What follows belongs to an exercise in optimizing a design on an open flow for small area; a production flow would make more cautious choices.
Where RTL was checked, it was by simulation tests only, not by an equivalence proof against the original.
Not every run is shown, and edits may drop behaviour that the tests do not exercise.
For runs 5, 6, 10 and 11, only the layout was checked, not whether the RTL still works.
Power is estimated from default activity; no workload was simulated.

run_1/final_clocks.png
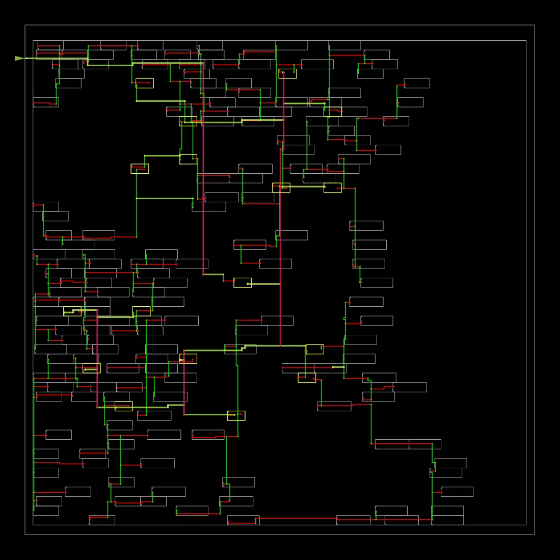
run_1/cell_classes.png
(3 px per um) Fill, decap, tap and diode cells in grey.
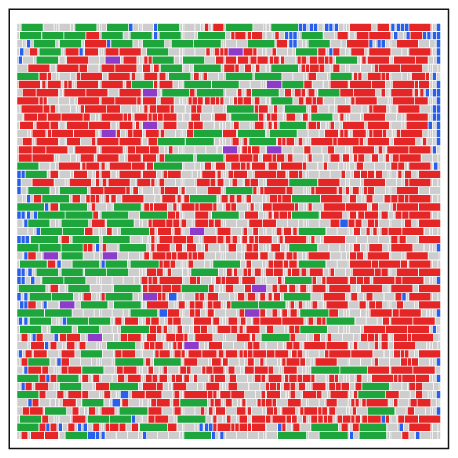
run_1/zoom.png
Region (24, 97) to (49, 122) um. Cells in grey, sequential cells in the stronger grey; small squares are vias.
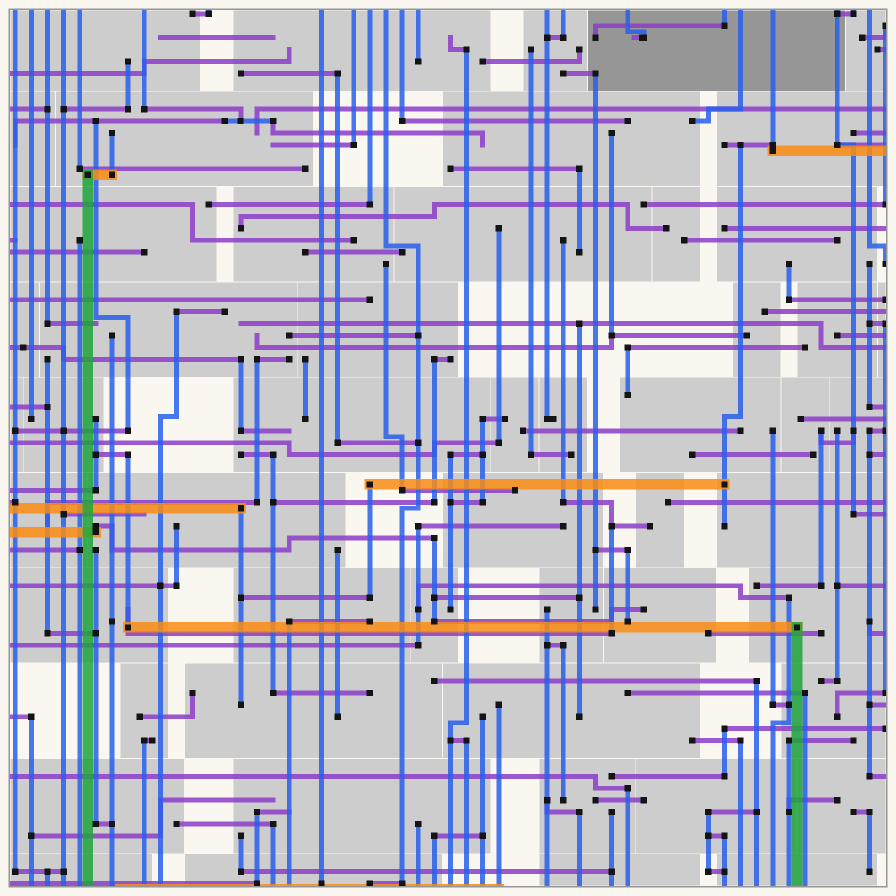
run_1/met4.png
(2 px per um) Supply wires on this layer in grey.
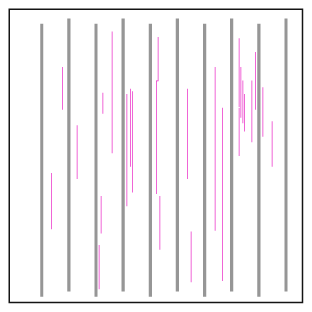
### flow/flow/run.sh
#!/bin/bash
# The standard layout (standard.sh: the ORFS run, unchanged synthesis),
# with two changes: the buffers ORFS puts on every input and output port are
# the platform's smallest buffer, sky130_fd_sc_hd__buf_1, and clock tree
# synthesis uses clkbuf_8 and inserts no dummy loads.
set -euo pipefail
bash standard.sh "BUFFER_PORTS_ARGS=-buffer_cell sky130_fd_sc_hd__buf_1" \
  "CTS_ARGS=-sink_clustering_enable -repair_clock_nets -buf_list sky130_fd_sc_hd__clkbuf_8 -dont_use_dummy_load" \
  finish > standard_flow.log 2>&1
### flow/standard.sh
#!/bin/bash
# synth_recipe.tcl (not shown) runs the flow's synth.tcl, then flattens the netlist and writes it again
# the make line also repeats each setting of config.mk as NAME=value (left out here)
make -C /OpenROAD-flow-scripts/flow DESIGN_CONFIG=/design/flow/config.mk WORK_HOME=/design/flow/orfs CLKGATE_MAP_FILE= SYNTH_SCRIPT=/design/flow/synth_recipe.tcl "${@:-finish}"
### flow/config.mk
export PLATFORM = sky130hd
export DESIGN_NAME = color_tracker
export DESIGN_NICKNAME = color_tracker
export VERILOG_FILES = /design/flow/design.v
export SDC_FILE = /design/flow/constraint.sdc
export NUM_CORES = 4
export LEC_CHECK = 0
export CAP_MARGIN = 20
export CORE_MARGIN = 2
export CORE_UTILIZATION = 65
export CTS_BUF_LIST = sky130_fd_sc_hd__clkbuf_8
export SLEW_MARGIN = 20
export SYNTH_HIERARCHICAL = 1
### flow/constraint.sdc
create_clock -name core_clock -period 12.0 [get_ports {clk}]
set_input_delay 2.4000 -clock core_clock [delete_from_list [all_inputs] [get_ports {clk}]]
set_output_delay 2.4000 -clock core_clock [all_outputs]
set_load 0.01 [all_outputs]
### flow/design.v
`timescale 1ns/ 1ps
module color_tracker
(
    input   wire        clk         ,
    input   wire        rst_n       ,
    output  wire [15:0] pix_addr    ,
    output  wire        pix_rden    ,
    input   wire [15:0] pix_data    ,
    output  wire [7:0]  vga_r       ,
    output  wire [7:0]  vga_g       ,
    output  wire [7:0]  vga_b       ,
    output  reg         th_hsync    ,
    output  reg         th_vsync    ,
    output  wire [31:0] x_error     ,
    output  wire [31:0] h_error
 ) ;
function rge;
    input [15:0] a;
    input [15:0] b;
    integer i;
    reg c;
    begin
        c = 1'b1;
        for (i = 0; i < 16; i = i + 1)
            c = (a[i] & ~b[i]) | (~(a[i] ^ b[i]) & c);
        rge = c;
    end
endfunction
function [15:0] radd;
    input [15:0] a;
    input [15:0] b;
    integer i;
    reg c;
    begin
        c = 1'b0;
        for (i = 0; i < 16; i = i + 1) begin
            radd[i] = a[i] ^ b[i] ^ c;
            c = (a[i] & b[i]) | (c & (a[i] ^ b[i]));
        end
    end
endfunction
function [4:0] nx5;
    input [4:0] s;
    nx5 = {s[3:0], ~(s[4] ^ s[2])};
endfunction
function [2:0] nx3;
    input [2:0] s;
    nx3 = {s[1:0], ~(s[2] ^ s[1])};
endfunction
function [8:0] nx9;
    input [8:0] s;
    nx9 = {s[7:0], ~(s[8] ^ s[4])};
endfunction
localparam [4:0] C5_0 = 5'd0, C5_15 = 5'd11, C5_16 = 5'd23;
localparam [2:0] C3_0 = 3'd0, C3_4 = 3'd5, C3_5 = 3'd2;
localparam [8:0] C9_0 = 9'd0, C9_500 = 9'd67;
reg [9:0]  h;
reg [9:0]  v;
reg [15:0] addr;
wire       addr_en;
reg [15:0] d1, d2, d3;
reg [7:0]  x0, y0, x1, y1;
wire       wrap = &x1[7:4];                      
wire [8:0] ma;
wire hs_1;
wire hc_2;
wire fs_3;
wire fc_4;
wire fs_5;
wire fc_6;
wire fs_7;
wire fc_8;
wire hs_9;
wire hc_10;
wire hs_11;
wire hc_12;
wire fs_13;
wire fc_14;
wire fs_15;
wire fc_16;
wire fs_17;
wire fc_18;
wire hs_19;
wire hc_20;
wire hs_21;
wire hc_22;
wire hs_23;
wire hc_24;
wire fs_25;
wire fc_26;
wire fs_27;
wire fc_28;
wire fs_29;
wire fc_30;
wire fs_31;
wire fc_32;
wire fs_33;
wire fc_34;
wire fs_35;
wire fc_36;
wire hs_37;
wire hc_38;
wire hs_39;
wire hc_40;
wire hs_41;
wire hc_42;
wire fs_43;
wire fc_44;
wire fs_45;
wire fc_46;
wire fs_47;
wire fc_48;
wire fs_49;
wire fc_50;
wire hs_51;
wire hc_52;
wire hs_53;
wire hc_54;
wire hs_55;
wire hc_56;
wire hs_57;
wire hc_58;
wire [8:0] t_p;
wire [9:0] t_sb;
wire hs_59;
wire hc_60;
wire fs_61;
wire fc_62;
wire fs_63;
wire fc_64;
wire fs_65;
wire fc_66;
wire fs_67;
wire fc_68;
wire hs_69;
wire hc_70;
wire hs_71;
wire hc_72;
wire hs_73;
wire hc_74;
wire xs_75;
wire xc_76;
wire fs_77;
wire fc_78;
wire fs_79;
wire fc_80;
wire fs_81;
wire fc_82;
wire fs_83;
wire fc_84;
wire [10:0] t_e3;
wire hs_85;
wire hc_86;
wire fs_87;
wire fc_88;
wire fs_89;
wire fc_90;
wire fs_91;
wire fc_92;
wire hs_93;
wire hc_94;
wire hs_95;
wire hc_96;
wire hs_97;
wire hc_98;
wire fs_99;
wire fc_100;
wire fs_101;
wire fc_102;
wire fs_103;
wire fc_104;
wire hs_105;
wire hc_106;
wire xs_107;
wire xc_108;
wire fs_109;
wire fc_110;
wire fs_111;
wire fc_112;
wire fs_113;
wire fc_114;
wire fs_115;
wire fc_116;
wire xs_117;
wire xc_118;
wire xs_119;
wire xc_120;
wire xs_121;
wire xc_122;
wire xs_123;
wire xc_124;
wire hs_125;
wire hc_126;
wire fs_127;
wire fc_128;
wire fs_129;
wire fc_130;
wire fs_131;
wire fc_132;
wire fs_133;
wire fc_134;
wire hs_135;
wire hc_136;
wire hs_137;
wire hc_138;
wire hs_139;
wire hc_140;
wire [11:0] t_c19;
wire hs_141;
wire hc_142;
wire fs_143;
wire fc_144;
wire fs_145;
wire fc_146;
wire fs_147;
wire fc_148;
wire fs_149;
wire fc_150;
wire hs_151;
wire hc_152;
wire hs_153;
wire hc_154;
wire hs_155;
wire hc_156;
wire [8:0] t_k5;
function [8:0] t_h14;   
    input [4:0] r;
    case (r)
        5'd0: t_h14 = 9'd0;
        5'd1: t_h14 = 9'd0;
        5'd2: t_h14 = 9'd0;
        5'd3: t_h14 = 9'd0;
        5'd4: t_h14 = 9'd0;
        5'd5: t_h14 = 9'd0;
        5'd6: t_h14 = 9'd0;
        5'd7: t_h14 = 9'd0;
        5'd8: t_h14 = 9'd11;
        5'd9: t_h14 = 9'd25;
        5'd10: t_h14 = 9'd39;
        5'd11: t_h14 = 9'd53;
        5'd12: t_h14 = 9'd67;
        5'd13: t_h14 = 9'd81;
        5'd14: t_h14 = 9'd95;
        5'd15: t_h14 = 9'd109;
        5'd16: t_h14 = 9'd123;
        5'd17: t_h14 = 9'd137;
        5'd18: t_h14 = 9'd151;
        5'd19: t_h14 = 9'd165;
        5'd20: t_h14 = 9'd179;
        5'd21: t_h14 = 9'd193;
        5'd22: t_h14 = 9'd207;
        5'd23: t_h14 = 9'd221;
        5'd24: t_h14 = 9'd235;
        5'd25: t_h14 = 9'd249;
        5'd26: t_h14 = 9'd263;
        5'd27: t_h14 = 9'd277;
        5'd28: t_h14 = 9'd291;
        5'd29: t_h14 = 9'd305;
        5'd30: t_h14 = 9'd319;
        5'd31: t_h14 = 9'd333;
        default: t_h14 = 9'd0;
    endcase
endfunction
function [4:0] t_b1;    
    input [2:0] r;
    input [2:0] g;
    case ({r, g})
        6'd31: t_b1 = 5'd31;
        6'd24: t_b1 = 5'd31;
        6'd25: t_b1 = 5'd27;
        6'd26: t_b1 = 5'd23;
        6'd27: t_b1 = 5'd18;
        6'd28: t_b1 = 5'd14;
        6'd39: t_b1 = 5'd31;
        6'd32: t_b1 = 5'd29;
        6'd33: t_b1 = 5'd25;
        6'd34: t_b1 = 5'd20;
        6'd35: t_b1 = 5'd16;
        6'd36: t_b1 = 5'd11;
        6'd47: t_b1 = 5'd31;
        6'd40: t_b1 = 5'd27;
        6'd41: t_b1 = 5'd22;
        6'd42: t_b1 = 5'd17;
        6'd43: t_b1 = 5'd13;
        6'd44: t_b1 = 5'd8;
        6'd55: t_b1 = 5'd28;
        6'd48: t_b1 = 5'd24;
        6'd49: t_b1 = 5'd19;
        6'd50: t_b1 = 5'd15;
        6'd51: t_b1 = 5'd10;
        6'd52: t_b1 = 5'd6;
        6'd63: t_b1 = 5'd26;
        6'd56: t_b1 = 5'd21;
        6'd57: t_b1 = 5'd17;
        6'd58: t_b1 = 5'd12;
        6'd59: t_b1 = 5'd7;
        6'd60: t_b1 = 5'd3;
        default: t_b1 = 5'd0;
    endcase
endfunction
wire hs_157;
wire hc_158;
wire hs_159;
wire hc_160;
wire hs_161;
wire hc_162;
wire hs_163;
wire hc_164;
wire hs_165;
wire hc_166;
wire hs_167;
wire hc_168;
wire hs_169;
wire hc_170;
wire hs_171;
wire hc_172;
wire hs_173;
wire hc_174;
wire [9:0] h_inc;
wire hs_175;
wire hc_176;
wire hs_177;
wire hc_178;
wire hs_179;
wire hc_180;
wire hs_181;
wire hc_182;
wire hs_183;
wire hc_184;
wire hs_185;
wire hc_186;
wire hs_187;
wire hc_188;
wire hs_189;
wire hc_190;
wire hs_191;
wire hc_192;
wire [9:0] v_inc;
wire hs_193;
wire hc_194;
wire hs_195;
wire hc_196;
wire hs_197;
wire hc_198;
wire hs_199;
wire hc_200;
wire hs_201;
wire hc_202;
wire hs_203;
wire hc_204;
wire hs_205;
wire hc_206;
wire hs_207;
wire hc_208;
wire hs_209;
wire hc_210;
wire hs_211;
wire hc_212;
wire hs_213;
wire hc_214;
wire hs_215;
wire hc_216;
wire hs_217;
wire hc_218;
wire hs_219;
wire hc_220;
wire hs_221;
wire hc_222;
wire hs_223;
wire hc_224;
wire [15:0] addr_nx;
wire cx_225;
wire fs_226;
wire fc_227;
wire fs_228;
wire fc_229;
wire fs_230;
wire fc_231;
wire fs_232;
wire fc_233;
wire fs_234;
wire fc_235;
wire fs_236;
wire fc_237;
wire fs_238;
wire fc_239;
wire [7:0] midx;
wire cy_240;
wire fs_241;
wire fc_242;
wire fs_243;
wire fc_244;
wire fs_245;
wire fc_246;
wire fs_247;
wire fc_248;
wire fs_249;
wire fc_250;
wire fs_251;
wire fc_252;
wire fs_253;
wire fc_254;
wire [7:0] midy;
wire xs_255;
wire xc_256;
wire fs_257;
wire fc_258;
wire fs_259;
wire fc_260;
wire fs_261;
wire fc_262;
wire fs_263;
wire fc_264;
wire fs_265;
wire fc_266;
wire fs_267;
wire fc_268;
wire fs_269;
wire fc_270;
wire xs_271;
wire xc_272;
wire fs_273;
wire fc_274;
wire fs_275;
wire fc_276;
wire fs_277;
wire fc_278;
wire fs_279;
wire fc_280;
wire fs_281;
wire fc_282;
wire fs_283;
wire fc_284;
wire fs_285;
wire fc_286;
wire [8:0] dxs;
wire [8:0] dys;
wire pp_287;
wire pp_288;
wire pp_289;
wire pp_290;
wire pp_291;
wire pp_292;
wire pp_293;
wire pp_294;
wire pp_295;
wire pp_296;
wire pp_297;
wire pp_298;
wire pp_299;
wire pp_300;
wire pp_301;
wire pp_302;
wire pp_303;
wire pp_304;
wire pp_305;
wire pp_306;
wire pp_307;
wire pp_308;
wire pp_309;
wire pp_310;
wire pp_311;
wire pp_312;
wire pp_313;
wire pp_314;
wire pp_315;
wire pp_316;
wire pp_317;
wire pp_318;
wire pp_319;
wire pp_320;
wire pp_321;
wire pp_322;
wire pp_323;
wire pp_324;
wire pp_325;
wire pp_326;
wire pp_327;
wire pp_328;
wire pp_329;
wire pp_330;
wire pp_331;
wire pp_332;
wire pp_333;
wire pp_334;
wire pp_335;
wire pp_336;
wire pp_337;
wire pp_338;
wire pp_339;
wire pp_340;
wire pp_341;
wire pp_342;
wire pp_343;
wire pp_344;
wire pp_345;
wire pp_346;
wire pp_347;
wire pp_348;
wire pp_349;
wire pp_350;
wire pp_351;
wire pp_352;
wire pp_353;
wire pp_354;
wire pp_355;
wire pp_356;
wire pp_357;
wire pp_358;
wire pp_359;
wire pp_360;
wire pp_361;
wire pp_362;
wire pp_363;
wire pp_364;
wire pp_365;
wire pp_366;
wire pp_367;
wire wr_368;
wire wr_369;
wire wr_370;
wire wr_371;
wire wr_372;
wire wr_373;
wire wr_374;
wire wr_375;
wire wr_376;
wire fs_377;
wire fc_378;
wire fs_379;
wire fc_380;
wire hs_381;
wire hc_382;
wire fs_383;
wire fc_384;
wire fs_385;
wire fc_386;
wire hs_387;
wire hc_388;
wire xs_389;
wire xc_390;
wire fs_391;
wire fc_392;
wire fs_393;
wire fc_394;
wire fs_395;
wire fc_396;
wire fs_397;
wire fc_398;
wire xs_399;
wire xc_400;
wire fs_401;
wire fc_402;
wire xs_403;
wire xc_404;
wire hs_405;
wire hc_406;
wire xs_407;
wire xc_408;
wire xs_409;
wire xc_410;
wire fs_411;
wire fc_412;
wire hs_413;
wire hc_414;
wire fs_415;
wire fc_416;
wire fs_417;
wire fc_418;
wire fs_419;
wire fc_420;
wire fs_421;
wire fc_422;
wire fs_423;
wire fc_424;
wire fs_425;
wire fc_426;
wire fs_427;
wire fc_428;
wire fs_429;
wire fc_430;
wire fs_431;
wire fc_432;
wire fs_433;
wire fc_434;
wire fs_435;
wire fc_436;
wire fs_437;
wire fc_438;
wire fs_439;
wire fc_440;
wire fs_441;
wire fc_442;
wire fs_443;
wire fc_444;
wire fs_445;
wire fc_446;
wire xs_447;
wire xc_448;
wire fs_449;
wire fc_450;
wire xs_451;
wire xc_452;
wire hs_453;
wire hc_454;
wire fs_455;
wire fc_456;
wire fs_457;
wire fc_458;
wire fs_459;
wire fc_460;
wire fs_461;
wire fc_462;
wire fs_463;
wire fc_464;
wire fs_465;
wire fc_466;
wire fs_467;
wire fc_468;
wire fs_469;
wire fc_470;
wire fs_471;
wire fc_472;
wire fs_473;
wire fc_474;
wire fs_475;
wire fc_476;
wire fs_477;
wire fc_478;
wire xs_479;
wire xc_480;
wire hs_481;
wire hc_482;
wire fs_483;
wire fc_484;
wire fs_485;
wire fc_486;
wire fs_487;
wire fc_488;
wire fs_489;
wire fc_490;
wire fs_491;
wire fc_492;
wire fs_493;
wire fc_494;
wire fs_495;
wire fc_496;
wire fs_497;
wire fc_498;
wire fs_499;
wire fc_500;
wire fs_501;
wire fc_502;
wire fs_503;
wire fc_504;
wire fs_505;
wire fc_506;
wire fs_507;
wire fc_508;
wire fs_509;
wire fc_510;
wire hs_511;
wire hc_512;
wire hs_513;
wire hc_514;
wire fs_515;
wire fc_516;
wire fs_517;
wire fc_518;
wire fs_519;
wire fc_520;
wire fs_521;
wire fc_522;
wire fs_523;
wire fc_524;
wire fs_525;
wire fc_526;
wire fs_527;
wire fc_528;
wire fs_529;
wire fc_530;
wire fs_531;
wire fc_532;
wire fs_533;
wire fc_534;
wire fs_535;
wire fc_536;
wire fs_537;
wire fc_538;
wire hs_539;
wire hc_540;
wire fs_541;
wire fc_542;
wire fs_543;
wire fc_544;
wire fs_545;
wire fc_546;
wire fs_547;
wire fc_548;
wire fs_549;
wire fc_550;
wire xs_551;
wire xc_552;
wire fs_553;
wire fc_554;
wire fs_555;
wire fc_556;
wire fs_557;
wire fc_558;
wire fs_559;
wire fc_560;
wire fs_561;
wire fc_562;
wire cs_563;
wire cs_564;
wire cs_565;
wire cs_566;
wire cs_567;
wire cs_568;
wire [19:0] hv;
ha u_ha1 (.a(d3[12]), .b(d3[11]), .s(hs_1), .co(hc_2));
fa u_fa1 (.a(d3[13]), .b(d3[12]), .c(hc_2), .s(fs_3), .co(fc_4));
fa u_fa2 (.a(d3[14]), .b(d3[13]), .c(fc_4), .s(fs_5), .co(fc_6));
fa u_fa3 (.a(d3[15]), .b(d3[14]), .c(fc_6), .s(fs_7), .co(fc_8));
ha u_ha2 (.a(d3[15]), .b(fc_8), .s(hs_9), .co(hc_10));
ha u_ha3 (.a(d3[7]), .b(d3[5]), .s(hs_11), .co(hc_12));
fa u_fa4 (.a(d3[8]), .b(d3[6]), .c(hc_12), .s(fs_13), .co(fc_14));
fa u_fa5 (.a(d3[9]), .b(d3[7]), .c(fc_14), .s(fs_15), .co(fc_16));
fa u_fa6 (.a(d3[10]), .b(d3[8]), .c(fc_16), .s(fs_17), .co(fc_18));
ha u_ha4 (.a(d3[9]), .b(fc_18), .s(hs_19), .co(hc_20));
ha u_ha5 (.a(d3[10]), .b(hc_20), .s(hs_21), .co(hc_22));
ha u_ha6 (.a(d3[11]), .b(d3[5]), .s(hs_23), .co(hc_24));
fa u_fa7 (.a(hs_1), .b(d3[6]), .c(hc_24), .s(fs_25), .co(fc_26));
fa u_fa8 (.a(fs_3), .b(hs_11), .c(fc_26), .s(fs_27), .co(fc_28));
fa u_fa9 (.a(fs_5), .b(fs_13), .c(fc_28), .s(fs_29), .co(fc_30));
fa u_fa10 (.a(fs_7), .b(fs_15), .c(fc_30), .s(fs_31), .co(fc_32));
fa u_fa11 (.a(hs_9), .b(fs_17), .c(fc_32), .s(fs_33), .co(fc_34));
fa u_fa12 (.a(hc_10), .b(hs_19), .c(fc_34), .s(fs_35), .co(fc_36));
ha u_ha7 (.a(hs_21), .b(fc_36), .s(hs_37), .co(hc_38));
assign hs_39 = hc_22 ^ hc_38;
ha u_ha9 (.a(hs_23), .b(d3[0]), .s(hs_41), .co(hc_42));
fa u_fa13 (.a(fs_25), .b(d3[1]), .c(hc_42), .s(fs_43), .co(fc_44));
fa u_fa14 (.a(fs_27), .b(d3[2]), .c(fc_44), .s(fs_45), .co(fc_46));
fa u_fa15 (.a(fs_29), .b(d3[3]), .c(fc_46), .s(fs_47), .co(fc_48));
fa u_fa16 (.a(fs_31), .b(d3[4]), .c(fc_48), .s(fs_49), .co(fc_50));
ha u_ha10 (.a(fs_33), .b(fc_50), .s(hs_51), .co(hc_52));
ha u_ha11 (.a(fs_35), .b(hc_52), .s(hs_53), .co(hc_54));
ha u_ha12 (.a(hs_37), .b(hc_54), .s(hs_55), .co(hc_56));
ha u_ha13 (.a(hs_39), .b(hc_56), .s(hs_57), .co(hc_58));
assign t_p[0] = hs_23;
assign t_p[1] = fs_25;
assign t_p[2] = fs_27;
assign t_p[3] = fs_29;
assign t_p[4] = fs_31;
assign t_p[5] = fs_33;
assign t_p[6] = fs_35;
assign t_p[7] = hs_37;
assign t_p[8] = hs_39;
assign t_sb[0] = hs_41;
assign t_sb[1] = fs_43;
assign t_sb[2] = fs_45;
assign t_sb[3] = fs_47;
assign t_sb[4] = fs_49;
assign t_sb[5] = hs_51;
assign t_sb[6] = hs_53;
assign t_sb[7] = hs_55;
assign t_sb[8] = hs_57;
assign t_sb[9] = hc_58;
ha u_ha14 (.a(fs_43), .b(d3[0]), .s(hs_59), .co(hc_60));
fa u_fa17 (.a(fs_45), .b(d3[1]), .c(hc_60), .s(fs_61), .co(fc_62));
fa u_fa18 (.a(fs_47), .b(d3[2]), .c(fc_62), .s(fs_63), .co(fc_64));
fa u_fa19 (.a(fs_49), .b(d3[3]), .c(fc_64), .s(fs_65), .co(fc_66));
fa u_fa20 (.a(hs_51), .b(d3[4]), .c(fc_66), .s(fs_67), .co(fc_68));
ha u_ha15 (.a(hs_53), .b(fc_68), .s(hs_69), .co(hc_70));
ha u_ha16 (.a(hs_55), .b(hc_70), .s(hs_71), .co(hc_72));
assign hs_73 = hs_57 ^ hc_72;
assign xs_75 = ~(fs_65 ^ ~d3[0]);
assign xc_76 = (fs_65 | ~d3[0]);
fa u_fa21 (.a(fs_67), .b(~d3[1]), .c(xc_76), .s(fs_77), .co(fc_78));
fa u_fa22 (.a(hs_69), .b(~d3[2]), .c(fc_78), .s(fs_79), .co(fc_80));
fa u_fa23 (.a(hs_71), .b(~d3[3]), .c(fc_80), .s(fs_81), .co(fc_82));
fa u_fa24 (.a(hs_73), .b(~d3[4]), .c(fc_82), .s(fs_83), .co(fc_84));
assign t_e3[0] = hs_41;
assign t_e3[1] = hs_59;
assign t_e3[2] = fs_61;
assign t_e3[3] = fs_63;
assign t_e3[4] = xs_75;
assign t_e3[5] = fs_77;
assign t_e3[6] = fs_79;
assign t_e3[7] = fs_81;
assign t_e3[8] = fs_83;
assign t_e3[9] = ~fc_84;
assign t_e3[10] = ~fc_84;
ha u_ha18 (.a(d3[12]), .b(d3[5]), .s(hs_85), .co(hc_86));
fa u_fa25 (.a(d3[13]), .b(d3[6]), .c(hc_86), .s(fs_87), .co(fc_88));
fa u_fa26 (.a(d3[14]), .b(d3[7]), .c(fc_88), .s(fs_89), .co(fc_90));
fa u_fa27 (.a(d3[15]), .b(d3[8]), .c(fc_90), .s(fs_91), .co(fc_92));
ha u_ha19 (.a(d3[9]), .b(fc_92), .s(hs_93), .co(hc_94));
ha u_ha20 (.a(d3[10]), .b(hc_94), .s(hs_95), .co(hc_96));
ha u_ha21 (.a(fs_5), .b(d3[0]), .s(hs_97), .co(hc_98));
fa u_fa28 (.a(fs_7), .b(d3[1]), .c(hc_98), .s(fs_99), .co(fc_100));
fa u_fa29 (.a(hs_9), .b(d3[2]), .c(fc_100), .s(fs_101), .co(fc_102));
fa u_fa30 (.a(hc_10), .b(d3[3]), .c(fc_102), .s(fs_103), .co(fc_104));
ha u_ha22 (.a(d3[4]), .b(fc_104), .s(hs_105), .co(hc_106));
assign xs_107 = ~(d3[11] ^ ~d3[0]);
assign xc_108 = (d3[11] | ~d3[0]);
fa u_fa31 (.a(hs_1), .b(~d3[1]), .c(xc_108), .s(fs_109), .co(fc_110));
fa u_fa32 (.a(fs_3), .b(~d3[2]), .c(fc_110), .s(fs_111), .co(fc_112));
fa u_fa33 (.a(hs_97), .b(~d3[3]), .c(fc_112), .s(fs_113), .co(fc_114));
fa u_fa34 (.a(fs_99), .b(~d3[4]), .c(fc_114), .s(fs_115), .co(fc_116));
assign xs_117 = ~(fs_101 ^ fc_116);
assign xc_118 = (fs_101 | fc_116);
assign xs_119 = ~(fs_103 ^ xc_118);
assign xc_120 = (fs_103 | xc_118);
assign xs_121 = ~(hs_105 ^ xc_120);
assign xc_122 = (hs_105 | xc_120);
assign xs_123 = ~(hc_106 ^ xc_122);
assign xc_124 = (hc_106 | xc_122);
ha u_ha23 (.a(d3[11]), .b(fs_115), .s(hs_125), .co(hc_126));
fa u_fa35 (.a(hs_85), .b(xs_117), .c(hc_126), .s(fs_127), .co(fc_128));
fa u_fa36 (.a(fs_87), .b(xs_119), .c(fc_128), .s(fs_129), .co(fc_130));
fa u_fa37 (.a(fs_89), .b(xs_121), .c(fc_130), .s(fs_131), .co(fc_132));
fa u_fa38 (.a(fs_91), .b(xs_123), .c(fc_132), .s(fs_133), .co(fc_134));
ha u_ha24 (.a(hs_93), .b(fc_134), .s(hs_135), .co(hc_136));
ha u_ha25 (.a(hs_95), .b(hc_136), .s(hs_137), .co(hc_138));
assign hs_139 = hc_96 ^ hc_138;
assign t_c19[0] = xs_107;
assign t_c19[1] = fs_109;
assign t_c19[2] = fs_111;
assign t_c19[3] = fs_113;
assign t_c19[4] = hs_125;
assign t_c19[5] = fs_127;
assign t_c19[6] = fs_129;
assign t_c19[7] = fs_131;
assign t_c19[8] = fs_133;
assign t_c19[9] = hs_135;
assign t_c19[10] = hs_137;
assign t_c19[11] = hs_139;
ha u_ha27 (.a(fs_43), .b(d3[11]), .s(hs_141), .co(hc_142));
fa u_fa39 (.a(fs_45), .b(d3[12]), .c(hc_142), .s(fs_143), .co(fc_144));
fa u_fa40 (.a(fs_47), .b(d3[13]), .c(fc_144), .s(fs_145), .co(fc_146));
fa u_fa41 (.a(fs_49), .b(d3[14]), .c(fc_146), .s(fs_147), .co(fc_148));
fa u_fa42 (.a(hs_51), .b(d3[15]), .c(fc_148), .s(fs_149), .co(fc_150));
ha u_ha28 (.a(hs_53), .b(fc_150), .s(hs_151), .co(hc_152));
ha u_ha29 (.a(hs_55), .b(hc_152), .s(hs_153), .co(hc_154));
assign hs_155 = hs_57 ^ hc_154;
assign t_k5[0] = hs_41;
assign t_k5[1] = hs_141;
assign t_k5[2] = fs_143;
assign t_k5[3] = fs_145;
assign t_k5[4] = fs_147;
assign t_k5[5] = fs_149;
assign t_k5[6] = hs_151;
assign t_k5[7] = hs_153;
assign t_k5[8] = hs_155;
ha u_ha31 (.a(h[1]), .b(h[0]), .s(hs_157), .co(hc_158));
ha u_ha32 (.a(h[2]), .b(hc_158), .s(hs_159), .co(hc_160));
ha u_ha33 (.a(h[3]), .b(hc_160), .s(hs_161), .co(hc_162));
ha u_ha34 (.a(h[4]), .b(hc_162), .s(hs_163), .co(hc_164));
ha u_ha35 (.a(h[5]), .b(hc_164), .s(hs_165), .co(hc_166));
ha u_ha36 (.a(h[6]), .b(hc_166), .s(hs_167), .co(hc_168));
ha u_ha37 (.a(h[7]), .b(hc_168), .s(hs_169), .co(hc_170));
ha u_ha38 (.a(h[8]), .b(hc_170), .s(hs_171), .co(hc_172));
assign hs_173 = h[9] ^ hc_172;
assign h_inc[0] = ~h[0];
assign h_inc[1] = hs_157;
assign h_inc[2] = hs_159;
assign h_inc[3] = hs_161;
assign h_inc[4] = hs_163;
assign h_inc[5] = hs_165;
assign h_inc[6] = hs_167;
assign h_inc[7] = hs_169;
assign h_inc[8] = hs_171;
assign h_inc[9] = hs_173;
ha u_ha40 (.a(v[1]), .b(v[0]), .s(hs_175), .co(hc_176));
ha u_ha41 (.a(v[2]), .b(hc_176), .s(hs_177), .co(hc_178));
ha u_ha42 (.a(v[3]), .b(hc_178), .s(hs_179), .co(hc_180));
ha u_ha43 (.a(v[4]), .b(hc_180), .s(hs_181), .co(hc_182));
ha u_ha44 (.a(v[5]), .b(hc_182), .s(hs_183), .co(hc_184));
ha u_ha45 (.a(v[6]), .b(hc_184), .s(hs_185), .co(hc_186));
ha u_ha46 (.a(v[7]), .b(hc_186), .s(hs_187), .co(hc_188));
ha u_ha47 (.a(v[8]), .b(hc_188), .s(hs_189), .co(hc_190));
assign hs_191 = v[9] ^ hc_190;
assign v_inc[0] = ~v[0];
assign v_inc[1] = hs_175;
assign v_inc[2] = hs_177;
assign v_inc[3] = hs_179;
assign v_inc[4] = hs_181;
assign v_inc[5] = hs_183;
assign v_inc[6] = hs_185;
assign v_inc[7] = hs_187;
assign v_inc[8] = hs_189;
assign v_inc[9] = hs_191;
ha u_ha49 (.a(addr[0]), .b(addr_en), .s(hs_193), .co(hc_194));
ha u_ha50 (.a(addr[1]), .b(hc_194), .s(hs_195), .co(hc_196));
ha u_ha51 (.a(addr[2]), .b(hc_196), .s(hs_197), .co(hc_198));
ha u_ha52 (.a(addr[3]), .b(hc_198), .s(hs_199), .co(hc_200));
ha u_ha53 (.a(addr[4]), .b(hc_200), .s(hs_201), .co(hc_202));
ha u_ha54 (.a(addr[5]), .b(hc_202), .s(hs_203), .co(hc_204));
ha u_ha55 (.a(addr[6]), .b(hc_204), .s(hs_205), .co(hc_206));
ha u_ha56 (.a(addr[7]), .b(hc_206), .s(hs_207), .co(hc_208));
ha u_ha57 (.a(addr[8]), .b(hc_208), .s(hs_209), .co(hc_210));
ha u_ha58 (.a(addr[9]), .b(hc_210), .s(hs_211), .co(hc_212));
ha u_ha59 (.a(addr[10]), .b(hc_212), .s(hs_213), .co(hc_214));
ha u_ha60 (.a(addr[11]), .b(hc_214), .s(hs_215), .co(hc_216));
ha u_ha61 (.a(addr[12]), .b(hc_216), .s(hs_217), .co(hc_218));
ha u_ha62 (.a(addr[13]), .b(hc_218), .s(hs_219), .co(hc_220));
ha u_ha63 (.a(addr[14]), .b(hc_220), .s(hs_221), .co(hc_222));
assign hs_223 = addr[15] ^ hc_222;
assign addr_nx[0] = hs_193;
assign addr_nx[1] = hs_195;
assign addr_nx[2] = hs_197;
assign addr_nx[3] = hs_199;
assign addr_nx[4] = hs_201;
assign addr_nx[5] = hs_203;
assign addr_nx[6] = hs_205;
assign addr_nx[7] = hs_207;
assign addr_nx[8] = hs_209;
assign addr_nx[9] = hs_211;
assign addr_nx[10] = hs_213;
assign addr_nx[11] = hs_215;
assign addr_nx[12] = hs_217;
assign addr_nx[13] = hs_219;
assign addr_nx[14] = hs_221;
assign addr_nx[15] = hs_223;
assign cx_225 = x0[0] & x1[0];
fa u_fa43 (.a(x0[1]), .b(x1[1]), .c(cx_225), .s(fs_226), .co(fc_227));
fa u_fa44 (.a(x0[2]), .b(x1[2]), .c(fc_227), .s(fs_228), .co(fc_229));
fa u_fa45 (.a(x0[3]), .b(x1[3]), .c(fc_229), .s(fs_230), .co(fc_231));
fa u_fa46 (.a(x0[4]), .b(x1[4]), .c(fc_231), .s(fs_232), .co(fc_233));
fa u_fa47 (.a(x0[5]), .b(x1[5]), .c(fc_233), .s(fs_234), .co(fc_235));
fa u_fa48 (.a(x0[6]), .b(x1[6]), .c(fc_235), .s(fs_236), .co(fc_237));
fa u_fa49 (.a(x0[7]), .b(x1[7]), .c(fc_237), .s(fs_238), .co(fc_239));
assign midx[0] = fs_226;
assign midx[1] = fs_228;
assign midx[2] = fs_230;
assign midx[3] = fs_232;
assign midx[4] = fs_234;
assign midx[5] = fs_236;
assign midx[6] = fs_238;
assign midx[7] = fc_239;
assign cy_240 = y0[0] & y1[0];
fa u_fa50 (.a(y0[1]), .b(y1[1]), .c(cy_240), .s(fs_241), .co(fc_242));
fa u_fa51 (.a(y0[2]), .b(y1[2]), .c(fc_242), .s(fs_243), .co(fc_244));
fa u_fa52 (.a(y0[3]), .b(y1[3]), .c(fc_244), .s(fs_245), .co(fc_246));
fa u_fa53 (.a(y0[4]), .b(y1[4]), .c(fc_246), .s(fs_247), .co(fc_248));
fa u_fa54 (.a(y0[5]), .b(y1[5]), .c(fc_248), .s(fs_249), .co(fc_250));
fa u_fa55 (.a(y0[6]), .b(y1[6]), .c(fc_250), .s(fs_251), .co(fc_252));
fa u_fa56 (.a(y0[7]), .b(y1[7]), .c(fc_252), .s(fs_253), .co(fc_254));
assign midy[0] = fs_241;
assign midy[1] = fs_243;
assign midy[2] = fs_245;
assign midy[3] = fs_247;
assign midy[4] = fs_249;
assign midy[5] = fs_251;
assign midy[6] = fs_253;
assign midy[7] = fc_254;
assign xs_255 = ~(x1[0] ^ ~x0[0]);
assign xc_256 = (x1[0] | ~x0[0]);
fa u_fa57 (.a(x1[1]), .b(~x0[1]), .c(xc_256), .s(fs_257), .co(fc_258));
fa u_fa58 (.a(x1[2]), .b(~x0[2]), .c(fc_258), .s(fs_259), .co(fc_260));
fa u_fa59 (.a(x1[3]), .b(~x0[3]), .c(fc_260), .s(fs_261), .co(fc_262));
fa u_fa60 (.a(x1[4]), .b(~x0[4]), .c(fc_262), .s(fs_263), .co(fc_264));
fa u_fa61 (.a(x1[5]), .b(~x0[5]), .c(fc_264), .s(fs_265), .co(fc_266));
fa u_fa62 (.a(x1[6]), .b(~x0[6]), .c(fc_266), .s(fs_267), .co(fc_268));
fa u_fa63 (.a(x1[7]), .b(~x0[7]), .c(fc_268), .s(fs_269), .co(fc_270));
assign xs_271 = ~(y1[0] ^ ~y0[0]);
assign xc_272 = (y1[0] | ~y0[0]);
fa u_fa64 (.a(y1[1]), .b(~y0[1]), .c(xc_272), .s(fs_273), .co(fc_274));
fa u_fa65 (.a(y1[2]), .b(~y0[2]), .c(fc_274), .s(fs_275), .co(fc_276));
fa u_fa66 (.a(y1[3]), .b(~y0[3]), .c(fc_276), .s(fs_277), .co(fc_278));
fa u_fa67 (.a(y1[4]), .b(~y0[4]), .c(fc_278), .s(fs_279), .co(fc_280));
fa u_fa68 (.a(y1[5]), .b(~y0[5]), .c(fc_280), .s(fs_281), .co(fc_282));
fa u_fa69 (.a(y1[6]), .b(~y0[6]), .c(fc_282), .s(fs_283), .co(fc_284));
fa u_fa70 (.a(y1[7]), .b(~y0[7]), .c(fc_284), .s(fs_285), .co(fc_286));
assign dxs[0] = xs_255;
assign dxs[1] = fs_257;
assign dxs[2] = fs_259;
assign dxs[3] = fs_261;
assign dxs[4] = fs_263;
assign dxs[5] = fs_265;
assign dxs[6] = fs_267;
assign dxs[7] = fs_269;
assign dxs[8] = ~fc_270;
assign dys[0] = xs_271;
assign dys[1] = fs_273;
assign dys[2] = fs_275;
assign dys[3] = fs_277;
assign dys[4] = fs_279;
assign dys[5] = fs_281;
assign dys[6] = fs_283;
assign dys[7] = fs_285;
assign dys[8] = ~fc_286;
assign pp_287 = ma[0] & dys[0];
assign pp_288 = ma[1] & dys[0];
assign pp_289 = ma[2] & dys[0];
assign pp_290 = ma[3] & dys[0];
assign pp_291 = ma[4] & dys[0];
assign pp_292 = ma[5] & dys[0];
assign pp_293 = ma[6] & dys[0];
assign pp_294 = ma[7] & dys[0];
assign pp_295 = ~(ma[8] & dys[0]);
assign pp_296 = ma[0] & dys[1];
assign pp_297 = ma[1] & dys[1];
assign pp_298 = ma[2] & dys[1];
assign pp_299 = ma[3] & dys[1];
assign pp_300 = ma[4] & dys[1];
assign pp_301 = ma[5] & dys[1];
assign pp_302 = ma[6] & dys[1];
assign pp_303 = ma[7] & dys[1];
assign pp_304 = ~(ma[8] & dys[1]);
assign pp_305 = ma[0] & dys[2];
assign pp_306 = ma[1] & dys[2];
assign pp_307 = ma[2] & dys[2];
assign pp_308 = ma[3] & dys[2];
assign pp_309 = ma[4] & dys[2];
assign pp_310 = ma[5] & dys[2];
assign pp_311 = ma[6] & dys[2];
assign pp_312 = ma[7] & dys[2];
assign pp_313 = ~(ma[8] & dys[2]);
assign pp_314 = ma[0] & dys[3];
assign pp_315 = ma[1] & dys[3];
assign pp_316 = ma[2] & dys[3];
assign pp_317 = ma[3] & dys[3];
assign pp_318 = ma[4] & dys[3];
assign pp_319 = ma[5] & dys[3];
assign pp_320 = ma[6] & dys[3];
assign pp_321 = ma[7] & dys[3];
assign pp_322 = ~(ma[8] & dys[3]);
assign pp_323 = ma[0] & dys[4];
assign pp_324 = ma[1] & dys[4];
assign pp_325 = ma[2] & dys[4];
assign pp_326 = ma[3] & dys[4];
assign pp_327 = ma[4] & dys[4];
assign pp_328 = ma[5] & dys[4];
assign pp_329 = ma[6] & dys[4];
assign pp_330 = ma[7] & dys[4];
assign pp_331 = ~(ma[8] & dys[4]);
assign pp_332 = ma[0] & dys[5];
assign pp_333 = ma[1] & dys[5];
assign pp_334 = ma[2] & dys[5];
assign pp_335 = ma[3] & dys[5];
assign pp_336 = ma[4] & dys[5];
assign pp_337 = ma[5] & dys[5];
assign pp_338 = ma[6] & dys[5];
assign pp_339 = ma[7] & dys[5];
assign pp_340 = ~(ma[8] & dys[5]);
assign pp_341 = ma[0] & dys[6];
assign pp_342 = ma[1] & dys[6];
assign pp_343 = ma[2] & dys[6];
assign pp_344 = ma[3] & dys[6];
assign pp_345 = ma[4] & dys[6];
assign pp_346 = ma[5] & dys[6];
assign pp_347 = ma[6] & dys[6];
assign pp_348 = ma[7] & dys[6];
assign pp_349 = ~(ma[8] & dys[6]);
assign pp_350 = ma[0] & dys[7];
assign pp_351 = ma[1] & dys[7];
assign pp_352 = ma[2] & dys[7];
assign pp_353 = ma[3] & dys[7];
assign pp_354 = ma[4] & dys[7];
assign pp_355 = ma[5] & dys[7];
assign pp_356 = ma[6] & dys[7];
assign pp_357 = ma[7] & dys[7];
assign pp_358 = ~(ma[8] & dys[7]);
assign pp_359 = ~(ma[0] & dys[8]);
assign pp_360 = ~(ma[1] & dys[8]);
assign pp_361 = ~(ma[2] & dys[8]);
assign pp_362 = ~(ma[3] & dys[8]);
assign pp_363 = ~(ma[4] & dys[8]);
assign pp_364 = ~(ma[5] & dys[8]);
assign pp_365 = ~(ma[6] & dys[8]);
assign pp_366 = ~(ma[7] & dys[8]);
assign pp_367 = ma[8] & dys[8];
assign wr_368 = wrap & dys[0];
assign wr_369 = wrap & dys[1];
assign wr_370 = wrap & dys[2];
assign wr_371 = wrap & dys[3];
assign wr_372 = wrap & dys[4];
assign wr_373 = wrap & dys[5];
assign wr_374 = wrap & dys[6];
assign wr_375 = wrap & dys[7];
assign wr_376 = ~(wrap & dys[8]);
fa u_fa71 (.a(pp_317), .b(pp_309), .c(pp_325), .s(fs_377), .co(fc_378));
fa u_fa72 (.a(pp_318), .b(pp_326), .c(pp_310), .s(fs_379), .co(fc_380));
ha u_ha65 (.a(pp_334), .b(pp_302), .s(hs_381), .co(hc_382));
fa u_fa73 (.a(pp_327), .b(pp_319), .c(pp_335), .s(fs_383), .co(fc_384));
fa u_fa74 (.a(pp_311), .b(pp_343), .c(pp_359), .s(fs_385), .co(fc_386));
ha u_ha66 (.a(pp_303), .b(pp_351), .s(hs_387), .co(hc_388));
assign xs_389 = ~(pp_328 ^ pp_336);
assign xc_390 = (pp_328 | pp_336);
fa u_fa75 (.a(pp_320), .b(pp_344), .c(pp_360), .s(fs_391), .co(fc_392));
fa u_fa76 (.a(pp_312), .b(pp_352), .c(pp_304), .s(fs_393), .co(fc_394));
fa u_fa77 (.a(pp_337), .b(pp_329), .c(pp_345), .s(fs_395), .co(fc_396));
fa u_fa78 (.a(pp_361), .b(pp_321), .c(pp_353), .s(fs_397), .co(fc_398));
assign xs_399 = ~(wr_368 ^ pp_338);
assign xc_400 = (wr_368 | pp_338);
fa u_fa79 (.a(pp_346), .b(pp_362), .c(pp_330), .s(fs_401), .co(fc_402));
assign xs_403 = ~(wr_369 ^ pp_347);
assign xc_404 = (wr_369 | pp_347);
ha u_ha67 (.a(pp_363), .b(pp_339), .s(hs_405), .co(hc_406));
assign xs_407 = ~(wr_370 ^ pp_364);
assign xc_408 = (wr_370 | pp_364);
assign xs_409 = ~(pp_307 ^ pp_299);
assign xc_410 = (pp_307 | pp_299);
fa u_fa80 (.a(~pp_308), .b(pp_316), .c(pp_300), .s(fs_411), .co(fc_412));
ha u_ha68 (.a(pp_324), .b(pp_292), .s(hs_413), .co(hc_414));
fa u_fa81 (.a(pp_308), .b(pp_301), .c(pp_333), .s(fs_415), .co(fc_416));
fa u_fa82 (.a(fs_377), .b(pp_293), .c(pp_341), .s(fs_417), .co(fc_418));
fa u_fa83 (.a(fc_378), .b(pp_342), .c(fs_379), .s(fs_419), .co(fc_420));
fa u_fa84 (.a(hs_381), .b(pp_294), .c(pp_350), .s(fs_421), .co(fc_422));
fa u_fa85 (.a(fc_380), .b(fs_383), .c(hc_382), .s(fs_423), .co(fc_424));
fa u_fa86 (.a(pp_295), .b(hs_387), .c(fs_385), .s(fs_425), .co(fc_426));
fa u_fa87 (.a(xs_389), .b(fc_384), .c(hc_388), .s(fs_427), .co(fc_428));
fa u_fa88 (.a(fc_386), .b(fs_391), .c(fs_393), .s(fs_429), .co(fc_430));
fa u_fa89 (.a(xc_390), .b(fs_395), .c(pp_313), .s(fs_431), .co(fc_432));
fa u_fa90 (.a(fc_392), .b(fs_397), .c(fc_394), .s(fs_433), .co(fc_434));
fa u_fa91 (.a(xs_399), .b(pp_354), .c(fc_396), .s(fs_435), .co(fc_436));
fa u_fa92 (.a(pp_322), .b(fc_398), .c(fs_401), .s(fs_437), .co(fc_438));
fa u_fa93 (.a(xc_400), .b(xs_403), .c(pp_355), .s(fs_439), .co(fc_440));
fa u_fa94 (.a(pp_331), .b(hs_405), .c(fc_402), .s(fs_441), .co(fc_442));
fa u_fa95 (.a(xc_404), .b(pp_348), .c(pp_356), .s(fs_443), .co(fc_444));
fa u_fa96 (.a(pp_340), .b(hc_406), .c(xs_407), .s(fs_445), .co(fc_446));
assign xs_447 = ~(wr_371 ^ pp_365);
assign xc_448 = (wr_371 | pp_365);
fa u_fa97 (.a(pp_357), .b(pp_349), .c(xc_408), .s(fs_449), .co(fc_450));
assign xs_451 = ~(wr_372 ^ pp_366);
assign xc_452 = (wr_372 | pp_366);
ha u_ha69 (.a(pp_298), .b(pp_306), .s(hs_453), .co(hc_454));
fa u_fa98 (.a(pp_315), .b(xs_409), .c(pp_291), .s(fs_455), .co(fc_456));
fa u_fa99 (.a(xc_410), .b(pp_332), .c(fs_411), .s(fs_457), .co(fc_458));
fa u_fa100 (.a(fc_412), .b(hc_414), .c(fs_415), .s(fs_459), .co(fc_460));
fa u_fa101 (.a(fc_416), .b(fc_418), .c(fs_419), .s(fs_461), .co(fc_462));
fa u_fa102 (.a(fc_420), .b(fs_423), .c(fc_422), .s(fs_463), .co(fc_464));
fa u_fa103 (.a(fc_424), .b(fs_427), .c(fc_426), .s(fs_465), .co(fc_466));
fa u_fa104 (.a(fc_428), .b(fs_431), .c(fs_433), .s(fs_467), .co(fc_468));
fa u_fa105 (.a(fs_435), .b(fc_432), .c(fc_434), .s(fs_469), .co(fc_470));
fa u_fa106 (.a(fc_436), .b(fs_439), .c(fs_441), .s(fs_471), .co(fc_472));
fa u_fa107 (.a(fc_440), .b(fs_443), .c(fs_445), .s(fs_473), .co(fc_474));
fa u_fa108 (.a(xs_447), .b(fc_444), .c(fc_446), .s(fs_475), .co(fc_476));
fa u_fa109 (.a(pp_358), .b(xc_448), .c(xs_451), .s(fs_477), .co(fc_478));
assign xs_479 = ~(wr_373 ^ pp_367);
assign xc_480 = (wr_373 | pp_367);
ha u_ha70 (.a(pp_297), .b(pp_289), .s(hs_481), .co(hc_482));
fa u_fa110 (.a(hs_453), .b(pp_290), .c(pp_314), .s(fs_483), .co(fc_484));
fa u_fa111 (.a(hc_454), .b(pp_323), .c(fs_455), .s(fs_485), .co(fc_486));
fa u_fa112 (.a(fc_456), .b(hs_413), .c(fs_457), .s(fs_487), .co(fc_488));
fa u_fa113 (.a(fc_458), .b(fs_417), .c(fs_459), .s(fs_489), .co(fc_490));
fa u_fa114 (.a(fc_460), .b(fs_421), .c(fs_461), .s(fs_491), .co(fc_492));
fa u_fa115 (.a(fc_462), .b(fs_463), .c(fs_425), .s(fs_493), .co(fc_494));
fa u_fa116 (.a(fc_464), .b(fs_429), .c(fs_465), .s(fs_495), .co(fc_496));
fa u_fa117 (.a(fc_430), .b(fc_466), .c(fs_467), .s(fs_497), .co(fc_498));
fa u_fa118 (.a(fs_437), .b(fs_469), .c(fc_468), .s(fs_499), .co(fc_500));
fa u_fa119 (.a(fc_438), .b(fc_470), .c(fs_471), .s(fs_501), .co(fc_502));
fa u_fa120 (.a(fc_442), .b(fs_473), .c(fc_472), .s(fs_503), .co(fc_504));
fa u_fa121 (.a(fs_449), .b(fs_475), .c(fc_474), .s(fs_505), .co(fc_506));
fa u_fa122 (.a(fc_450), .b(fs_477), .c(fc_476), .s(fs_507), .co(fc_508));
fa u_fa123 (.a(xc_452), .b(xs_479), .c(fc_478), .s(fs_509), .co(fc_510));
ha u_ha71 (.a(wr_374), .b(xc_480), .s(hs_511), .co(hc_512));
ha u_ha72 (.a(pp_288), .b(pp_296), .s(hs_513), .co(hc_514));
fa u_fa124 (.a(hs_481), .b(pp_305), .c(hc_514), .s(fs_515), .co(fc_516));
fa u_fa125 (.a(fs_483), .b(hc_482), .c(fc_516), .s(fs_517), .co(fc_518));
fa u_fa126 (.a(fs_485), .b(fc_484), .c(fc_518), .s(fs_519), .co(fc_520));
fa u_fa127 (.a(fs_487), .b(fc_486), .c(fc_520), .s(fs_521), .co(fc_522));
fa u_fa128 (.a(fs_489), .b(fc_488), .c(fc_522), .s(fs_523), .co(fc_524));
fa u_fa129 (.a(fs_491), .b(fc_490), .c(fc_524), .s(fs_525), .co(fc_526));
fa u_fa130 (.a(fs_493), .b(fc_492), .c(fc_526), .s(fs_527), .co(fc_528));
fa u_fa131 (.a(fs_495), .b(fc_494), .c(fc_528), .s(fs_529), .co(fc_530));
fa u_fa132 (.a(fs_497), .b(fc_496), .c(fc_530), .s(fs_531), .co(fc_532));
fa u_fa133 (.a(fs_499), .b(fc_498), .c(fc_532), .s(fs_533), .co(fc_534));
fa u_fa134 (.a(fs_501), .b(fc_500), .c(fc_534), .s(fs_535), .co(fc_536));
fa u_fa135 (.a(fs_503), .b(fc_502), .c(fc_536), .s(fs_537), .co(fc_538));
ha u_ha73 (.a(fs_505), .b(fc_504), .s(hs_539), .co(hc_540));
fa u_fa136 (.a(fs_507), .b(fc_506), .c(hc_540), .s(fs_541), .co(fc_542));
fa u_fa137 (.a(fs_509), .b(fc_508), .c(fc_542), .s(fs_543), .co(fc_544));
fa u_fa138 (.a(hs_511), .b(fc_510), .c(fc_544), .s(fs_545), .co(fc_546));
fa u_fa139 (.a(~wr_375), .b(hc_512), .c(fc_546), .s(fs_547), .co(fc_548));
assign fs_549 = wr_376 ^ wr_375 ^ fc_548;
assign xs_551 = ~(fs_505 ^ fc_504);
assign xc_552 = (fs_505 | fc_504);
fa u_fa141 (.a(fs_507), .b(fc_506), .c(xc_552), .s(fs_553), .co(fc_554));
fa u_fa142 (.a(fs_509), .b(fc_508), .c(fc_554), .s(fs_555), .co(fc_556));
fa u_fa143 (.a(hs_511), .b(fc_510), .c(fc_556), .s(fs_557), .co(fc_558));
fa u_fa144 (.a(~wr_375), .b(hc_512), .c(fc_558), .s(fs_559), .co(fc_560));
assign fs_561 = wr_376 ^ wr_375 ^ fc_560;
assign cs_563 = fc_538 ? xs_551 : hs_539;
assign cs_564 = fc_538 ? fs_553 : fs_541;
assign cs_565 = fc_538 ? fs_555 : fs_543;
assign cs_566 = fc_538 ? fs_557 : fs_545;
assign cs_567 = fc_538 ? fs_559 : fs_547;
assign cs_568 = fc_538 ? fs_561 : fs_549;
assign hv[0] = pp_287;
assign hv[1] = hs_513;
assign hv[2] = fs_515;
assign hv[3] = fs_517;
assign hv[4] = fs_519;
assign hv[5] = fs_521;
assign hv[6] = fs_523;
assign hv[7] = fs_525;
assign hv[8] = fs_527;
assign hv[9] = fs_529;
assign hv[10] = fs_531;
assign hv[11] = fs_533;
assign hv[12] = fs_535;
assign hv[13] = fs_537;
assign hv[14] = cs_563;
assign hv[15] = cs_564;
assign hv[16] = cs_565;
assign hv[17] = cs_566;
assign hv[18] = cs_567;
assign hv[19] = cs_568;
wire h_end = (h == 10'd800);
wire h_200 = (h == 10'd200);
always @(posedge clk or negedge rst_n) begin
    if (!rst_n)     h <= 10'd636;
    else if (h_end) h <= 10'd0;
    else            h <= h_inc;
end
always @(posedge clk or negedge rst_n) begin
    if (!rst_n)     v <= 10'd480;
    else if (h_200) v <= (v == 10'd525) ? 10'd0 : v_inc;
end
wire h_lt195 = !rge(h, 195);
wire h_lt196 = !rge(h, 196);
wire h_lt198 = !rge(h, 198);
wire h_lt199 = !rge(h, 199);
wire h_lt201 = !rge(h, 201);
wire h_ge796 = rge(h, 796);
wire h_ge797 = rge(h, 797);
wire h_ge799 = rge(h, 799);
wire r1 = !rge(v, 164);                         
wire r2 = rge(v, 200) && !rge(v, 364);          
assign pix_rden = (h_ge796 || h_lt195) && (r1 || r2);
wire de_a = (h_end || h_lt199) && r1;
wire de_b = (h_ge799 || h_lt198) && r2;
wire de_l = (h != 10'd0) && h_lt201 && r1;
assign addr_en = h_ge797 || h_lt196;
always @(posedge clk) begin
    if (!(r1 || r2)) addr <= 16'd0;
    else             addr <= addr_nx;
end
assign pix_addr = (h == 10'd796) ? 16'd0 : addr;
wire h_ge5 = rge(h, 641) || h_lt201;             
always @(posedge clk or negedge rst_n) begin
    if (!rst_n) begin
        th_hsync <= 1'b0;
        th_vsync <= 1'b0;
    end else begin
        th_hsync <= rge(h, 657) && !rge(h, 753);
        th_vsync <= (v == 10'd491) || (h_ge5 ? (v == 10'd490) : (v == 10'd492));
    end
end
always @(posedge clk) begin
    d1 <= pix_data;
    d2 <= d1;
    d3 <= d2;
end
wire [4:0] tR = d3[15:11];
wire [5:0] tG = d3[10:5];
wire [4:0] tB = d3[4:0];
wire t_c0 = rge({6'd0, t_sb}, 16'd49);
wire [15:0] t_r7 = radd({11'd0, tR}, 16'hfff9);           
wire t_c4 = rge({11'd0, tR}, 16'd7) && rge({7'd0, t_r7[4:0], 4'b1011}, {7'd0, t_k5});
wire t_c1 = rge(16'd1764, {4'd0, t_c19});
wire t_c23 = rge({5'd0, t_e3 ^ 11'h400}, 16'd920) &&       
             rge(16'd1127, {5'd0, t_e3 ^ 11'h400});        
wire target = t_c0 && t_c1 && t_c23 && t_c4;
reg nb0;         
reg nb1;         
reg nb2;         
always @(posedge clk or negedge rst_n) begin
    if (!rst_n) begin
        nb0 <= 1'b0;
        nb1 <= 1'b1;
        nb2 <= 1'b1;
    end else begin
        nb0 <= !target;
        nb1 <= nb0;
        nb2 <= nb1;
    end
end
reg rq1, rq2;
always @(posedge clk or negedge rst_n) begin
    if (!rst_n) begin
        rq1 <= 1'b0;
        rq2 <= 1'b0;
    end else begin
        rq1 <= 1'b1;
        rq2 <= rq1;
    end
end
wire rst_d = !rq2;
wire       eol  = de_l && h_200;             
wire       v163 = (v == 10'd163);
wire [15:0] v_m4  = radd({8'd0, v[7:0]}, 16'hfffc);
wire [15:0] h_m16 = radd({8'd0, h[7:0]}, 16'hfff0);
wire [7:0] vl4  = v_m4[7:0];                         
wire [7:0] hl15 = de_l ? h_m16[7:0] : 8'd241;         
reg [4:0] hb;    
reg [2:0] vb;    
reg [4:0] he;    
reg [2:0] ve;    
reg [8:0] cnt;   
reg       fd;
wire hb16    = (hb == C5_16);
wire cnt_sat = (cnt == C9_500);
reg [7:0] x0n, y0n, x1n, y1n;
always @(*) begin
    x0n = x0;
    y0n = y0;
    x1n = x1;
    y1n = y1;
    if (rst_d) begin
        x0n = 8'd0;
        y0n = 8'd0;
        x1n = 8'd0;
    end else if (vb == C3_4) begin
        if (hb == C5_15) begin
            x0n = hl15;
            y0n = vl4;
        end else if (he == C5_15) begin
            x1n = hl15;
        end
    end else if (fd) begin
        x0n = 8'd0;
        y0n = 8'd0;
        x1n = 8'd0;
    end
    if (rst_d)            y1n = 8'd0;
    else if (ve == C3_4)  y1n = vl4;
    else if (fd)          y1n = 8'd0;
end
always @(posedge clk) begin
    if (!de_l)     hb <= C5_0;
    else if (hb16) hb <= hb;
    else if (!nb2) hb <= nx5(hb);
    else           hb <= C5_0;
    if (!hb16)             he <= C5_0;
    else if (he == C5_16)  he <= he;
    else if (nb2)          he <= nx5(he);
    else                   he <= C5_0;
end
always @(posedge clk or negedge rst_n) begin
    if (!rst_n) begin
        vb  <= C3_0;
        ve  <= C3_0;
        cnt <= C9_0;
        fd  <= 1'b0;
        x0  <= 8'd80;
        y0  <= 8'd0;
        x1  <= 8'd120;
        y1  <= 8'd50;
    end else begin
        if (v163)             vb <= C3_0;
        else if (vb == C3_5)  vb <= vb;
        else if (eol)         vb <= hb16 ? nx3(vb) : C3_0;
        if (vb != C3_5)       ve <= C3_0;
        else if (ve == C3_5)  ve <= ve;
        else if (eol)         ve <= (hb == C5_0) ? nx3(ve) : C3_0;
        if (v163 && eol)           cnt <= C9_0;
        else if (!nb2 && !cnt_sat) cnt <= nx9(cnt);
        if (de_l && h == 10'd191 && v[7:0] == 8'd159) fd <= !cnt_sat;
        x0 <= x0n;
        y0 <= y0n;
        x1 <= x1n;
        y1 <= y1n;
    end
end
wire [15:0] xe = radd({8'd0, midx}, wrap ? 16'd796 : 16'd924);
assign x_error = {{22{xe[9] & !wrap}}, xe[9:0]};
assign ma = {dxs[8] ^ wrap, dxs[7:0]};
assign h_error = {{12{hv[19]}}, hv};
wire [7:0] hd = h[9] ? 8'd0 : h[7:0];        
wire [7:0] vd = v[7:0];
wire flag0 = !rge({8'd0, x0n}, {8'd0, hd}) && !rge({8'd0, hd}, {8'd0, x1n});
wire flag1 = !rge({8'd0, y0n}, {8'd0, vd}) && !rge({8'd0, vd}, {8'd0, y1n});
wire red   = (flag0 && (vd == y0n || vd == y1n)) ||
             (flag1 && (hd == x0n || hd == x1n)) ||
             (!wrap && vd == midy && hd == midx);
wire white = !red && nb1;
wire rw    = red || white;
reg [4:0] or_r;
reg [5:0] or_g;
reg [4:0] or_b;
reg       or_rl, or_gl;
always @(posedge clk or negedge rst_n) begin
    if (!rst_n) begin
        or_r  <= 5'd0;
        or_g  <= 6'd0;
        or_b  <= 5'd0;
        or_rl <= 1'b0;
        or_gl <= 1'b0;
    end else if (de_a) begin
        or_r  <= {5{rw}};
        or_g  <= {6{white}};
        or_b  <= {5{white}};
        or_rl <= rw;
        or_gl <= white;
    end else if (de_b) begin
        or_r  <= d3[15:11];
        or_g  <= d3[10:5];
        or_b  <= d3[4:0];
        or_rl <= 1'b0;
        or_gl <= 1'b0;
    end else begin
        or_r  <= 5'd0;
        or_g  <= 6'd0;
        or_b  <= 5'd0;
        or_rl <= 1'b0;
        or_gl <= 1'b0;
    end
end
assign vga_r = {or_r, {3{or_rl}}};
assign vga_g = {or_g, {2{or_gl}}};
assign vga_b = {or_b, {3{or_gl}}};
endmodule
module fa (input a, input b, input c, output s, output co);
    assign s  = a ^ b ^ c;
    assign co = (a & b) | (c & (a ^ b));
endmodule
module ha (input a, input b, output s, output co);
    assign s  = a ^ b;
    assign co = a & b;
endmodule
==> run summary, run 1 <==
Post-synth EDFFs=0; Mapped Nets=~1600; initial core utilization=roughly 67%; ys flop type=dfxtp_1; Lkg Pwr=about 6.2 nW; Die W=146 um; number of gates resized after cts=0; IR drop worst, VDD=0.283 mV; Area Overhead vs Synth=3.27%; setup total negative slack=0 ps; area of the multi-input gates=slightly above 0.008 mm^2; clock tree buffer depth=2; max incr delay on CP=690 ps; share of the synthesized area in the top cell type=around 22%; XOR/XNOR Fraction of Synth Area=1.81%; Slew headroom=30.1%; Vias/cell=about 5.6; slowest cell on the critical path=fa_1; Clock Tree Root=clkbuf_8; Synth top cells by count=fa_1 (144), ha_1 (143), inv_1 (113); Mapped Cells=1246; Reg area=around 0.0038 mm^2; Slew Viols, Final=0; Post-Route WL=approximately 28 mm; Netlist cell types=74; TritonCTS clock tree=yes; hold path endpoint=d2[5]$_DFF_P_; Inserted Diodes=0; vias in the first global route=a little over 9000; hold wc startpoint=d1[5]$_DFF_P_; initial antenna violation count=0; Hold WC Path Type=flop to flop; Final Wtd Congestion=0.948; Hold Vio Cnt, Final=0; placed cell areas=0.0133 mm^2; post-route ant nets=0; fill count=about 1600; YS warnings=7; Post-CTS Setup Bufs=0; H-Tree Depth=4; wire length of the first global-routing pass=approximately 47 mm; CP endpoint kind=output port; NumNets Final=1595; grt total ovfl=0; Max-cap violations=0; top-count cell post-synth=fa_1; slew of the pin with the lowest slew margin=1050 ps; post-synthesis register bit count=between 150 and 200; reg2reg path depth=17; pwr dens=a little over 100 mW/mm^2; Adder-Cell Fraction of Synth Area=around 36%; Seq/Total Area, Yosys=~29%; cell taking the most area after synthesis=fa_1; via count=between 8000 and 9000; total power=between 1 and 1.5 mW; reg2reg start=d3[12]$_DFF_P_; Worst setup startpoint=x1[0]$_DFF_PN0_; fin crit share=slightly below 100%; critical path endpoint=h_error[21]; Die Ht=146 um; die area=0.0213 mm^2; CP Launch Type=flop; # hold bufs at CTS=0; critical path class=flop to output port; GRT Util Overall=27.7%; post-DP HPWL=around 22 mm; Ports=125; FMAX=between 80 and 90 MHz; detailed router's first-iteration violation count=roughly 480; RR Endpoint=nb0$_DFF_PN0_; hold path cells=0; Critical Path RT=around 9600 ps; syn_area_per_cell=between 10 and 15 um^2; crit-path cells=inv_1, ha_1, inv_1, fa_1, fa_1, fa_1, fa_1, fa_1, fa_1, nor2b_1, fa_1, fa_1, fa_1, fa_1, fa_1, fa_1, fa_1, fa_1, fa_1, fa_1, mux2i_1, xnor2_2, buf_1; cell area after synthesis=between 0.01 and 0.015 mm^2; min Tclk post-route=~12000 ps; most frequent CP cell=fa_1; status=timing/DRC/antenna clean; WL per Instance=between 15 and 20 um; Async SR Flop Fraction=roughly 56%; main combinational cell family by area after synthesis=adder cells; post-synthesis compound-gate area fraction=between 7 and 8%; PortBufs=between 100 and 150; DRC viols=0; clock slew at reported path FFs=90 ps; crit path DAT=9190 ps; final setup fails=0
Back to the opening pictures, final_clocks.png:
CTS Buf Count: 17
clock buffers: 17

Back to the opening pictures, cell_classes.png:
- other buffers and delay cells: blue (cells 129; share of their area 3.8%)
- flip-flops: green (cells 167; share of their area 29%)
- all other logic: red (cells 975; share of their area 65%)
- cells driving clock nets: purple (cells 17; share of their area 1.8%)
utilization after layout: 69.0%
row count: 51
Final Instance Area: 0.0135 mm^2
Core ar.: 0.0196 mm^2

Back to the opening pictures, zoom.png:
- met4: green
- met2: blue
- met3: orange
- met1: purple
- most frequent: fa_1 (14), inv_1 (9), ha_1 (7)
- cells with their middle in the window: 44
- netlist names of flops here include: d2 (1)
- sequential cells in the window: 1

Back to the opening pictures, met4.png:
- main direction: vertical
- longest straight run: 86.4 um
- share of all routed wire: 3.3%
- nets with wire on the layer: 23
- wire length on this layer: 903 um

-- run 1: worst max-delay path: cells and delay by family, from the launching register on --
kind / cells / cell delay (ps)
adder cells (fa/ha/maj): 17 / 7150
flip-flops: 1 / 410
XOR/XNOR: 1 / 410
buffers and inverters: 3 / 320
AND/OR/NAND/NOR: 1 / 230
multiplexers: 1 / 210
-- run 1: per-stage QoR --
step	setup WS, ps	utilization, %	cells
finish	405	69.0	1553
global route	-13.1	69.0	1553
CTS	166	68.9	1553
detailed placement	697	67.7	1536
global placement	819	67.7	1536
floorplan	1070	-	1246
-- run 1: routing by layer --
metal	vias to the layer above	part of all wire, %	GRT usage (%)
met5	-	0	0
met4	0	3.2	11.4
met3	58	4.6	4.73
met2	257	49	46.7
met1	4288	43	35.7
li1	4152	-	-
-- run 1: layout by cell type (no fill, tap or decap), types with 6 or more instances in the layout --
cell type,synthesis,final
a211oi_1,6,6
a21boi_0,7,7
a21o_1,11,11
a21oi_1,38,38
a31oi_1,10,10
and2_1,65,65
and3_1,10,10
buf_1,2,123
clkbuf_8,0,17
dfrtp_1,72,72
dfstp_2,21,21
dfxtp_1,74,74
fa_1,144,144
ha_1,143,143
inv_1,113,113
mux2i_1,10,10
nand2_1,84,84
nand2b_1,13,13
nand3_1,30,30
nand3b_1,9,9
nand4_1,13,13
nor2_1,36,36
nor2b_1,54,53
nor3_1,15,15
nor4_1,11,11
o211ai_1,7,7
o21ai_0,44,44
or3_1,6,6
xnor2_1,15,14
xor2_1,12,12
-- run 1: Yosys stat by module (local to each module, per instance) --
module / area (um^2) / copies in the design / flip-flops and latches / cells
fa: 20.0 / 143 / 0 / 1
ha: 12.5 / 66 / 0 / 1
color_tracker: 9400 / 1 / 167 / 1037
-- run 1: logic make-up (layout without fill, tap and decap cells) --
kind of cell,after synthesis,after routing
compound gates,157,157
buf+inv,218,260
other cells,1,1
mux,15,15
fa+ha+maj,287,287
xor+xnor,27,27
simple gates,374,374
flops,167,167
-- run 1: where the power goes --
part / switching, mW / leakage [nW] / internal (mW)
combinational: 0.267 / 4.36 / 0.222
sequential: 0.0258 / 1.72 / 0.588
clock: 0.176 / 0.122 / 0.125
-- run 1: layout make-up --
cell class / count / area share (%)
inverter: 114 / 3.17
sequential: 167 / 28.4
multi-input combinational: 861 / 60.5
tap: 265 / 2.45
timing repair buffer: 129 / 3.75
clock buffer: 17 / 1.73
run_1/drive_strength.png
(4 px per um)
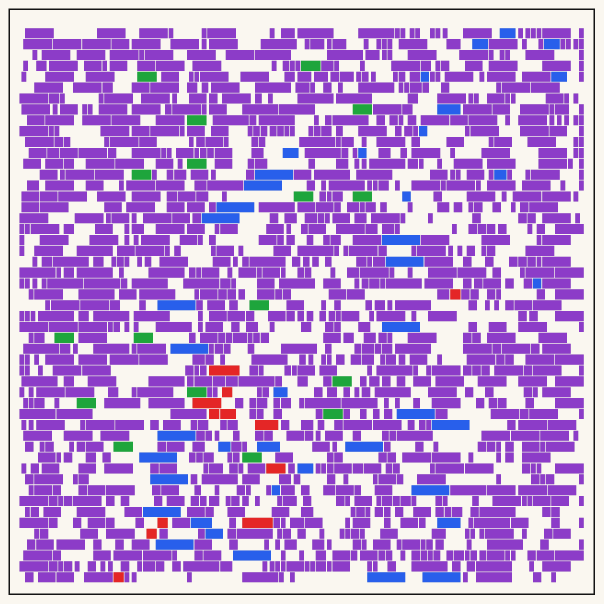

==> run 1 -> run 2 <==
==> flow/flow/run.sh (replaced) <==
#!/bin/bash
# The standard layout (standard.sh: the ORFS run) with these changes:
# - synthesis maps the logic with flow/abc.script, an area-oriented ABC
#   script, in place of ORFS's abc_speed.script (the rest of ORFS's scripts
#   are used as they are, from a copy in ./scripts);
# - the buffers ORFS puts on every input and output port are the
#   platform's smallest buffer, sky130_fd_sc_hd__buf_1;
# - clock tree synthesis uses clkbuf_8 and inserts no dummy loads.
set -euo pipefail
rm -rf scripts
cp -r "$FLOW_HOME/scripts" scripts
cp flow/abc.script scripts/abc_speed.script
bash standard.sh "SCRIPTS_DIR=$PWD/scripts" \
  "BUFFER_PORTS_ARGS=-buffer_cell sky130_fd_sc_hd__buf_1" \
  "CTS_ARGS=-sink_clustering_enable -repair_clock_nets -buf_list sky130_fd_sc_hd__clkbuf_8 -dont_use_dummy_load" \
  finish > standard_flow.log 2>&1
==> flow/flow/abc.script (new file) <==
&get -n
&st
&deepsyn -T 60
&dch
&nf -R 1000
&put
buffer -c
topo
stime -c
upsize -c
dnsize -c
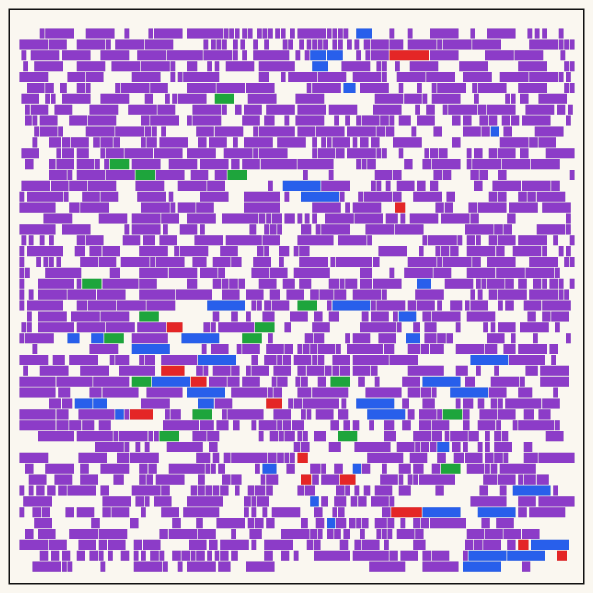
run_2/drive_strength.png
(4 px per um)
- drive 3 to 4: red (cells 13; share 1.1%; most used buf_4)
- drive 1 or less: purple (cells 1134; share 94%; most used fa_1)
- drive 2: blue (cells 41; share 3.4%; most used dfstp_2)
- drive 6 and up: green (cells 17; share 1.4%; most used clkbuf_8)

==> run 2 against run 1 <==
Effect of this change: synthesized cell count decreased by 7.9%; total power increased by 2.4%; synthesized area decreased by 3.7%; largest power group unchanged.
==> run summary, run 2 <==
Final WS setup=about 460 ps; clock buffers=17; WL per Instance=17.4 um; Lkg Pwr=6.07 nW; YS warnings=7; most frequent cells in the layout=fa_1 (144), ha_1 (143), buf_1 (123); Clock Tree Root=clkbuf_8; fill count=about 1500; reg2reg start=d3[12]$_DFF_P_; met3 wire len=905 um; Slew Viols, Final=0; Critical Path RT=9600 ps; Inserted Diodes=0; buffers outside the clock class=between 100 and 150; Seq area share=about 30%; GR Util met3=under 10%; initial core utilization=66.7%; metal1 wirelength=11.2 mm; Post-CTS Setup Bufs=0; top routing layer used=met4; TritonCTS clock tree=yes; CTS Buf Count=17; Clk pwr share=about a fifth; post-synthesis register bit count=167; met2 wire len=~13 mm; grt peak-use layer=met2; FMAX=roughly 87 MHz; Mapped Cells=approximately 1100; Async SR Flop Fraction=a little under three fifths; setup total negative slack=0 ps; die area=about 0.021 mm^2; Max-cap violations=0; NumNets Final=around 1500; Vias/cell=5.55; RR Endpoint=nb0$_DFF_PN0_; H-Tree Depth=4; Post-synth EDFFs=0; grt total ovfl=0; multi-input gates=just under 800; Netlist cell types=between 70 and 80; # hold bufs at CTS=0; wire length of the first global-routing pass=42.7 mm; hold path cells=0; Tap Count=260; clock tree buffer depth=2; multi-input gate share of total cell area=between 50% and 60%; vias in the first global route=between 8000 and 9000; hold wc startpoint=d1[10]$_DFF_P_; Core ar.=roughly 0.019 mm^2; Synth top cells by count=fa_1 (144), ha_1 (143), inv_1 (120); PortBufs=around 120; Mapped Nets=1453; via count=slightly above 8000; Seq/Total Area, Yosys=30.4%; Final Wtd Congestion=approximately 0.9; NonClk Buf Share=3.81%; Die W=143 um; area of the multi-input gates=a little under 0.008 mm^2; Comb pwr share=35.8%; GR Util met1=about 36%; most common cell after layout, fill and taps aside=fa_1; min Tclk post-route=between 10000 and 15000 ps; initial antenna violation count=0; row count=50; met2 Track Usage GR=~45%; switching part of the total=approximately 33%; top-count cell post-synth=fa_1; clock slew at reported path FFs=110 ps; Reg area=0.00383 mm^2; ys flop type=dfxtp_1; post-place setup slack=roughly 550 ps; slew of the pin with the lowest slew margin=952 ps; status=timing/DRC/antenna clean
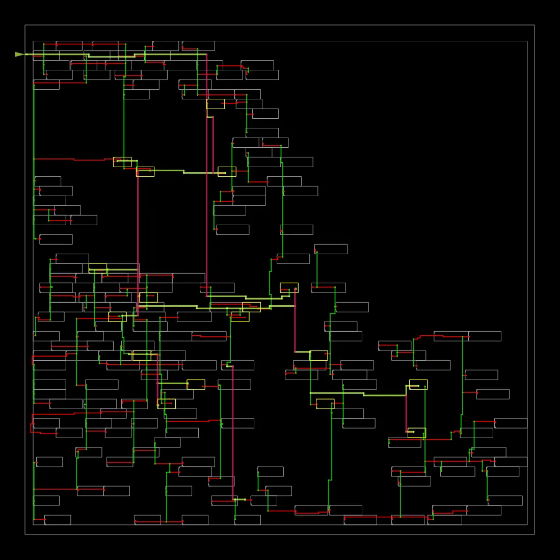
run_2/final_clocks.png
Final Skew: 46.0 ps
worst skew pair latency: 460 ps
P_clk: 0.300 mW

[run 2: through the flow]
| stage | area (um^2) | total power [mW] |
|---|---|---|
| global placement | 12800 | 1.13 |
| finish | 13100 | 1.44 |
| global route | 13100 | 1.57 |
| detailed placement | 12800 | 1.15 |
| floorplan | 12600 | 1.02 |
| CTS | 13100 | 1.46 |
[run 2: worst max-delay path, cell delays in order, from the launching register on]
cell,delay (ps)
dfrtp_1,410
inv_1,70
ha_1,140
inv_1,50
fa_1,400
fa_1,390
fa_1,390
fa_1,390
fa_1,730
and2_1,210
fa_1,440
fa_1,510
fa_1,450
fa_1,450
fa_1,400
fa_1,400
fa_1,400
fa_1,390
fa_1,390
fa_1,390
fa_1,510
mux2i_1,380
xnor2_4,230
buf_1,190
[run 2: cells by family (layout without fill, tap and decap cells)]
logic type                 Yosys count  in the layout  share of synthesized area, %
and+or+nand+nor                    306            306                          13.7
adders and majority gates          287            287                          37.1
buffers and inverters              208            265                          8.30
DFF                                167            167                          30.4
AOI/OAI and AO/OA                  147            147                          8.09
xor gates and xnor gates            25             25                          1.74
muxes                                7              7                         0.606
other                                1              1                        0.0298
[run 2: worst max-delay path by stage]
stage | start | endpoint | slack, ps | cells after the start
after floorplan | y1[0]$_DFF_PN0_ | h_error[19] | 1070 | 25
after global placement | x1[0]$_DFF_PN0_ | h_error[22] | 770 | 23
after detailed placement | y1[0]$_DFF_PN0_ | h_error[31] | 550 | 23
after CTS | x1[0]$_DFF_PN0_ | h_error[31] | 90 | 23
after global routing | y1[0]$_DFF_PN0_ | h_error[28] | 70 | 23
final | y1[0]$_DFF_PN0_ | h_error[31] | 460 | 23
[run 2: power by group through the flow]
stage               combinational, mW  sequential [mW]  clock, mW
floorplan                       0.389            0.630          0
global placement                0.500            0.633          0
detailed placement              0.514            0.633          0
CTS                             0.521            0.623      0.311
global route                    0.612            0.627      0.330
finish                          0.515            0.623      0.300
[run 2: per-module statistics from Yosys (local to each module, per instance)]
module | area [um^2] | copies in the design | cells
color_tracker | 8910 | 1 | 939
fa | 20.0 | 143 | 1
ha | 12.5 | 66 | 1
[run 2: timing repair]
item | in CTS | in global routing
endpoints found under the setup margin | 0 | 13
endpoints found under the hold margin | 0 | 0
gates resized for setup | 0 | 2
run_2/met4.png
(2 px per um) Supply wires on this layer in grey.
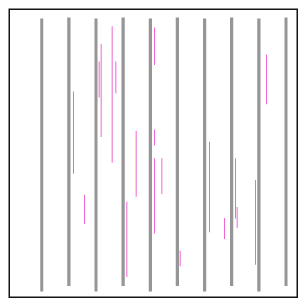

==> run 2 -> run 3 <==
--- a/flow/design.v
+++ b/flow/design.v
@@ -1382,37 +1382,29 @@
 reg [4:0] or_r;
 reg [5:0] or_g;
 reg [4:0] or_b;
-reg       or_rl, or_gl;
 always @(posedge clk or negedge rst_n) begin
     if (!rst_n) begin
         or_r  <= 5'd0;
         or_g  <= 6'd0;
         or_b  <= 5'd0;
-        or_rl <= 1'b0;
-        or_gl <= 1'b0;
     end else if (de_a) begin
         or_r  <= {5{rw}};
         or_g  <= {6{white}};
         or_b  <= {5{white}};
-        or_rl <= rw;
-        or_gl <= white;
     end else if (de_b) begin
         or_r  <= d3[15:11];
         or_g  <= d3[10:5];
         or_b  <= d3[4:0];
-        or_rl <= 1'b0;
-        or_gl <= 1'b0;
     end else begin
         or_r  <= 5'd0;
         or_g  <= 6'd0;
         or_b  <= 5'd0;
-        or_rl <= 1'b0;
-        or_gl <= 1'b0;
     end
 end
-assign vga_r = {or_r, {3{or_rl}}};
-assign vga_g = {or_g, {2{or_gl}}};
-assign vga_b = {or_b, {3{or_gl}}};
+wire de_p = h_lt201 && r1;
+assign vga_r = {or_r, {3{or_r[0] & de_p}}};
+assign vga_g = {or_g, {2{or_g[0] & de_p}}};
+assign vga_b = {or_b, {3{or_g[0] & de_p}}};
 endmodule
 module fa (input a, input b, input c, output s, output co);
     assign s  = a ^ b ^ c;
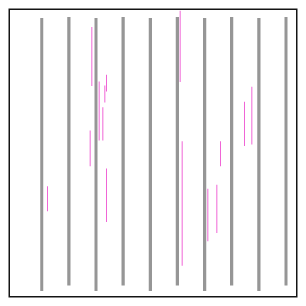
run_3/met4.png
(2 px per um) Supply wires on this layer in grey.
- longest straight run: 61.9 um
- wire length on this layer: 357 um
- main direction: vertical
- share of all routed wire: 1.4%
- nets with wire on the layer: 13
Post-Route WL: 25.4 mm
via count: 8195

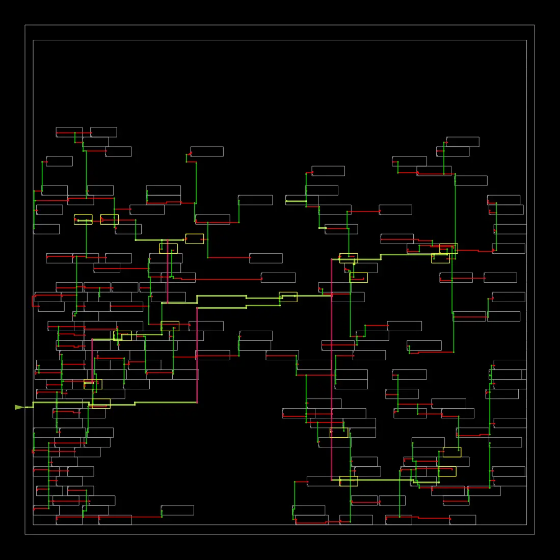
run_3/final_clocks.png
FFs & Latches: 165
clock sinks: 165
P_clk: 0.297 mW
Final Skew: 45.9 ps

==> run 3 against run 2 <==
Effect of this change: sequential cell count fell by 2; final cell count rose by 0.48%; combinational power fell by 5.8%; clock power barely moved; first-iteration DRC count fell by 8.4%; setup slack improved by 39 ps; total power fell by 3.6%; cell area fell by 0.31%; die area fell by 0.39%; critical endpoint is now h_error[25]; largest cell class unchanged.
==> run summary, run 3 <==
post-synthesis register bit count=approximately 170; slowest cell on the critical path=fa_1; die area=about 0.02 mm^2; Flop pwr share=between 40% and 50%; initial core utilization=between 60 and 70%; CP Launch Type=flop; reg2reg start=d3[12]$_DFF_P_; slew of the pin with the lowest slew margin=1040 ps; Critical Path RT=around 9600 ps; Async SR Flop Fraction=a little under three fifths; RR Endpoint=nb0$_DFF_PN0_; RSZ-0062 raised after global routing=no; Post-synth EDFFs=0; YS warnings=7; most frequent CP cell=fa_1; Slew headroom=30.3%; metal1 wirelength=between 10 and 15 mm; detailed router's first-iteration violation count=382; status=timing/DRC/antenna clean; most common cell after layout, fill and taps aside=fa_1; Clk pwr share=21.4%; GR Util met1=between 30% and 40%; top-count cell post-synth=fa_1; Die W=143 um; area of the multi-input gates=0.00776 mm^2; Hold WC Path Type=flop to flop; total power=between 1 and 1.5 mW; Reg2Reg Setup Slack=5230 ps; crit-path cells=inv_1, ha_1, inv_1, fa_1, fa_1, fa_1, fa_1, fa_1, and2_1, fa_1, fa_1, fa_1, fa_1, fa_1, fa_1, fa_1, fa_1, fa_1, fa_1, fa_1, mux2i_1, xnor2_2, buf_1; Pre-Repair DR Iteration Count=5; clock slew at reported path FFs=around 110 ps; GR Util met3=about 5.5%; min Tclk post-route=approximately 12000 ps; Synth top cells by count=fa_1 (144), ha_1 (143), inv_1 (117); number of gates resized after cts=0; hold path endpoint=d3[12]$_DFF_P_; Vias/cell=5.57; IR drop worst, VDD=~0.11 mV; Max-cap violations=0; WL per Instance=roughly 17 um; DRC viols=0; clock tree buffer depth=2; layout cells sized above 1=under 10%; hold wc startpoint=d2[12]$_DFF_P_; ys flop type=dfxtp_1; initial antenna violation count=0; worst skew pair latency=roughly 460 ps; max incr delay on CP=approximately 700 ps; Sw Pwr=roughly 0.45 mW; hold path cells=0; Seq/Total Area, Yosys=a little under a third; syn_area_per_cell=10.9 um^2; grt peak-use layer=met2; Cell Count, Final, Fillers Out=1472; synth top area cells=fa_1 (23%), ha_1 (14%), dfrtp_1 (14%); cell area after synthesis=0.0126 mm^2; NumNets Final=between 1500 and 2000; post-route ant nets=0; Hold Vio Cnt, Final=0; Netlist cell types=64; Slew Viols, Final=0; GRT Util Overall=about a quarter; CP endpoint kind=output port; Comb pwr share=about a third; met3 wire len=around 1.4 mm; crit path DAT=between 9000 and 10000 ps; Core ar.=approximately 0.019 mm^2; pwr dens=between 100 and 150 mW/mm^2; fin crit share=roughly 96%; met2 wire len=11.9 mm; critical path class=flop to output port; Clock Tree Root=clkbuf_8; Worst setup startpoint=x1[0]$_DFF_PN0_; Inserted Diodes=0; # hold bufs at CTS=0; cell taking the most area after synthesis=fa_1; utilization after layout=69.3%; Die Ht=143 um; met2 Track Usage GR=43.0%; Crit Path Max Fanout=13; largest net degree at the start of global routing=64; Mapped Nets=roughly 1500; Reg area=approximately 0.0038 mm^2; row count=50; FMAX=slightly below 90 MHz; Area Overhead vs Synth=3.95%; share of the synthesized area in the top cell type=23.0%; vias in the first global route=between 8000 and 9000; top routing layer used=met4; post-DP HPWL=slightly above 20 mm; final setup fails=0; switching part of the total=around 32%; reg2reg path depth=17; TritonCTS clock tree=yes; H-Tree Depth=4; Mapped Cells=roughly 1200; CTS Buf Count=17; setup total negative slack=0 ps; most frequent cells in the layout=fa_1 (144), ha_1 (143), buf_1 (123); grt total ovfl=0; Ports=around 130; Lkg Pwr=approximately 6.1 nW; Post-CTS Setup Bufs=0; Final Wtd Congestion=around 0.92; Pint=roughly 0.94 mW; fill count=~1600; PortBufs=around 120; wire length of the first global-routing pass=42.5 mm; Placed Cells incl. Taps=~1500
## run 3: changes by cell type in the layout (fill, tap and decap cells not counted), sizes merged, moves of 4 or more
cell / before / now
o22ai: 7 / 1
nor2b: 27 / 42
xnor2: 15 / 19
nor3: 7 / 12
and2: 87 / 74
o221ai: 0 / 4
nand2: 65 / 72
a21oi: 34 / 27
nand3: 21 / 26
## run 3: cells by family (layout without fill, tap and decap cells)
| group | count (synthesis) | in the layout | share of synthesized area (%) |
|---|---|---|---|
| simple gates | 323 | 323 | 14.1 |
| fa+ha+maj | 287 | 287 | 37.2 |
| buf+inv | 205 | 263 | 8.21 |
| flops | 165 | 165 | 30.2 |
| compound gates | 138 | 138 | 7.72 |
| xor+xnor | 28 | 28 | 1.95 |
| mux | 7 | 7 | 0.618 |
| other cells | 1 | 1 | 0.0299 |
## run 3: stage by stage
stage	cell area, um^2	hold slack (ps)	worst slack [ps]
4_1_cts	13000	300	173
6_report	13000	300	497
3_5_place_dp	12800	312	651
5_1_grt	13000	303	170
2_1_floorplan	12600	310	1070
3_3_place_gp	12800	310	782
## run 3: power groups by stage
stage / Sequential [mW] / Clock [mW] / Combinational (mW)
2_1_floorplan: 0.611 / 0 / 0.375
3_3_place_gp: 0.616 / 0 / 0.463
3_5_place_dp: 0.615 / 0 / 0.487
4_1_cts: 0.605 / 0.303 / 0.491
5_1_grt: 0.610 / 0.328 / 0.565
6_report: 0.605 / 0.297 / 0.485
## run 3: cell type report
type | instances | area share (%)
clock buffer | 17 | 1.79
inverter | 117 | 3.37
multi-input combinational | 784 | 59.5
sequential | 165 | 29.0
tap | 260 | 2.49
timing repair buffer | 129 | 3.88
## run 3: worst max path at each step
stage | to | cells past startpoint
6_report | h_error[25] | 23
5_1_grt | h_error[27] | 23
4_1_cts | h_error[31] | 23
3_5_place_dp | h_error[31] | 23
3_3_place_gp | h_error[20] | 23
2_1_floorplan | h_error[19] | 25
## run 3: worst max-delay path, delay by kind of cell, from the launching register on
| family | cells | cell delay [ps] |
|---|---|---|
| fa+ha+maj | 17 | 7130 |
| simple gates | 1 | 220 |
| buf+inv | 3 | 310 |
| flops | 1 | 390 |
| mux | 1 | 200 |
| xor+xnor | 1 | 410 |
## run 3: modules after synthesis, one instance, submodules excluded
module         cell area [um^2]  flip-flops and latches  times used
fa                         20.0                       0         143
color_tracker              8860                     165           1
ha                         12.5                       0          66
run_3/drive_strength.png
(4 px per um)
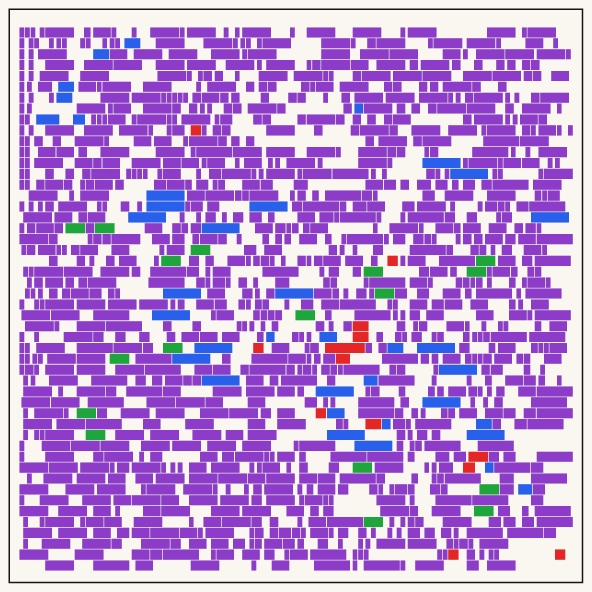

==> run 3 -> run 4 <==
==> flow/flow/run.sh (replaced) <==
#!/bin/bash
# The standard layout (standard.sh: the ORFS run) with these changes:
# - synthesis uses a copy of ORFS's scripts in ./scripts in which
#   * the logic is mapped with flow/abc.script, an area-oriented ABC script,
#     in place of abc_speed.script, and
#   * Yosys's adder extraction (extract_fa) runs only on the design's full
#     and half adder modules (fa, ha), not on the rest of the logic;
#   the registers are the standard synthesis's;
# - the buffers ORFS puts on every input and output port are the
#   platform's smallest buffer, sky130_fd_sc_hd__buf_1;
# - clock tree synthesis uses clkbuf_8 and inserts no dummy loads.
set -euo pipefail
rm -rf scripts
cp -r "$FLOW_HOME/scripts" scripts
cp flow/abc.script scripts/abc_speed.script
sed -i 's/^  extract_fa {\*}\[dont_use_extract_fa_args\]$/  extract_fa {*}[dont_use_extract_fa_args] fa ha/' scripts/synth.tcl
grep -q 'dont_use_extract_fa_args\] fa ha$' scripts/synth.tcl
bash standard.sh "SCRIPTS_DIR=$PWD/scripts" \
  "BUFFER_PORTS_ARGS=-buffer_cell sky130_fd_sc_hd__buf_1" \
  "CTS_ARGS=-sink_clustering_enable -repair_clock_nets -buf_list sky130_fd_sc_hd__clkbuf_8 -dont_use_dummy_load" \
  finish > standard_flow.log 2>&1
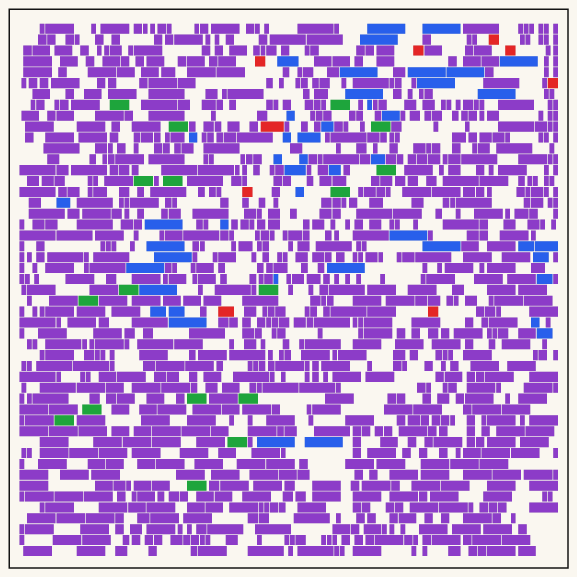
run_4/drive_strength.png
(4 px per um)
- drive 3 to 4: red (cells 9; share 0.77%; most used buf_4)
- drive 1 or less: purple (cells 1091; share 94%; most used fa_1)
- drive 6 and up: green (cells 17; share 1.5%; most used clkbuf_8)
- drive 2: blue (cells 46; share 4.0%; most used dfstp_2)
Area Overhead vs Synth: 3.47%
Final WS setup: 510 ps

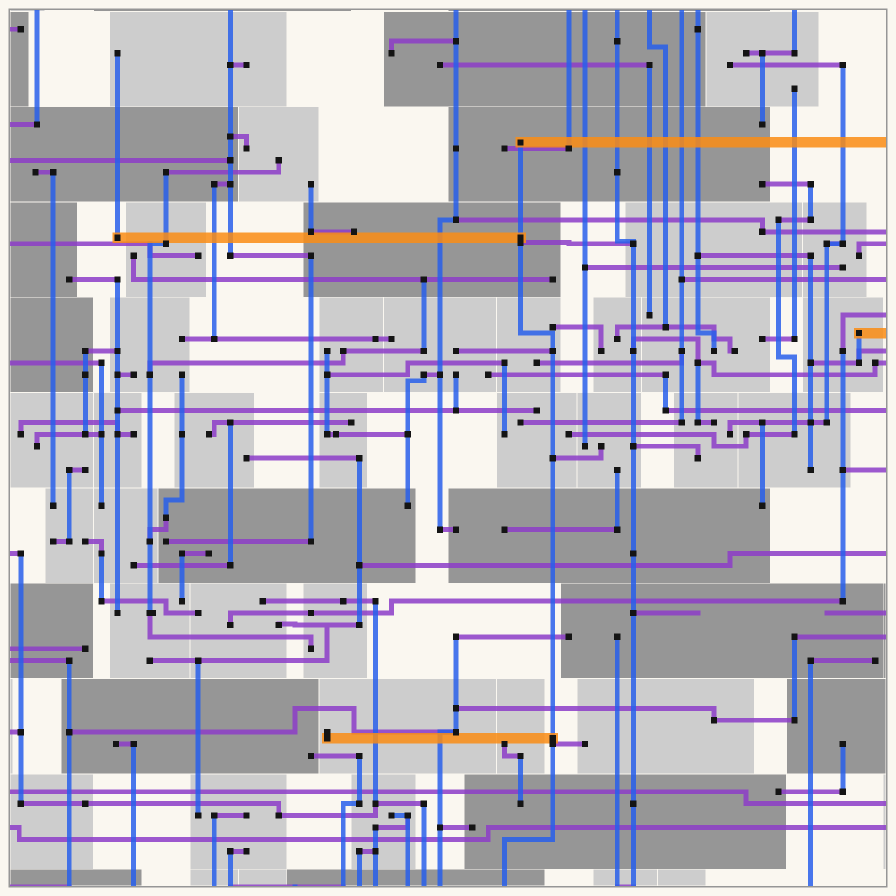
run_4/zoom.png
Region (22, 92) to (47, 117) um. Cells in grey, sequential cells in the stronger grey; small squares are vias.
- met3: orange
- met2: blue
- met1: purple
- netlist names of flops here include: hb (3), ve (3)
- sequential cells in the window: 9
- most frequent: dfrtp_1 (5), clkbuf_8 (4), dfxtp_1 (4)
- cells with their middle in the window: 41

==> run 4 against run 3 <==
Effect of this change: setup slack improved by 14 ps; sequential power hardly changed; non-clock buffer count rose by 1; synthesized cell count fell by 3.3%; wire length down 0.49%; cell area shrank 5.6%; sequential share of layout area up 1.7 points; global-route usage increased by 0.68 points; sequential cell count is the same; fmax grew 0.12%; clock power about the same; worst hold slack improved by 14 ps.
==> run summary, run 4 <==
ys flop type=dfxtp_1; grt total ovfl=0; largest net degree at the start of global routing=56; Vias/cell=around 6; final setup fails=0; syn_area_per_cell=~11 um^2; utilization after layout=between 60% and 70%; reg2reg path depth=17; GRT Util Overall=between 20 and 30%; pwr dens=~110 mW/mm^2; layout cells sized above 1=under 10%; RSZ-0062 raised after global routing=no; min Tclk post-route=between 10000 and 15000 ps; most frequent cells in the layout=fa_1 (143), buf_1 (123), and2_1 (80); CP endpoint kind=output port; clock sinks=165; die area=0.0194 mm^2; Die Ht=around 140 um; crit-path cells=nand2b_1, fa_1, fa_1, fa_1, fa_1, fa_1, and2_1, fa_1, fa_1, fa_1, fa_1, fa_1, fa_1, fa_1, fa_1, fa_1, fa_1, fa_1, mux2i_1, xnor2_2, buf_1; post-route ant nets=0; via count=8167; clock slew at reported path FFs=80 ps; IR drop worst, VDD=0.155 mV; slew of the pin with the lowest slew margin=888 ps; Ports=125; hold path cells=0; most frequent CP cell=fa_1; Slew headroom=around 41%; YS warnings=7; Cell Count, Final, Fillers Out=approximately 1400; Post-Route WL=approximately 25 mm; DRC viols=0; status=timing/DRC/antenna clean; Final Wtd Congestion=approximately 0.94; cell taking the most area after synthesis=fa_1; Post-synth EDFFs=0; placed cell areas=0.0121 mm^2; cell area after synthesis=0.0119 mm^2; slowest cell on the critical path=fa_1; Final Instance Area=0.0123 mm^2; post-place setup slack=approximately 740 ps; vias in the first global route=around 8200; NumNets Final=about 1400; synth top area cells=fa_1 (24%), dfrtp_1 (15%), dfxtp_1 (12%); initial core utilization=between 60% and 70%; max incr delay on CP=a little over 700 ps; Post-CTS Setup Bufs=0; TritonCTS clock tree=yes; CP Launch Type=flop; Mapped Cells=1116; Die W=approximately 140 um; Hold WC Path Type=flop to flop; Mapped Nets=between 1000 and 1500; top-count cell post-synth=fa_1; PortBufs=approximately 120; CTS Buf Count=17; Critical Path RT=between 9000 and 10000 ps; total power=roughly 1.4 mW; row count=49; setup total negative slack=0 ps; worst skew pair latency=about 460 ps; wire length of the first global-routing pass=42.1 mm; most common cell after layout, fill and taps aside=fa_1; Lkg Pwr=5.41 nW; detailed router's first-iteration violation count=just under 600; Inserted Diodes=0; fin crit share=a little over nine tenths; Netlist cell types=72; worst path bufs/invs=1; Hold Vio Cnt, Final=0; Slew Viols, Final=0; CP top delay family=adder cells; Crit Path Max Fanout=13; clock tree buffer depth=2; Max-cap violations=0; H-Tree Depth=4; # hold bufs at CTS=0; Seq/Total Area, Yosys=between 30% and 40%; Async SR Flop Fraction=between 50% and 60%; post-DP HPWL=around 20 mm; share of the synthesized area in the top cell type=between 20 and 25%; hold_ws=roughly 310 ps; Pre-Repair DR Iteration Count=5; Core ar.=about 0.018 mm^2; crit path DAT=9090 ps; Clock Tree Root=clkbuf_8; Synth top cells by count=fa_1 (143), and2_1 (80), nand2_1 (78); Placed Cells incl. Taps=~1400; FMAX=around 87 MHz; critical path class=flop to output port; WL per Instance=between 15 and 20 um; Final Skew=around 34 ps; initial antenna violation count=0; post-synthesis register bit count=around 170; cell count along the critical path=21
-- run 4: cell types whose count changed after synthesis, moves of 11 or more --
| cell | before | now |
|---|---|---|
| nor2_1 | 33 | 54 |
| o22ai_1 | 1 | 15 |
| xor2_1 | 9 | 20 |
| clkbuf_1 | 16 | 30 |
| ha_1 | 143 | 66 |
| nor2b_1 | 41 | 30 |
| inv_1 | 117 | 65 |
-- run 4: repair_timing --
| action | CTS | global route |
|---|---|---|
| endpoints found under the setup margin | 0 | 13 |
| gates resized for setup | 0 | 1 |
| hold endpoints to repair | 0 | 0 |
-- run 4: worst reg2reg max path: cells and delay by family, from the launching register on --
family | cells | cell delay, ps
flip-flops | 1 | 610
AND/OR/NAND/NOR | 4 | 600
AO/OA/AOI/OAI | 1 | 90
adder cells (fa/ha/maj) | 12 | 5420
-- run 4: logic make-up (layout without fill, tap and decap cells) --
group / after synthesis / in the layout / synth area share (%)
AO/OA/AOI/OAI: 179 / 179 / 10.5
XOR/XNOR: 42 / 42 / 3.09
adder cells (fa/ha/maj): 210 / 210 / 31.1
buffers and inverters: 167 / 214 / 7.45
flip-flops: 165 / 165 / 31.8
multiplexers: 8 / 8 / 0.736
other: 1 / 1 / 0.0315
AND/OR/NAND/NOR: 344 / 344 / 15.4
-- run 4: path summary, 6_finish.rpt --
path | from | to | slack [ps]
min in group asynchronous | rst_n | h[1]$_DFF_PN0_ | 1930
worst max-delay path | x1[0]$_DFF_PN0_ | h_error[25] | 510
worst min-delay path | d1[3]$_DFF_P_ | d2[3]$_DFF_P_ | 310
worst min register to register | d1[3]$_DFF_P_ | d2[3]$_DFF_P_ | 310
max in group asynchronous | rst_n | or_g[1]$_DFF_PN0_ | 8980
worst max register to register | d3[11]$_DFF_P_ | nb0$_DFF_PN0_ | 5130
-- run 4: final cells by class --
type / count / area (um^2)
Fill cell: 1443 / 5650
Sequential cell: 165 / 3780
Multi-Input combinational cell: 784 / 7240
Clock buffer: 17 / 234
Inverter: 67 / 251
Timing Repair Buffer: 130 / 514
Tap cell: 229 / 287
-- run 4: power by group --
group	leakage, nW	switching (mW)	internal (mW)
logic	3.58	0.263	0.224
clock network	0.122	0.170	0.125
registers	1.70	0.0232	0.580
-- run 4: metal layers --
metal  global-route usage (%)  vias up  part of all wire (%)
li1                         -     3773                     -
met1                     38.7     4021                    45
met2                     43.9      335                    47
met3                     5.16       38                   6.5
met4                     7.60        0                   1.6
met5                        0        -                     0
run_4/cell_classes.png
(3 px per um) Fill, decap, tap and diode cells in grey.
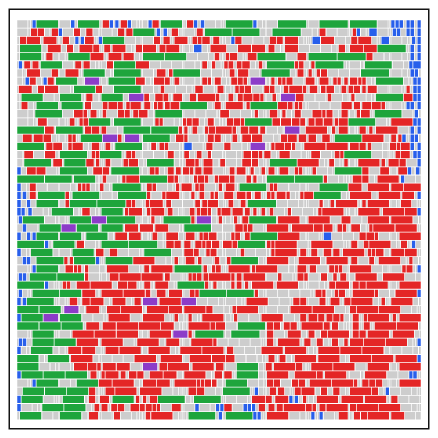

==> run 5: a larger rewrite; changed files in full <==
==> flow/design.v <==
`timescale 1ns/ 1ps
module color_tracker
(
    input   wire        clk         ,
    input   wire        rst_n       ,
    output  wire [15:0] pix_addr    ,
    output  wire        pix_rden    ,
    input   wire [15:0] pix_data    ,
    output  wire [7:0]  vga_r       ,
    output  wire [7:0]  vga_g       ,
    output  wire [7:0]  vga_b       ,
    output  reg         th_hsync    ,
    output  reg         th_vsync    ,
    output  wire [31:0] x_error     ,
    output  wire [31:0] h_error
 ) ;
function rge;
    input [15:0] a;
    input [15:0] b;
    integer i;
    reg c;
    begin
        c = 1'b1;
        for (i = 0; i < 16; i = i + 1)
            c = (a[i] & ~b[i]) | (~(a[i] ^ b[i]) & c);
        rge = c;
    end
endfunction
function [15:0] radd;
    input [15:0] a;
    input [15:0] b;
    integer i;
    reg c;
    begin
        c = 1'b0;
        for (i = 0; i < 16; i = i + 1) begin
            radd[i] = a[i] ^ b[i] ^ c;
            c = (a[i] & b[i]) | (c & (a[i] ^ b[i]));
        end
    end
endfunction
function [4:0] nx5;
    input [4:0] s;
    nx5 = {s[3:0], ~(s[4] ^ s[2])};
endfunction
function [2:0] nx3;
    input [2:0] s;
    nx3 = {s[1:0], ~(s[2] ^ s[1])};
endfunction
function [8:0] nx9;
    input [8:0] s;
    nx9 = {s[7:0], ~(s[8] ^ s[4])};
endfunction
localparam [4:0] C5_0 = 5'd0, C5_15 = 5'd11, C5_16 = 5'd23;
localparam [2:0] C3_0 = 3'd0, C3_4 = 3'd5, C3_5 = 3'd2;
localparam [8:0] C9_0 = 9'd0, C9_500 = 9'd67;
reg [9:0]  h;
reg [9:0]  v;
reg [15:0] addr;
wire       addr_en;
reg [15:0] d1, d2, d3;
reg [7:0]  x0, y0, x1, y1;
wire       wrap = &x1[7:4];                      
wire [8:0] ma;
wire ps_1;
wire pc_2;
wire ps_3;
wire pc_4;
wire ps_5;
wire pc_6;
wire ps_7;
wire pc_8;
wire ps_9;
wire pc_10;
wire ps_11;
wire pc_12;
wire ps_13;
wire pc_14;
wire ps_15;
wire pc_16;
wire ps_17;
wire pc_18;
wire ps_19;
wire pc_20;
wire ps_21;
wire pc_22;
wire ps_23;
wire pc_24;
wire ps_25;
wire pc_26;
wire ps_27;
wire pc_28;
wire ps_29;
wire pc_30;
wire ps_31;
wire pc_32;
wire ps_33;
wire pc_34;
wire ps_35;
wire pc_36;
wire ps_37;
wire pc_38;
wire ps_39;
wire pc_40;
wire ps_41;
wire pc_42;
wire ps_43;
wire pc_44;
wire ps_45;
wire pc_46;
wire ps_47;
wire pc_48;
wire ps_49;
wire pc_50;
wire ps_51;
wire pc_52;
wire ps_53;
wire pc_54;
wire ps_55;
wire pc_56;
wire ps_57;
wire pc_58;
wire [8:0] t_p;
wire [9:0] t_sb;
wire ps_59;
wire pc_60;
wire ps_61;
wire pc_62;
wire ps_63;
wire pc_64;
wire ps_65;
wire pc_66;
wire ps_67;
wire pc_68;
wire ps_69;
wire pc_70;
wire ps_71;
wire pc_72;
wire ps_73;
wire pc_74;
wire xs_75;
wire xc_76;
wire ps_77;
wire pc_78;
wire ps_79;
wire pc_80;
wire ps_81;
wire pc_82;
wire ps_83;
wire pc_84;
wire [10:0] t_e3;
wire ps_85;
wire pc_86;
wire ps_87;
wire pc_88;
wire ps_89;
wire pc_90;
wire ps_91;
wire pc_92;
wire ps_93;
wire pc_94;
wire ps_95;
wire pc_96;
wire ps_97;
wire pc_98;
wire ps_99;
wire pc_100;
wire ps_101;
wire pc_102;
wire ps_103;
wire pc_104;
wire ps_105;
wire pc_106;
wire xs_107;
wire xc_108;
wire ps_109;
wire pc_110;
wire ps_111;
wire pc_112;
wire ps_113;
wire pc_114;
wire ps_115;
wire pc_116;
wire xs_117;
wire xc_118;
wire xs_119;
wire xc_120;
wire xs_121;
wire xc_122;
wire xs_123;
wire xc_124;
wire ps_125;
wire pc_126;
wire ps_127;
wire pc_128;
wire ps_129;
wire pc_130;
wire ps_131;
wire pc_132;
wire ps_133;
wire pc_134;
wire ps_135;
wire pc_136;
wire ps_137;
wire pc_138;
wire ps_139;
wire pc_140;
wire [11:0] t_c19;
wire ps_141;
wire pc_142;
wire ps_143;
wire pc_144;
wire ps_145;
wire pc_146;
wire ps_147;
wire pc_148;
wire ps_149;
wire pc_150;
wire ps_151;
wire pc_152;
wire ps_153;
wire pc_154;
wire ps_155;
wire pc_156;
wire [8:0] t_k5;
function [8:0] t_h14;   
    input [4:0] r;
    case (r)
        5'd0: t_h14 = 9'd0;
        5'd1: t_h14 = 9'd0;
        5'd2: t_h14 = 9'd0;
        5'd3: t_h14 = 9'd0;
        5'd4: t_h14 = 9'd0;
        5'd5: t_h14 = 9'd0;
        5'd6: t_h14 = 9'd0;
        5'd7: t_h14 = 9'd0;
        5'd8: t_h14 = 9'd11;
        5'd9: t_h14 = 9'd25;
        5'd10: t_h14 = 9'd39;
        5'd11: t_h14 = 9'd53;
        5'd12: t_h14 = 9'd67;
        5'd13: t_h14 = 9'd81;
        5'd14: t_h14 = 9'd95;
        5'd15: t_h14 = 9'd109;
        5'd16: t_h14 = 9'd123;
        5'd17: t_h14 = 9'd137;
        5'd18: t_h14 = 9'd151;
        5'd19: t_h14 = 9'd165;
        5'd20: t_h14 = 9'd179;
        5'd21: t_h14 = 9'd193;
        5'd22: t_h14 = 9'd207;
        5'd23: t_h14 = 9'd221;
        5'd24: t_h14 = 9'd235;
        5'd25: t_h14 = 9'd249;
        5'd26: t_h14 = 9'd263;
        5'd27: t_h14 = 9'd277;
        5'd28: t_h14 = 9'd291;
        5'd29: t_h14 = 9'd305;
        5'd30: t_h14 = 9'd319;
        5'd31: t_h14 = 9'd333;
        default: t_h14 = 9'd0;
    endcase
endfunction
function [4:0] t_b1;    
    input [2:0] r;
    input [2:0] g;
    case ({r, g})
        6'd31: t_b1 = 5'd31;
        6'd24: t_b1 = 5'd31;
        6'd25: t_b1 = 5'd27;
        6'd26: t_b1 = 5'd23;
        6'd27: t_b1 = 5'd18;
        6'd28: t_b1 = 5'd14;
        6'd39: t_b1 = 5'd31;
        6'd32: t_b1 = 5'd29;
        6'd33: t_b1 = 5'd25;
        6'd34: t_b1 = 5'd20;
        6'd35: t_b1 = 5'd16;
        6'd36: t_b1 = 5'd11;
        6'd47: t_b1 = 5'd31;
        6'd40: t_b1 = 5'd27;
        6'd41: t_b1 = 5'd22;
        6'd42: t_b1 = 5'd17;
        6'd43: t_b1 = 5'd13;
        6'd44: t_b1 = 5'd8;
        6'd55: t_b1 = 5'd28;
        6'd48: t_b1 = 5'd24;
        6'd49: t_b1 = 5'd19;
        6'd50: t_b1 = 5'd15;
        6'd51: t_b1 = 5'd10;
        6'd52: t_b1 = 5'd6;
        6'd63: t_b1 = 5'd26;
        6'd56: t_b1 = 5'd21;
        6'd57: t_b1 = 5'd17;
        6'd58: t_b1 = 5'd12;
        6'd59: t_b1 = 5'd7;
        6'd60: t_b1 = 5'd3;
        default: t_b1 = 5'd0;
    endcase
endfunction
wire ps_157;
wire pc_158;
wire ps_159;
wire pc_160;
wire ps_161;
wire pc_162;
wire ps_163;
wire pc_164;
wire ps_165;
wire pc_166;
wire ps_167;
wire pc_168;
wire ps_169;
wire pc_170;
wire ps_171;
wire pc_172;
wire ps_173;
wire pc_174;
wire [9:0] h_inc;
wire ps_175;
wire pc_176;
wire ps_177;
wire pc_178;
wire ps_179;
wire pc_180;
wire ps_181;
wire pc_182;
wire ps_183;
wire pc_184;
wire ps_185;
wire pc_186;
wire ps_187;
wire pc_188;
wire ps_189;
wire pc_190;
wire ps_191;
wire pc_192;
wire [9:0] v_inc;
wire ps_193;
wire pc_194;
wire ps_195;
wire pc_196;
wire ps_197;
wire pc_198;
wire ps_199;
wire pc_200;
wire ps_201;
wire pc_202;
wire ps_203;
wire pc_204;
wire ps_205;
wire pc_206;
wire ps_207;
wire pc_208;
wire ps_209;
wire pc_210;
wire ps_211;
wire pc_212;
wire ps_213;
wire pc_214;
wire ps_215;
wire pc_216;
wire ps_217;
wire pc_218;
wire ps_219;
wire pc_220;
wire ps_221;
wire pc_222;
wire ps_223;
wire pc_224;
wire [15:0] addr_nx;
wire cx_225;
wire fs_226;
wire fc_227;
wire fs_228;
wire fc_229;
wire fs_230;
wire fc_231;
wire fs_232;
wire fc_233;
wire fs_234;
wire fc_235;
wire fs_236;
wire fc_237;
wire fs_238;
wire fc_239;
wire [7:0] midx;
wire cy_240;
wire fs_241;
wire fc_242;
wire fs_243;
wire fc_244;
wire fs_245;
wire fc_246;
wire fs_247;
wire fc_248;
wire fs_249;
wire fc_250;
wire fs_251;
wire fc_252;
wire fs_253;
wire fc_254;
wire [7:0] midy;
wire xs_255;
wire xc_256;
wire fs_257;
wire fc_258;
wire fs_259;
wire fc_260;
wire fs_261;
wire fc_262;
wire fs_263;
wire fc_264;
wire fs_265;
wire fc_266;
wire fs_267;
wire fc_268;
wire fs_269;
wire fc_270;
wire xs_271;
wire xc_272;
wire fs_273;
wire fc_274;
wire fs_275;
wire fc_276;
wire fs_277;
wire fc_278;
wire fs_279;
wire fc_280;
wire fs_281;
wire fc_282;
wire fs_283;
wire fc_284;
wire fs_285;
wire fc_286;
wire [8:0] dxs;
wire [8:0] dys;
wire pp_287;
wire pp_288;
wire pp_289;
wire pp_290;
wire pp_291;
wire pp_292;
wire pp_293;
wire pp_294;
wire pp_295;
wire pp_296;
wire pp_297;
wire pp_298;
wire pp_299;
wire pp_300;
wire pp_301;
wire pp_302;
wire pp_303;
wire pp_304;
wire pp_305;
wire pp_306;
wire pp_307;
wire pp_308;
wire pp_309;
wire pp_310;
wire pp_311;
wire pp_312;
wire pp_313;
wire pp_314;
wire pp_315;
wire pp_316;
wire pp_317;
wire pp_318;
wire pp_319;
wire pp_320;
wire pp_321;
wire pp_322;
wire pp_323;
wire pp_324;
wire pp_325;
wire pp_326;
wire pp_327;
wire pp_328;
wire pp_329;
wire pp_330;
wire pp_331;
wire pp_332;
wire pp_333;
wire pp_334;
wire pp_335;
wire pp_336;
wire pp_337;
wire pp_338;
wire pp_339;
wire pp_340;
wire pp_341;
wire pp_342;
wire pp_343;
wire pp_344;
wire pp_345;
wire pp_346;
wire pp_347;
wire pp_348;
wire pp_349;
wire pp_350;
wire pp_351;
wire pp_352;
wire pp_353;
wire pp_354;
wire pp_355;
wire pp_356;
wire pp_357;
wire pp_358;
wire pp_359;
wire pp_360;
wire pp_361;
wire pp_362;
wire pp_363;
wire pp_364;
wire pp_365;
wire pp_366;
wire pp_367;
wire wr_368;
wire wr_369;
wire wr_370;
wire wr_371;
wire wr_372;
wire wr_373;
wire wr_374;
wire wr_375;
wire wr_376;
wire fs_377;
wire fc_378;
wire fs_379;
wire fc_380;
wire hs_381;
wire hc_382;
wire fs_383;
wire fc_384;
wire fs_385;
wire fc_386;
wire hs_387;
wire hc_388;
wire xs_389;
wire xc_390;
wire fs_391;
wire fc_392;
wire fs_393;
wire fc_394;
wire fs_395;
wire fc_396;
wire fs_397;
wire fc_398;
wire xs_399;
wire xc_400;
wire fs_401;
wire fc_402;
wire xs_403;
wire xc_404;
wire hs_405;
wire hc_406;
wire xs_407;
wire xc_408;
wire xs_409;
wire xc_410;
wire fs_411;
wire fc_412;
wire hs_413;
wire hc_414;
wire fs_415;
wire fc_416;
wire fs_417;
wire fc_418;
wire fs_419;
wire fc_420;
wire fs_421;
wire fc_422;
wire fs_423;
wire fc_424;
wire fs_425;
wire fc_426;
wire fs_427;
wire fc_428;
wire fs_429;
wire fc_430;
wire fs_431;
wire fc_432;
wire fs_433;
wire fc_434;
wire fs_435;
wire fc_436;
wire fs_437;
wire fc_438;
wire fs_439;
wire fc_440;
wire fs_441;
wire fc_442;
wire fs_443;
wire fc_444;
wire fs_445;
wire fc_446;
wire xs_447;
wire xc_448;
wire fs_449;
wire fc_450;
wire xs_451;
wire xc_452;
wire hs_453;
wire hc_454;
wire fs_455;
wire fc_456;
wire fs_457;
wire fc_458;
wire fs_459;
wire fc_460;
wire fs_461;
wire fc_462;
wire fs_463;
wire fc_464;
wire fs_465;
wire fc_466;
wire fs_467;
wire fc_468;
wire fs_469;
wire fc_470;
wire fs_471;
wire fc_472;
wire fs_473;
wire fc_474;
wire fs_475;
wire fc_476;
wire fs_477;
wire fc_478;
wire xs_479;
wire xc_480;
wire hs_481;
wire hc_482;
wire fs_483;
wire fc_484;
wire fs_485;
wire fc_486;
wire fs_487;
wire fc_488;
wire fs_489;
wire fc_490;
wire fs_491;
wire fc_492;
wire fs_493;
wire fc_494;
wire fs_495;
wire fc_496;
wire fs_497;
wire fc_498;
wire fs_499;
wire fc_500;
wire fs_501;
wire fc_502;
wire fs_503;
wire fc_504;
wire fs_505;
wire fc_506;
wire fs_507;
wire fc_508;
wire fs_509;
wire fc_510;
wire hs_511;
wire hc_512;
wire hs_513;
wire hc_514;
wire fs_515;
wire fc_516;
wire fs_517;
wire fc_518;
wire fs_519;
wire fc_520;
wire fs_521;
wire fc_522;
wire fs_523;
wire fc_524;
wire fs_525;
wire fc_526;
wire fs_527;
wire fc_528;
wire fs_529;
wire fc_530;
wire fs_531;
wire fc_532;
wire fs_533;
wire fc_534;
wire fs_535;
wire fc_536;
wire fs_537;
wire fc_538;
wire fs_539;
wire fc_540;
wire fs_541;
wire fc_542;
wire hs_543;
wire hc_544;
wire fs_545;
wire fc_546;
wire fs_547;
wire fc_548;
wire fs_549;
wire fc_550;
wire xs_551;
wire xc_552;
wire fs_553;
wire fc_554;
wire fs_555;
wire fc_556;
wire fs_557;
wire fc_558;
wire cs_559;
wire cs_560;
wire cs_561;
wire cs_562;
wire [19:0] hv;
assign ps_1 = d3[12] ^ d3[11];
assign pc_2 = d3[12] & d3[11];
assign ps_3 = d3[13] ^ d3[12] ^ pc_2;
assign pc_4 = (d3[13] & d3[12]) | (pc_2 & (d3[13] ^ d3[12]));
assign ps_5 = d3[14] ^ d3[13] ^ pc_4;
assign pc_6 = (d3[14] & d3[13]) | (pc_4 & (d3[14] ^ d3[13]));
assign ps_7 = d3[15] ^ d3[14] ^ pc_6;
assign pc_8 = (d3[15] & d3[14]) | (pc_6 & (d3[15] ^ d3[14]));
assign ps_9 = d3[15] ^ pc_8;
assign pc_10 = d3[15] & pc_8;
assign ps_11 = d3[7] ^ d3[5];
assign pc_12 = d3[7] & d3[5];
assign ps_13 = d3[8] ^ d3[6] ^ pc_12;
assign pc_14 = (d3[8] & d3[6]) | (pc_12 & (d3[8] ^ d3[6]));
assign ps_15 = d3[9] ^ d3[7] ^ pc_14;
assign pc_16 = (d3[9] & d3[7]) | (pc_14 & (d3[9] ^ d3[7]));
assign ps_17 = d3[10] ^ d3[8] ^ pc_16;
assign pc_18 = (d3[10] & d3[8]) | (pc_16 & (d3[10] ^ d3[8]));
assign ps_19 = d3[9] ^ pc_18;
assign pc_20 = d3[9] & pc_18;
assign ps_21 = d3[10] ^ pc_20;
assign pc_22 = d3[10] & pc_20;
assign ps_23 = d3[11] ^ d3[5];
assign pc_24 = d3[11] & d3[5];
assign ps_25 = ps_1 ^ d3[6] ^ pc_24;
assign pc_26 = (ps_1 & d3[6]) | (pc_24 & (ps_1 ^ d3[6]));
assign ps_27 = ps_3 ^ ps_11 ^ pc_26;
assign pc_28 = (ps_3 & ps_11) | (pc_26 & (ps_3 ^ ps_11));
assign ps_29 = ps_5 ^ ps_13 ^ pc_28;
assign pc_30 = (ps_5 & ps_13) | (pc_28 & (ps_5 ^ ps_13));
assign ps_31 = ps_7 ^ ps_15 ^ pc_30;
assign pc_32 = (ps_7 & ps_15) | (pc_30 & (ps_7 ^ ps_15));
assign ps_33 = ps_9 ^ ps_17 ^ pc_32;
assign pc_34 = (ps_9 & ps_17) | (pc_32 & (ps_9 ^ ps_17));
assign ps_35 = pc_10 ^ ps_19 ^ pc_34;
assign pc_36 = (pc_10 & ps_19) | (pc_34 & (pc_10 ^ ps_19));
assign ps_37 = ps_21 ^ pc_36;
assign pc_38 = ps_21 & pc_36;
assign ps_39 = pc_22 ^ pc_38;
assign pc_40 = pc_22 & pc_38;
assign ps_41 = ps_23 ^ d3[0];
assign pc_42 = ps_23 & d3[0];
assign ps_43 = ps_25 ^ d3[1] ^ pc_42;
assign pc_44 = (ps_25 & d3[1]) | (pc_42 & (ps_25 ^ d3[1]));
assign ps_45 = ps_27 ^ d3[2] ^ pc_44;
assign pc_46 = (ps_27 & d3[2]) | (pc_44 & (ps_27 ^ d3[2]));
assign ps_47 = ps_29 ^ d3[3] ^ pc_46;
assign pc_48 = (ps_29 & d3[3]) | (pc_46 & (ps_29 ^ d3[3]));
assign ps_49 = ps_31 ^ d3[4] ^ pc_48;
assign pc_50 = (ps_31 & d3[4]) | (pc_48 & (ps_31 ^ d3[4]));
assign ps_51 = ps_33 ^ pc_50;
assign pc_52 = ps_33 & pc_50;
assign ps_53 = ps_35 ^ pc_52;
assign pc_54 = ps_35 & pc_52;
assign ps_55 = ps_37 ^ pc_54;
assign pc_56 = ps_37 & pc_54;
assign ps_57 = ps_39 ^ pc_56;
assign pc_58 = ps_39 & pc_56;
assign t_p[0] = ps_23;
assign t_p[1] = ps_25;
assign t_p[2] = ps_27;
assign t_p[3] = ps_29;
assign t_p[4] = ps_31;
assign t_p[5] = ps_33;
assign t_p[6] = ps_35;
assign t_p[7] = ps_37;
assign t_p[8] = ps_39;
assign t_sb[0] = ps_41;
assign t_sb[1] = ps_43;
assign t_sb[2] = ps_45;
assign t_sb[3] = ps_47;
assign t_sb[4] = ps_49;
assign t_sb[5] = ps_51;
assign t_sb[6] = ps_53;
assign t_sb[7] = ps_55;
assign t_sb[8] = ps_57;
assign t_sb[9] = pc_58;
assign ps_59 = ps_43 ^ d3[0];
assign pc_60 = ps_43 & d3[0];
assign ps_61 = ps_45 ^ d3[1] ^ pc_60;
assign pc_62 = (ps_45 & d3[1]) | (pc_60 & (ps_45 ^ d3[1]));
assign ps_63 = ps_47 ^ d3[2] ^ pc_62;
assign pc_64 = (ps_47 & d3[2]) | (pc_62 & (ps_47 ^ d3[2]));
assign ps_65 = ps_49 ^ d3[3] ^ pc_64;
assign pc_66 = (ps_49 & d3[3]) | (pc_64 & (ps_49 ^ d3[3]));
assign ps_67 = ps_51 ^ d3[4] ^ pc_66;
assign pc_68 = (ps_51 & d3[4]) | (pc_66 & (ps_51 ^ d3[4]));
assign ps_69 = ps_53 ^ pc_68;
assign pc_70 = ps_53 & pc_68;
assign ps_71 = ps_55 ^ pc_70;
assign pc_72 = ps_55 & pc_70;
assign ps_73 = ps_57 ^ pc_72;
assign pc_74 = ps_57 & pc_72;
assign xs_75 = ~(ps_65 ^ ~d3[0]);
assign xc_76 = (ps_65 | ~d3[0]);
assign ps_77 = ps_67 ^ ~d3[1] ^ xc_76;
assign pc_78 = (ps_67 & ~d3[1]) | (xc_76 & (ps_67 ^ ~d3[1]));
assign ps_79 = ps_69 ^ ~d3[2] ^ pc_78;
assign pc_80 = (ps_69 & ~d3[2]) | (pc_78 & (ps_69 ^ ~d3[2]));
assign ps_81 = ps_71 ^ ~d3[3] ^ pc_80;
assign pc_82 = (ps_71 & ~d3[3]) | (pc_80 & (ps_71 ^ ~d3[3]));
assign ps_83 = ps_73 ^ ~d3[4] ^ pc_82;
assign pc_84 = (ps_73 & ~d3[4]) | (pc_82 & (ps_73 ^ ~d3[4]));
assign t_e3[0] = ps_41;
assign t_e3[1] = ps_59;
assign t_e3[2] = ps_61;
assign t_e3[3] = ps_63;
assign t_e3[4] = xs_75;
assign t_e3[5] = ps_77;
assign t_e3[6] = ps_79;
assign t_e3[7] = ps_81;
assign t_e3[8] = ps_83;
assign t_e3[9] = ~pc_84;
assign t_e3[10] = ~pc_84;
assign ps_85 = d3[12] ^ d3[5];
assign pc_86 = d3[12] & d3[5];
assign ps_87 = d3[13] ^ d3[6] ^ pc_86;
assign pc_88 = (d3[13] & d3[6]) | (pc_86 & (d3[13] ^ d3[6]));
assign ps_89 = d3[14] ^ d3[7] ^ pc_88;
assign pc_90 = (d3[14] & d3[7]) | (pc_88 & (d3[14] ^ d3[7]));
assign ps_91 = d3[15] ^ d3[8] ^ pc_90;
assign pc_92 = (d3[15] & d3[8]) | (pc_90 & (d3[15] ^ d3[8]));
assign ps_93 = d3[9] ^ pc_92;
assign pc_94 = d3[9] & pc_92;
assign ps_95 = d3[10] ^ pc_94;
assign pc_96 = d3[10] & pc_94;
assign ps_97 = ps_5 ^ d3[0];
assign pc_98 = ps_5 & d3[0];
assign ps_99 = ps_7 ^ d3[1] ^ pc_98;
assign pc_100 = (ps_7 & d3[1]) | (pc_98 & (ps_7 ^ d3[1]));
assign ps_101 = ps_9 ^ d3[2] ^ pc_100;
assign pc_102 = (ps_9 & d3[2]) | (pc_100 & (ps_9 ^ d3[2]));
assign ps_103 = pc_10 ^ d3[3] ^ pc_102;
assign pc_104 = (pc_10 & d3[3]) | (pc_102 & (pc_10 ^ d3[3]));
assign ps_105 = d3[4] ^ pc_104;
assign pc_106 = d3[4] & pc_104;
assign xs_107 = ~(d3[11] ^ ~d3[0]);
assign xc_108 = (d3[11] | ~d3[0]);
assign ps_109 = ps_1 ^ ~d3[1] ^ xc_108;
assign pc_110 = (ps_1 & ~d3[1]) | (xc_108 & (ps_1 ^ ~d3[1]));
assign ps_111 = ps_3 ^ ~d3[2] ^ pc_110;
assign pc_112 = (ps_3 & ~d3[2]) | (pc_110 & (ps_3 ^ ~d3[2]));
assign ps_113 = ps_97 ^ ~d3[3] ^ pc_112;
assign pc_114 = (ps_97 & ~d3[3]) | (pc_112 & (ps_97 ^ ~d3[3]));
assign ps_115 = ps_99 ^ ~d3[4] ^ pc_114;
assign pc_116 = (ps_99 & ~d3[4]) | (pc_114 & (ps_99 ^ ~d3[4]));
assign xs_117 = ~(ps_101 ^ pc_116);
assign xc_118 = (ps_101 | pc_116);
assign xs_119 = ~(ps_103 ^ xc_118);
assign xc_120 = (ps_103 | xc_118);
assign xs_121 = ~(ps_105 ^ xc_120);
assign xc_122 = (ps_105 | xc_120);
assign xs_123 = ~(pc_106 ^ xc_122);
assign xc_124 = (pc_106 | xc_122);
assign ps_125 = d3[11] ^ ps_115;
assign pc_126 = d3[11] & ps_115;
assign ps_127 = ps_85 ^ xs_117 ^ pc_126;
assign pc_128 = (ps_85 & xs_117) | (pc_126 & (ps_85 ^ xs_117));
assign ps_129 = ps_87 ^ xs_119 ^ pc_128;
assign pc_130 = (ps_87 & xs_119) | (pc_128 & (ps_87 ^ xs_119));
assign ps_131 = ps_89 ^ xs_121 ^ pc_130;
assign pc_132 = (ps_89 & xs_121) | (pc_130 & (ps_89 ^ xs_121));
assign ps_133 = ps_91 ^ xs_123 ^ pc_132;
assign pc_134 = (ps_91 & xs_123) | (pc_132 & (ps_91 ^ xs_123));
assign ps_135 = ps_93 ^ pc_134;
assign pc_136 = ps_93 & pc_134;
assign ps_137 = ps_95 ^ pc_136;
assign pc_138 = ps_95 & pc_136;
assign ps_139 = pc_96 ^ pc_138;
assign pc_140 = pc_96 & pc_138;
assign t_c19[0] = xs_107;
assign t_c19[1] = ps_109;
assign t_c19[2] = ps_111;
assign t_c19[3] = ps_113;
assign t_c19[4] = ps_125;
assign t_c19[5] = ps_127;
assign t_c19[6] = ps_129;
assign t_c19[7] = ps_131;
assign t_c19[8] = ps_133;
assign t_c19[9] = ps_135;
assign t_c19[10] = ps_137;
assign t_c19[11] = ps_139;
assign ps_141 = ps_43 ^ d3[11];
assign pc_142 = ps_43 & d3[11];
assign ps_143 = ps_45 ^ d3[12] ^ pc_142;
assign pc_144 = (ps_45 & d3[12]) | (pc_142 & (ps_45 ^ d3[12]));
assign ps_145 = ps_47 ^ d3[13] ^ pc_144;
assign pc_146 = (ps_47 & d3[13]) | (pc_144 & (ps_47 ^ d3[13]));
assign ps_147 = ps_49 ^ d3[14] ^ pc_146;
assign pc_148 = (ps_49 & d3[14]) | (pc_146 & (ps_49 ^ d3[14]));
assign ps_149 = ps_51 ^ d3[15] ^ pc_148;
assign pc_150 = (ps_51 & d3[15]) | (pc_148 & (ps_51 ^ d3[15]));
assign ps_151 = ps_53 ^ pc_150;
assign pc_152 = ps_53 & pc_150;
assign ps_153 = ps_55 ^ pc_152;
assign pc_154 = ps_55 & pc_152;
assign ps_155 = ps_57 ^ pc_154;
assign pc_156 = ps_57 & pc_154;
assign t_k5[0] = ps_41;
assign t_k5[1] = ps_141;
assign t_k5[2] = ps_143;
assign t_k5[3] = ps_145;
assign t_k5[4] = ps_147;
assign t_k5[5] = ps_149;
assign t_k5[6] = ps_151;
assign t_k5[7] = ps_153;
assign t_k5[8] = ps_155;
assign ps_157 = h[1] ^ h[0];
assign pc_158 = h[1] & h[0];
assign ps_159 = h[2] ^ pc_158;
assign pc_160 = h[2] & pc_158;
assign ps_161 = h[3] ^ pc_160;
assign pc_162 = h[3] & pc_160;
assign ps_163 = h[4] ^ pc_162;
assign pc_164 = h[4] & pc_162;
assign ps_165 = h[5] ^ pc_164;
assign pc_166 = h[5] & pc_164;
assign ps_167 = h[6] ^ pc_166;
assign pc_168 = h[6] & pc_166;
assign ps_169 = h[7] ^ pc_168;
assign pc_170 = h[7] & pc_168;
assign ps_171 = h[8] ^ pc_170;
assign pc_172 = h[8] & pc_170;
assign ps_173 = h[9] ^ pc_172;
assign pc_174 = h[9] & pc_172;
assign h_inc[0] = ~h[0];
assign h_inc[1] = ps_157;
assign h_inc[2] = ps_159;
assign h_inc[3] = ps_161;
assign h_inc[4] = ps_163;
assign h_inc[5] = ps_165;
assign h_inc[6] = ps_167;
assign h_inc[7] = ps_169;
assign h_inc[8] = ps_171;
assign h_inc[9] = ps_173;
assign ps_175 = v[1] ^ v[0];
assign pc_176 = v[1] & v[0];
assign ps_177 = v[2] ^ pc_176;
assign pc_178 = v[2] & pc_176;
assign ps_179 = v[3] ^ pc_178;
assign pc_180 = v[3] & pc_178;
assign ps_181 = v[4] ^ pc_180;
assign pc_182 = v[4] & pc_180;
assign ps_183 = v[5] ^ pc_182;
assign pc_184 = v[5] & pc_182;
assign ps_185 = v[6] ^ pc_184;
assign pc_186 = v[6] & pc_184;
assign ps_187 = v[7] ^ pc_186;
assign pc_188 = v[7] & pc_186;
assign ps_189 = v[8] ^ pc_188;
assign pc_190 = v[8] & pc_188;
assign ps_191 = v[9] ^ pc_190;
assign pc_192 = v[9] & pc_190;
assign v_inc[0] = ~v[0];
assign v_inc[1] = ps_175;
assign v_inc[2] = ps_177;
assign v_inc[3] = ps_179;
assign v_inc[4] = ps_181;
assign v_inc[5] = ps_183;
assign v_inc[6] = ps_185;
assign v_inc[7] = ps_187;
assign v_inc[8] = ps_189;
assign v_inc[9] = ps_191;
assign ps_193 = addr[0] ^ addr_en;
assign pc_194 = addr[0] & addr_en;
assign ps_195 = addr[1] ^ pc_194;
assign pc_196 = addr[1] & pc_194;
assign ps_197 = addr[2] ^ pc_196;
assign pc_198 = addr[2] & pc_196;
assign ps_199 = addr[3] ^ pc_198;
assign pc_200 = addr[3] & pc_198;
assign ps_201 = addr[4] ^ pc_200;
assign pc_202 = addr[4] & pc_200;
assign ps_203 = addr[5] ^ pc_202;
assign pc_204 = addr[5] & pc_202;
assign ps_205 = addr[6] ^ pc_204;
assign pc_206 = addr[6] & pc_204;
assign ps_207 = addr[7] ^ pc_206;
assign pc_208 = addr[7] & pc_206;
assign ps_209 = addr[8] ^ pc_208;
assign pc_210 = addr[8] & pc_208;
assign ps_211 = addr[9] ^ pc_210;
assign pc_212 = addr[9] & pc_210;
assign ps_213 = addr[10] ^ pc_212;
assign pc_214 = addr[10] & pc_212;
assign ps_215 = addr[11] ^ pc_214;
assign pc_216 = addr[11] & pc_214;
assign ps_217 = addr[12] ^ pc_216;
assign pc_218 = addr[12] & pc_216;
assign ps_219 = addr[13] ^ pc_218;
assign pc_220 = addr[13] & pc_218;
assign ps_221 = addr[14] ^ pc_220;
assign pc_222 = addr[14] & pc_220;
assign ps_223 = addr[15] ^ pc_222;
assign pc_224 = addr[15] & pc_222;
assign addr_nx[0] = ps_193;
assign addr_nx[1] = ps_195;
assign addr_nx[2] = ps_197;
assign addr_nx[3] = ps_199;
assign addr_nx[4] = ps_201;
assign addr_nx[5] = ps_203;
assign addr_nx[6] = ps_205;
assign addr_nx[7] = ps_207;
assign addr_nx[8] = ps_209;
assign addr_nx[9] = ps_211;
assign addr_nx[10] = ps_213;
assign addr_nx[11] = ps_215;
assign addr_nx[12] = ps_217;
assign addr_nx[13] = ps_219;
assign addr_nx[14] = ps_221;
assign addr_nx[15] = ps_223;
assign cx_225 = x0[0] & x1[0];
fa u_fa1 (.a(x0[1]), .b(x1[1]), .c(cx_225), .s(fs_226), .co(fc_227));
fa u_fa2 (.a(x0[2]), .b(x1[2]), .c(fc_227), .s(fs_228), .co(fc_229));
fa u_fa3 (.a(x0[3]), .b(x1[3]), .c(fc_229), .s(fs_230), .co(fc_231));
fa u_fa4 (.a(x0[4]), .b(x1[4]), .c(fc_231), .s(fs_232), .co(fc_233));
fa u_fa5 (.a(x0[5]), .b(x1[5]), .c(fc_233), .s(fs_234), .co(fc_235));
fa u_fa6 (.a(x0[6]), .b(x1[6]), .c(fc_235), .s(fs_236), .co(fc_237));
fa u_fa7 (.a(x0[7]), .b(x1[7]), .c(fc_237), .s(fs_238), .co(fc_239));
assign midx[0] = fs_226;
assign midx[1] = fs_228;
assign midx[2] = fs_230;
assign midx[3] = fs_232;
assign midx[4] = fs_234;
assign midx[5] = fs_236;
assign midx[6] = fs_238;
assign midx[7] = fc_239;
assign cy_240 = y0[0] & y1[0];
fa u_fa8 (.a(y0[1]), .b(y1[1]), .c(cy_240), .s(fs_241), .co(fc_242));
fa u_fa9 (.a(y0[2]), .b(y1[2]), .c(fc_242), .s(fs_243), .co(fc_244));
fa u_fa10 (.a(y0[3]), .b(y1[3]), .c(fc_244), .s(fs_245), .co(fc_246));
fa u_fa11 (.a(y0[4]), .b(y1[4]), .c(fc_246), .s(fs_247), .co(fc_248));
fa u_fa12 (.a(y0[5]), .b(y1[5]), .c(fc_248), .s(fs_249), .co(fc_250));
fa u_fa13 (.a(y0[6]), .b(y1[6]), .c(fc_250), .s(fs_251), .co(fc_252));
fa u_fa14 (.a(y0[7]), .b(y1[7]), .c(fc_252), .s(fs_253), .co(fc_254));
assign midy[0] = fs_241;
assign midy[1] = fs_243;
assign midy[2] = fs_245;
assign midy[3] = fs_247;
assign midy[4] = fs_249;
assign midy[5] = fs_251;
assign midy[6] = fs_253;
assign midy[7] = fc_254;
assign xs_255 = ~(x1[0] ^ ~x0[0]);
assign xc_256 = (x1[0] | ~x0[0]);
fa u_fa15 (.a(x1[1]), .b(~x0[1]), .c(xc_256), .s(fs_257), .co(fc_258));
fa u_fa16 (.a(x1[2]), .b(~x0[2]), .c(fc_258), .s(fs_259), .co(fc_260));
fa u_fa17 (.a(x1[3]), .b(~x0[3]), .c(fc_260), .s(fs_261), .co(fc_262));
fa u_fa18 (.a(x1[4]), .b(~x0[4]), .c(fc_262), .s(fs_263), .co(fc_264));
fa u_fa19 (.a(x1[5]), .b(~x0[5]), .c(fc_264), .s(fs_265), .co(fc_266));
fa u_fa20 (.a(x1[6]), .b(~x0[6]), .c(fc_266), .s(fs_267), .co(fc_268));
fa u_fa21 (.a(x1[7]), .b(~x0[7]), .c(fc_268), .s(fs_269), .co(fc_270));
assign xs_271 = ~(y1[0] ^ ~y0[0]);
assign xc_272 = (y1[0] | ~y0[0]);
fa u_fa22 (.a(y1[1]), .b(~y0[1]), .c(xc_272), .s(fs_273), .co(fc_274));
fa u_fa23 (.a(y1[2]), .b(~y0[2]), .c(fc_274), .s(fs_275), .co(fc_276));
fa u_fa24 (.a(y1[3]), .b(~y0[3]), .c(fc_276), .s(fs_277), .co(fc_278));
fa u_fa25 (.a(y1[4]), .b(~y0[4]), .c(fc_278), .s(fs_279), .co(fc_280));
fa u_fa26 (.a(y1[5]), .b(~y0[5]), .c(fc_280), .s(fs_281), .co(fc_282));
fa u_fa27 (.a(y1[6]), .b(~y0[6]), .c(fc_282), .s(fs_283), .co(fc_284));
fa u_fa28 (.a(y1[7]), .b(~y0[7]), .c(fc_284), .s(fs_285), .co(fc_286));
assign dxs[0] = xs_255;
assign dxs[1] = fs_257;
assign dxs[2] = fs_259;
assign dxs[3] = fs_261;
assign dxs[4] = fs_263;
assign dxs[5] = fs_265;
assign dxs[6] = fs_267;
assign dxs[7] = fs_269;
assign dxs[8] = ~fc_270;
assign dys[0] = xs_271;
assign dys[1] = fs_273;
assign dys[2] = fs_275;
assign dys[3] = fs_277;
assign dys[4] = fs_279;
assign dys[5] = fs_281;
assign dys[6] = fs_283;
assign dys[7] = fs_285;
assign dys[8] = ~fc_286;
assign pp_287 = ma[0] & dys[0];
assign pp_288 = ma[1] & dys[0];
assign pp_289 = ma[2] & dys[0];
assign pp_290 = ma[3] & dys[0];
assign pp_291 = ma[4] & dys[0];
assign pp_292 = ma[5] & dys[0];
assign pp_293 = ma[6] & dys[0];
assign pp_294 = ma[7] & dys[0];
assign pp_295 = ~(ma[8] & dys[0]);
assign pp_296 = ma[0] & dys[1];
assign pp_297 = ma[1] & dys[1];
assign pp_298 = ma[2] & dys[1];
assign pp_299 = ma[3] & dys[1];
assign pp_300 = ma[4] & dys[1];
assign pp_301 = ma[5] & dys[1];
assign pp_302 = ma[6] & dys[1];
assign pp_303 = ma[7] & dys[1];
assign pp_304 = ~(ma[8] & dys[1]);
assign pp_305 = ma[0] & dys[2];
assign pp_306 = ma[1] & dys[2];
assign pp_307 = ma[2] & dys[2];
assign pp_308 = ma[3] & dys[2];
assign pp_309 = ma[4] & dys[2];
assign pp_310 = ma[5] & dys[2];
assign pp_311 = ma[6] & dys[2];
assign pp_312 = ma[7] & dys[2];
assign pp_313 = ~(ma[8] & dys[2]);
assign pp_314 = ma[0] & dys[3];
assign pp_315 = ma[1] & dys[3];
assign pp_316 = ma[2] & dys[3];
assign pp_317 = ma[3] & dys[3];
assign pp_318 = ma[4] & dys[3];
assign pp_319 = ma[5] & dys[3];
assign pp_320 = ma[6] & dys[3];
assign pp_321 = ma[7] & dys[3];
assign pp_322 = ~(ma[8] & dys[3]);
assign pp_323 = ma[0] & dys[4];
assign pp_324 = ma[1] & dys[4];
assign pp_325 = ma[2] & dys[4];
assign pp_326 = ma[3] & dys[4];
assign pp_327 = ma[4] & dys[4];
assign pp_328 = ma[5] & dys[4];
assign pp_329 = ma[6] & dys[4];
assign pp_330 = ma[7] & dys[4];
assign pp_331 = ~(ma[8] & dys[4]);
assign pp_332 = ma[0] & dys[5];
assign pp_333 = ma[1] & dys[5];
assign pp_334 = ma[2] & dys[5];
assign pp_335 = ma[3] & dys[5];
assign pp_336 = ma[4] & dys[5];
assign pp_337 = ma[5] & dys[5];
assign pp_338 = ma[6] & dys[5];
assign pp_339 = ma[7] & dys[5];
assign pp_340 = ~(ma[8] & dys[5]);
assign pp_341 = ma[0] & dys[6];
assign pp_342 = ma[1] & dys[6];
assign pp_343 = ma[2] & dys[6];
assign pp_344 = ma[3] & dys[6];
assign pp_345 = ma[4] & dys[6];
assign pp_346 = ma[5] & dys[6];
assign pp_347 = ma[6] & dys[6];
assign pp_348 = ma[7] & dys[6];
assign pp_349 = ~(ma[8] & dys[6]);
assign pp_350 = ma[0] & dys[7];
assign pp_351 = ma[1] & dys[7];
assign pp_352 = ma[2] & dys[7];
assign pp_353 = ma[3] & dys[7];
assign pp_354 = ma[4] & dys[7];
assign pp_355 = ma[5] & dys[7];
assign pp_356 = ma[6] & dys[7];
assign pp_357 = ma[7] & dys[7];
assign pp_358 = ~(ma[8] & dys[7]);
assign pp_359 = ~(ma[0] & dys[8]);
assign pp_360 = ~(ma[1] & dys[8]);
assign pp_361 = ~(ma[2] & dys[8]);
assign pp_362 = ~(ma[3] & dys[8]);
assign pp_363 = ~(ma[4] & dys[8]);
assign pp_364 = ~(ma[5] & dys[8]);
assign pp_365 = ~(ma[6] & dys[8]);
assign pp_366 = ~(ma[7] & dys[8]);
assign pp_367 = ma[8] & dys[8];
assign wr_368 = wrap & dys[0];
assign wr_369 = wrap & dys[1];
assign wr_370 = wrap & dys[2];
assign wr_371 = wrap & dys[3];
assign wr_372 = wrap & dys[4];
assign wr_373 = wrap & dys[5];
assign wr_374 = wrap & dys[6];
assign wr_375 = wrap & dys[7];
assign wr_376 = ~(wrap & dys[8]);
fa u_fa29 (.a(pp_317), .b(pp_309), .c(pp_325), .s(fs_377), .co(fc_378));
fa u_fa30 (.a(pp_318), .b(pp_326), .c(pp_310), .s(fs_379), .co(fc_380));
ha u_ha1 (.a(pp_334), .b(pp_302), .s(hs_381), .co(hc_382));
fa u_fa31 (.a(pp_327), .b(pp_319), .c(pp_335), .s(fs_383), .co(fc_384));
fa u_fa32 (.a(pp_311), .b(pp_343), .c(pp_359), .s(fs_385), .co(fc_386));
ha u_ha2 (.a(pp_303), .b(pp_351), .s(hs_387), .co(hc_388));
assign xs_389 = ~(pp_328 ^ pp_336);
assign xc_390 = (pp_328 | pp_336);
fa u_fa33 (.a(pp_320), .b(pp_344), .c(pp_360), .s(fs_391), .co(fc_392));
fa u_fa34 (.a(pp_312), .b(pp_352), .c(pp_304), .s(fs_393), .co(fc_394));
fa u_fa35 (.a(pp_337), .b(pp_329), .c(pp_345), .s(fs_395), .co(fc_396));
fa u_fa36 (.a(pp_361), .b(pp_321), .c(pp_353), .s(fs_397), .co(fc_398));
assign xs_399 = ~(wr_368 ^ pp_338);
assign xc_400 = (wr_368 | pp_338);
fa u_fa37 (.a(pp_346), .b(pp_362), .c(pp_330), .s(fs_401), .co(fc_402));
assign xs_403 = ~(wr_369 ^ pp_347);
assign xc_404 = (wr_369 | pp_347);
ha u_ha3 (.a(pp_363), .b(pp_339), .s(hs_405), .co(hc_406));
assign xs_407 = ~(wr_370 ^ pp_364);
assign xc_408 = (wr_370 | pp_364);
assign xs_409 = ~(pp_307 ^ pp_299);
assign xc_410 = (pp_307 | pp_299);
fa u_fa38 (.a(~pp_308), .b(pp_316), .c(pp_300), .s(fs_411), .co(fc_412));
ha u_ha4 (.a(pp_324), .b(pp_292), .s(hs_413), .co(hc_414));
fa u_fa39 (.a(pp_308), .b(pp_301), .c(pp_333), .s(fs_415), .co(fc_416));
fa u_fa40 (.a(fs_377), .b(pp_293), .c(pp_341), .s(fs_417), .co(fc_418));
fa u_fa41 (.a(fc_378), .b(pp_342), .c(fs_379), .s(fs_419), .co(fc_420));
fa u_fa42 (.a(hs_381), .b(pp_294), .c(pp_350), .s(fs_421), .co(fc_422));
fa u_fa43 (.a(fc_380), .b(fs_383), .c(hc_382), .s(fs_423), .co(fc_424));
fa u_fa44 (.a(pp_295), .b(hs_387), .c(fs_385), .s(fs_425), .co(fc_426));
fa u_fa45 (.a(xs_389), .b(fc_384), .c(hc_388), .s(fs_427), .co(fc_428));
fa u_fa46 (.a(fc_386), .b(fs_391), .c(fs_393), .s(fs_429), .co(fc_430));
fa u_fa47 (.a(xc_390), .b(fs_395), .c(pp_313), .s(fs_431), .co(fc_432));
fa u_fa48 (.a(fc_392), .b(fs_397), .c(fc_394), .s(fs_433), .co(fc_434));
fa u_fa49 (.a(xs_399), .b(pp_354), .c(fc_396), .s(fs_435), .co(fc_436));
fa u_fa50 (.a(pp_322), .b(fc_398), .c(fs_401), .s(fs_437), .co(fc_438));
fa u_fa51 (.a(xc_400), .b(xs_403), .c(pp_355), .s(fs_439), .co(fc_440));
fa u_fa52 (.a(pp_331), .b(hs_405), .c(fc_402), .s(fs_441), .co(fc_442));
fa u_fa53 (.a(xc_404), .b(pp_348), .c(pp_356), .s(fs_443), .co(fc_444));
fa u_fa54 (.a(pp_340), .b(hc_406), .c(xs_407), .s(fs_445), .co(fc_446));
assign xs_447 = ~(wr_371 ^ pp_365);
assign xc_448 = (wr_371 | pp_365);
fa u_fa55 (.a(pp_357), .b(pp_349), .c(xc_408), .s(fs_449), .co(fc_450));
assign xs_451 = ~(wr_372 ^ pp_366);
assign xc_452 = (wr_372 | pp_366);
ha u_ha5 (.a(pp_298), .b(pp_306), .s(hs_453), .co(hc_454));
fa u_fa56 (.a(pp_315), .b(xs_409), .c(pp_291), .s(fs_455), .co(fc_456));
fa u_fa57 (.a(xc_410), .b(pp_332), .c(fs_411), .s(fs_457), .co(fc_458));
fa u_fa58 (.a(fc_412), .b(hc_414), .c(fs_415), .s(fs_459), .co(fc_460));
fa u_fa59 (.a(fc_416), .b(fc_418), .c(fs_419), .s(fs_461), .co(fc_462));
fa u_fa60 (.a(fc_420), .b(fs_423), .c(fc_422), .s(fs_463), .co(fc_464));
fa u_fa61 (.a(fc_424), .b(fs_427), .c(fc_426), .s(fs_465), .co(fc_466));
fa u_fa62 (.a(fc_428), .b(fs_431), .c(fs_433), .s(fs_467), .co(fc_468));
fa u_fa63 (.a(fs_435), .b(fc_432), .c(fc_434), .s(fs_469), .co(fc_470));
fa u_fa64 (.a(fc_436), .b(fs_439), .c(fs_441), .s(fs_471), .co(fc_472));
fa u_fa65 (.a(fc_440), .b(fs_443), .c(fs_445), .s(fs_473), .co(fc_474));
fa u_fa66 (.a(xs_447), .b(fc_444), .c(fc_446), .s(fs_475), .co(fc_476));
fa u_fa67 (.a(pp_358), .b(xc_448), .c(xs_451), .s(fs_477), .co(fc_478));
assign xs_479 = ~(wr_373 ^ pp_367);
assign xc_480 = (wr_373 | pp_367);
ha u_ha6 (.a(pp_297), .b(pp_289), .s(hs_481), .co(hc_482));
fa u_fa68 (.a(hs_453), .b(pp_290), .c(pp_314), .s(fs_483), .co(fc_484));
fa u_fa69 (.a(hc_454), .b(pp_323), .c(fs_455), .s(fs_485), .co(fc_486));
fa u_fa70 (.a(fc_456), .b(hs_413), .c(fs_457), .s(fs_487), .co(fc_488));
fa u_fa71 (.a(fc_458), .b(fs_417), .c(fs_459), .s(fs_489), .co(fc_490));
fa u_fa72 (.a(fc_460), .b(fs_421), .c(fs_461), .s(fs_491), .co(fc_492));
fa u_fa73 (.a(fc_462), .b(fs_463), .c(fs_425), .s(fs_493), .co(fc_494));
fa u_fa74 (.a(fc_464), .b(fs_429), .c(fs_465), .s(fs_495), .co(fc_496));
fa u_fa75 (.a(fc_430), .b(fc_466), .c(fs_467), .s(fs_497), .co(fc_498));
fa u_fa76 (.a(fs_437), .b(fs_469), .c(fc_468), .s(fs_499), .co(fc_500));
fa u_fa77 (.a(fc_438), .b(fc_470), .c(fs_471), .s(fs_501), .co(fc_502));
fa u_fa78 (.a(fc_442), .b(fs_473), .c(fc_472), .s(fs_503), .co(fc_504));
fa u_fa79 (.a(fs_449), .b(fs_475), .c(fc_474), .s(fs_505), .co(fc_506));
fa u_fa80 (.a(fc_450), .b(fs_477), .c(fc_476), .s(fs_507), .co(fc_508));
fa u_fa81 (.a(xc_452), .b(xs_479), .c(fc_478), .s(fs_509), .co(fc_510));
ha u_ha7 (.a(wr_374), .b(xc_480), .s(hs_511), .co(hc_512));
ha u_ha8 (.a(pp_288), .b(pp_296), .s(hs_513), .co(hc_514));
fa u_fa82 (.a(hs_481), .b(pp_305), .c(hc_514), .s(fs_515), .co(fc_516));
fa u_fa83 (.a(fs_483), .b(hc_482), .c(fc_516), .s(fs_517), .co(fc_518));
fa u_fa84 (.a(fs_485), .b(fc_484), .c(fc_518), .s(fs_519), .co(fc_520));
fa u_fa85 (.a(fs_487), .b(fc_486), .c(fc_520), .s(fs_521), .co(fc_522));
fa u_fa86 (.a(fs_489), .b(fc_488), .c(fc_522), .s(fs_523), .co(fc_524));
fa u_fa87 (.a(fs_491), .b(fc_490), .c(fc_524), .s(fs_525), .co(fc_526));
fa u_fa88 (.a(fs_493), .b(fc_492), .c(fc_526), .s(fs_527), .co(fc_528));
fa u_fa89 (.a(fs_495), .b(fc_494), .c(fc_528), .s(fs_529), .co(fc_530));
fa u_fa90 (.a(fs_497), .b(fc_496), .c(fc_530), .s(fs_531), .co(fc_532));
fa u_fa91 (.a(fs_499), .b(fc_498), .c(fc_532), .s(fs_533), .co(fc_534));
fa u_fa92 (.a(fs_501), .b(fc_500), .c(fc_534), .s(fs_535), .co(fc_536));
fa u_fa93 (.a(fs_503), .b(fc_502), .c(fc_536), .s(fs_537), .co(fc_538));
fa u_fa94 (.a(fs_505), .b(fc_504), .c(fc_538), .s(fs_539), .co(fc_540));
fa u_fa95 (.a(fs_507), .b(fc_506), .c(fc_540), .s(fs_541), .co(fc_542));
ha u_ha9 (.a(fs_509), .b(fc_508), .s(hs_543), .co(hc_544));
fa u_fa96 (.a(hs_511), .b(fc_510), .c(hc_544), .s(fs_545), .co(fc_546));
fa u_fa97 (.a(~wr_375), .b(hc_512), .c(fc_546), .s(fs_547), .co(fc_548));
assign fs_549 = wr_376 ^ wr_375 ^ fc_548;
assign xs_551 = ~(fs_509 ^ fc_508);
assign xc_552 = (fs_509 | fc_508);
fa u_fa99 (.a(hs_511), .b(fc_510), .c(xc_552), .s(fs_553), .co(fc_554));
fa u_fa100 (.a(~wr_375), .b(hc_512), .c(fc_554), .s(fs_555), .co(fc_556));
assign fs_557 = wr_376 ^ wr_375 ^ fc_556;
assign cs_559 = fc_542 ? xs_551 : hs_543;
assign cs_560 = fc_542 ? fs_553 : fs_545;
assign cs_561 = fc_542 ? fs_555 : fs_547;
assign cs_562 = fc_542 ? fs_557 : fs_549;
assign hv[0] = pp_287;
assign hv[1] = hs_513;
assign hv[2] = fs_515;
assign hv[3] = fs_517;
assign hv[4] = fs_519;
assign hv[5] = fs_521;
assign hv[6] = fs_523;
assign hv[7] = fs_525;
assign hv[8] = fs_527;
assign hv[9] = fs_529;
assign hv[10] = fs_531;
assign hv[11] = fs_533;
assign hv[12] = fs_535;
assign hv[13] = fs_537;
assign hv[14] = fs_539;
assign hv[15] = fs_541;
assign hv[16] = cs_559;
assign hv[17] = cs_560;
assign hv[18] = cs_561;
assign hv[19] = cs_562;
wire h_end = (h == 10'd800);
wire h_200 = (h == 10'd200);
always @(posedge clk or negedge rst_n) begin
    if (!rst_n)     h <= 10'd636;
    else if (h_end) h <= 10'd0;
    else            h <= h_inc;
end
always @(posedge clk or negedge rst_n) begin
    if (!rst_n)     v <= 10'd480;
    else if (h_200) v <= (v == 10'd525) ? 10'd0 : v_inc;
end
wire h_lt195 = !rge(h, 195);
wire h_lt196 = !rge(h, 196);
wire h_lt198 = !rge(h, 198);
wire h_lt199 = !rge(h, 199);
wire h_lt201 = !rge(h, 201);
wire h_ge796 = rge(h, 796);
wire h_ge797 = rge(h, 797);
wire h_ge799 = rge(h, 799);
wire r1 = !rge(v, 164);                         
wire r2 = rge(v, 200) && !rge(v, 364);          
assign pix_rden = (h_ge796 || h_lt195) && (r1 || r2);
wire de_a = (h_end || h_lt199) && r1;
wire de_b = (h_ge799 || h_lt198) && r2;
wire de_l = (h != 10'd0) && h_lt201 && r1;
assign addr_en = h_ge797 || h_lt196;
always @(posedge clk) begin
    if (!(r1 || r2)) addr <= 16'd0;
    else             addr <= addr_nx;
end
assign pix_addr = (h == 10'd796) ? 16'd0 : addr;
wire h_ge5 = rge(h, 641) || h_lt201;             
always @(posedge clk or negedge rst_n) begin
    if (!rst_n) begin
        th_hsync <= 1'b0;
        th_vsync <= 1'b0;
    end else begin
        th_hsync <= rge(h, 657) && !rge(h, 753);
        th_vsync <= (v == 10'd491) || (h_ge5 ? (v == 10'd490) : (v == 10'd492));
    end
end
always @(posedge clk) begin
    d1 <= pix_data;
    d2 <= d1;
    d3 <= d2;
end
wire [4:0] tR = d3[15:11];
wire [5:0] tG = d3[10:5];
wire [4:0] tB = d3[4:0];
wire t_c0 = rge({6'd0, t_sb}, 16'd49);
wire [15:0] t_r7 = radd({11'd0, tR}, 16'hfff9);           
wire t_c4 = rge({11'd0, tR}, 16'd7) && rge({7'd0, t_r7[4:0], 4'b1011}, {7'd0, t_k5});
wire t_c1 = rge(16'd1764, {4'd0, t_c19});
wire t_c23 = rge({5'd0, t_e3 ^ 11'h400}, 16'd920) &&       
             rge(16'd1127, {5'd0, t_e3 ^ 11'h400});        
wire target = t_c0 && t_c1 && t_c23 && t_c4;
reg nb0;         
reg nb1;         
reg nb2;         
always @(posedge clk or negedge rst_n) begin
    if (!rst_n) begin
        nb0 <= 1'b0;
        nb1 <= 1'b1;
        nb2 <= 1'b1;
    end else begin
        nb0 <= !target;
        nb1 <= nb0;
        nb2 <= nb1;
    end
end
reg rq1, rq2;
always @(posedge clk or negedge rst_n) begin
    if (!rst_n) begin
        rq1 <= 1'b0;
        rq2 <= 1'b0;
    end else begin
        rq1 <= 1'b1;
        rq2 <= rq1;
    end
end
wire rst_d = !rq2;
wire       eol  = de_l && h_200;             
wire       v163 = (v == 10'd163);
wire [15:0] v_m4  = radd({8'd0, v[7:0]}, 16'hfffc);
wire [15:0] h_m16 = radd({8'd0, h[7:0]}, 16'hfff0);
wire [7:0] vl4  = v_m4[7:0];                         
wire [7:0] hl15 = de_l ? h_m16[7:0] : 8'd241;         
reg [4:0] hb;    
reg [2:0] vb;    
reg [4:0] he;    
reg [2:0] ve;    
reg [8:0] cnt;   
reg       fd;
wire hb16    = (hb == C5_16);
wire cnt_sat = (cnt == C9_500);
reg [7:0] x0n, y0n, x1n, y1n;
always @(*) begin
    x0n = x0;
    y0n = y0;
    x1n = x1;
    y1n = y1;
    if (rst_d) begin
        x0n = 8'd0;
        y0n = 8'd0;
        x1n = 8'd0;
    end else if (vb == C3_4) begin
        if (hb == C5_15) begin
            x0n = hl15;
            y0n = vl4;
        end else if (he == C5_15) begin
            x1n = hl15;
        end
    end else if (fd) begin
        x0n = 8'd0;
        y0n = 8'd0;
        x1n = 8'd0;
    end
    if (rst_d)            y1n = 8'd0;
    else if (ve == C3_4)  y1n = vl4;
    else if (fd)          y1n = 8'd0;
end
always @(posedge clk) begin
    if (!de_l)     hb <= C5_0;
    else if (hb16) hb <= hb;
    else if (!nb2) hb <= nx5(hb);
    else           hb <= C5_0;
    if (!hb16)             he <= C5_0;
    else if (he == C5_16)  he <= he;
    else if (nb2)          he <= nx5(he);
    else                   he <= C5_0;
end
always @(posedge clk or negedge rst_n) begin
    if (!rst_n) begin
        vb  <= C3_0;
        ve  <= C3_0;
        cnt <= C9_0;
        fd  <= 1'b0;
        x0  <= 8'd80;
        y0  <= 8'd0;
        x1  <= 8'd120;
        y1  <= 8'd50;
    end else begin
        if (v163)             vb <= C3_0;
        else if (vb == C3_5)  vb <= vb;
        else if (eol)         vb <= hb16 ? nx3(vb) : C3_0;
        if (vb != C3_5)       ve <= C3_0;
        else if (ve == C3_5)  ve <= ve;
        else if (eol)         ve <= (hb == C5_0) ? nx3(ve) : C3_0;
        if (v163 && eol)           cnt <= C9_0;
        else if (!nb2 && !cnt_sat) cnt <= nx9(cnt);
        if (de_l && h == 10'd191 && v[7:0] == 8'd159) fd <= !cnt_sat;
        x0 <= x0n;
        y0 <= y0n;
        x1 <= x1n;
        y1 <= y1n;
    end
end
wire [15:0] xe = radd({8'd0, midx}, wrap ? 16'd796 : 16'd924);
assign x_error = {{22{xe[9] & !wrap}}, xe[9:0]};
assign ma = {dxs[8] ^ wrap, dxs[7:0]};
assign h_error = {{12{hv[19]}}, hv};
wire [7:0] hd = h[9] ? 8'd0 : h[7:0];        
wire [7:0] vd = v[7:0];
wire flag0 = !rge({8'd0, x0n}, {8'd0, hd}) && !rge({8'd0, hd}, {8'd0, x1n});
wire flag1 = !rge({8'd0, y0n}, {8'd0, vd}) && !rge({8'd0, vd}, {8'd0, y1n});
wire red   = (flag0 && (vd == y0n || vd == y1n)) ||
             (flag1 && (hd == x0n || hd == x1n)) ||
             (!wrap && vd == midy && hd == midx);
wire white = !red && nb1;
wire rw    = red || white;
reg [4:0] or_r;
reg [5:0] or_g;
reg [4:0] or_b;
always @(posedge clk or negedge rst_n) begin
    if (!rst_n) begin
        or_r  <= 5'd0;
        or_g  <= 6'd0;
        or_b  <= 5'd0;
    end else if (de_a) begin
        or_r  <= {5{rw}};
        or_g  <= {6{white}};
        or_b  <= {5{white}};
    end else if (de_b) begin
        or_r  <= d3[15:11];
        or_g  <= d3[10:5];
        or_b  <= d3[4:0];
    end else begin
        or_r  <= 5'd0;
        or_g  <= 6'd0;
        or_b  <= 5'd0;
    end
end
wire de_p = h_lt201 && r1;
assign vga_r = {or_r, {3{or_r[0] & de_p}}};
assign vga_g = {or_g, {2{or_g[0] & de_p}}};
assign vga_b = {or_b, {3{or_g[0] & de_p}}};
endmodule
module fa (input a, input b, input c, output s, output co);
    assign s  = a ^ b ^ c;
    assign co = (a & b) | (c & (a ^ b));
endmodule
module ha (input a, input b, output s, output co);
    assign s  = a ^ b;
    assign co = a & b;
endmodule
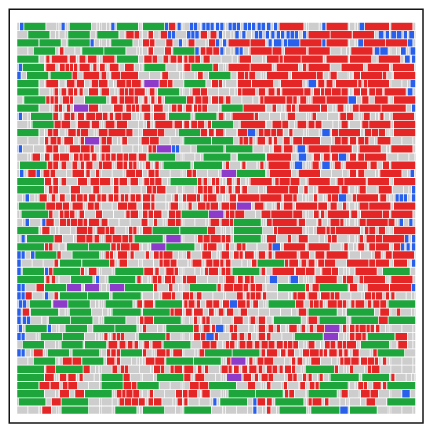
run_5/cell_classes.png
(3 px per um) Fill, decap, tap and diode cells in grey.
- all other logic: red (cells 962; share of their area 61%)
- other buffers and delay cells: blue (cells 144; share of their area 5.4%)
- cells driving clock nets: purple (cells 17; share of their area 2.0%)
- flip-flops: green (cells 165; share of their area 32%)

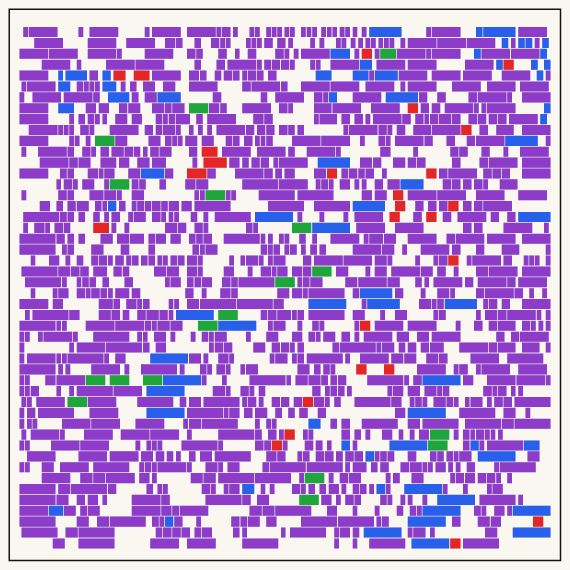
run_5/drive_strength.png
(4 px per um)
- drive 1 or less: purple (cells 1174; share 91%; most used buf_1)
- drive 3 to 4: red (cells 26; share 2.0%; most used buf_4)
- drive 2: blue (cells 70; share 5.4%; most used dfstp_2)
- drive 6 and up: green (cells 18; share 1.4%; most used clkbuf_8)
Final WS setup: 293 ps
Area Overhead vs Synth: 4.52%
buffers outside the clock class: 144
Final Instance Area: 0.0121 mm^2

==> run 5 against run 4 <==
Effect of this change: clock skew increased by 19 ps; critical path depth increased by 4; non-clock buffer count increased by 14; sequential share of layout area increased by 0.56 points; still clean; fmax decreased by 1.9%; highest routed layer unchanged.
==> run summary, run 5 <==
status=timing/DRC/antenna clean; initial core utilization=between 60% and 70%; Crit Path Max Fanout=6; Vias/cell=slightly below 6; Pre-Repair DR Iteration Count=6; CP top delay family=adder cells; CP endpoint kind=output port; most frequent cells in the layout=buf_1 (110), nor2_1 (104), nand2_1 (103); Max-cap violations=0; H-Tree Depth=4; total power=1.28 mW; synth top area cells=fa_1 (17%), dfrtp_1 (15%), dfxtp_1 (13%); grt peak-use layer=met2; Synth top cells by count=nor2_1 (104), nand2_1 (103), fa_1 (99); cell taking the most area after synthesis=fa_1; share of the synthesized area in the top cell type=~17%; max incr delay on CP=about 540 ps; post-route ant nets=0; cell area after synthesis=0.0116 mm^2; Core ar.=0.0174 mm^2; Post-synth EDFFs=0; top routing layer used=met4; met2 Track Usage GR=between 40% and 50%; Slew Viols, Final=0; placed cell areas=roughly 0.012 mm^2; RR Endpoint=or_b[0]$_DFF_PN0_; Lkg Pwr=a little over 5 nW; detailed router's first-iteration violation count=between 400 and 500; die area=0.0189 mm^2; WL per Instance=roughly 17 um; met2 wire len=roughly 13 mm; Die W=around 140 um; Hold WC Path Type=flop to flop; slowest cell on the critical path=fa_2; Slew headroom=around a third; CP Launch Type=flop; DRC viols=0; post-DP HPWL=20.0 mm; syn_area_per_cell=~9.3 um^2; YS warnings=7; ys flop type=dfxtp_1; post-synthesis register bit count=165; clock sinks=between 150 and 200; IR drop worst, VDD=0.161 mV; Mapped Cells=roughly 1200; most common cell after layout, fill and taps aside=buf_1; pwr dens=around 110 mW/mm^2; Post-Route WL=approximately 26 mm; most frequent CP cell=fa_1; CTS Buf Count=17; slew of the pin with the lowest slew margin=983 ps; clock tree buffer depth=2; Clock Tree Root=clkbuf_8; Reg2Reg Setup Slack=just over 6000 ps; crit path DAT=9310 ps; hold path cells=0; initial antenna violation count=0; cell count along the critical path=25; wire length of the first global-routing pass=approximately 43 mm; hold path endpoint=d2[9]$_DFF_P_; GR Util met1=between 30% and 40%; met3 wire len=roughly 1.3 mm; Ports=125; TritonCTS clock tree=yes; largest net degree at the start of global routing=just under 80; final setup fails=0; reg2reg path depth=18; grt total ovfl=0; Inserted Diodes=0; via count=a little under 9000; Die Ht=approximately 140 um; top-count cell post-synth=nor2_1; row count=48; Final Wtd Congestion=0.930; Final Skew=around 54 ps; vias in the first global route=8697; Mapped Nets=about 1400; hold wc startpoint=d1[9]$_DFF_P_; fin crit share=97.6%; PortBufs=124; Critical Path RT=around 9600 ps; Seq/Total Area, Yosys=32.7%; metal1 wirelength=11.3 mm; Hold Vio Cnt, Final=0; GRT Util Overall=between 20% and 30%; FMAX=around 85 MHz; worst path bufs/invs=3; NumNets Final=1416; layout cells sized above 1=about 8.9%; critical path class=flop to output port; Async SR Flop Fraction=around 55%; Netlist cell types=86; worst skew pair latency=approximately 470 ps; clock slew at reported path FFs=~110 ps; reg2reg start=x1[0]$_DFF_PN0_; GR Util met3=under 10%; min Tclk post-route=11710 ps
==> run 5: cell count changes after synthesis, moves of 15 or more <==
cell,change
ha_1,-57
nor2_1,+50
fa_1,-44
nand2_1,+25
nor3_1,+25
a21oi_1,+23
xnor2_1,+20
o21ai_0,+15
==> run 5: worst max-delay path by stage <==
stage,start,to,slack [ps]
floorplan,y1[0]$_DFF_PN0_,h_error[19],370
global placement,y1[0]$_DFF_PN0_,h_error[27],250
detailed placement,y1[0]$_DFF_PN0_,h_error[23],40
CTS,x1[0]$_DFF_PN0_,h_error[27],0.9
global route,x1[0]$_DFF_PN0_,h_error[31],-20
finish,y1[0]$_DFF_PN0_,h_error[31],290
==> run 5: per-module statistics from Yosys (local to each module, per instance) <==
| module | cells inside | times used | flip-flops and latches |
|---|---|---|---|
| color_tracker | 1136 | 1 | 165 |
| fa | 1 | 99 | 0 |
| ha | 1 | 9 | 0 |
==> run 5: what timing repair did <==
action	CTS	global route
hold endpoints to repair	0	0
setup endpoints to repair	13	16
gates cloned	0	1
setup buffers	1	3
hold buffers	0	0
pin swaps	1	5
resized for setup	4	24
==> run 5: power breakdown <==
group          internal, mW  switching (mW)
Combinational         0.141           0.190
Clock                 0.125           0.174
Sequential            0.608          0.0369
==> run 5: through the flow <==
step | setup WS [ps] | util, % | cells | hold slack, ps | TNS (ps)
5_1_grt | -17.6 | 69.7 | 1513 | 307 | -60.5
3_3_place_gp | 254 | 67.7 | 1491 | 311 | 0
2_1_floorplan | 373 | - | 1244 | 310 | 0
3_5_place_dp | 44.0 | 67.7 | 1491 | 312 | 0
4_1_cts | 0.855 | 69.2 | 1509 | 296 | 0
6_report | 293 | 69.7 | 1513 | 298 | 0
==> run 5: logic make-up (layout without fill, tap and decap cells) <==
family | Yosys count | in the layout | synth area share, %
flip-flops | 165 | 165 | 32.7
buffers and inverters | 176 | 220 | 7.79
multiplexers | 8 | 8 | 0.735
adder cells (fa/ha/maj) | 110 | 110 | 18.3
AO/OA/AOI/OAI | 244 | 244 | 14.2
other | 1 | 1 | 0.0324
XOR/XNOR | 68 | 68 | 5.28
AND/OR/NAND/NOR | 472 | 472 | 21.0
==> run 5: final cells by class <==
cell class,instances,area [um^2]
multi-input combinational,903,6940
timing repair buffer,144,639
tap,225,282
fill,1411,5260
inverter,59,221
clock buffer,17,234
sequential,165,3780
run_5/final_clocks.png
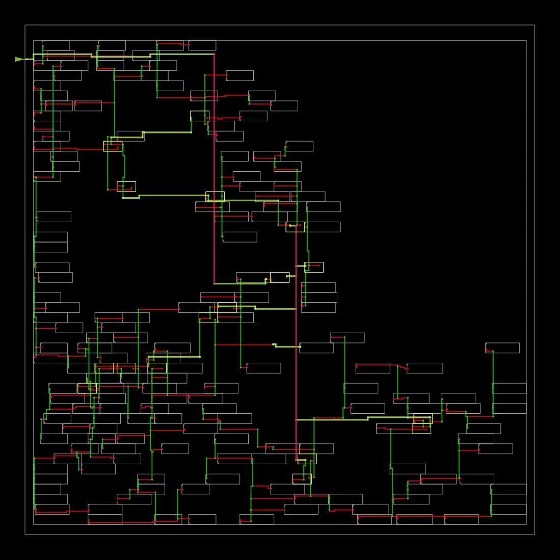

==> run 5 -> run 6 <==
--- a/flow/design.v
+++ b/flow/design.v
@@ -691,10 +691,10 @@
 wire fc_540;
 wire fs_541;
 wire fc_542;
-wire hs_543;
-wire hc_544;
-wire fs_545;
-wire fc_546;
+wire fs_543;
+wire fc_544;
+wire hs_545;
+wire hc_546;
 wire fs_547;
 wire fc_548;
 wire fs_549;
@@ -705,12 +705,9 @@
 wire fc_554;
 wire fs_555;
 wire fc_556;
-wire fs_557;
-wire fc_558;
+wire cs_557;
+wire cs_558;
 wire cs_559;
-wire cs_560;
-wire cs_561;
-wire cs_562;
 wire [19:0] hv;
 assign ps_1 = d3[12] ^ d3[11];
 assign pc_2 = d3[12] & d3[11];
@@ -1272,19 +1269,17 @@
 fa u_fa93 (.a(fs_503), .b(fc_502), .c(fc_536), .s(fs_537), .co(fc_538));
 fa u_fa94 (.a(fs_505), .b(fc_504), .c(fc_538), .s(fs_539), .co(fc_540));
 fa u_fa95 (.a(fs_507), .b(fc_506), .c(fc_540), .s(fs_541), .co(fc_542));
-ha u_ha9 (.a(fs_509), .b(fc_508), .s(hs_543), .co(hc_544));
-fa u_fa96 (.a(hs_511), .b(fc_510), .c(hc_544), .s(fs_545), .co(fc_546));
-fa u_fa97 (.a(~wr_375), .b(hc_512), .c(fc_546), .s(fs_547), .co(fc_548));
+fa u_fa96 (.a(fs_509), .b(fc_508), .c(fc_542), .s(fs_543), .co(fc_544));
+ha u_ha9 (.a(hs_511), .b(fc_510), .s(hs_545), .co(hc_546));
+fa u_fa97 (.a(~wr_375), .b(hc_512), .c(hc_546), .s(fs_547), .co(fc_548));
 assign fs_549 = wr_376 ^ wr_375 ^ fc_548;
-assign xs_551 = ~(fs_509 ^ fc_508);
-assign xc_552 = (fs_509 | fc_508);
-fa u_fa99 (.a(hs_511), .b(fc_510), .c(xc_552), .s(fs_553), .co(fc_554));
-fa u_fa100 (.a(~wr_375), .b(hc_512), .c(fc_554), .s(fs_555), .co(fc_556));
-assign fs_557 = wr_376 ^ wr_375 ^ fc_556;
-assign cs_559 = fc_542 ? xs_551 : hs_543;
-assign cs_560 = fc_542 ? fs_553 : fs_545;
-assign cs_561 = fc_542 ? fs_555 : fs_547;
-assign cs_562 = fc_542 ? fs_557 : fs_549;
+assign xs_551 = ~(hs_511 ^ fc_510);
+assign xc_552 = (hs_511 | fc_510);
+fa u_fa99 (.a(~wr_375), .b(hc_512), .c(xc_552), .s(fs_553), .co(fc_554));
+assign fs_555 = wr_376 ^ wr_375 ^ fc_554;
+assign cs_557 = fc_544 ? xs_551 : hs_545;
+assign cs_558 = fc_544 ? fs_553 : fs_547;
+assign cs_559 = fc_544 ? fs_555 : fs_549;
 assign hv[0] = pp_287;
 assign hv[1] = hs_513;
 assign hv[2] = fs_515;
@@ -1301,10 +1296,10 @@
 assign hv[13] = fs_537;
 assign hv[14] = fs_539;
 assign hv[15] = fs_541;
-assign hv[16] = cs_559;
-assign hv[17] = cs_560;
-assign hv[18] = cs_561;
-assign hv[19] = cs_562;
+assign hv[16] = fs_543;
+assign hv[17] = cs_557;
+assign hv[18] = cs_558;
+assign hv[19] = cs_559;
 wire h_end = (h == 10'd800);
 wire h_200 = (h == 10'd200);
 always @(posedge clk or negedge rst_n) begin
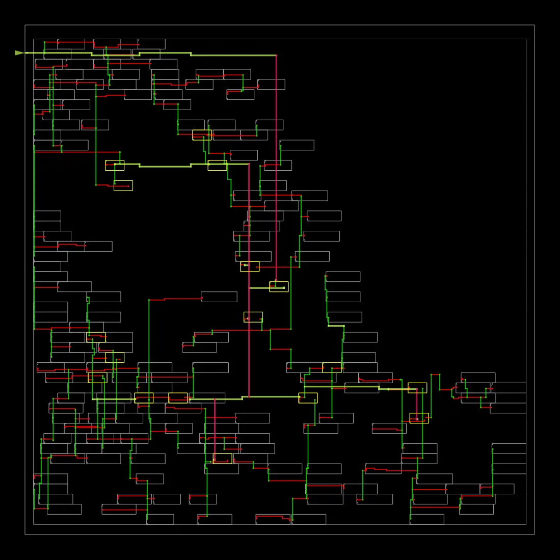
run_6/final_clocks.png
Final Skew: 44.6 ps
P_clk: 0.298 mW

==> run 6 against run 5 <==
Effect of this change: still clean on timing, DRC and antenna; fmax rose by 0.22%; cell area fell by 0.47%; via count rose by 0.12%; wire length fell by 1.1%; combinational power fell by 6.0%; register-to-register slack improved by 250 ps; utilization fell by 0.084 points; clock power barely moved; setup slack improved by 25 ps; first-iteration DRC count rose by 48%; largest power group unchanged.
==> run summary, run 6 <==
Post-Route WL=26.0 mm; IR drop worst, VDD=0.122 mV; Lkg Pwr=between 5 and 6 nW; clock slew at reported path FFs=roughly 100 ps; min Tclk post-route=11680 ps; clock sinks=between 150 and 200; die area=0.0188 mm^2; NumNets Final=1400; Synth top cells by count=nand2_1 (102), fa_1 (98), and2_1 (90), nor2_1 (90), dfxtp_1 (74); hold_ws=slightly above 300 ps; Placed Cells incl. Taps=around 1500; WL per Instance=17.4 um; Cell Count, Final, Fillers Out=roughly 1500; Worst setup startpoint=x1[0]$_DFF_PN0_; Mapped Cells=1226; GRT Util Overall=~29%; initial core utilization=~67%; detailed router's first-iteration violation count=about 720; Critical Path RT=about 9600 ps; Post-synth EDFFs=0; RSZ-0062 raised after global routing=no; pwr dens=between 100 and 150 mW/mm^2; largest net degree at the start of global routing=roughly 80; worst skew pair latency=460 ps; YS warnings=7; crit path DAT=between 9000 and 10000 ps; Hold WC Path Type=flop to flop; grt total ovfl=0; ys flop type=dfxtp_1; vias in the first global route=between 8000 and 9000; Max-cap violations=0; critical path class=flop to output port; placed cell areas=roughly 0.012 mm^2; post-synthesis register bit count=around 170; wire length of the first global-routing pass=roughly 42 mm; Async SR Flop Fraction=55.2%; post-route ant nets=0; row count=48; H-Tree Depth=4; # hold bufs at CTS=0; initial antenna violation count=0; PortBufs=124; Inserted Diodes=0; setup total negative slack=0 ps; post-place setup slack=7.26 ps; RR Endpoint=or_g[5]$_DFF_PN0_; share of the synthesized area in the top cell type=between 10% and 20%; Reg2Reg Setup Slack=roughly 6300 ps; Crit Path Max Fanout=7; TritonCTS clock tree=yes; status=timing/DRC/antenna clean; via count=8922; Seq/Total Area, Yosys=32.9%; Die Ht=roughly 140 um; layout cells sized above 1=around 9.7%; clock tree buffer depth=2; critical path endpoint=h_error[29]; Core ar.=around 0.017 mm^2; top-count cell post-synth=nand2_1; CP endpoint kind=output port; most frequent cells in the layout=buf_1 (110), nand2_1 (102), nor2_1 (90), and2_1 (90), fa_1 (79); hold path cells=0; synth top area cells=fa_1 (17%), dfrtp_1 (15%), dfxtp_1 (13%); slew of the pin with the lowest slew margin=~1200 ps; reg2reg path depth=18; hold path endpoint=d2[8]$_DFF_P_; final setup fails=0; most common cell after layout, fill and taps aside=buf_1; Clock Tree Root=clkbuf_8; Final Instance Area=between 0.01 and 0.015 mm^2; Netlist cell types=a little under 90; Slew Viols, Final=0; fin crit share=97.3%; Slew headroom=between 20 and 25%; Vias/cell=between 5 and 6; Mapped Nets=approximately 1400; Final Wtd Congestion=0.900; Ports=125; cell taking the most area after synthesis=fa_1; Final WS setup=between 300 and 400 ps; post-DP HPWL=19.7 mm; total power=approximately 1.2 mW; reg2reg start=y1[0]$_DFF_PN0_; cell area after synthesis=0.0115 mm^2; FMAX=roughly 86 MHz; DRC viols=0; syn_area_per_cell=approximately 9.4 um^2; CP Launch Type=flop; utilization after layout=between 60% and 70%; Hold Vio Cnt, Final=0; CTS Buf Count=17; Area Overhead vs Synth=4.64%; fill count=1462; hold wc startpoint=d1[8]$_DFF_P_; Die W=around 140 um; Pre-Repair DR Iteration Count=5
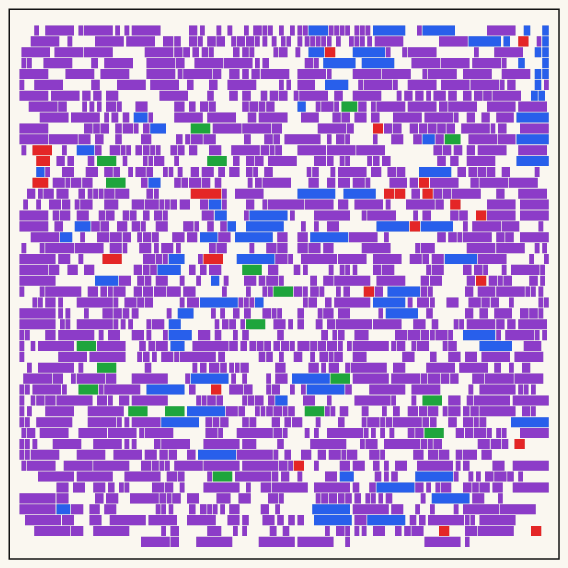
run_6/drive_strength.png
(4 px per um)
- drive 6 and up: green (cells 19; share 1.5%; most used clkbuf_8)
- drive 2: blue (cells 81; share 6.4%; most used dfstp_2)
- drive 3 to 4: red (cells 23; share 1.8%; most used buf_4)
- drive 1 or less: purple (cells 1150; share 90%; most used buf_1)

==> run 6: cell types whose count changed after synthesis, sizes merged, moves of 7 or more <==
cell   change
and3       -7
nor2b     -17
nand3      +8
a21oi     +10
and2       +8
xnor2      +8
nor2      -16
==> run 6: per-layer routing <==
metal  vias to the layer above  wire length, um  global-route usage (%)  part of all wire [%]
met5                         -                0                       0                     0
met4                         0              672                    9.51                   2.6
met3                        53             1400                    4.30                   5.4
met2                       334            12700                    47.8                    49
met1                      4355            11300                    38.8                    43
li1                       4180                -                       -                     -
==> run 6: worst max-delay path: stages, from the launching register on <==
cell and delay (ps):
dfrtp_1 370, nand2b_1 170, fa_2 350, fa_2 340
fa_2 360, fa_2 340, fa_1 490, and2_1 200
fa_1 460, fa_1 540, fa_1 440, fa_1 480
fa_2 410, fa_2 350, fa_2 350, fa_1 380
fa_2 350, fa_2 350, fa_2 350, fa_2 340
fa_2 340, fa_2 370, mux2i_2 240, xnor2_2 190
buf_6 170, clkbuf_2 140
==> run 6: cells by family (layout without fill, tap and decap cells) <==
family / count (synthesis) / in the layout / share of synthesized area (%)
AO/OA/AOI/OAI: 258 / 258 / 14.9
XOR/XNOR: 75 / 75 / 5.90
adder cells (fa/ha/maj): 114 / 114 / 18.7
buffers and inverters: 179 / 226 / 8.01
flip-flops: 165 / 165 / 32.9
multiplexers: 5 / 5 / 0.446
other: 1 / 1 / 0.0326
AND/OR/NAND/NOR: 429 / 429 / 19.1
==> run 6: area by class of cell <==
| cell class | count | area (um^2) | share of cell area, % |
|---|---|---|---|
| sequential | 165 | 3780 | 31.4 |
| timing repair buffer | 142 | 628 | 5.22 |
| tap | 225 | 282 | 2.34 |
| inverter | 67 | 251 | 2.09 |
| clock buffer | 17 | 234 | 1.94 |
| multi-input combinational | 882 | 6860 | 57.0 |
==> run 6: power breakdown <==
group	switching (mW)	internal, mW
Clock	0.173	0.125
Sequential	0.0341	0.599
Combinational	0.177	0.135
==> run 6: modules after synthesis (local to each module, per instance) <==
module,cell area [um^2],copies in the design,cells inside,flops+latches
fa,20.0,98,1,0
ha,12.5,9,1,0
color_tracker,9430,1,1119,165
==> run 6: repair_timing <==
action / CTS / global route
setup endpoints to repair: 15 / 14
cloned: 1 / 0
pin swaps: 6 / 10
buffers inserted: 3 / 0
gates resized for setup: 23 / 15
run_6/zoom.png
Region (22, 90) to (47, 115) um. Cells in grey, sequential cells in the stronger grey; small squares are vias.
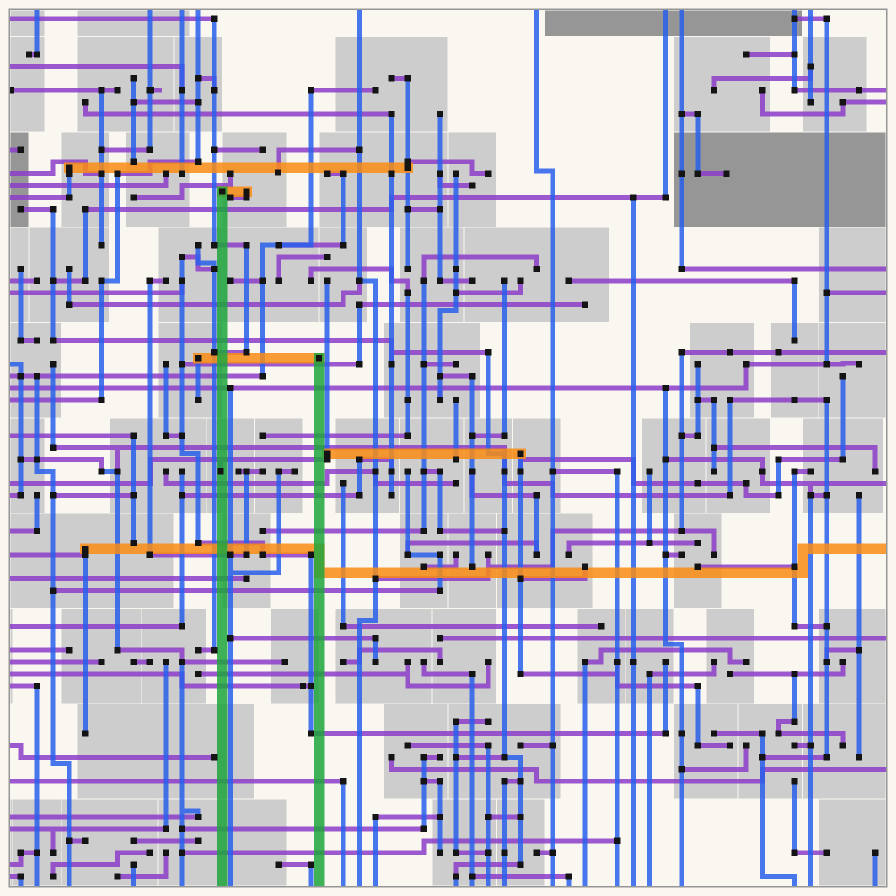

==> run 6 -> run 7 <==
--- a/flow/design.v
+++ b/flow/design.v
@@ -687,14 +687,14 @@
 wire fc_536;
 wire fs_537;
 wire fc_538;
-wire fs_539;
-wire fc_540;
+wire hs_539;
+wire hc_540;
 wire fs_541;
 wire fc_542;
 wire fs_543;
 wire fc_544;
-wire hs_545;
-wire hc_546;
+wire fs_545;
+wire fc_546;
 wire fs_547;
 wire fc_548;
 wire fs_549;
@@ -705,9 +705,18 @@
 wire fc_554;
 wire fs_555;
 wire fc_556;
-wire cs_557;
-wire cs_558;
-wire cs_559;
+wire fs_557;
+wire fc_558;
+wire fs_559;
+wire fc_560;
+wire fs_561;
+wire fc_562;
+wire cs_563;
+wire cs_564;
+wire cs_565;
+wire cs_566;
+wire cs_567;
+wire cs_568;
 wire [19:0] hv;
 assign ps_1 = d3[12] ^ d3[11];
 assign pc_2 = d3[12] & d3[11];
@@ -1267,19 +1276,25 @@
 fa u_fa91 (.a(fs_499), .b(fc_498), .c(fc_532), .s(fs_533), .co(fc_534));
 fa u_fa92 (.a(fs_501), .b(fc_500), .c(fc_534), .s(fs_535), .co(fc_536));
 fa u_fa93 (.a(fs_503), .b(fc_502), .c(fc_536), .s(fs_537), .co(fc_538));
-fa u_fa94 (.a(fs_505), .b(fc_504), .c(fc_538), .s(fs_539), .co(fc_540));
-fa u_fa95 (.a(fs_507), .b(fc_506), .c(fc_540), .s(fs_541), .co(fc_542));
-fa u_fa96 (.a(fs_509), .b(fc_508), .c(fc_542), .s(fs_543), .co(fc_544));
-ha u_ha9 (.a(hs_511), .b(fc_510), .s(hs_545), .co(hc_546));
-fa u_fa97 (.a(~wr_375), .b(hc_512), .c(hc_546), .s(fs_547), .co(fc_548));
+ha u_ha9 (.a(fs_505), .b(fc_504), .s(hs_539), .co(hc_540));
+fa u_fa94 (.a(fs_507), .b(fc_506), .c(hc_540), .s(fs_541), .co(fc_542));
+fa u_fa95 (.a(fs_509), .b(fc_508), .c(fc_542), .s(fs_543), .co(fc_544));
+fa u_fa96 (.a(hs_511), .b(fc_510), .c(fc_544), .s(fs_545), .co(fc_546));
+fa u_fa97 (.a(~wr_375), .b(hc_512), .c(fc_546), .s(fs_547), .co(fc_548));
 assign fs_549 = wr_376 ^ wr_375 ^ fc_548;
-assign xs_551 = ~(hs_511 ^ fc_510);
-assign xc_552 = (hs_511 | fc_510);
-fa u_fa99 (.a(~wr_375), .b(hc_512), .c(xc_552), .s(fs_553), .co(fc_554));
-assign fs_555 = wr_376 ^ wr_375 ^ fc_554;
-assign cs_557 = fc_544 ? xs_551 : hs_545;
-assign cs_558 = fc_544 ? fs_553 : fs_547;
-assign cs_559 = fc_544 ? fs_555 : fs_549;
+assign xs_551 = ~(fs_505 ^ fc_504);
+assign xc_552 = (fs_505 | fc_504);
+fa u_fa99 (.a(fs_507), .b(fc_506), .c(xc_552), .s(fs_553), .co(fc_554));
+fa u_fa100 (.a(fs_509), .b(fc_508), .c(fc_554), .s(fs_555), .co(fc_556));
+fa u_fa101 (.a(hs_511), .b(fc_510), .c(fc_556), .s(fs_557), .co(fc_558));
+fa u_fa102 (.a(~wr_375), .b(hc_512), .c(fc_558), .s(fs_559), .co(fc_560));
+assign fs_561 = wr_376 ^ wr_375 ^ fc_560;
+assign cs_563 = fc_538 ? xs_551 : hs_539;
+assign cs_564 = fc_538 ? fs_553 : fs_541;
+assign cs_565 = fc_538 ? fs_555 : fs_543;
+assign cs_566 = fc_538 ? fs_557 : fs_545;
+assign cs_567 = fc_538 ? fs_559 : fs_547;
+assign cs_568 = fc_538 ? fs_561 : fs_549;
 assign hv[0] = pp_287;
 assign hv[1] = hs_513;
 assign hv[2] = fs_515;
@@ -1294,12 +1309,12 @@
 assign hv[11] = fs_533;
 assign hv[12] = fs_535;
 assign hv[13] = fs_537;
-assign hv[14] = fs_539;
-assign hv[15] = fs_541;
-assign hv[16] = fs_543;
-assign hv[17] = cs_557;
-assign hv[18] = cs_558;
-assign hv[19] = cs_559;
+assign hv[14] = cs_563;
+assign hv[15] = cs_564;
+assign hv[16] = cs_565;
+assign hv[17] = cs_566;
+assign hv[18] = cs_567;
+assign hv[19] = cs_568;
 wire h_end = (h == 10'd800);
 wire h_200 = (h == 10'd200);
 always @(posedge clk or negedge rst_n) begin
--- a/flow/flow/run.sh
+++ b/flow/flow/run.sh
@@ -17,5 +17,5 @@
 grep -q 'dont_use_extract_fa_args\] fa ha$' scripts/synth.tcl
 bash standard.sh "SCRIPTS_DIR=$PWD/scripts" \
   "BUFFER_PORTS_ARGS=-buffer_cell sky130_fd_sc_hd__buf_1" \
-  "CTS_ARGS=-sink_clustering_enable -repair_clock_nets -buf_list sky130_fd_sc_hd__clkbuf_8 -dont_use_dummy_load" \
+  "CTS_ARGS=-sink_clustering_enable -repair_clock_nets -buf_list {sky130_fd_sc_hd__clkbuf_4 sky130_fd_sc_hd__clkbuf_8} -dont_use_dummy_load" \
   finish > standard_flow.log 2>&1
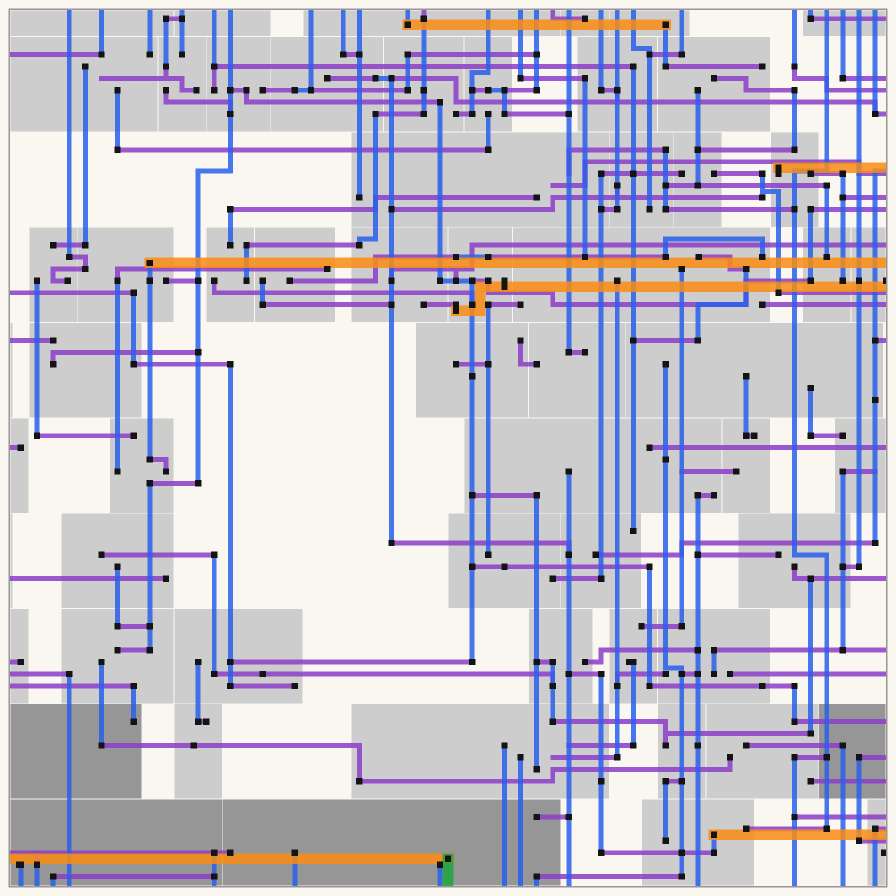
run_7/zoom.png
Region (22, 90) to (47, 115) um. Cells in grey, sequential cells in the stronger grey; small squares are vias.
- met1: purple
- met2: blue
- met3: orange
- met4: green
- most frequent: nand2_1 (7), fa_1 (6), xnor2_1 (5)
- netlist names of flops here include: addr (2), x0 (1)
- sequential cells in the window: 3
- cells with their middle in the window: 44

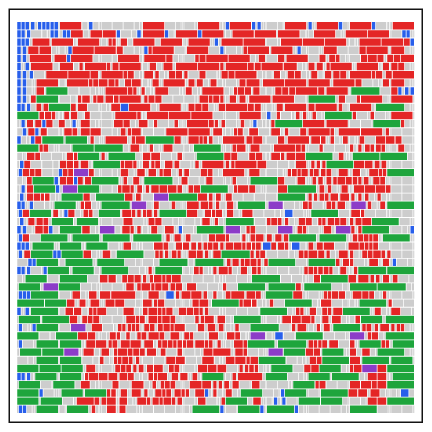
run_7/cell_classes.png
(3 px per um) Fill, decap, tap and diode cells in grey.
- all other logic: red (cells 944; share of their area 61%)
- other buffers and delay cells: blue (cells 130; share of their area 4.4%)
- cells driving clock nets: purple (cells 17; share of their area 2.0%)
- flip-flops: green (cells 165; share of their area 33%)
Final Instance Area: 0.0119 mm^2
Seq area share: 31.8%

==> run 7 against run 6 <==
Effect of this change: sequential share of layout area grew 0.33 points; critical path type unchanged; via count shrank 1.8%; total power grew 2.5%; largest power group unchanged; global-route usage shrank 0.86 points; first-iteration DRC count shrank 2.1%; synthesized cell count shrank 0.41%; critical endpoint is now h_error[19]; fmax grew 1.1%; still clean on timing, DRC and antenna; sequential cell count is the same; highest routed layer unchanged; die area grew 0.18%; sequential power shrank 3.3%; largest cell class unchanged.
==> run summary, run 7 <==
setup total negative slack=0 ps; main combinational cell family by area after synthesis=adder cells; status=timing/DRC/antenna clean; cell taking the most area after synthesis=fa_1; PortBufs=~120; slowest cell on the critical path=fa_1; Hold WC Path Type=flop to flop; clock slew at reported path FFs=around 90 ps; Reg area=0.00378 mm^2; Post-Synth Simple-Gate Area=19.1%; WL per Instance=between 15 and 20 um; cell area after synthesis=0.0115 mm^2; worst path bufs/invs=1; area of the multi-input gates=around 0.007 mm^2; via count=between 8000 and 9000; crit-path cells=nand2b_1, fa_1, fa_1, fa_1, fa_1, fa_1, fa_1, fa_1, or3_1, fa_1, fa_1, fa_1, fa_1, fa_1, fa_1, fa_1, fa_1, fa_1, mux2i_1, xnor2_2, buf_1; final setup fails=0; slew of the pin with the lowest slew margin=1130 ps; Lkg Pwr=4.96 nW; fin crit share=a little over nine tenths; Slew headroom=roughly a quarter; die area=between 0.015 and 0.02 mm^2; post-DP HPWL=about 19 mm; pwr dens=between 100 and 150 mW/mm^2; post-synthesis register bit count=165; Area Overhead vs Synth=3.37%; vias in the first global route=between 8000 and 9000; switching part of the total=a little under a third; initial core utilization=roughly 67%; Crit Path Max Fanout=13; initial antenna violation count=0; Adder-Cell Fraction of Synth Area=slightly below 20%; Seq/Total Area, Yosys=between 30% and 40%; Pint=a little under 0.9 mW; DRC viols=0; post-route ant nets=0; Vias/cell=a little under 6; ys flop type=dfxtp_1; Placed Cells incl. Taps=around 1500; syn_area_per_cell=around 9.4 um^2; Clk pwr share=between 20% and 30%; Flop pwr share=between 40% and 50%; Mapped Nets=~1300; Ports=around 130; Clock Tree Root=clkbuf_8; CP Launch Type=flop; max incr delay on CP=550 ps; clock sinks=between 150 and 200; CP top delay family=adder cells; Die Ht=between 100 and 150 um; Post-Route WL=~25 mm; Comb pwr share=between 20 and 30%; top-count cell post-synth=fa_1; CP endpoint kind=output port; min Tclk post-route=11550 ps; most common cell after layout, fill and taps aside=buf_1; Pre-Repair DR Iteration Count=7; critical path class=flop to output port; TritonCTS clock tree=yes; Slew Viols, Final=0; YS warnings=7; placed cell areas=roughly 0.012 mm^2; Die W=137 um; detailed router's first-iteration violation count=between 700 and 800; post-synthesis mux area share=less than 1%; post-synthesis compound-gate area fraction=between 10% and 20%; Critical Path RT=roughly 9600 ps; share of the synthesized area in the top cell type=17.5%; worst skew pair latency=roughly 460 ps; Final WS setup=about 450 ps; Mapped Cells=about 1200; RSZ-0062 raised after global routing=no; utilization after layout=between 60% and 70%; layout cells sized above 1=approximately 5.3%; Netlist cell types=72; largest net degree at the start of global routing=55; XOR/XNOR Fraction of Synth Area=roughly 6.0%; Hold Vio Cnt, Final=0; most frequent CP cell=fa_1; GRT Util Overall=27.9%
## run 7: cell count changes in the layout (fill, tap and decap cells not counted), sizes merged, moves of 6 or more
cell	change
o21ai	-6
nand2	-6
o22ai	-8
clkbuf	-6
nand3	-9
nor4	+6
buf	-6
a21oi	-9
o31ai	-6
## run 7: final timing paths
path / startpoint / end / slack [ps] / cells after the start
min reg2reg: d1[15]$_DFF_P_ / d2[15]$_DFF_P_ / 320 / 0
max in group asynchronous: rst_n / or_r[0]$_DFF_PN0_ / 8940 / 2
min: d1[15]$_DFF_P_ / d2[15]$_DFF_P_ / 320 / 0
max: y1[0]$_DFF_PN0_ / h_error[19] / 450 / 21
max reg2reg: x1[0]$_DFF_PN0_ / or_g[2]$_DFF_PN0_ / 6330 / 18
min in group asynchronous: rst_n / cnt[5]$_DFFE_PN0P_ / 1940 / 1
## run 7: logic make-up (layout without fill, tap and decap cells)
group,after synthesis,count (layout)
other cells,1,1
mux,8,8
simple gates,434,434
fa+ha+maj,121,121
xor+xnor,74,74
compound gates,239,239
buf+inv,179,214
flops,165,165
## run 7: modules after synthesis, one instance, submodules excluded
module,flops+latches,cells inside,cell area (um^2)
ha,0,1,12.5
fa,0,1,20.0
color_tracker,165,1111,9390
## run 7: layout make-up
| cell class | instances | share of cell area, % |
|---|---|---|
| inverter | 67 | 2.11 |
| clock buffer | 17 | 1.96 |
| timing repair buffer | 130 | 4.32 |
| tap | 225 | 2.36 |
| multi-input combinational | 877 | 57.5 |
| sequential | 165 | 31.8 |
## run 7: worst reg2reg max path, stage by stage (launching register included)
cell      delay [ps]
dfrtp_1          410
and2_1           210
fa_1             390
fa_1             400
fa_1             390
fa_1             390
fa_1             400
fa_1             390
fa_1             570
xnor2_1          160
o221ai_1         140
nand4b_1         230
nor4_1           200
nand3_1          110
nand3_1          180
nor2_1            90
nor4_2           560
buf_4            280
a21o_1           110
## run 7: power by group through the flow
stage	clock, mW	combinational [mW]	sequential (mW)
5_1_grt	0.327	0.405	0.615
3_5_place_dp	0	0.362	0.622
6_report	0.298	0.364	0.612
4_1_cts	0.306	0.363	0.612
2_1_floorplan	0	0.301	0.615
3_3_place_gp	0	0.356	0.622
## run 7: layer usage
layer	part of all wire, %	wire [um]	GRT usage [%]
met2	45	11300	42.7
met3	7.7	1930	6.00
met1	46	11500	41.0
met5	0	0	0
met4	1.2	306	6.30
==> run 7 -> run 8 <==
--- a/flow/flow/run.sh
+++ b/flow/flow/run.sh
@@ -17,5 +17,5 @@
 grep -q 'dont_use_extract_fa_args\] fa ha$' scripts/synth.tcl
 bash standard.sh "SCRIPTS_DIR=$PWD/scripts" \
   "BUFFER_PORTS_ARGS=-buffer_cell sky130_fd_sc_hd__buf_1" \
-  "CTS_ARGS=-sink_clustering_enable -repair_clock_nets -buf_list {sky130_fd_sc_hd__clkbuf_4 sky130_fd_sc_hd__clkbuf_8} -dont_use_dummy_load" \
+  "CTS_ARGS=-sink_clustering_enable -repair_clock_nets -buf_list sky130_fd_sc_hd__clkbuf_8 -dont_use_dummy_load" \
   finish > standard_flow.log 2>&1
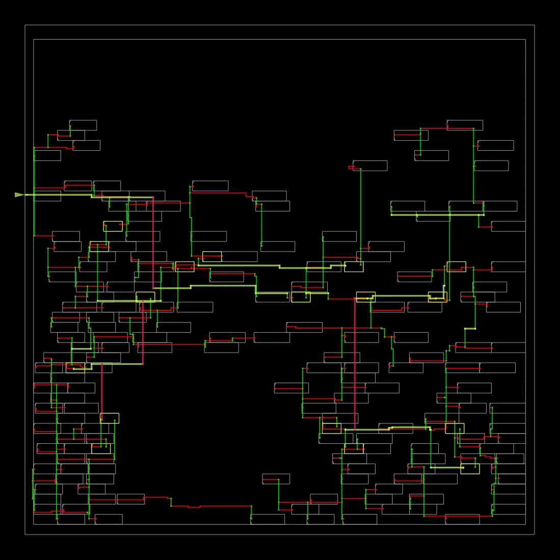
run_8/final_clocks.png
Final Skew: 30.2 ps

==> run 8 against run 7 <==
Effect of this change: utilization unchanged; setup slack unchanged; total power unchanged; clock-buffer cell count unchanged; synthesized cell count unchanged; clock power about the same; largest cell class unchanged.
==> run summary, run 8 <==
Final Wtd Congestion=between 0.9 and 1; Pre-Repair DR Iteration Count=7; cell area after synthesis=~0.012 mm^2; IR drop worst, VDD=0.119 mV; Mapped Cells=about 1200; FFs & Latches=approximately 170; initial antenna violation count=0; Netlist cell types=72; status=timing/DRC/antenna clean; post-synthesis register bit count=between 150 and 200; Inserted Diodes=0; initial core utilization=~67%; die area=approximately 0.019 mm^2; Top pwr grp=sequential cells; clock tree buffer depth=2; # hold bufs at CTS=0; min Tclk post-route=~12000 ps; multi-input gates=~880; Reg2Reg Setup Slack=approximately 6300 ps; reg2reg path depth=18; Placed Cells incl. Taps=roughly 1500; NonClk Buf Share=roughly 4.3%; Post-Route WL=25.1 mm; Mapped Nets=~1300; Clock Tree Root=clkbuf_8; Synth top cells by count=fa_1 (101), nand2_1 (98), nor2_1 (94); Power Sequential=roughly 0.61 mW; Hold Vio Cnt, Final=0; GRT Util Overall=between 20 and 30%; row count=between 40 and 50; detailed router's first-iteration violation count=around 700; Hold WC Path Type=flop to flop; share of the synthesized area in the top cell type=~18%; CP Launch Type=flop; YS warnings=7; Final WS setup=~450 ps; Reg area=about 0.0038 mm^2; syn_area_per_cell=9.44 um^2; area of the multi-input gates=around 0.0068 mm^2; setup total negative slack=0 ps; RSZ-0062 raised after global routing=no; fin crit share=96.2%; Slew Viols, Final=0; multi-input gate share of total cell area=around 57%; Crit Path Max Fanout=13; DRC viols=0; CP endpoint kind=output port; top-count cell post-synth=fa_1; grt total ovfl=0; switching part of the total=between 30% and 40%; Post-CTS Setup Bufs=0; Tap Count=approximately 230; Comb group=0.364 mW; H-Tree Depth=4; Cell Count, Final, Fillers Out=around 1500; cell taking the most area after synthesis=fa_1; Post-synth EDFFs=0; layout cells sized above 1=around 5.3%; post-route ant nets=0; slew of the pin with the lowest slew margin=roughly 1100 ps; pwr dens=107 mW/mm^2; PortBufs=around 120; most frequent cells in the layout=buf_1 (123), fa_1 (101), nand2_1 (98); Seq/Total Area, Yosys=between 30% and 40%; hold path cells=0; worst skew pair latency=roughly 460 ps; vias in the first global route=8281; clock slew at reported path FFs=90 ps; TritonCTS clock tree=yes; WL per Instance=~17 um; Async SR Flop Fraction=a little under three fifths; Lkg Pwr=around 5.0 nW; Die Ht=137 um; clock sinks=around 170; CTS Buf Count=17; most common cell after layout, fill and taps aside=buf_1; number of gates resized after cts=0; FMAX=86.6 MHz; Flop pwr share=a little under half; NumNets Final=around 1400
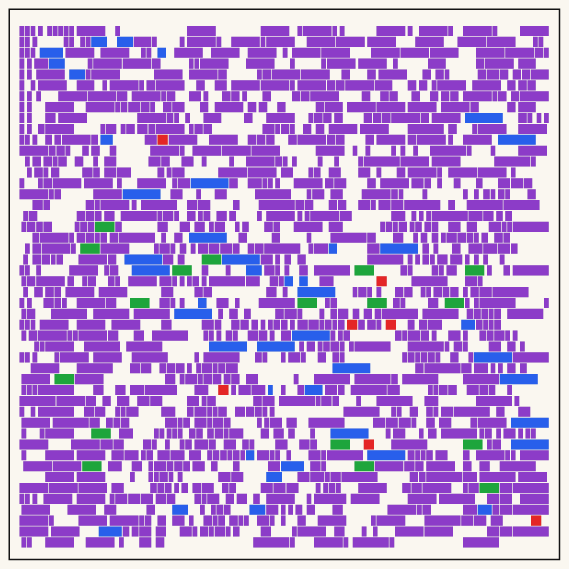
run_8/drive_strength.png
(4 px per um)
- drive 1 or less: purple (cells 1189; share 95%; most used buf_1)
- drive 2: blue (cells 43; share 3.4%; most used dfstp_2)
- drive 6 and up: green (cells 17; share 1.4%; most used clkbuf_8)
- drive 3 to 4: red (cells 7; share 0.56%; most used buf_4)
Area Overhead vs Synth: 3.37%
buffers outside the clock class: 130

[run 8: cell counts in the layout (fill, tap and decap cells not counted)]
No cell type changed its count.
[run 8: per-stage QoR]
step / power [mW] / area (um^2) / hold WS (ps)
CTS: 1.28 / 11900 / 321
floorplan: 0.916 / 11500 / 310
finish: 1.27 / 11900 / 321
global route: 1.35 / 11900 / 326
detailed placement: 0.984 / 11700 / 312
global placement: 0.978 / 11700 / 310
[run 8: path summary, 6_finish.rpt]
| path | from | end |
|---|---|---|
| worst max-delay path | y1[0]$_DFF_PN0_ | h_error[19] |
| worst min-delay path | d1[15]$_DFF_P_ | d2[15]$_DFF_P_ |
| worst max register to register | x1[0]$_DFF_PN0_ | or_g[2]$_DFF_PN0_ |
| worst min register to register | d1[15]$_DFF_P_ | d2[15]$_DFF_P_ |
| max in group asynchronous | rst_n | or_r[0]$_DFF_PN0_ |
| min in group asynchronous | rst_n | cnt[5]$_DFFE_PN0P_ |
[run 8: per-module statistics from Yosys (local to each module, per instance)]
module	flip-flops and latches	cell area, um^2	copies in the design
fa	0	20.0	101
color_tracker	165	9390	1
ha	0	12.5	9
[run 8: cells by family (layout without fill, tap and decap cells)]
family	count (synthesis)	in the layout	synth area share [%]
AO/OA/AOI/OAI	239	239	13.9
XOR/XNOR	74	74	5.99
adder cells (fa/ha/maj)	121	121	19.5
buffers and inverters	179	214	7.89
flip-flops	165	165	32.8
multiplexers	8	8	0.738
other	1	1	0.0325
AND/OR/NAND/NOR	434	434	19.1
[run 8: per-layer routing]
| metal | share of wire (%) | up-vias | GRT usage (%) | routed length (um) |
|---|---|---|---|---|
| met1 | 46 | 4216 | 41.0 | 11500 |
| met2 | 45 | 361 | 42.7 | 11300 |
| met3 | 7.7 | 35 | 6.00 | 1930 |
| met4 | 1.2 | 0 | 6.30 | 306 |
| li1 | - | 4152 | - | - |
| met5 | 0 | - | 0 | 0 |
[run 8: worst max-delay path, cell delays in order, from the launching register on]
cell and delay (ps):
dfrtp_1 430, nand2b_1 180, fa_1 390, fa_1 390, fa_1 390, fa_1 390, fa_1 390, fa_1 400
fa_1 550, or3_1 450, fa_1 530, fa_1 440, fa_1 480, fa_1 440, fa_1 390, fa_1 390
fa_1 380, fa_1 390, fa_1 520, mux2i_1 200, xnor2_2 380, buf_1 200
run_8/met4.png
(3 px per um) Supply wires on this layer in grey.
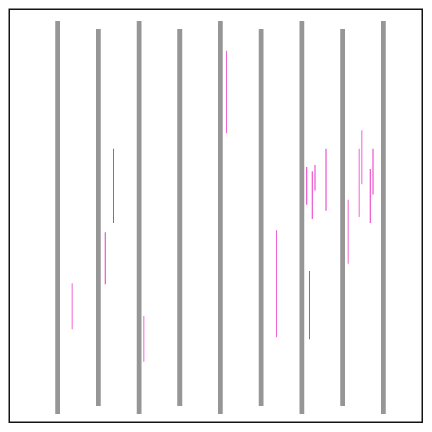

==> run 8 -> run 9 <==
--- a/flow/config.mk
+++ b/flow/config.mk
@@ -7,7 +7,7 @@
 export LEC_CHECK = 0
 export CAP_MARGIN = 20
 export CORE_MARGIN = 2
-export CORE_UTILIZATION = 65
+export CORE_UTILIZATION = 80
 export CTS_BUF_LIST = sky130_fd_sc_hd__clkbuf_8
 export SLEW_MARGIN = 20
 export SYNTH_HIERARCHICAL = 1
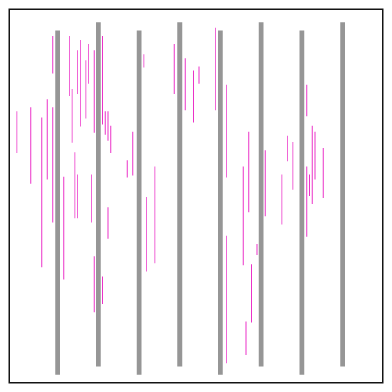
run_9/met4.png
(3 px per um) Supply wires on this layer in grey.
- longest straight run: 49.6 um
- nets with wire on the layer: 43
- main direction: vertical
- share of all routed wire: 3.4%

==> run 9 against run 8 <==
Effect of this change: critical endpoint is now h_error[20]; total power rose by 1.3%; highest routed layer unchanged; via count rose by 8.2%; first-iteration DRC count is 51% higher; clock-buffer cell count stayed put; register-to-register slack worse by 160 ps; clock skew fell by 8.0 ps; sequential cell count is the same; worst hold slack better by 11 ps; final cell count down 3.0%; wire length rose by 15%.
==> run summary, run 9 <==
FMAX=between 80 and 90 MHz; layout cells sized above 1=~5.6%; Vias/cell=6.60; Sw Pwr=slightly above 0.4 mW; Die W=between 100 and 150 um; reg2reg path depth=20; Slew headroom=34.2%; # hold bufs at CTS=0; Core ar.=0.0140 mm^2; post-place setup slack=602 ps; grt total ovfl=0; Reg2Reg Setup Slack=between 6000 and 7000 ps; Reg area=around 0.0038 mm^2; detailed router's first-iteration violation count=1062; placed cell areas=around 0.012 mm^2; Pint=0.877 mW; Mapped Cells=between 1000 and 1500; Post-Route WL=roughly 29 mm; RR Endpoint=nb0$_DFF_PN0_; Comb pwr share=29.4%; Max-cap violations=0; Hold Vio Cnt, Final=0; hold_ws=around 330 ps; Area Overhead vs Synth=3.00%; Clock Tree Root=clkbuf_8; NumNets Final=1386; Clk pwr share=23.0%; Worst setup startpoint=y1[0]$_DFF_PN0_; share of the synthesized area in the top cell type=17.5%; clock tree buffer depth=2; row count=43; Crit Path Max Fanout=13; total power=between 1 and 1.5 mW; Post-CTS Setup Bufs=0; Synth top cells by count=fa_1 (101), nand2_1 (98), nor2_1 (94); post-route ant nets=0; critical path class=flop to output port; CP endpoint kind=output port; Final Instance Area=between 0.01 and 0.015 mm^2; Netlist cell types=72; Hold WC Path Type=flop to flop; Final Wtd Congestion=0.954; cell taking the most area after synthesis=fa_1; min Tclk post-route=11680 ps; fill count=808; CTS Buf Count=17; synth top area cells=fa_1 (18%), dfrtp_1 (15%), dfxtp_1 (13%); TritonCTS clock tree=yes; crit path DAT=between 9000 and 10000 ps; Flop pwr share=a little under half; CP Launch Type=flop; initial core utilization=82.4%; status=timing/DRC/antenna clean; PortBufs=~120; die area=0.0154 mm^2; Mapped Nets=~1300; wire length of the first global-routing pass=about 45 mm; Post-synth EDFFs=0; Final Skew=22.2 ps; Die Ht=approximately 120 um; Ports=between 100 and 150; fin crit share=between 90% and 100%; most common cell after layout, fill and taps aside=buf_1; post-DP HPWL=about 21 mm; switching part of the total=roughly a third; utilization after layout=between 80% and 90%; clock slew at reported path FFs=80 ps; Critical Path RT=9600 ps; worst skew pair latency=470 ps; initial antenna violation count=0; H-Tree Depth=4; top-count cell post-synth=fa_1; Cell Count, Final, Fillers Out=roughly 1400; Slew Viols, Final=0; WL per Instance=between 20 and 25 um; Final WS setup=~320 ps; Inserted Diodes=0; Placed Cells incl. Taps=between 1000 and 1500; setup total negative slack=0 ps; vias in the first global route=around 9300; reg2reg start=d3[5]$_DFF_P_; pwr dens=about 110 mW/mm^2; post-synthesis register bit count=about 170; YS warnings=7; Lkg Pwr=4.96 nW; final setup fails=0; area of the multi-input gates=0.00686 mm^2; largest net degree at the start of global routing=between 60 and 70; via count=around 9500; critical path endpoint=h_error[20]; ys flop type=dfxtp_1; cell area after synthesis=approximately 0.012 mm^2; syn_area_per_cell=roughly 9.4 um^2; clock sinks=around 170; DRC viols=0; slew of the pin with the lowest slew margin=979 ps; Seq/Total Area, Yosys=approximately 33%; GRT Util Overall=approximately two fifths; Pre-Repair DR Iteration Count=7; most frequent cells in the layout=buf_1 (123), fa_1 (100), nand2_1 (98); Async SR Flop Fraction=between 50 and 60%; IR drop worst, VDD=around 0.14 mV; number of gates resized after cts=0
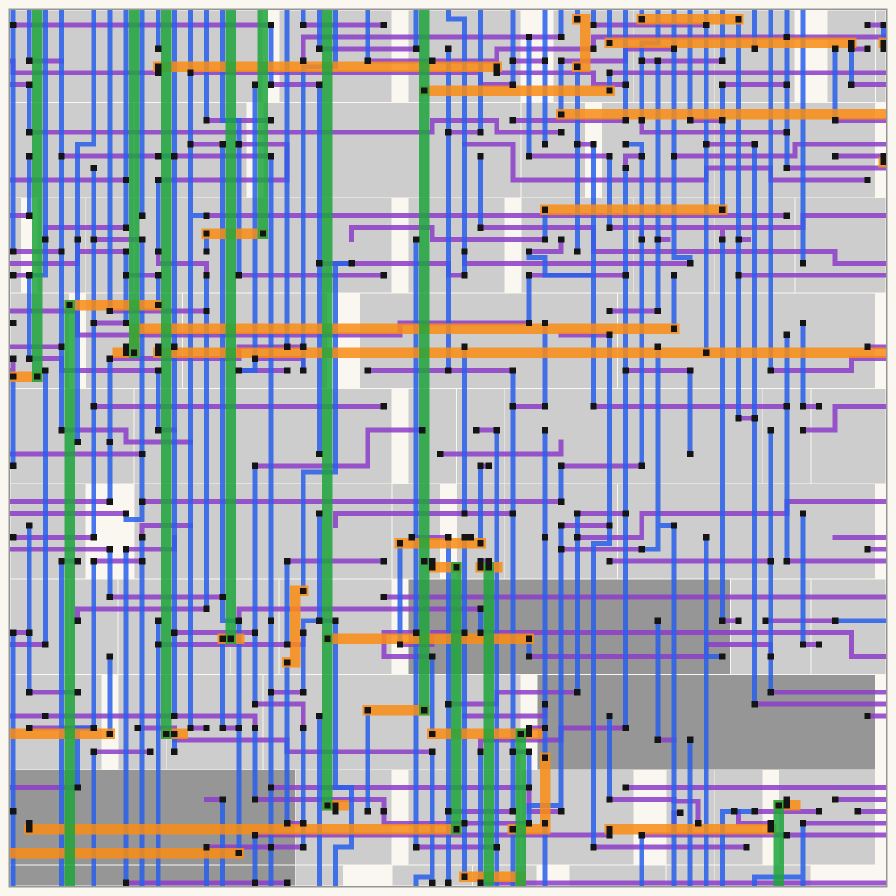
run_9/zoom.png
Region (19, 81) to (44, 106) um. Cells in grey, sequential cells in the stronger grey; small squares are vias.
- met1: purple
- met3: orange
- met2: blue
- met4: green
- sequential cells in the window: 3
- netlist names of flops here include: x0 (3)
- cells with their middle in the window: 55
- most frequent: fa_1 (10), inv_1 (7), xnor2_1 (7)

## run 9: cell count changes in the layout (fill, tap and decap cells not counted)
| cell | previous run | this run |
|---|---|---|
| fa_2 | 0 | 1 |
| nor3b_1 | 5 | 4 |
| nor3b_2 | 0 | 1 |
| fa_1 | 101 | 100 |
| nor4_2 | 1 | 2 |
| nor4_1 | 11 | 10 |
## run 9: area by class of cell
| type | count | area share [%] |
|---|---|---|
| multi-input combinational | 877 | 57.8 |
| sequential | 165 | 31.9 |
| timing repair buffer | 130 | 4.33 |
| inverter | 67 | 2.12 |
| clock buffer | 17 | 1.97 |
| tap | 180 | 1.90 |
## run 9: power by group through the flow
stage               registers, mW  clock network [mW]  logic [mW]
detailed placement          0.623                   0       0.373
CTS                         0.613               0.297       0.376
global placement            0.621                   0       0.355
floorplan                   0.615                   0       0.301
finish                      0.614               0.297       0.380
global route                0.617               0.319       0.417
## run 9: logic make-up after synthesis
family / after synthesis / share of synthesized area [%]
XOR/XNOR: 74 / 5.99
flip-flops: 165 / 32.8
multiplexers: 8 / 0.738
AND/OR/NAND/NOR: 434 / 19.1
adder cells (fa/ha/maj): 121 / 19.5
AO/OA/AOI/OAI: 239 / 13.9
other: 1 / 0.0325
buffers and inverters: 179 / 7.89
## run 9: critical path, cell delays in order, from the launching register on
cell	delay [ps]
dfrtp_1	420
nand2b_1	180
fa_1	380
fa_1	390
fa_1	390
fa_1	380
fa_1	810
and2_1	220
fa_1	430
fa_1	510
fa_1	440
fa_1	440
fa_1	390
fa_1	410
fa_1	410
fa_1	390
fa_1	380
fa_1	390
fa_1	550
mux2i_1	350
xnor2_2	150
buf_4	190
buf_1	180
## run 9: metal layers
metal  part of all wire, %  global-route usage, %  vias up
met4                   3.4                   14.7        0
met2                    48                   62.8      626
met3                    10                   9.84      112
met1                    39                   50.5     4596
li1                      -                      -     4149
met5                     0                      0        -
## run 9: worst min-delay path by stage
stage                         startpoint        endpoint  slack, ps  cells past startpoint
after CTS                  d2[9]$_DFF_P_   d3[9]$_DFF_P_        330                      0
after floorplan            d1[0]$_DFF_P_   d2[0]$_DFF_P_        310                      0
after global routing      d2[12]$_DFF_P_  d3[12]$_DFF_P_        330                      0
final                     d2[14]$_DFF_P_  d3[14]$_DFF_P_        330                      0
after global placement     d2[7]$_DFF_P_   d3[7]$_DFF_P_        310                      0
after detailed placement   d1[2]$_DFF_P_   d2[2]$_DFF_P_        310                      0
run_9/final_clocks.png
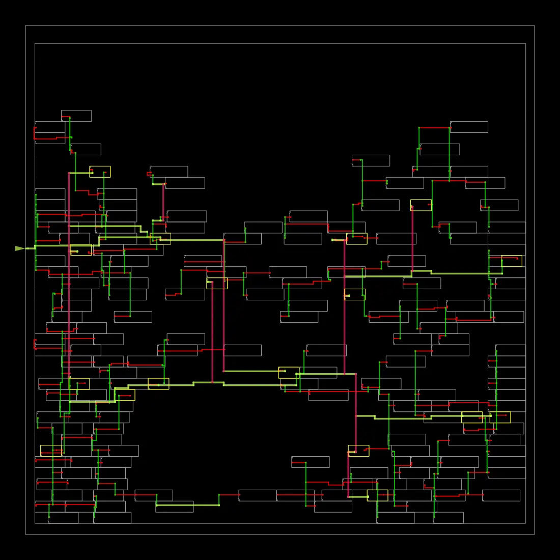

==> run 9 -> run 10 <==
--- a/flow/design.v
+++ b/flow/design.v
@@ -1386,14 +1386,9 @@
     end
 end
 reg rq1, rq2;
-always @(posedge clk or negedge rst_n) begin
-    if (!rst_n) begin
-        rq1 <= 1'b0;
-        rq2 <= 1'b0;
-    end else begin
-        rq1 <= 1'b1;
-        rq2 <= rq1;
-    end
+always @(posedge clk) begin
+    rq1 <= rst_n;
+    rq2 <= rq1;
 end
 wire rst_d = !rq2;
 wire       eol  = de_l && h_200;             
@@ -1437,6 +1432,16 @@
     else if (fd)          y1n = 8'd0;
 end
 always @(posedge clk) begin
+    if (v163 || !rst_n)   vb <= C3_0;
+    else if (vb == C3_5)  vb <= vb;
+    else if (eol)         vb <= hb16 ? nx3(vb) : C3_0;
+    if (vb != C3_5)       ve <= C3_0;
+    else if (ve == C3_5)  ve <= ve;
+    else if (eol)         ve <= (hb == C5_0) ? nx3(ve) : C3_0;
+    if ((v163 && eol) || !rst_n) cnt <= C9_0;
+    else if (!nb2 && !cnt_sat)   cnt <= nx9(cnt);
+    if (!rst_n)                                        fd <= 1'b0;
+    else if (de_l && h == 10'd191 && v[7:0] == 8'd159) fd <= !cnt_sat;
     if (!de_l)     hb <= C5_0;
     else if (hb16) hb <= hb;
     else if (!nb2) hb <= nx5(hb);
@@ -1448,24 +1453,11 @@
 end
 always @(posedge clk or negedge rst_n) begin
     if (!rst_n) begin
-        vb  <= C3_0;
-        ve  <= C3_0;
-        cnt <= C9_0;
-        fd  <= 1'b0;
         x0  <= 8'd80;
         y0  <= 8'd0;
         x1  <= 8'd120;
         y1  <= 8'd50;
     end else begin
-        if (v163)             vb <= C3_0;
-        else if (vb == C3_5)  vb <= vb;
-        else if (eol)         vb <= hb16 ? nx3(vb) : C3_0;
-        if (vb != C3_5)       ve <= C3_0;
-        else if (ve == C3_5)  ve <= ve;
-        else if (eol)         ve <= (hb == C5_0) ? nx3(ve) : C3_0;
-        if (v163 && eol)           cnt <= C9_0;
-        else if (!nb2 && !cnt_sat) cnt <= nx9(cnt);
-        if (de_l && h == 10'd191 && v[7:0] == 8'd159) fd <= !cnt_sat;
         x0 <= x0n;
         y0 <= y0n;
         x1 <= x1n;
--- a/flow/config.mk
+++ b/flow/config.mk
@@ -7,7 +7,7 @@
 export LEC_CHECK = 0
 export CAP_MARGIN = 20
 export CORE_MARGIN = 2
-export CORE_UTILIZATION = 80
+export CORE_UTILIZATION = 65
 export CTS_BUF_LIST = sky130_fd_sc_hd__clkbuf_8
 export SLEW_MARGIN = 20
 export SYNTH_HIERARCHICAL = 1
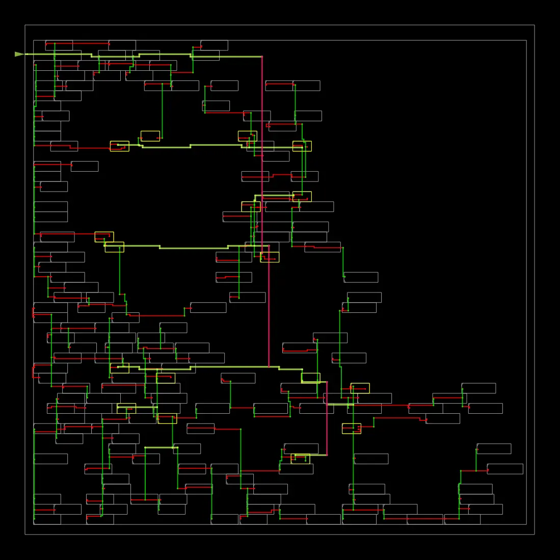
run_10/final_clocks.png
Final Skew: 43.8 ps
P_clk: 0.294 mW
worst skew pair latency: 470 ps

==> run 10 against run 9 <==
Effect of this change: sequential share of layout area fell by 0.93 points; worst hold slack got worse by 17 ps; fmax rose by 1.8%; total power fell by 3.8%; clock-buffer cell count did not move; final cell count rose by 5.2%; non-clock buffer count did not move; die area rose by 23%; combinational power fell by 5%; critical endpoint is now h_error[31]; largest power group unchanged.
==> run summary, run 10 <==
clock slew at reported path FFs=about 80 ps; CTS Buf Count=17; Mapped Nets=about 1400; largest net degree at the start of global routing=43; vias in the first global route=between 8000 and 9000; initial core utilization=66.7%; Clock Tree Root=clkbuf_8; cell taking the most area after synthesis=fa_1; crit-path cells=nand2b_1, fa_1, fa_1, fa_1, fa_1, fa_1, and2_1, fa_1, fa_1, fa_1, fa_1, fa_1, fa_1, fa_1, fa_1, fa_1, fa_1, fa_1, mux2i_1, xnor2_2, buf_1; initial antenna violation count=0; Hold Vio Cnt, Final=0; Slew Viols, Final=0; Final Wtd Congestion=0.930; worst path bufs/invs=1; WL per Instance=between 15 and 20 um; Area Overhead vs Synth=3.19%; Mapped Cells=around 1300; cell area after synthesis=between 0.01 and 0.015 mm^2; Lkg Pwr=between 4 and 5 nW; post-DP HPWL=between 15 and 20 mm; status=timing/DRC/antenna clean; NumNets Final=1416; slowest cell on the critical path=fa_1; hold wc startpoint=d2[3]$_DFF_P_; fin crit share=between 90% and 100%; max incr delay on CP=approximately 660 ps; DRC viols=0; Synth top cells by count=nand2_1 (104), nor2_1 (103), fa_1 (101); Post-synth EDFFs=0; met2 wire len=between 10 and 15 mm; Critical Path RT=9600 ps; share of the synthesized area in the top cell type=between 10% and 20%; Hold WC Path Type=flop to flop; setup total negative slack=0 ps; Ports=125; final setup fails=0; critical path class=flop to output port; row count=48; Netlist cell types=76; clock tree buffer depth=2; met3 wire len=approximately 1.4 mm; IR drop worst, VDD=around 0.097 mV; Async SR Flop Fraction=roughly 44%; Max-cap violations=0; pwr dens=between 100 and 150 mW/mm^2; YS warnings=7; metal1 wirelength=around 11 mm; slew of the pin with the lowest slew margin=~950 ps; TritonCTS clock tree=yes; syn_area_per_cell=slightly above 9 um^2; CP Launch Type=flop; Vias/cell=5.95; post-route ant nets=0; wire length of the first global-routing pass=slightly above 40 mm; PortBufs=~120; layout cells sized above 1=between 5 and 6%; H-Tree Depth=4; Inserted Diodes=0; hold_ws=~310 ps; Worst setup startpoint=x1[0]$_DFF_PN0_; ys flop type=dfxtp_1; FMAX=roughly 87 MHz; Pre-Repair DR Iteration Count=5; RSZ-0062 raised after global routing=no; most frequent cells in the layout=buf_1 (123), nand2_1 (104), nor2_1 (103); min Tclk post-route=11470 ps; Core ar.=roughly 0.017 mm^2; post-synthesis register bit count=~170; Die Ht=137 um; clock sinks=~170; Seq/Total Area, Yosys=roughly a third; CP top delay family=adder cells; Slew headroom=a little over a third; detailed router's first-iteration violation count=603; Crit Path Max Fanout=13; grt total ovfl=0; synth top area cells=fa_1 (17%), dfxtp_1 (16%), dfrtp_1 (11%); die area=between 0.015 and 0.02 mm^2; CP endpoint kind=output port; crit path DAT=approximately 9000 ps; top routing layer used=met4; reg2reg start=y0[0]$_DFF_PN0_; top-count cell post-synth=nand2_1; GRT Util Overall=28.1%; most common cell after layout, fill and taps aside=buf_1; Die W=~140 um; most frequent CP cell=fa_1
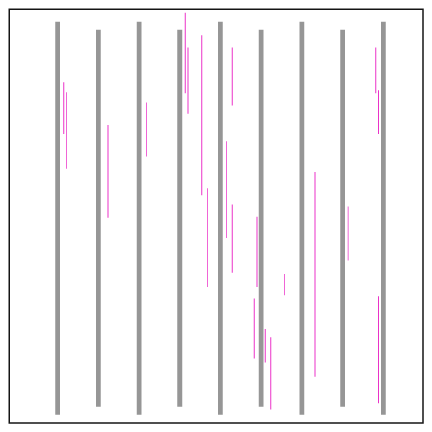
run_10/met4.png
(3 px per um) Supply wires on this layer in grey.
- wire length on this layer: 532 um
- nets with wire on the layer: 20
- main direction: vertical
- share of all routed wire: 2.1%
via count: 8988
Post-Route WL: 25.8 mm

[run 10: kinds of logic after synthesis]
logic type                 Yosys count  share of synthesized area [%]
adders and majority gates          114                           18.8
and+or+nand+nor                    454                           19.7
DFF                                165                           31.9
buffers and inverters              177                           7.92
AOI/OAI and AO/OA                  255                           14.4
xor gates and xnor gates            81                           6.52
muxes                                7                          0.649
[run 10: path summary, 6_finish.rpt]
check / endpoint / slack, ps / cells after the start
min in group asynchronous: y0[2]$_DFF_PN0_ / 1910 / 1
max in group asynchronous: or_b[1]$_DFF_PN0_ / 9120 / 2
worst max register to register: or_g[4]$_DFF_PN0_ / 5870 / 18
worst min-delay path: d3[3]$_DFF_P_ / 310 / 0
worst min register to register: d3[3]$_DFF_P_ / 310 / 0
worst max-delay path: h_error[31] / 530 / 21
[run 10: worst reg2reg max path: cells and delay by family, from the launching register on]
| kind | cells | cell delay, ps |
|---|---|---|
| AO/OA/AOI/OAI | 6 | 1510 |
| adder cells (fa/ha/maj) | 7 | 2790 |
| buffers and inverters | 1 | 80 |
| flip-flops | 1 | 440 |
| AND/OR/NAND/NOR | 4 | 1240 |
[run 10: metal layers]
layer,vias to the layer above,track usage [%]
met2,323,47.6
met4,0,8.48
met3,45,5.19
met1,4372,36.7
li1,4248,-
met5,-,0
[run 10: what timing repair did]
action / 4_1_cts / 5_1_grt
endpoints found under the setup margin: 0 / 13
setup buffers: 0 / 0
resized for setup: 0 / 1
hold buffers: 0 / 0
[run 10: where the power goes]
part           leakage, nW  internal (mW)  switching [mW]
clock network        0.122          0.125           0.169
registers             1.62          0.570          0.0161
logic                 3.19          0.154           0.207
total                 4.93          0.849           0.392
[run 10: per-module statistics from Yosys (local to each module, per instance)]
module,area (um^2),cells inside
ha,12.5,1
fa,20.0,1
color_tracker,9440,1143
[run 10: layout make-up]
type | instances | area, um^2
sequential | 165 | 3690
tap | 225 | 282
clock buffer | 17 | 234
multi-input combinational | 911 | 6980
inverter | 63 | 236
timing repair buffer | 130 | 514
fill | 1437 | 5420
[run 10: metrics by stage]
stage	cell area [um^2]	worst slack [ps]	total power [mW]	utilization (%)	std cells
4_1_cts	11900	289	1.25	68.7	1511
6_report	11900	530	1.24	68.8	1511
3_3_place_gp	11700	918	0.946	67.4	1494
5_1_grt	11900	112	1.32	68.8	1511
3_5_place_dp	11700	764	0.952	67.4	1494
2_1_floorplan	11600	1100	0.889	-	1253
run_10/zoom.png
Region (22, 91) to (47, 116) um. Cells in grey, sequential cells in the stronger grey; small squares are vias.
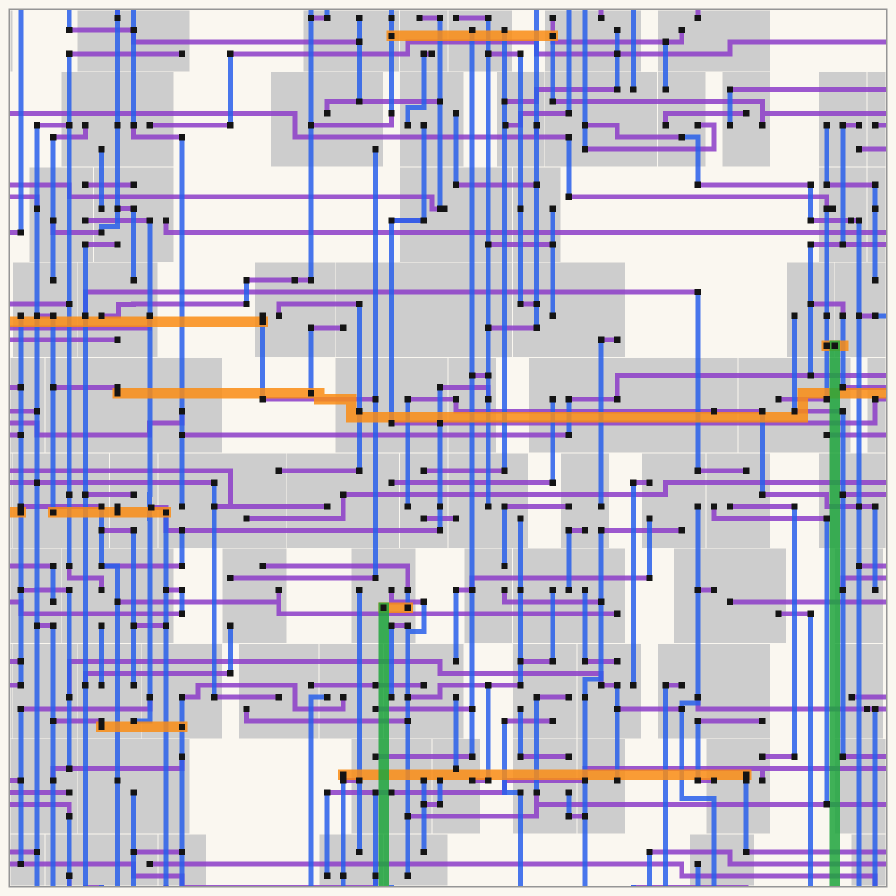

==> run 10 -> run 11 <==
--- a/flow/design.v
+++ b/flow/design.v
@@ -661,56 +661,56 @@
 wire fc_510;
 wire hs_511;
 wire hc_512;
-wire hs_513;
-wire hc_514;
-wire fs_515;
-wire fc_516;
-wire fs_517;
-wire fc_518;
-wire fs_519;
-wire fc_520;
-wire fs_521;
-wire fc_522;
-wire fs_523;
-wire fc_524;
-wire fs_525;
-wire fc_526;
-wire fs_527;
-wire fc_528;
-wire fs_529;
-wire fc_530;
-wire fs_531;
-wire fc_532;
-wire fs_533;
-wire fc_534;
-wire fs_535;
-wire fc_536;
-wire fs_537;
-wire fc_538;
-wire hs_539;
-wire hc_540;
-wire fs_541;
-wire fc_542;
-wire fs_543;
-wire fc_544;
-wire fs_545;
-wire fc_546;
-wire fs_547;
-wire fc_548;
-wire fs_549;
-wire fc_550;
+wire ps_513;
+wire pc_514;
+wire ps_515;
+wire pc_516;
+wire ps_517;
+wire pc_518;
+wire ps_519;
+wire pc_520;
+wire ps_521;
+wire pc_522;
+wire ps_523;
+wire pc_524;
+wire ps_525;
+wire pc_526;
+wire ps_527;
+wire pc_528;
+wire ps_529;
+wire pc_530;
+wire ps_531;
+wire pc_532;
+wire ps_533;
+wire pc_534;
+wire ps_535;
+wire pc_536;
+wire ps_537;
+wire pc_538;
+wire ps_539;
+wire pc_540;
+wire ps_541;
+wire pc_542;
+wire ps_543;
+wire pc_544;
+wire ps_545;
+wire pc_546;
+wire ps_547;
+wire pc_548;
+wire ps_549;
+wire pc_550;
 wire xs_551;
 wire xc_552;
-wire fs_553;
-wire fc_554;
-wire fs_555;
-wire fc_556;
-wire fs_557;
-wire fc_558;
-wire fs_559;
-wire fc_560;
-wire fs_561;
-wire fc_562;
+wire ps_553;
+wire pc_554;
+wire ps_555;
+wire pc_556;
+wire ps_557;
+wire pc_558;
+wire ps_559;
+wire pc_560;
+wire ps_561;
+wire pc_562;
 wire cs_563;
 wire cs_564;
 wire cs_565;
@@ -1263,52 +1263,76 @@
 fa u_fa80 (.a(fc_450), .b(fs_477), .c(fc_476), .s(fs_507), .co(fc_508));
 fa u_fa81 (.a(xc_452), .b(xs_479), .c(fc_478), .s(fs_509), .co(fc_510));
 ha u_ha7 (.a(wr_374), .b(xc_480), .s(hs_511), .co(hc_512));
-ha u_ha8 (.a(pp_288), .b(pp_296), .s(hs_513), .co(hc_514));
-fa u_fa82 (.a(hs_481), .b(pp_305), .c(hc_514), .s(fs_515), .co(fc_516));
-fa u_fa83 (.a(fs_483), .b(hc_482), .c(fc_516), .s(fs_517), .co(fc_518));
-fa u_fa84 (.a(fs_485), .b(fc_484), .c(fc_518), .s(fs_519), .co(fc_520));
-fa u_fa85 (.a(fs_487), .b(fc_486), .c(fc_520), .s(fs_521), .co(fc_522));
-fa u_fa86 (.a(fs_489), .b(fc_488), .c(fc_522), .s(fs_523), .co(fc_524));
-fa u_fa87 (.a(fs_491), .b(fc_490), .c(fc_524), .s(fs_525), .co(fc_526));
-fa u_fa88 (.a(fs_493), .b(fc_492), .c(fc_526), .s(fs_527), .co(fc_528));
-fa u_fa89 (.a(fs_495), .b(fc_494), .c(fc_528), .s(fs_529), .co(fc_530));
-fa u_fa90 (.a(fs_497), .b(fc_496), .c(fc_530), .s(fs_531), .co(fc_532));
-fa u_fa91 (.a(fs_499), .b(fc_498), .c(fc_532), .s(fs_533), .co(fc_534));
-fa u_fa92 (.a(fs_501), .b(fc_500), .c(fc_534), .s(fs_535), .co(fc_536));
-fa u_fa93 (.a(fs_503), .b(fc_502), .c(fc_536), .s(fs_537), .co(fc_538));
-ha u_ha9 (.a(fs_505), .b(fc_504), .s(hs_539), .co(hc_540));
-fa u_fa94 (.a(fs_507), .b(fc_506), .c(hc_540), .s(fs_541), .co(fc_542));
-fa u_fa95 (.a(fs_509), .b(fc_508), .c(fc_542), .s(fs_543), .co(fc_544));
-fa u_fa96 (.a(hs_511), .b(fc_510), .c(fc_544), .s(fs_545), .co(fc_546));
-fa u_fa97 (.a(~wr_375), .b(hc_512), .c(fc_546), .s(fs_547), .co(fc_548));
-assign fs_549 = wr_376 ^ wr_375 ^ fc_548;
+assign ps_513 = pp_288 ^ pp_296;
+assign pc_514 = pp_288 & pp_296;
+assign ps_515 = hs_481 ^ pp_305 ^ pc_514;
+assign pc_516 = (hs_481 & pp_305) | (pc_514 & (hs_481 ^ pp_305));
+assign ps_517 = fs_483 ^ hc_482 ^ pc_516;
+assign pc_518 = (fs_483 & hc_482) | (pc_516 & (fs_483 ^ hc_482));
+assign ps_519 = fs_485 ^ fc_484 ^ pc_518;
+assign pc_520 = (fs_485 & fc_484) | (pc_518 & (fs_485 ^ fc_484));
+assign ps_521 = fs_487 ^ fc_486 ^ pc_520;
+assign pc_522 = (fs_487 & fc_486) | (pc_520 & (fs_487 ^ fc_486));
+assign ps_523 = fs_489 ^ fc_488 ^ pc_522;
+assign pc_524 = (fs_489 & fc_488) | (pc_522 & (fs_489 ^ fc_488));
+assign ps_525 = fs_491 ^ fc_490 ^ pc_524;
+assign pc_526 = (fs_491 & fc_490) | (pc_524 & (fs_491 ^ fc_490));
+assign ps_527 = fs_493 ^ fc_492 ^ pc_526;
+assign pc_528 = (fs_493 & fc_492) | (pc_526 & (fs_493 ^ fc_492));
+assign ps_529 = fs_495 ^ fc_494 ^ pc_528;
+assign pc_530 = (fs_495 & fc_494) | (pc_528 & (fs_495 ^ fc_494));
+assign ps_531 = fs_497 ^ fc_496 ^ pc_530;
+assign pc_532 = (fs_497 & fc_496) | (pc_530 & (fs_497 ^ fc_496));
+assign ps_533 = fs_499 ^ fc_498 ^ pc_532;
+assign pc_534 = (fs_499 & fc_498) | (pc_532 & (fs_499 ^ fc_498));
+assign ps_535 = fs_501 ^ fc_500 ^ pc_534;
+assign pc_536 = (fs_501 & fc_500) | (pc_534 & (fs_501 ^ fc_500));
+assign ps_537 = fs_503 ^ fc_502 ^ pc_536;
+assign pc_538 = (fs_503 & fc_502) | (pc_536 & (fs_503 ^ fc_502));
+assign ps_539 = fs_505 ^ fc_504;
+assign pc_540 = fs_505 & fc_504;
+assign ps_541 = fs_507 ^ fc_506 ^ pc_540;
+assign pc_542 = (fs_507 & fc_506) | (pc_540 & (fs_507 ^ fc_506));
+assign ps_543 = fs_509 ^ fc_508 ^ pc_542;
+assign pc_544 = (fs_509 & fc_508) | (pc_542 & (fs_509 ^ fc_508));
+assign ps_545 = hs_511 ^ fc_510 ^ pc_544;
+assign pc_546 = (hs_511 & fc_510) | (pc_544 & (hs_511 ^ fc_510));
+assign ps_547 = ~wr_375 ^ hc_512 ^ pc_546;
+assign pc_548 = (~wr_375 & hc_512) | (pc_546 & (~wr_375 ^ hc_512));
+assign ps_549 = wr_376 ^ wr_375 ^ pc_548;
+assign pc_550 = (wr_376 & wr_375) | (pc_548 & (wr_376 ^ wr_375));
 assign xs_551 = ~(fs_505 ^ fc_504);
 assign xc_552 = (fs_505 | fc_504);
-fa u_fa99 (.a(fs_507), .b(fc_506), .c(xc_552), .s(fs_553), .co(fc_554));
-fa u_fa100 (.a(fs_509), .b(fc_508), .c(fc_554), .s(fs_555), .co(fc_556));
-fa u_fa101 (.a(hs_511), .b(fc_510), .c(fc_556), .s(fs_557), .co(fc_558));
-fa u_fa102 (.a(~wr_375), .b(hc_512), .c(fc_558), .s(fs_559), .co(fc_560));
-assign fs_561 = wr_376 ^ wr_375 ^ fc_560;
-assign cs_563 = fc_538 ? xs_551 : hs_539;
-assign cs_564 = fc_538 ? fs_553 : fs_541;
-assign cs_565 = fc_538 ? fs_555 : fs_543;
-assign cs_566 = fc_538 ? fs_557 : fs_545;
-assign cs_567 = fc_538 ? fs_559 : fs_547;
-assign cs_568 = fc_538 ? fs_561 : fs_549;
+assign ps_553 = fs_507 ^ fc_506 ^ xc_552;
+assign pc_554 = (fs_507 & fc_506) | (xc_552 & (fs_507 ^ fc_506));
+assign ps_555 = fs_509 ^ fc_508 ^ pc_554;
+assign pc_556 = (fs_509 & fc_508) | (pc_554 & (fs_509 ^ fc_508));
+assign ps_557 = hs_511 ^ fc_510 ^ pc_556;
+assign pc_558 = (hs_511 & fc_510) | (pc_556 & (hs_511 ^ fc_510));
+assign ps_559 = ~wr_375 ^ hc_512 ^ pc_558;
+assign pc_560 = (~wr_375 & hc_512) | (pc_558 & (~wr_375 ^ hc_512));
+assign ps_561 = wr_376 ^ wr_375 ^ pc_560;
+assign pc_562 = (wr_376 & wr_375) | (pc_560 & (wr_376 ^ wr_375));
+assign cs_563 = pc_538 ? xs_551 : ps_539;
+assign cs_564 = pc_538 ? ps_553 : ps_541;
+assign cs_565 = pc_538 ? ps_555 : ps_543;
+assign cs_566 = pc_538 ? ps_557 : ps_545;
+assign cs_567 = pc_538 ? ps_559 : ps_547;
+assign cs_568 = pc_538 ? ps_561 : ps_549;
 assign hv[0] = pp_287;
-assign hv[1] = hs_513;
-assign hv[2] = fs_515;
-assign hv[3] = fs_517;
-assign hv[4] = fs_519;
-assign hv[5] = fs_521;
-assign hv[6] = fs_523;
-assign hv[7] = fs_525;
-assign hv[8] = fs_527;
-assign hv[9] = fs_529;
-assign hv[10] = fs_531;
-assign hv[11] = fs_533;
-assign hv[12] = fs_535;
-assign hv[13] = fs_537;
+assign hv[1] = ps_513;
+assign hv[2] = ps_515;
+assign hv[3] = ps_517;
+assign hv[4] = ps_519;
+assign hv[5] = ps_521;
+assign hv[6] = ps_523;
+assign hv[7] = ps_525;
+assign hv[8] = ps_527;
+assign hv[9] = ps_529;
+assign hv[10] = ps_531;
+assign hv[11] = ps_533;
+assign hv[12] = ps_535;
+assign hv[13] = ps_537;
 assign hv[14] = cs_563;
 assign hv[15] = cs_564;
 assign hv[16] = cs_565;
@@ -1386,9 +1410,14 @@
     end
 end
 reg rq1, rq2;
-always @(posedge clk) begin
-    rq1 <= rst_n;
-    rq2 <= rq1;
+always @(posedge clk or negedge rst_n) begin
+    if (!rst_n) begin
+        rq1 <= 1'b0;
+        rq2 <= 1'b0;
+    end else begin
+        rq1 <= 1'b1;
+        rq2 <= rq1;
+    end
 end
 wire rst_d = !rq2;
 wire       eol  = de_l && h_200;             
@@ -1432,16 +1461,6 @@
     else if (fd)          y1n = 8'd0;
 end
 always @(posedge clk) begin
-    if (v163 || !rst_n)   vb <= C3_0;
-    else if (vb == C3_5)  vb <= vb;
-    else if (eol)         vb <= hb16 ? nx3(vb) : C3_0;
-    if (vb != C3_5)       ve <= C3_0;
-    else if (ve == C3_5)  ve <= ve;
-    else if (eol)         ve <= (hb == C5_0) ? nx3(ve) : C3_0;
-    if ((v163 && eol) || !rst_n) cnt <= C9_0;
-    else if (!nb2 && !cnt_sat)   cnt <= nx9(cnt);
-    if (!rst_n)                                        fd <= 1'b0;
-    else if (de_l && h == 10'd191 && v[7:0] == 8'd159) fd <= !cnt_sat;
     if (!de_l)     hb <= C5_0;
     else if (hb16) hb <= hb;
     else if (!nb2) hb <= nx5(hb);
@@ -1453,11 +1472,24 @@
 end
 always @(posedge clk or negedge rst_n) begin
     if (!rst_n) begin
+        vb  <= C3_0;
+        ve  <= C3_0;
+        cnt <= C9_0;
+        fd  <= 1'b0;
         x0  <= 8'd80;
         y0  <= 8'd0;
         x1  <= 8'd120;
         y1  <= 8'd50;
     end else begin
+        if (v163)             vb <= C3_0;
+        else if (vb == C3_5)  vb <= vb;
+        else if (eol)         vb <= hb16 ? nx3(vb) : C3_0;
+        if (vb != C3_5)       ve <= C3_0;
+        else if (ve == C3_5)  ve <= ve;
+        else if (eol)         ve <= (hb == C5_0) ? nx3(ve) : C3_0;
+        if (v163 && eol)           cnt <= C9_0;
+        else if (!nb2 && !cnt_sat) cnt <= nx9(cnt);
+        if (de_l && h == 10'd191 && v[7:0] == 8'd159) fd <= !cnt_sat;
         x0 <= x0n;
         y0 <= y0n;
         x1 <= x1n;
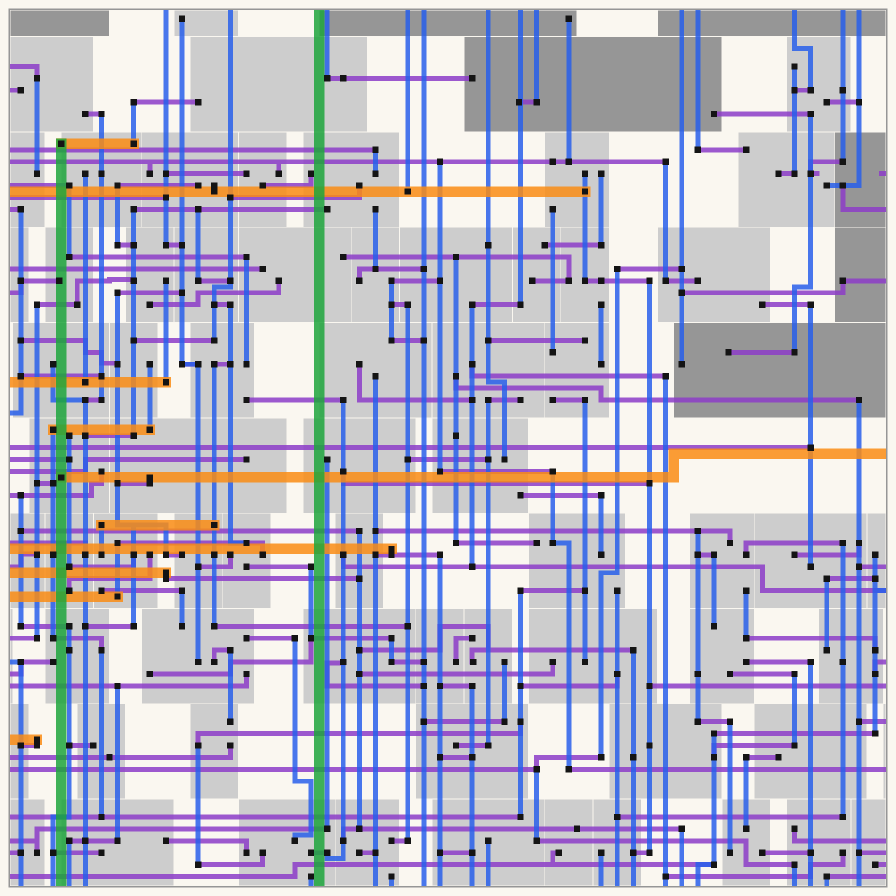
run_11/zoom.png
Region (22, 90) to (47, 115) um. Cells in grey, sequential cells in the stronger grey; small squares are vias.
- met3: orange
- met4: green
- met1: purple
- met2: blue
- most frequent: xnor2_1 (9), nand2_1 (9), a21oi_1 (8)
- sequential cells in the window: 2
- cells with their middle in the window: 61
- netlist names of flops here include: d1 (1), d2 (1)

==> run 11 against run 10 <==
Effect of this change: critical endpoint unchanged; first-iteration DRC count grew 33%; final cell count grew 2.3%; largest power group unchanged; highest routed layer unchanged; sequential share of layout area grew 0.12 points.
==> run summary, run 11 <==
status=timing/DRC/antenna clean; Post-Route WL=27.2 mm; initial core utilization=around two thirds; cell area after synthesis=0.0115 mm^2; clock slew at reported path FFs=around 100 ps; met2 Track Usage GR=approximately half; Netlist cell types=68; via count=9212; Slew headroom=between 20% and 30%; grt peak-use layer=met2; Post-CTS Setup Bufs=5; CP Launch Type=flop; clock sinks=~170; Vias/cell=roughly 6.0; min Tclk post-route=11870 ps; GRT Util Overall=about 30%; Pre-Repair DR Iteration Count=5; Hold WC Path Type=flop to flop; Synth top cells by count=nand2_1 (126), nor2_1 (91), xnor2_1 (86); Slew Viols, Final=0; # hold bufs at CTS=0; hold path endpoint=d2[10]$_DFF_P_; initial antenna violation count=0; number of gates resized after cts=11; YS warnings=7; Crit Path Max Fanout=7; Final Skew=between 40 and 50 ps; synth top area cells=dfrtp_1 (15%), fa_1 (14%), dfxtp_1 (13%); Clock Tree Root=clkbuf_8; utilization after layout=a little over two thirds; Placed Cells incl. Taps=1513; GR Util met1=between 30% and 40%; CTS Buf Count=17; Die W=137 um; cell taking the most area after synthesis=dfrtp_1; Ports=125; Area Overhead vs Synth=5.73%; Final WS setup=between 100 and 150 ps; syn_area_per_cell=9.10 um^2; Reg area=approximately 0.0038 mm^2; row count=between 40 and 50; Mapped Nets=around 1400; CP endpoint kind=output port; grt total ovfl=0; most frequent cells in the layout=nand2_1 (126), buf_1 (113), nor2_1 (91); wire length of the first global-routing pass=around 43 mm; vias in the first global route=8770; detailed router's first-iteration violation count=approximately 800; fin crit share=a little over nine tenths; reg2reg path depth=16; Lkg Pwr=between 5 and 6 nW; Async SR Flop Fraction=a little under three fifths; DRC viols=0; WL per Instance=17.6 um; die area=between 0.015 and 0.02 mm^2; FMAX=~84 MHz; TritonCTS clock tree=yes; Final Wtd Congestion=about 0.94; worst skew pair latency=460 ps; setup total negative slack=0 ps; largest net degree at the start of global routing=57; post-place setup slack=-23.3 ps; share of the synthesized area in the top cell type=between 10% and 20%; hold path cells=0; total power=1.27 mW; post-synthesis register bit count=~170; ys flop type=dfxtp_1; area of the multi-input gates=between 0.006 and 0.007 mm^2; pwr dens=between 100 and 150 mW/mm^2; crit path DAT=around 9500 ps; Post-synth EDFFs=0; layout cells sized above 1=a little under a tenth; IR drop worst, VDD=0.118 mV; slew of the pin with the lowest slew margin=1050 ps; Seq/Total Area, Yosys=32.8%; most common cell after layout, fill and taps aside=nand2_1; placed cell areas=roughly 0.012 mm^2; Mapped Cells=1267; reg2reg start=x0[0]$_DFF_PN0_; GR Util met3=4.37%; post-DP HPWL=20.3 mm; critical path class=flop to output port; Die Ht=between 100 and 150 um; final setup fails=0; Reg2Reg Setup Slack=a little under 6000 ps; post-route ant nets=0; PortBufs=~120; Critical Path RT=9600 ps; Cell Count, Final, Fillers Out=approximately 1500; top-count cell post-synth=nand2_1; Core ar.=between 0.015 and 0.02 mm^2; clock tree buffer depth=2; hold wc startpoint=d1[10]$_DFF_P_; hold_ws=between 200 and 300 ps; Inserted Diodes=0; Hold Vio Cnt, Final=0; RR Endpoint=or_g[5]$_DFF_PN0_; RSZ-0062 raised after global routing=yes; H-Tree Depth=4; Max-cap violations=0; NumNets Final=roughly 1400; fill count=~1400
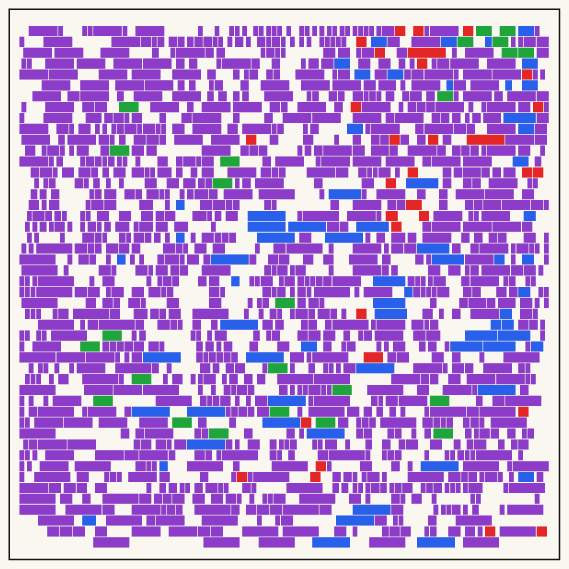
run_11/drive_strength.png
(4 px per um)
- drive 2: blue (cells 66; share 5.0%; most used dfstp_2)
- drive 1 or less: purple (cells 1199; share 91%; most used nand2_1)
- drive 3 to 4: red (cells 31; share 2.3%; most used buf_4)
- drive 6 and up: green (cells 24; share 1.8%; most used clkbuf_8)
Final Instance Area: 0.0122 mm^2
buffers outside the clock class: 149

[run 11: cell count changes in the layout (fill, tap and decap cells not counted), sizes merged, moves of 15 or more]
| cell | delta |
|---|---|
| dfrtp | +18 |
| nand2 | +21 |
| fa | -20 |
| dfxtp | -18 |
| maj3 | +15 |
| xnor2 | +27 |
| and2 | -17 |
| buf | +18 |
[run 11: modules after synthesis (local to each module, per instance)]
module	cell area [um^2]	times used
ha	12.5	7
fa	20.0	81
color_tracker	9820	1
[run 11: layout make-up]
class	instances	share of cell area, %
sequential	165	31.1
multi-input combinational	926	56.9
clock buffer	17	1.92
tap	225	2.31
inverter	63	1.94
timing repair buffer	149	5.85
[run 11: kinds of logic (layout without fill, tap and decap cells)]
group / Yosys count / after routing / share of synthesized area (%)
simple gates: 446 / 446 / 19.1
compound gates: 258 / 259 / 15.0
buf+inv: 177 / 229 / 7.78
flops: 165 / 165 / 32.8
xor+xnor: 110 / 110 / 8.36
fa+ha+maj: 107 / 107 / 16.6
mux: 3 / 3 / 0.261
other cells: 1 / 1 / 0.0325
[run 11: critical path, cell delays in order (launching register included)]
cell	delay, ps
dfrtp_1	400
nand2b_4	150
fa_2	340
fa_2	370
fa_2	370
fa_2	340
fa_1	450
and2_4	160
fa_1	480
fa_1	510
fa_1	590
fa_1	460
maj3_2	350
maj3_2	340
maj3_2	320
maj3_2	320
maj3_2	320
maj3_2	350
maj3_2	330
maj3_2	330
maj3_2	320
maj3_2	330
maj3_2	370
o211ai_1	180
buf_4	180
o221ai_4	170
buf_6	180
[run 11: routing by layer]
metal  wire (um)  share of wire, %
met1       11800                43
met2       13400                49
met3        1530               5.6
met4         566               2.1
met5           0                 0
[run 11: report_power, final]
| group | internal (mW) | switching (mW) | total, mW |
|---|---|---|---|
| Sequential | 0.597 | 0.0328 | 0.630 |
| Clock | 0.125 | 0.173 | 0.298 |
| Combinational | 0.150 | 0.193 | 0.343 |
[run 11: worst max-delay path by stage]
stage | start | end | slack [ps]
finish | x1[0]$_DFF_PN0_ | h_error[31] | 130
global route | x1[0]$_DFF_PN0_ | h_error[31] | -120
CTS | y1[0]$_DFF_PN0_ | h_error[27] | 1
detailed placement | y1[0]$_DFF_PN0_ | h_error[31] | -20
global placement | y1[0]$_DFF_PN0_ | h_error[20] | 190
floorplan | y1[0]$_DFF_PN0_ | h_error[19] | 270

==> notes/layouts.md <==
Pictures saved along the way, in no particular order.

Cell classes on the final placement.
image #1
(3 px per um) Fill, decap, tap and diode cells in grey.
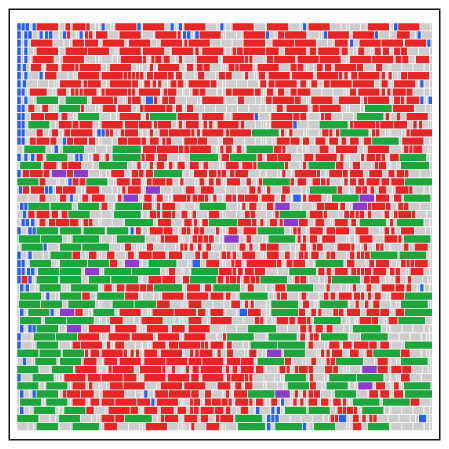
image #2
(3 px per um) Fill, decap, tap and diode cells in grey.
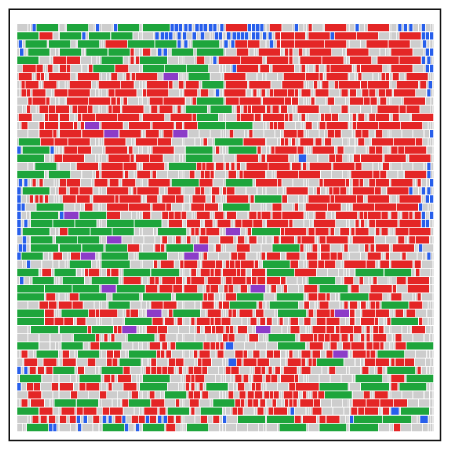
image #3
(3 px per um) Fill, decap, tap and diode cells in grey.
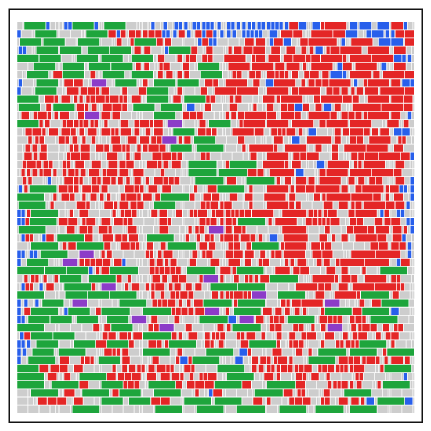
image #4
(3 px per um) Fill, decap, tap and diode cells in grey.
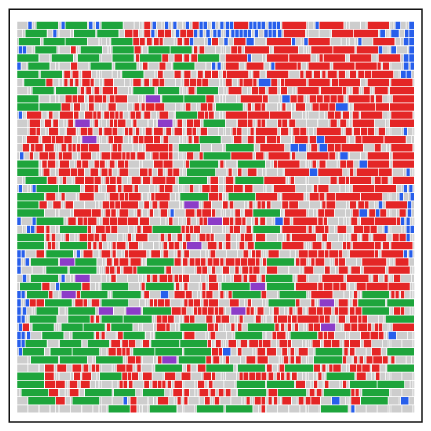
image #5
(4 px per um) Fill, decap, tap and diode cells in grey.
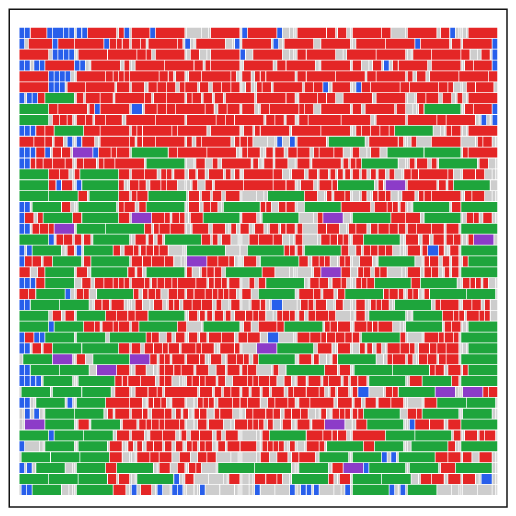
image #6
(3 px per um) Fill, decap, tap and diode cells in grey.
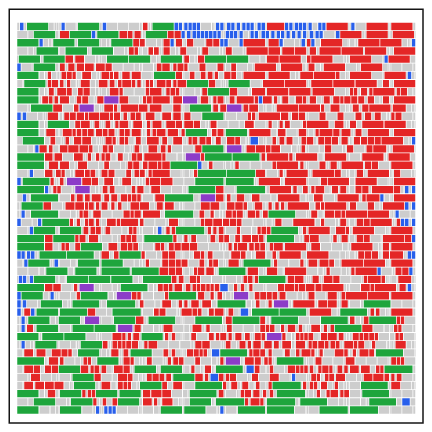
- smallest die: image #5
- highest utilization: image #5
Image #2 is run 2.
Image #6 is run 10.
Image #1 is run 3.
Image #3 is run 11.
Image #4 is run 6.
Image #5 is run 9.

Key to image #2:
- flip-flops: green (cells 167; share of their area 30%)
- cells driving clock nets: purple (cells 17; share of their area 1.8%)
- all other logic: red (cells 893; share of their area 64%)
- other buffers and delay cells: blue (cells 128; share of their area 3.9%)


## Gallery

Close-up of the layout.
shot_01.png
Region (23, 95) to (48, 120) um. Cells in grey, sequential cells in the stronger grey; small squares are vias.
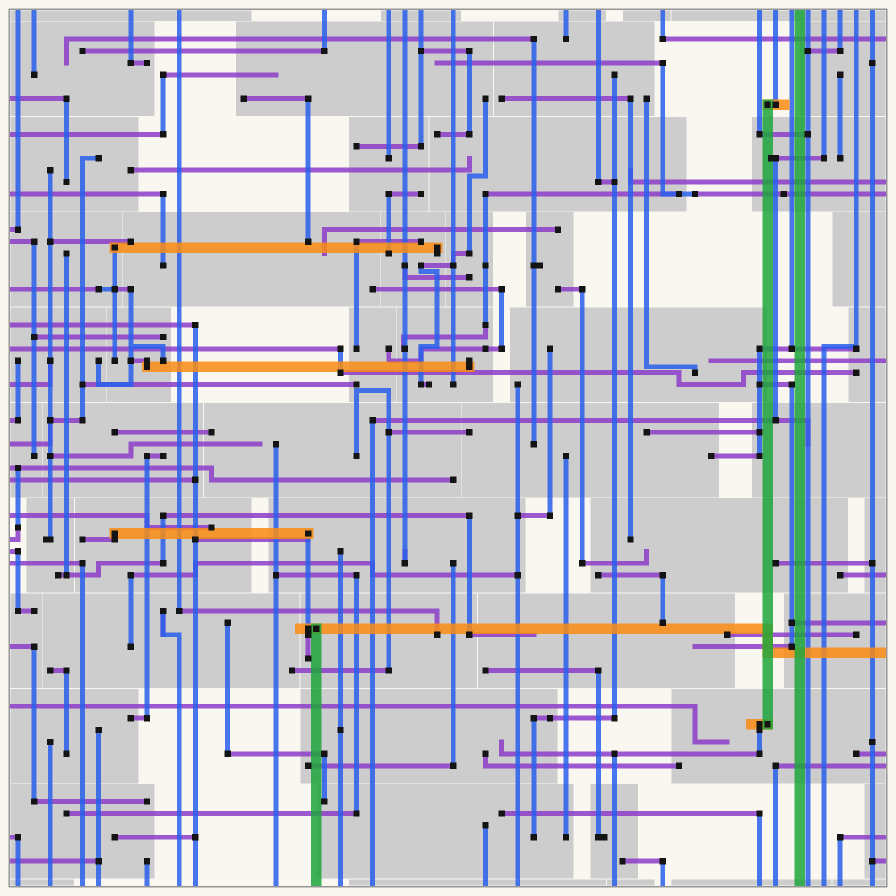
shot_02.png
Region (23, 95) to (48, 120) um. Cells in grey, sequential cells in the stronger grey; small squares are vias.
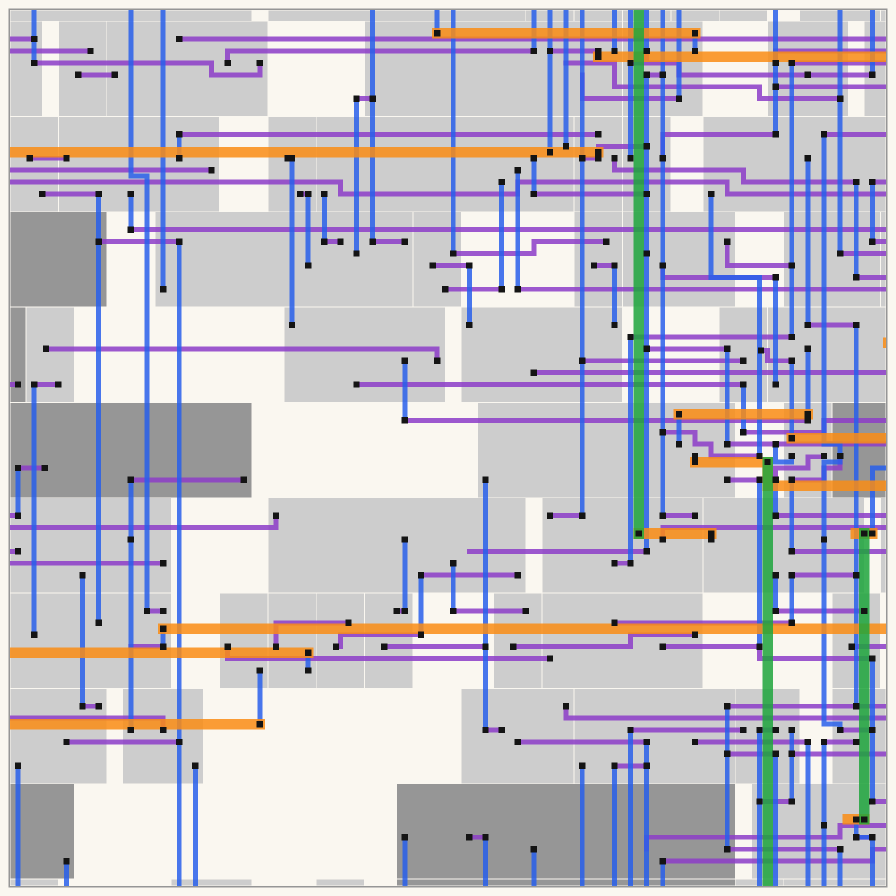
shot_03.png
Region (22, 91) to (47, 116) um. Cells in grey, sequential cells in the stronger grey; small squares are vias.
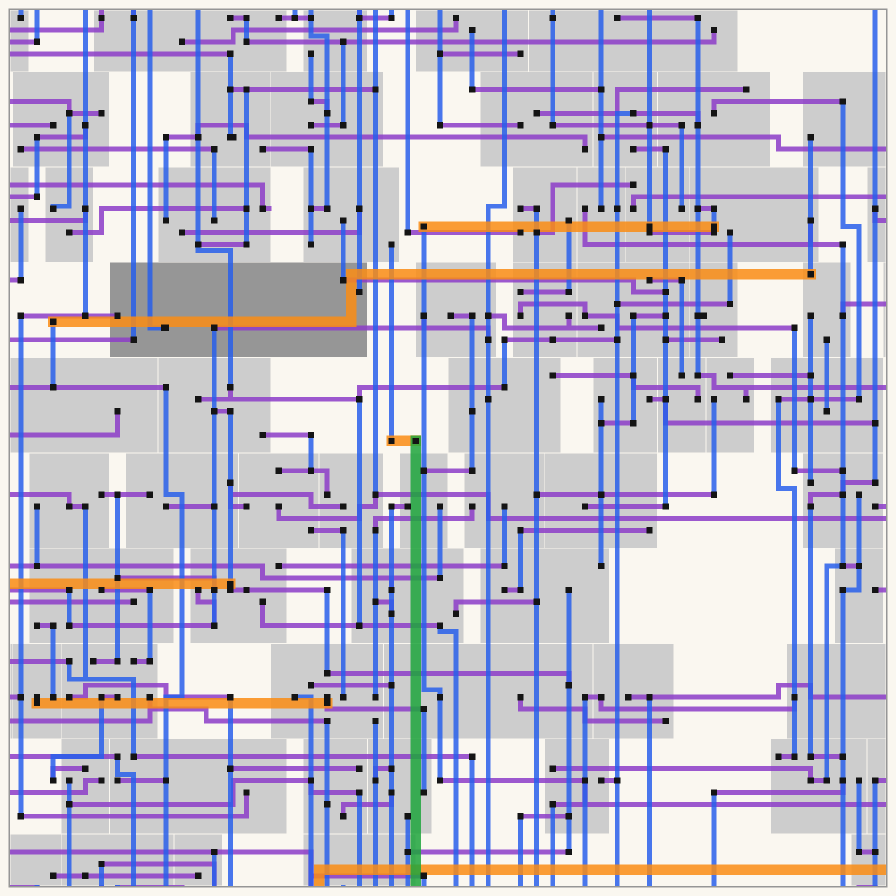
shot_01.png: run 2
shot_03.png: run 5
shot_02.png: run 3

Key to shot_01.png:
- met2: blue
- met4: green
- met3: orange
- met1: purple
- most frequent: fa_1 (17), inv_1 (4), ha_1 (4)
- cells with their middle in the window: 35
- sequential cells in the window: 0

-- afterwards: timing with drivers on the ports --
In the flow no input, the clock included, has a driving cell. The finished layouts below were timed again as built, in two steps. Step 1, drivers: a clkbuf_16 drives clk and a buf_2 each remaining input, both assumed. Step 2 also shifts input and output timing later by t, the mid clock arrival at the registers, as if the neighbouring blocks saw the same clock. Slacks: ideal / step 1 / step 2; pairs: ideal / step 1.
run	shift t [ns]	setup slack, ns	hold WS [ns]	clock arrival spread, ns	worst slew at a driven data input, ns
run 1	0.491	0.405 / 0.365 / 0.856	0.314 / 0.314 / 0.314	0.037 / 0.036	0.03
run 2	0.486	0.457 / 0.413 / 0.899	0.308 / 0.308 / 0.308	0.046 / 0.045	0.03
run 3	0.473	0.497 / 0.462 / 0.935	0.300 / 0.300 / 0.300	0.046 / 0.046	0.03
run 4	0.486	0.510 / 0.469 / 0.955	0.315 / 0.315 / 0.315	0.036 / 0.036	0.03
run 5	0.481	0.293 / 0.252 / 0.733	0.298 / 0.298 / 0.298	0.056 / 0.056	0.03
run 6	0.477	0.318 / 0.277 / 0.754	0.309 / 0.309 / 0.309	0.046 / 0.045	0.04
run 7	0.475	0.450 / 0.415 / 0.890	0.321 / 0.321 / 0.321	0.030 / 0.030	0.04
run 8	0.475	0.450 / 0.415 / 0.890	0.321 / 0.321 / 0.321	0.030 / 0.030	0.04
run 9	0.499	0.321 / 0.283 / 0.783	0.331 / 0.331 / 0.331	0.024 / 0.023	0.03
run 10	0.480	0.530 / 0.492 / 0.972	0.314 / 0.314 / 0.314	0.048 / 0.048	0.03
run 11	0.479	0.126 / 0.085 / 0.564	0.294 / 0.294 / 0.294	0.041 / 0.042	0.03
After both steps setup and hold are still met in every run listed.
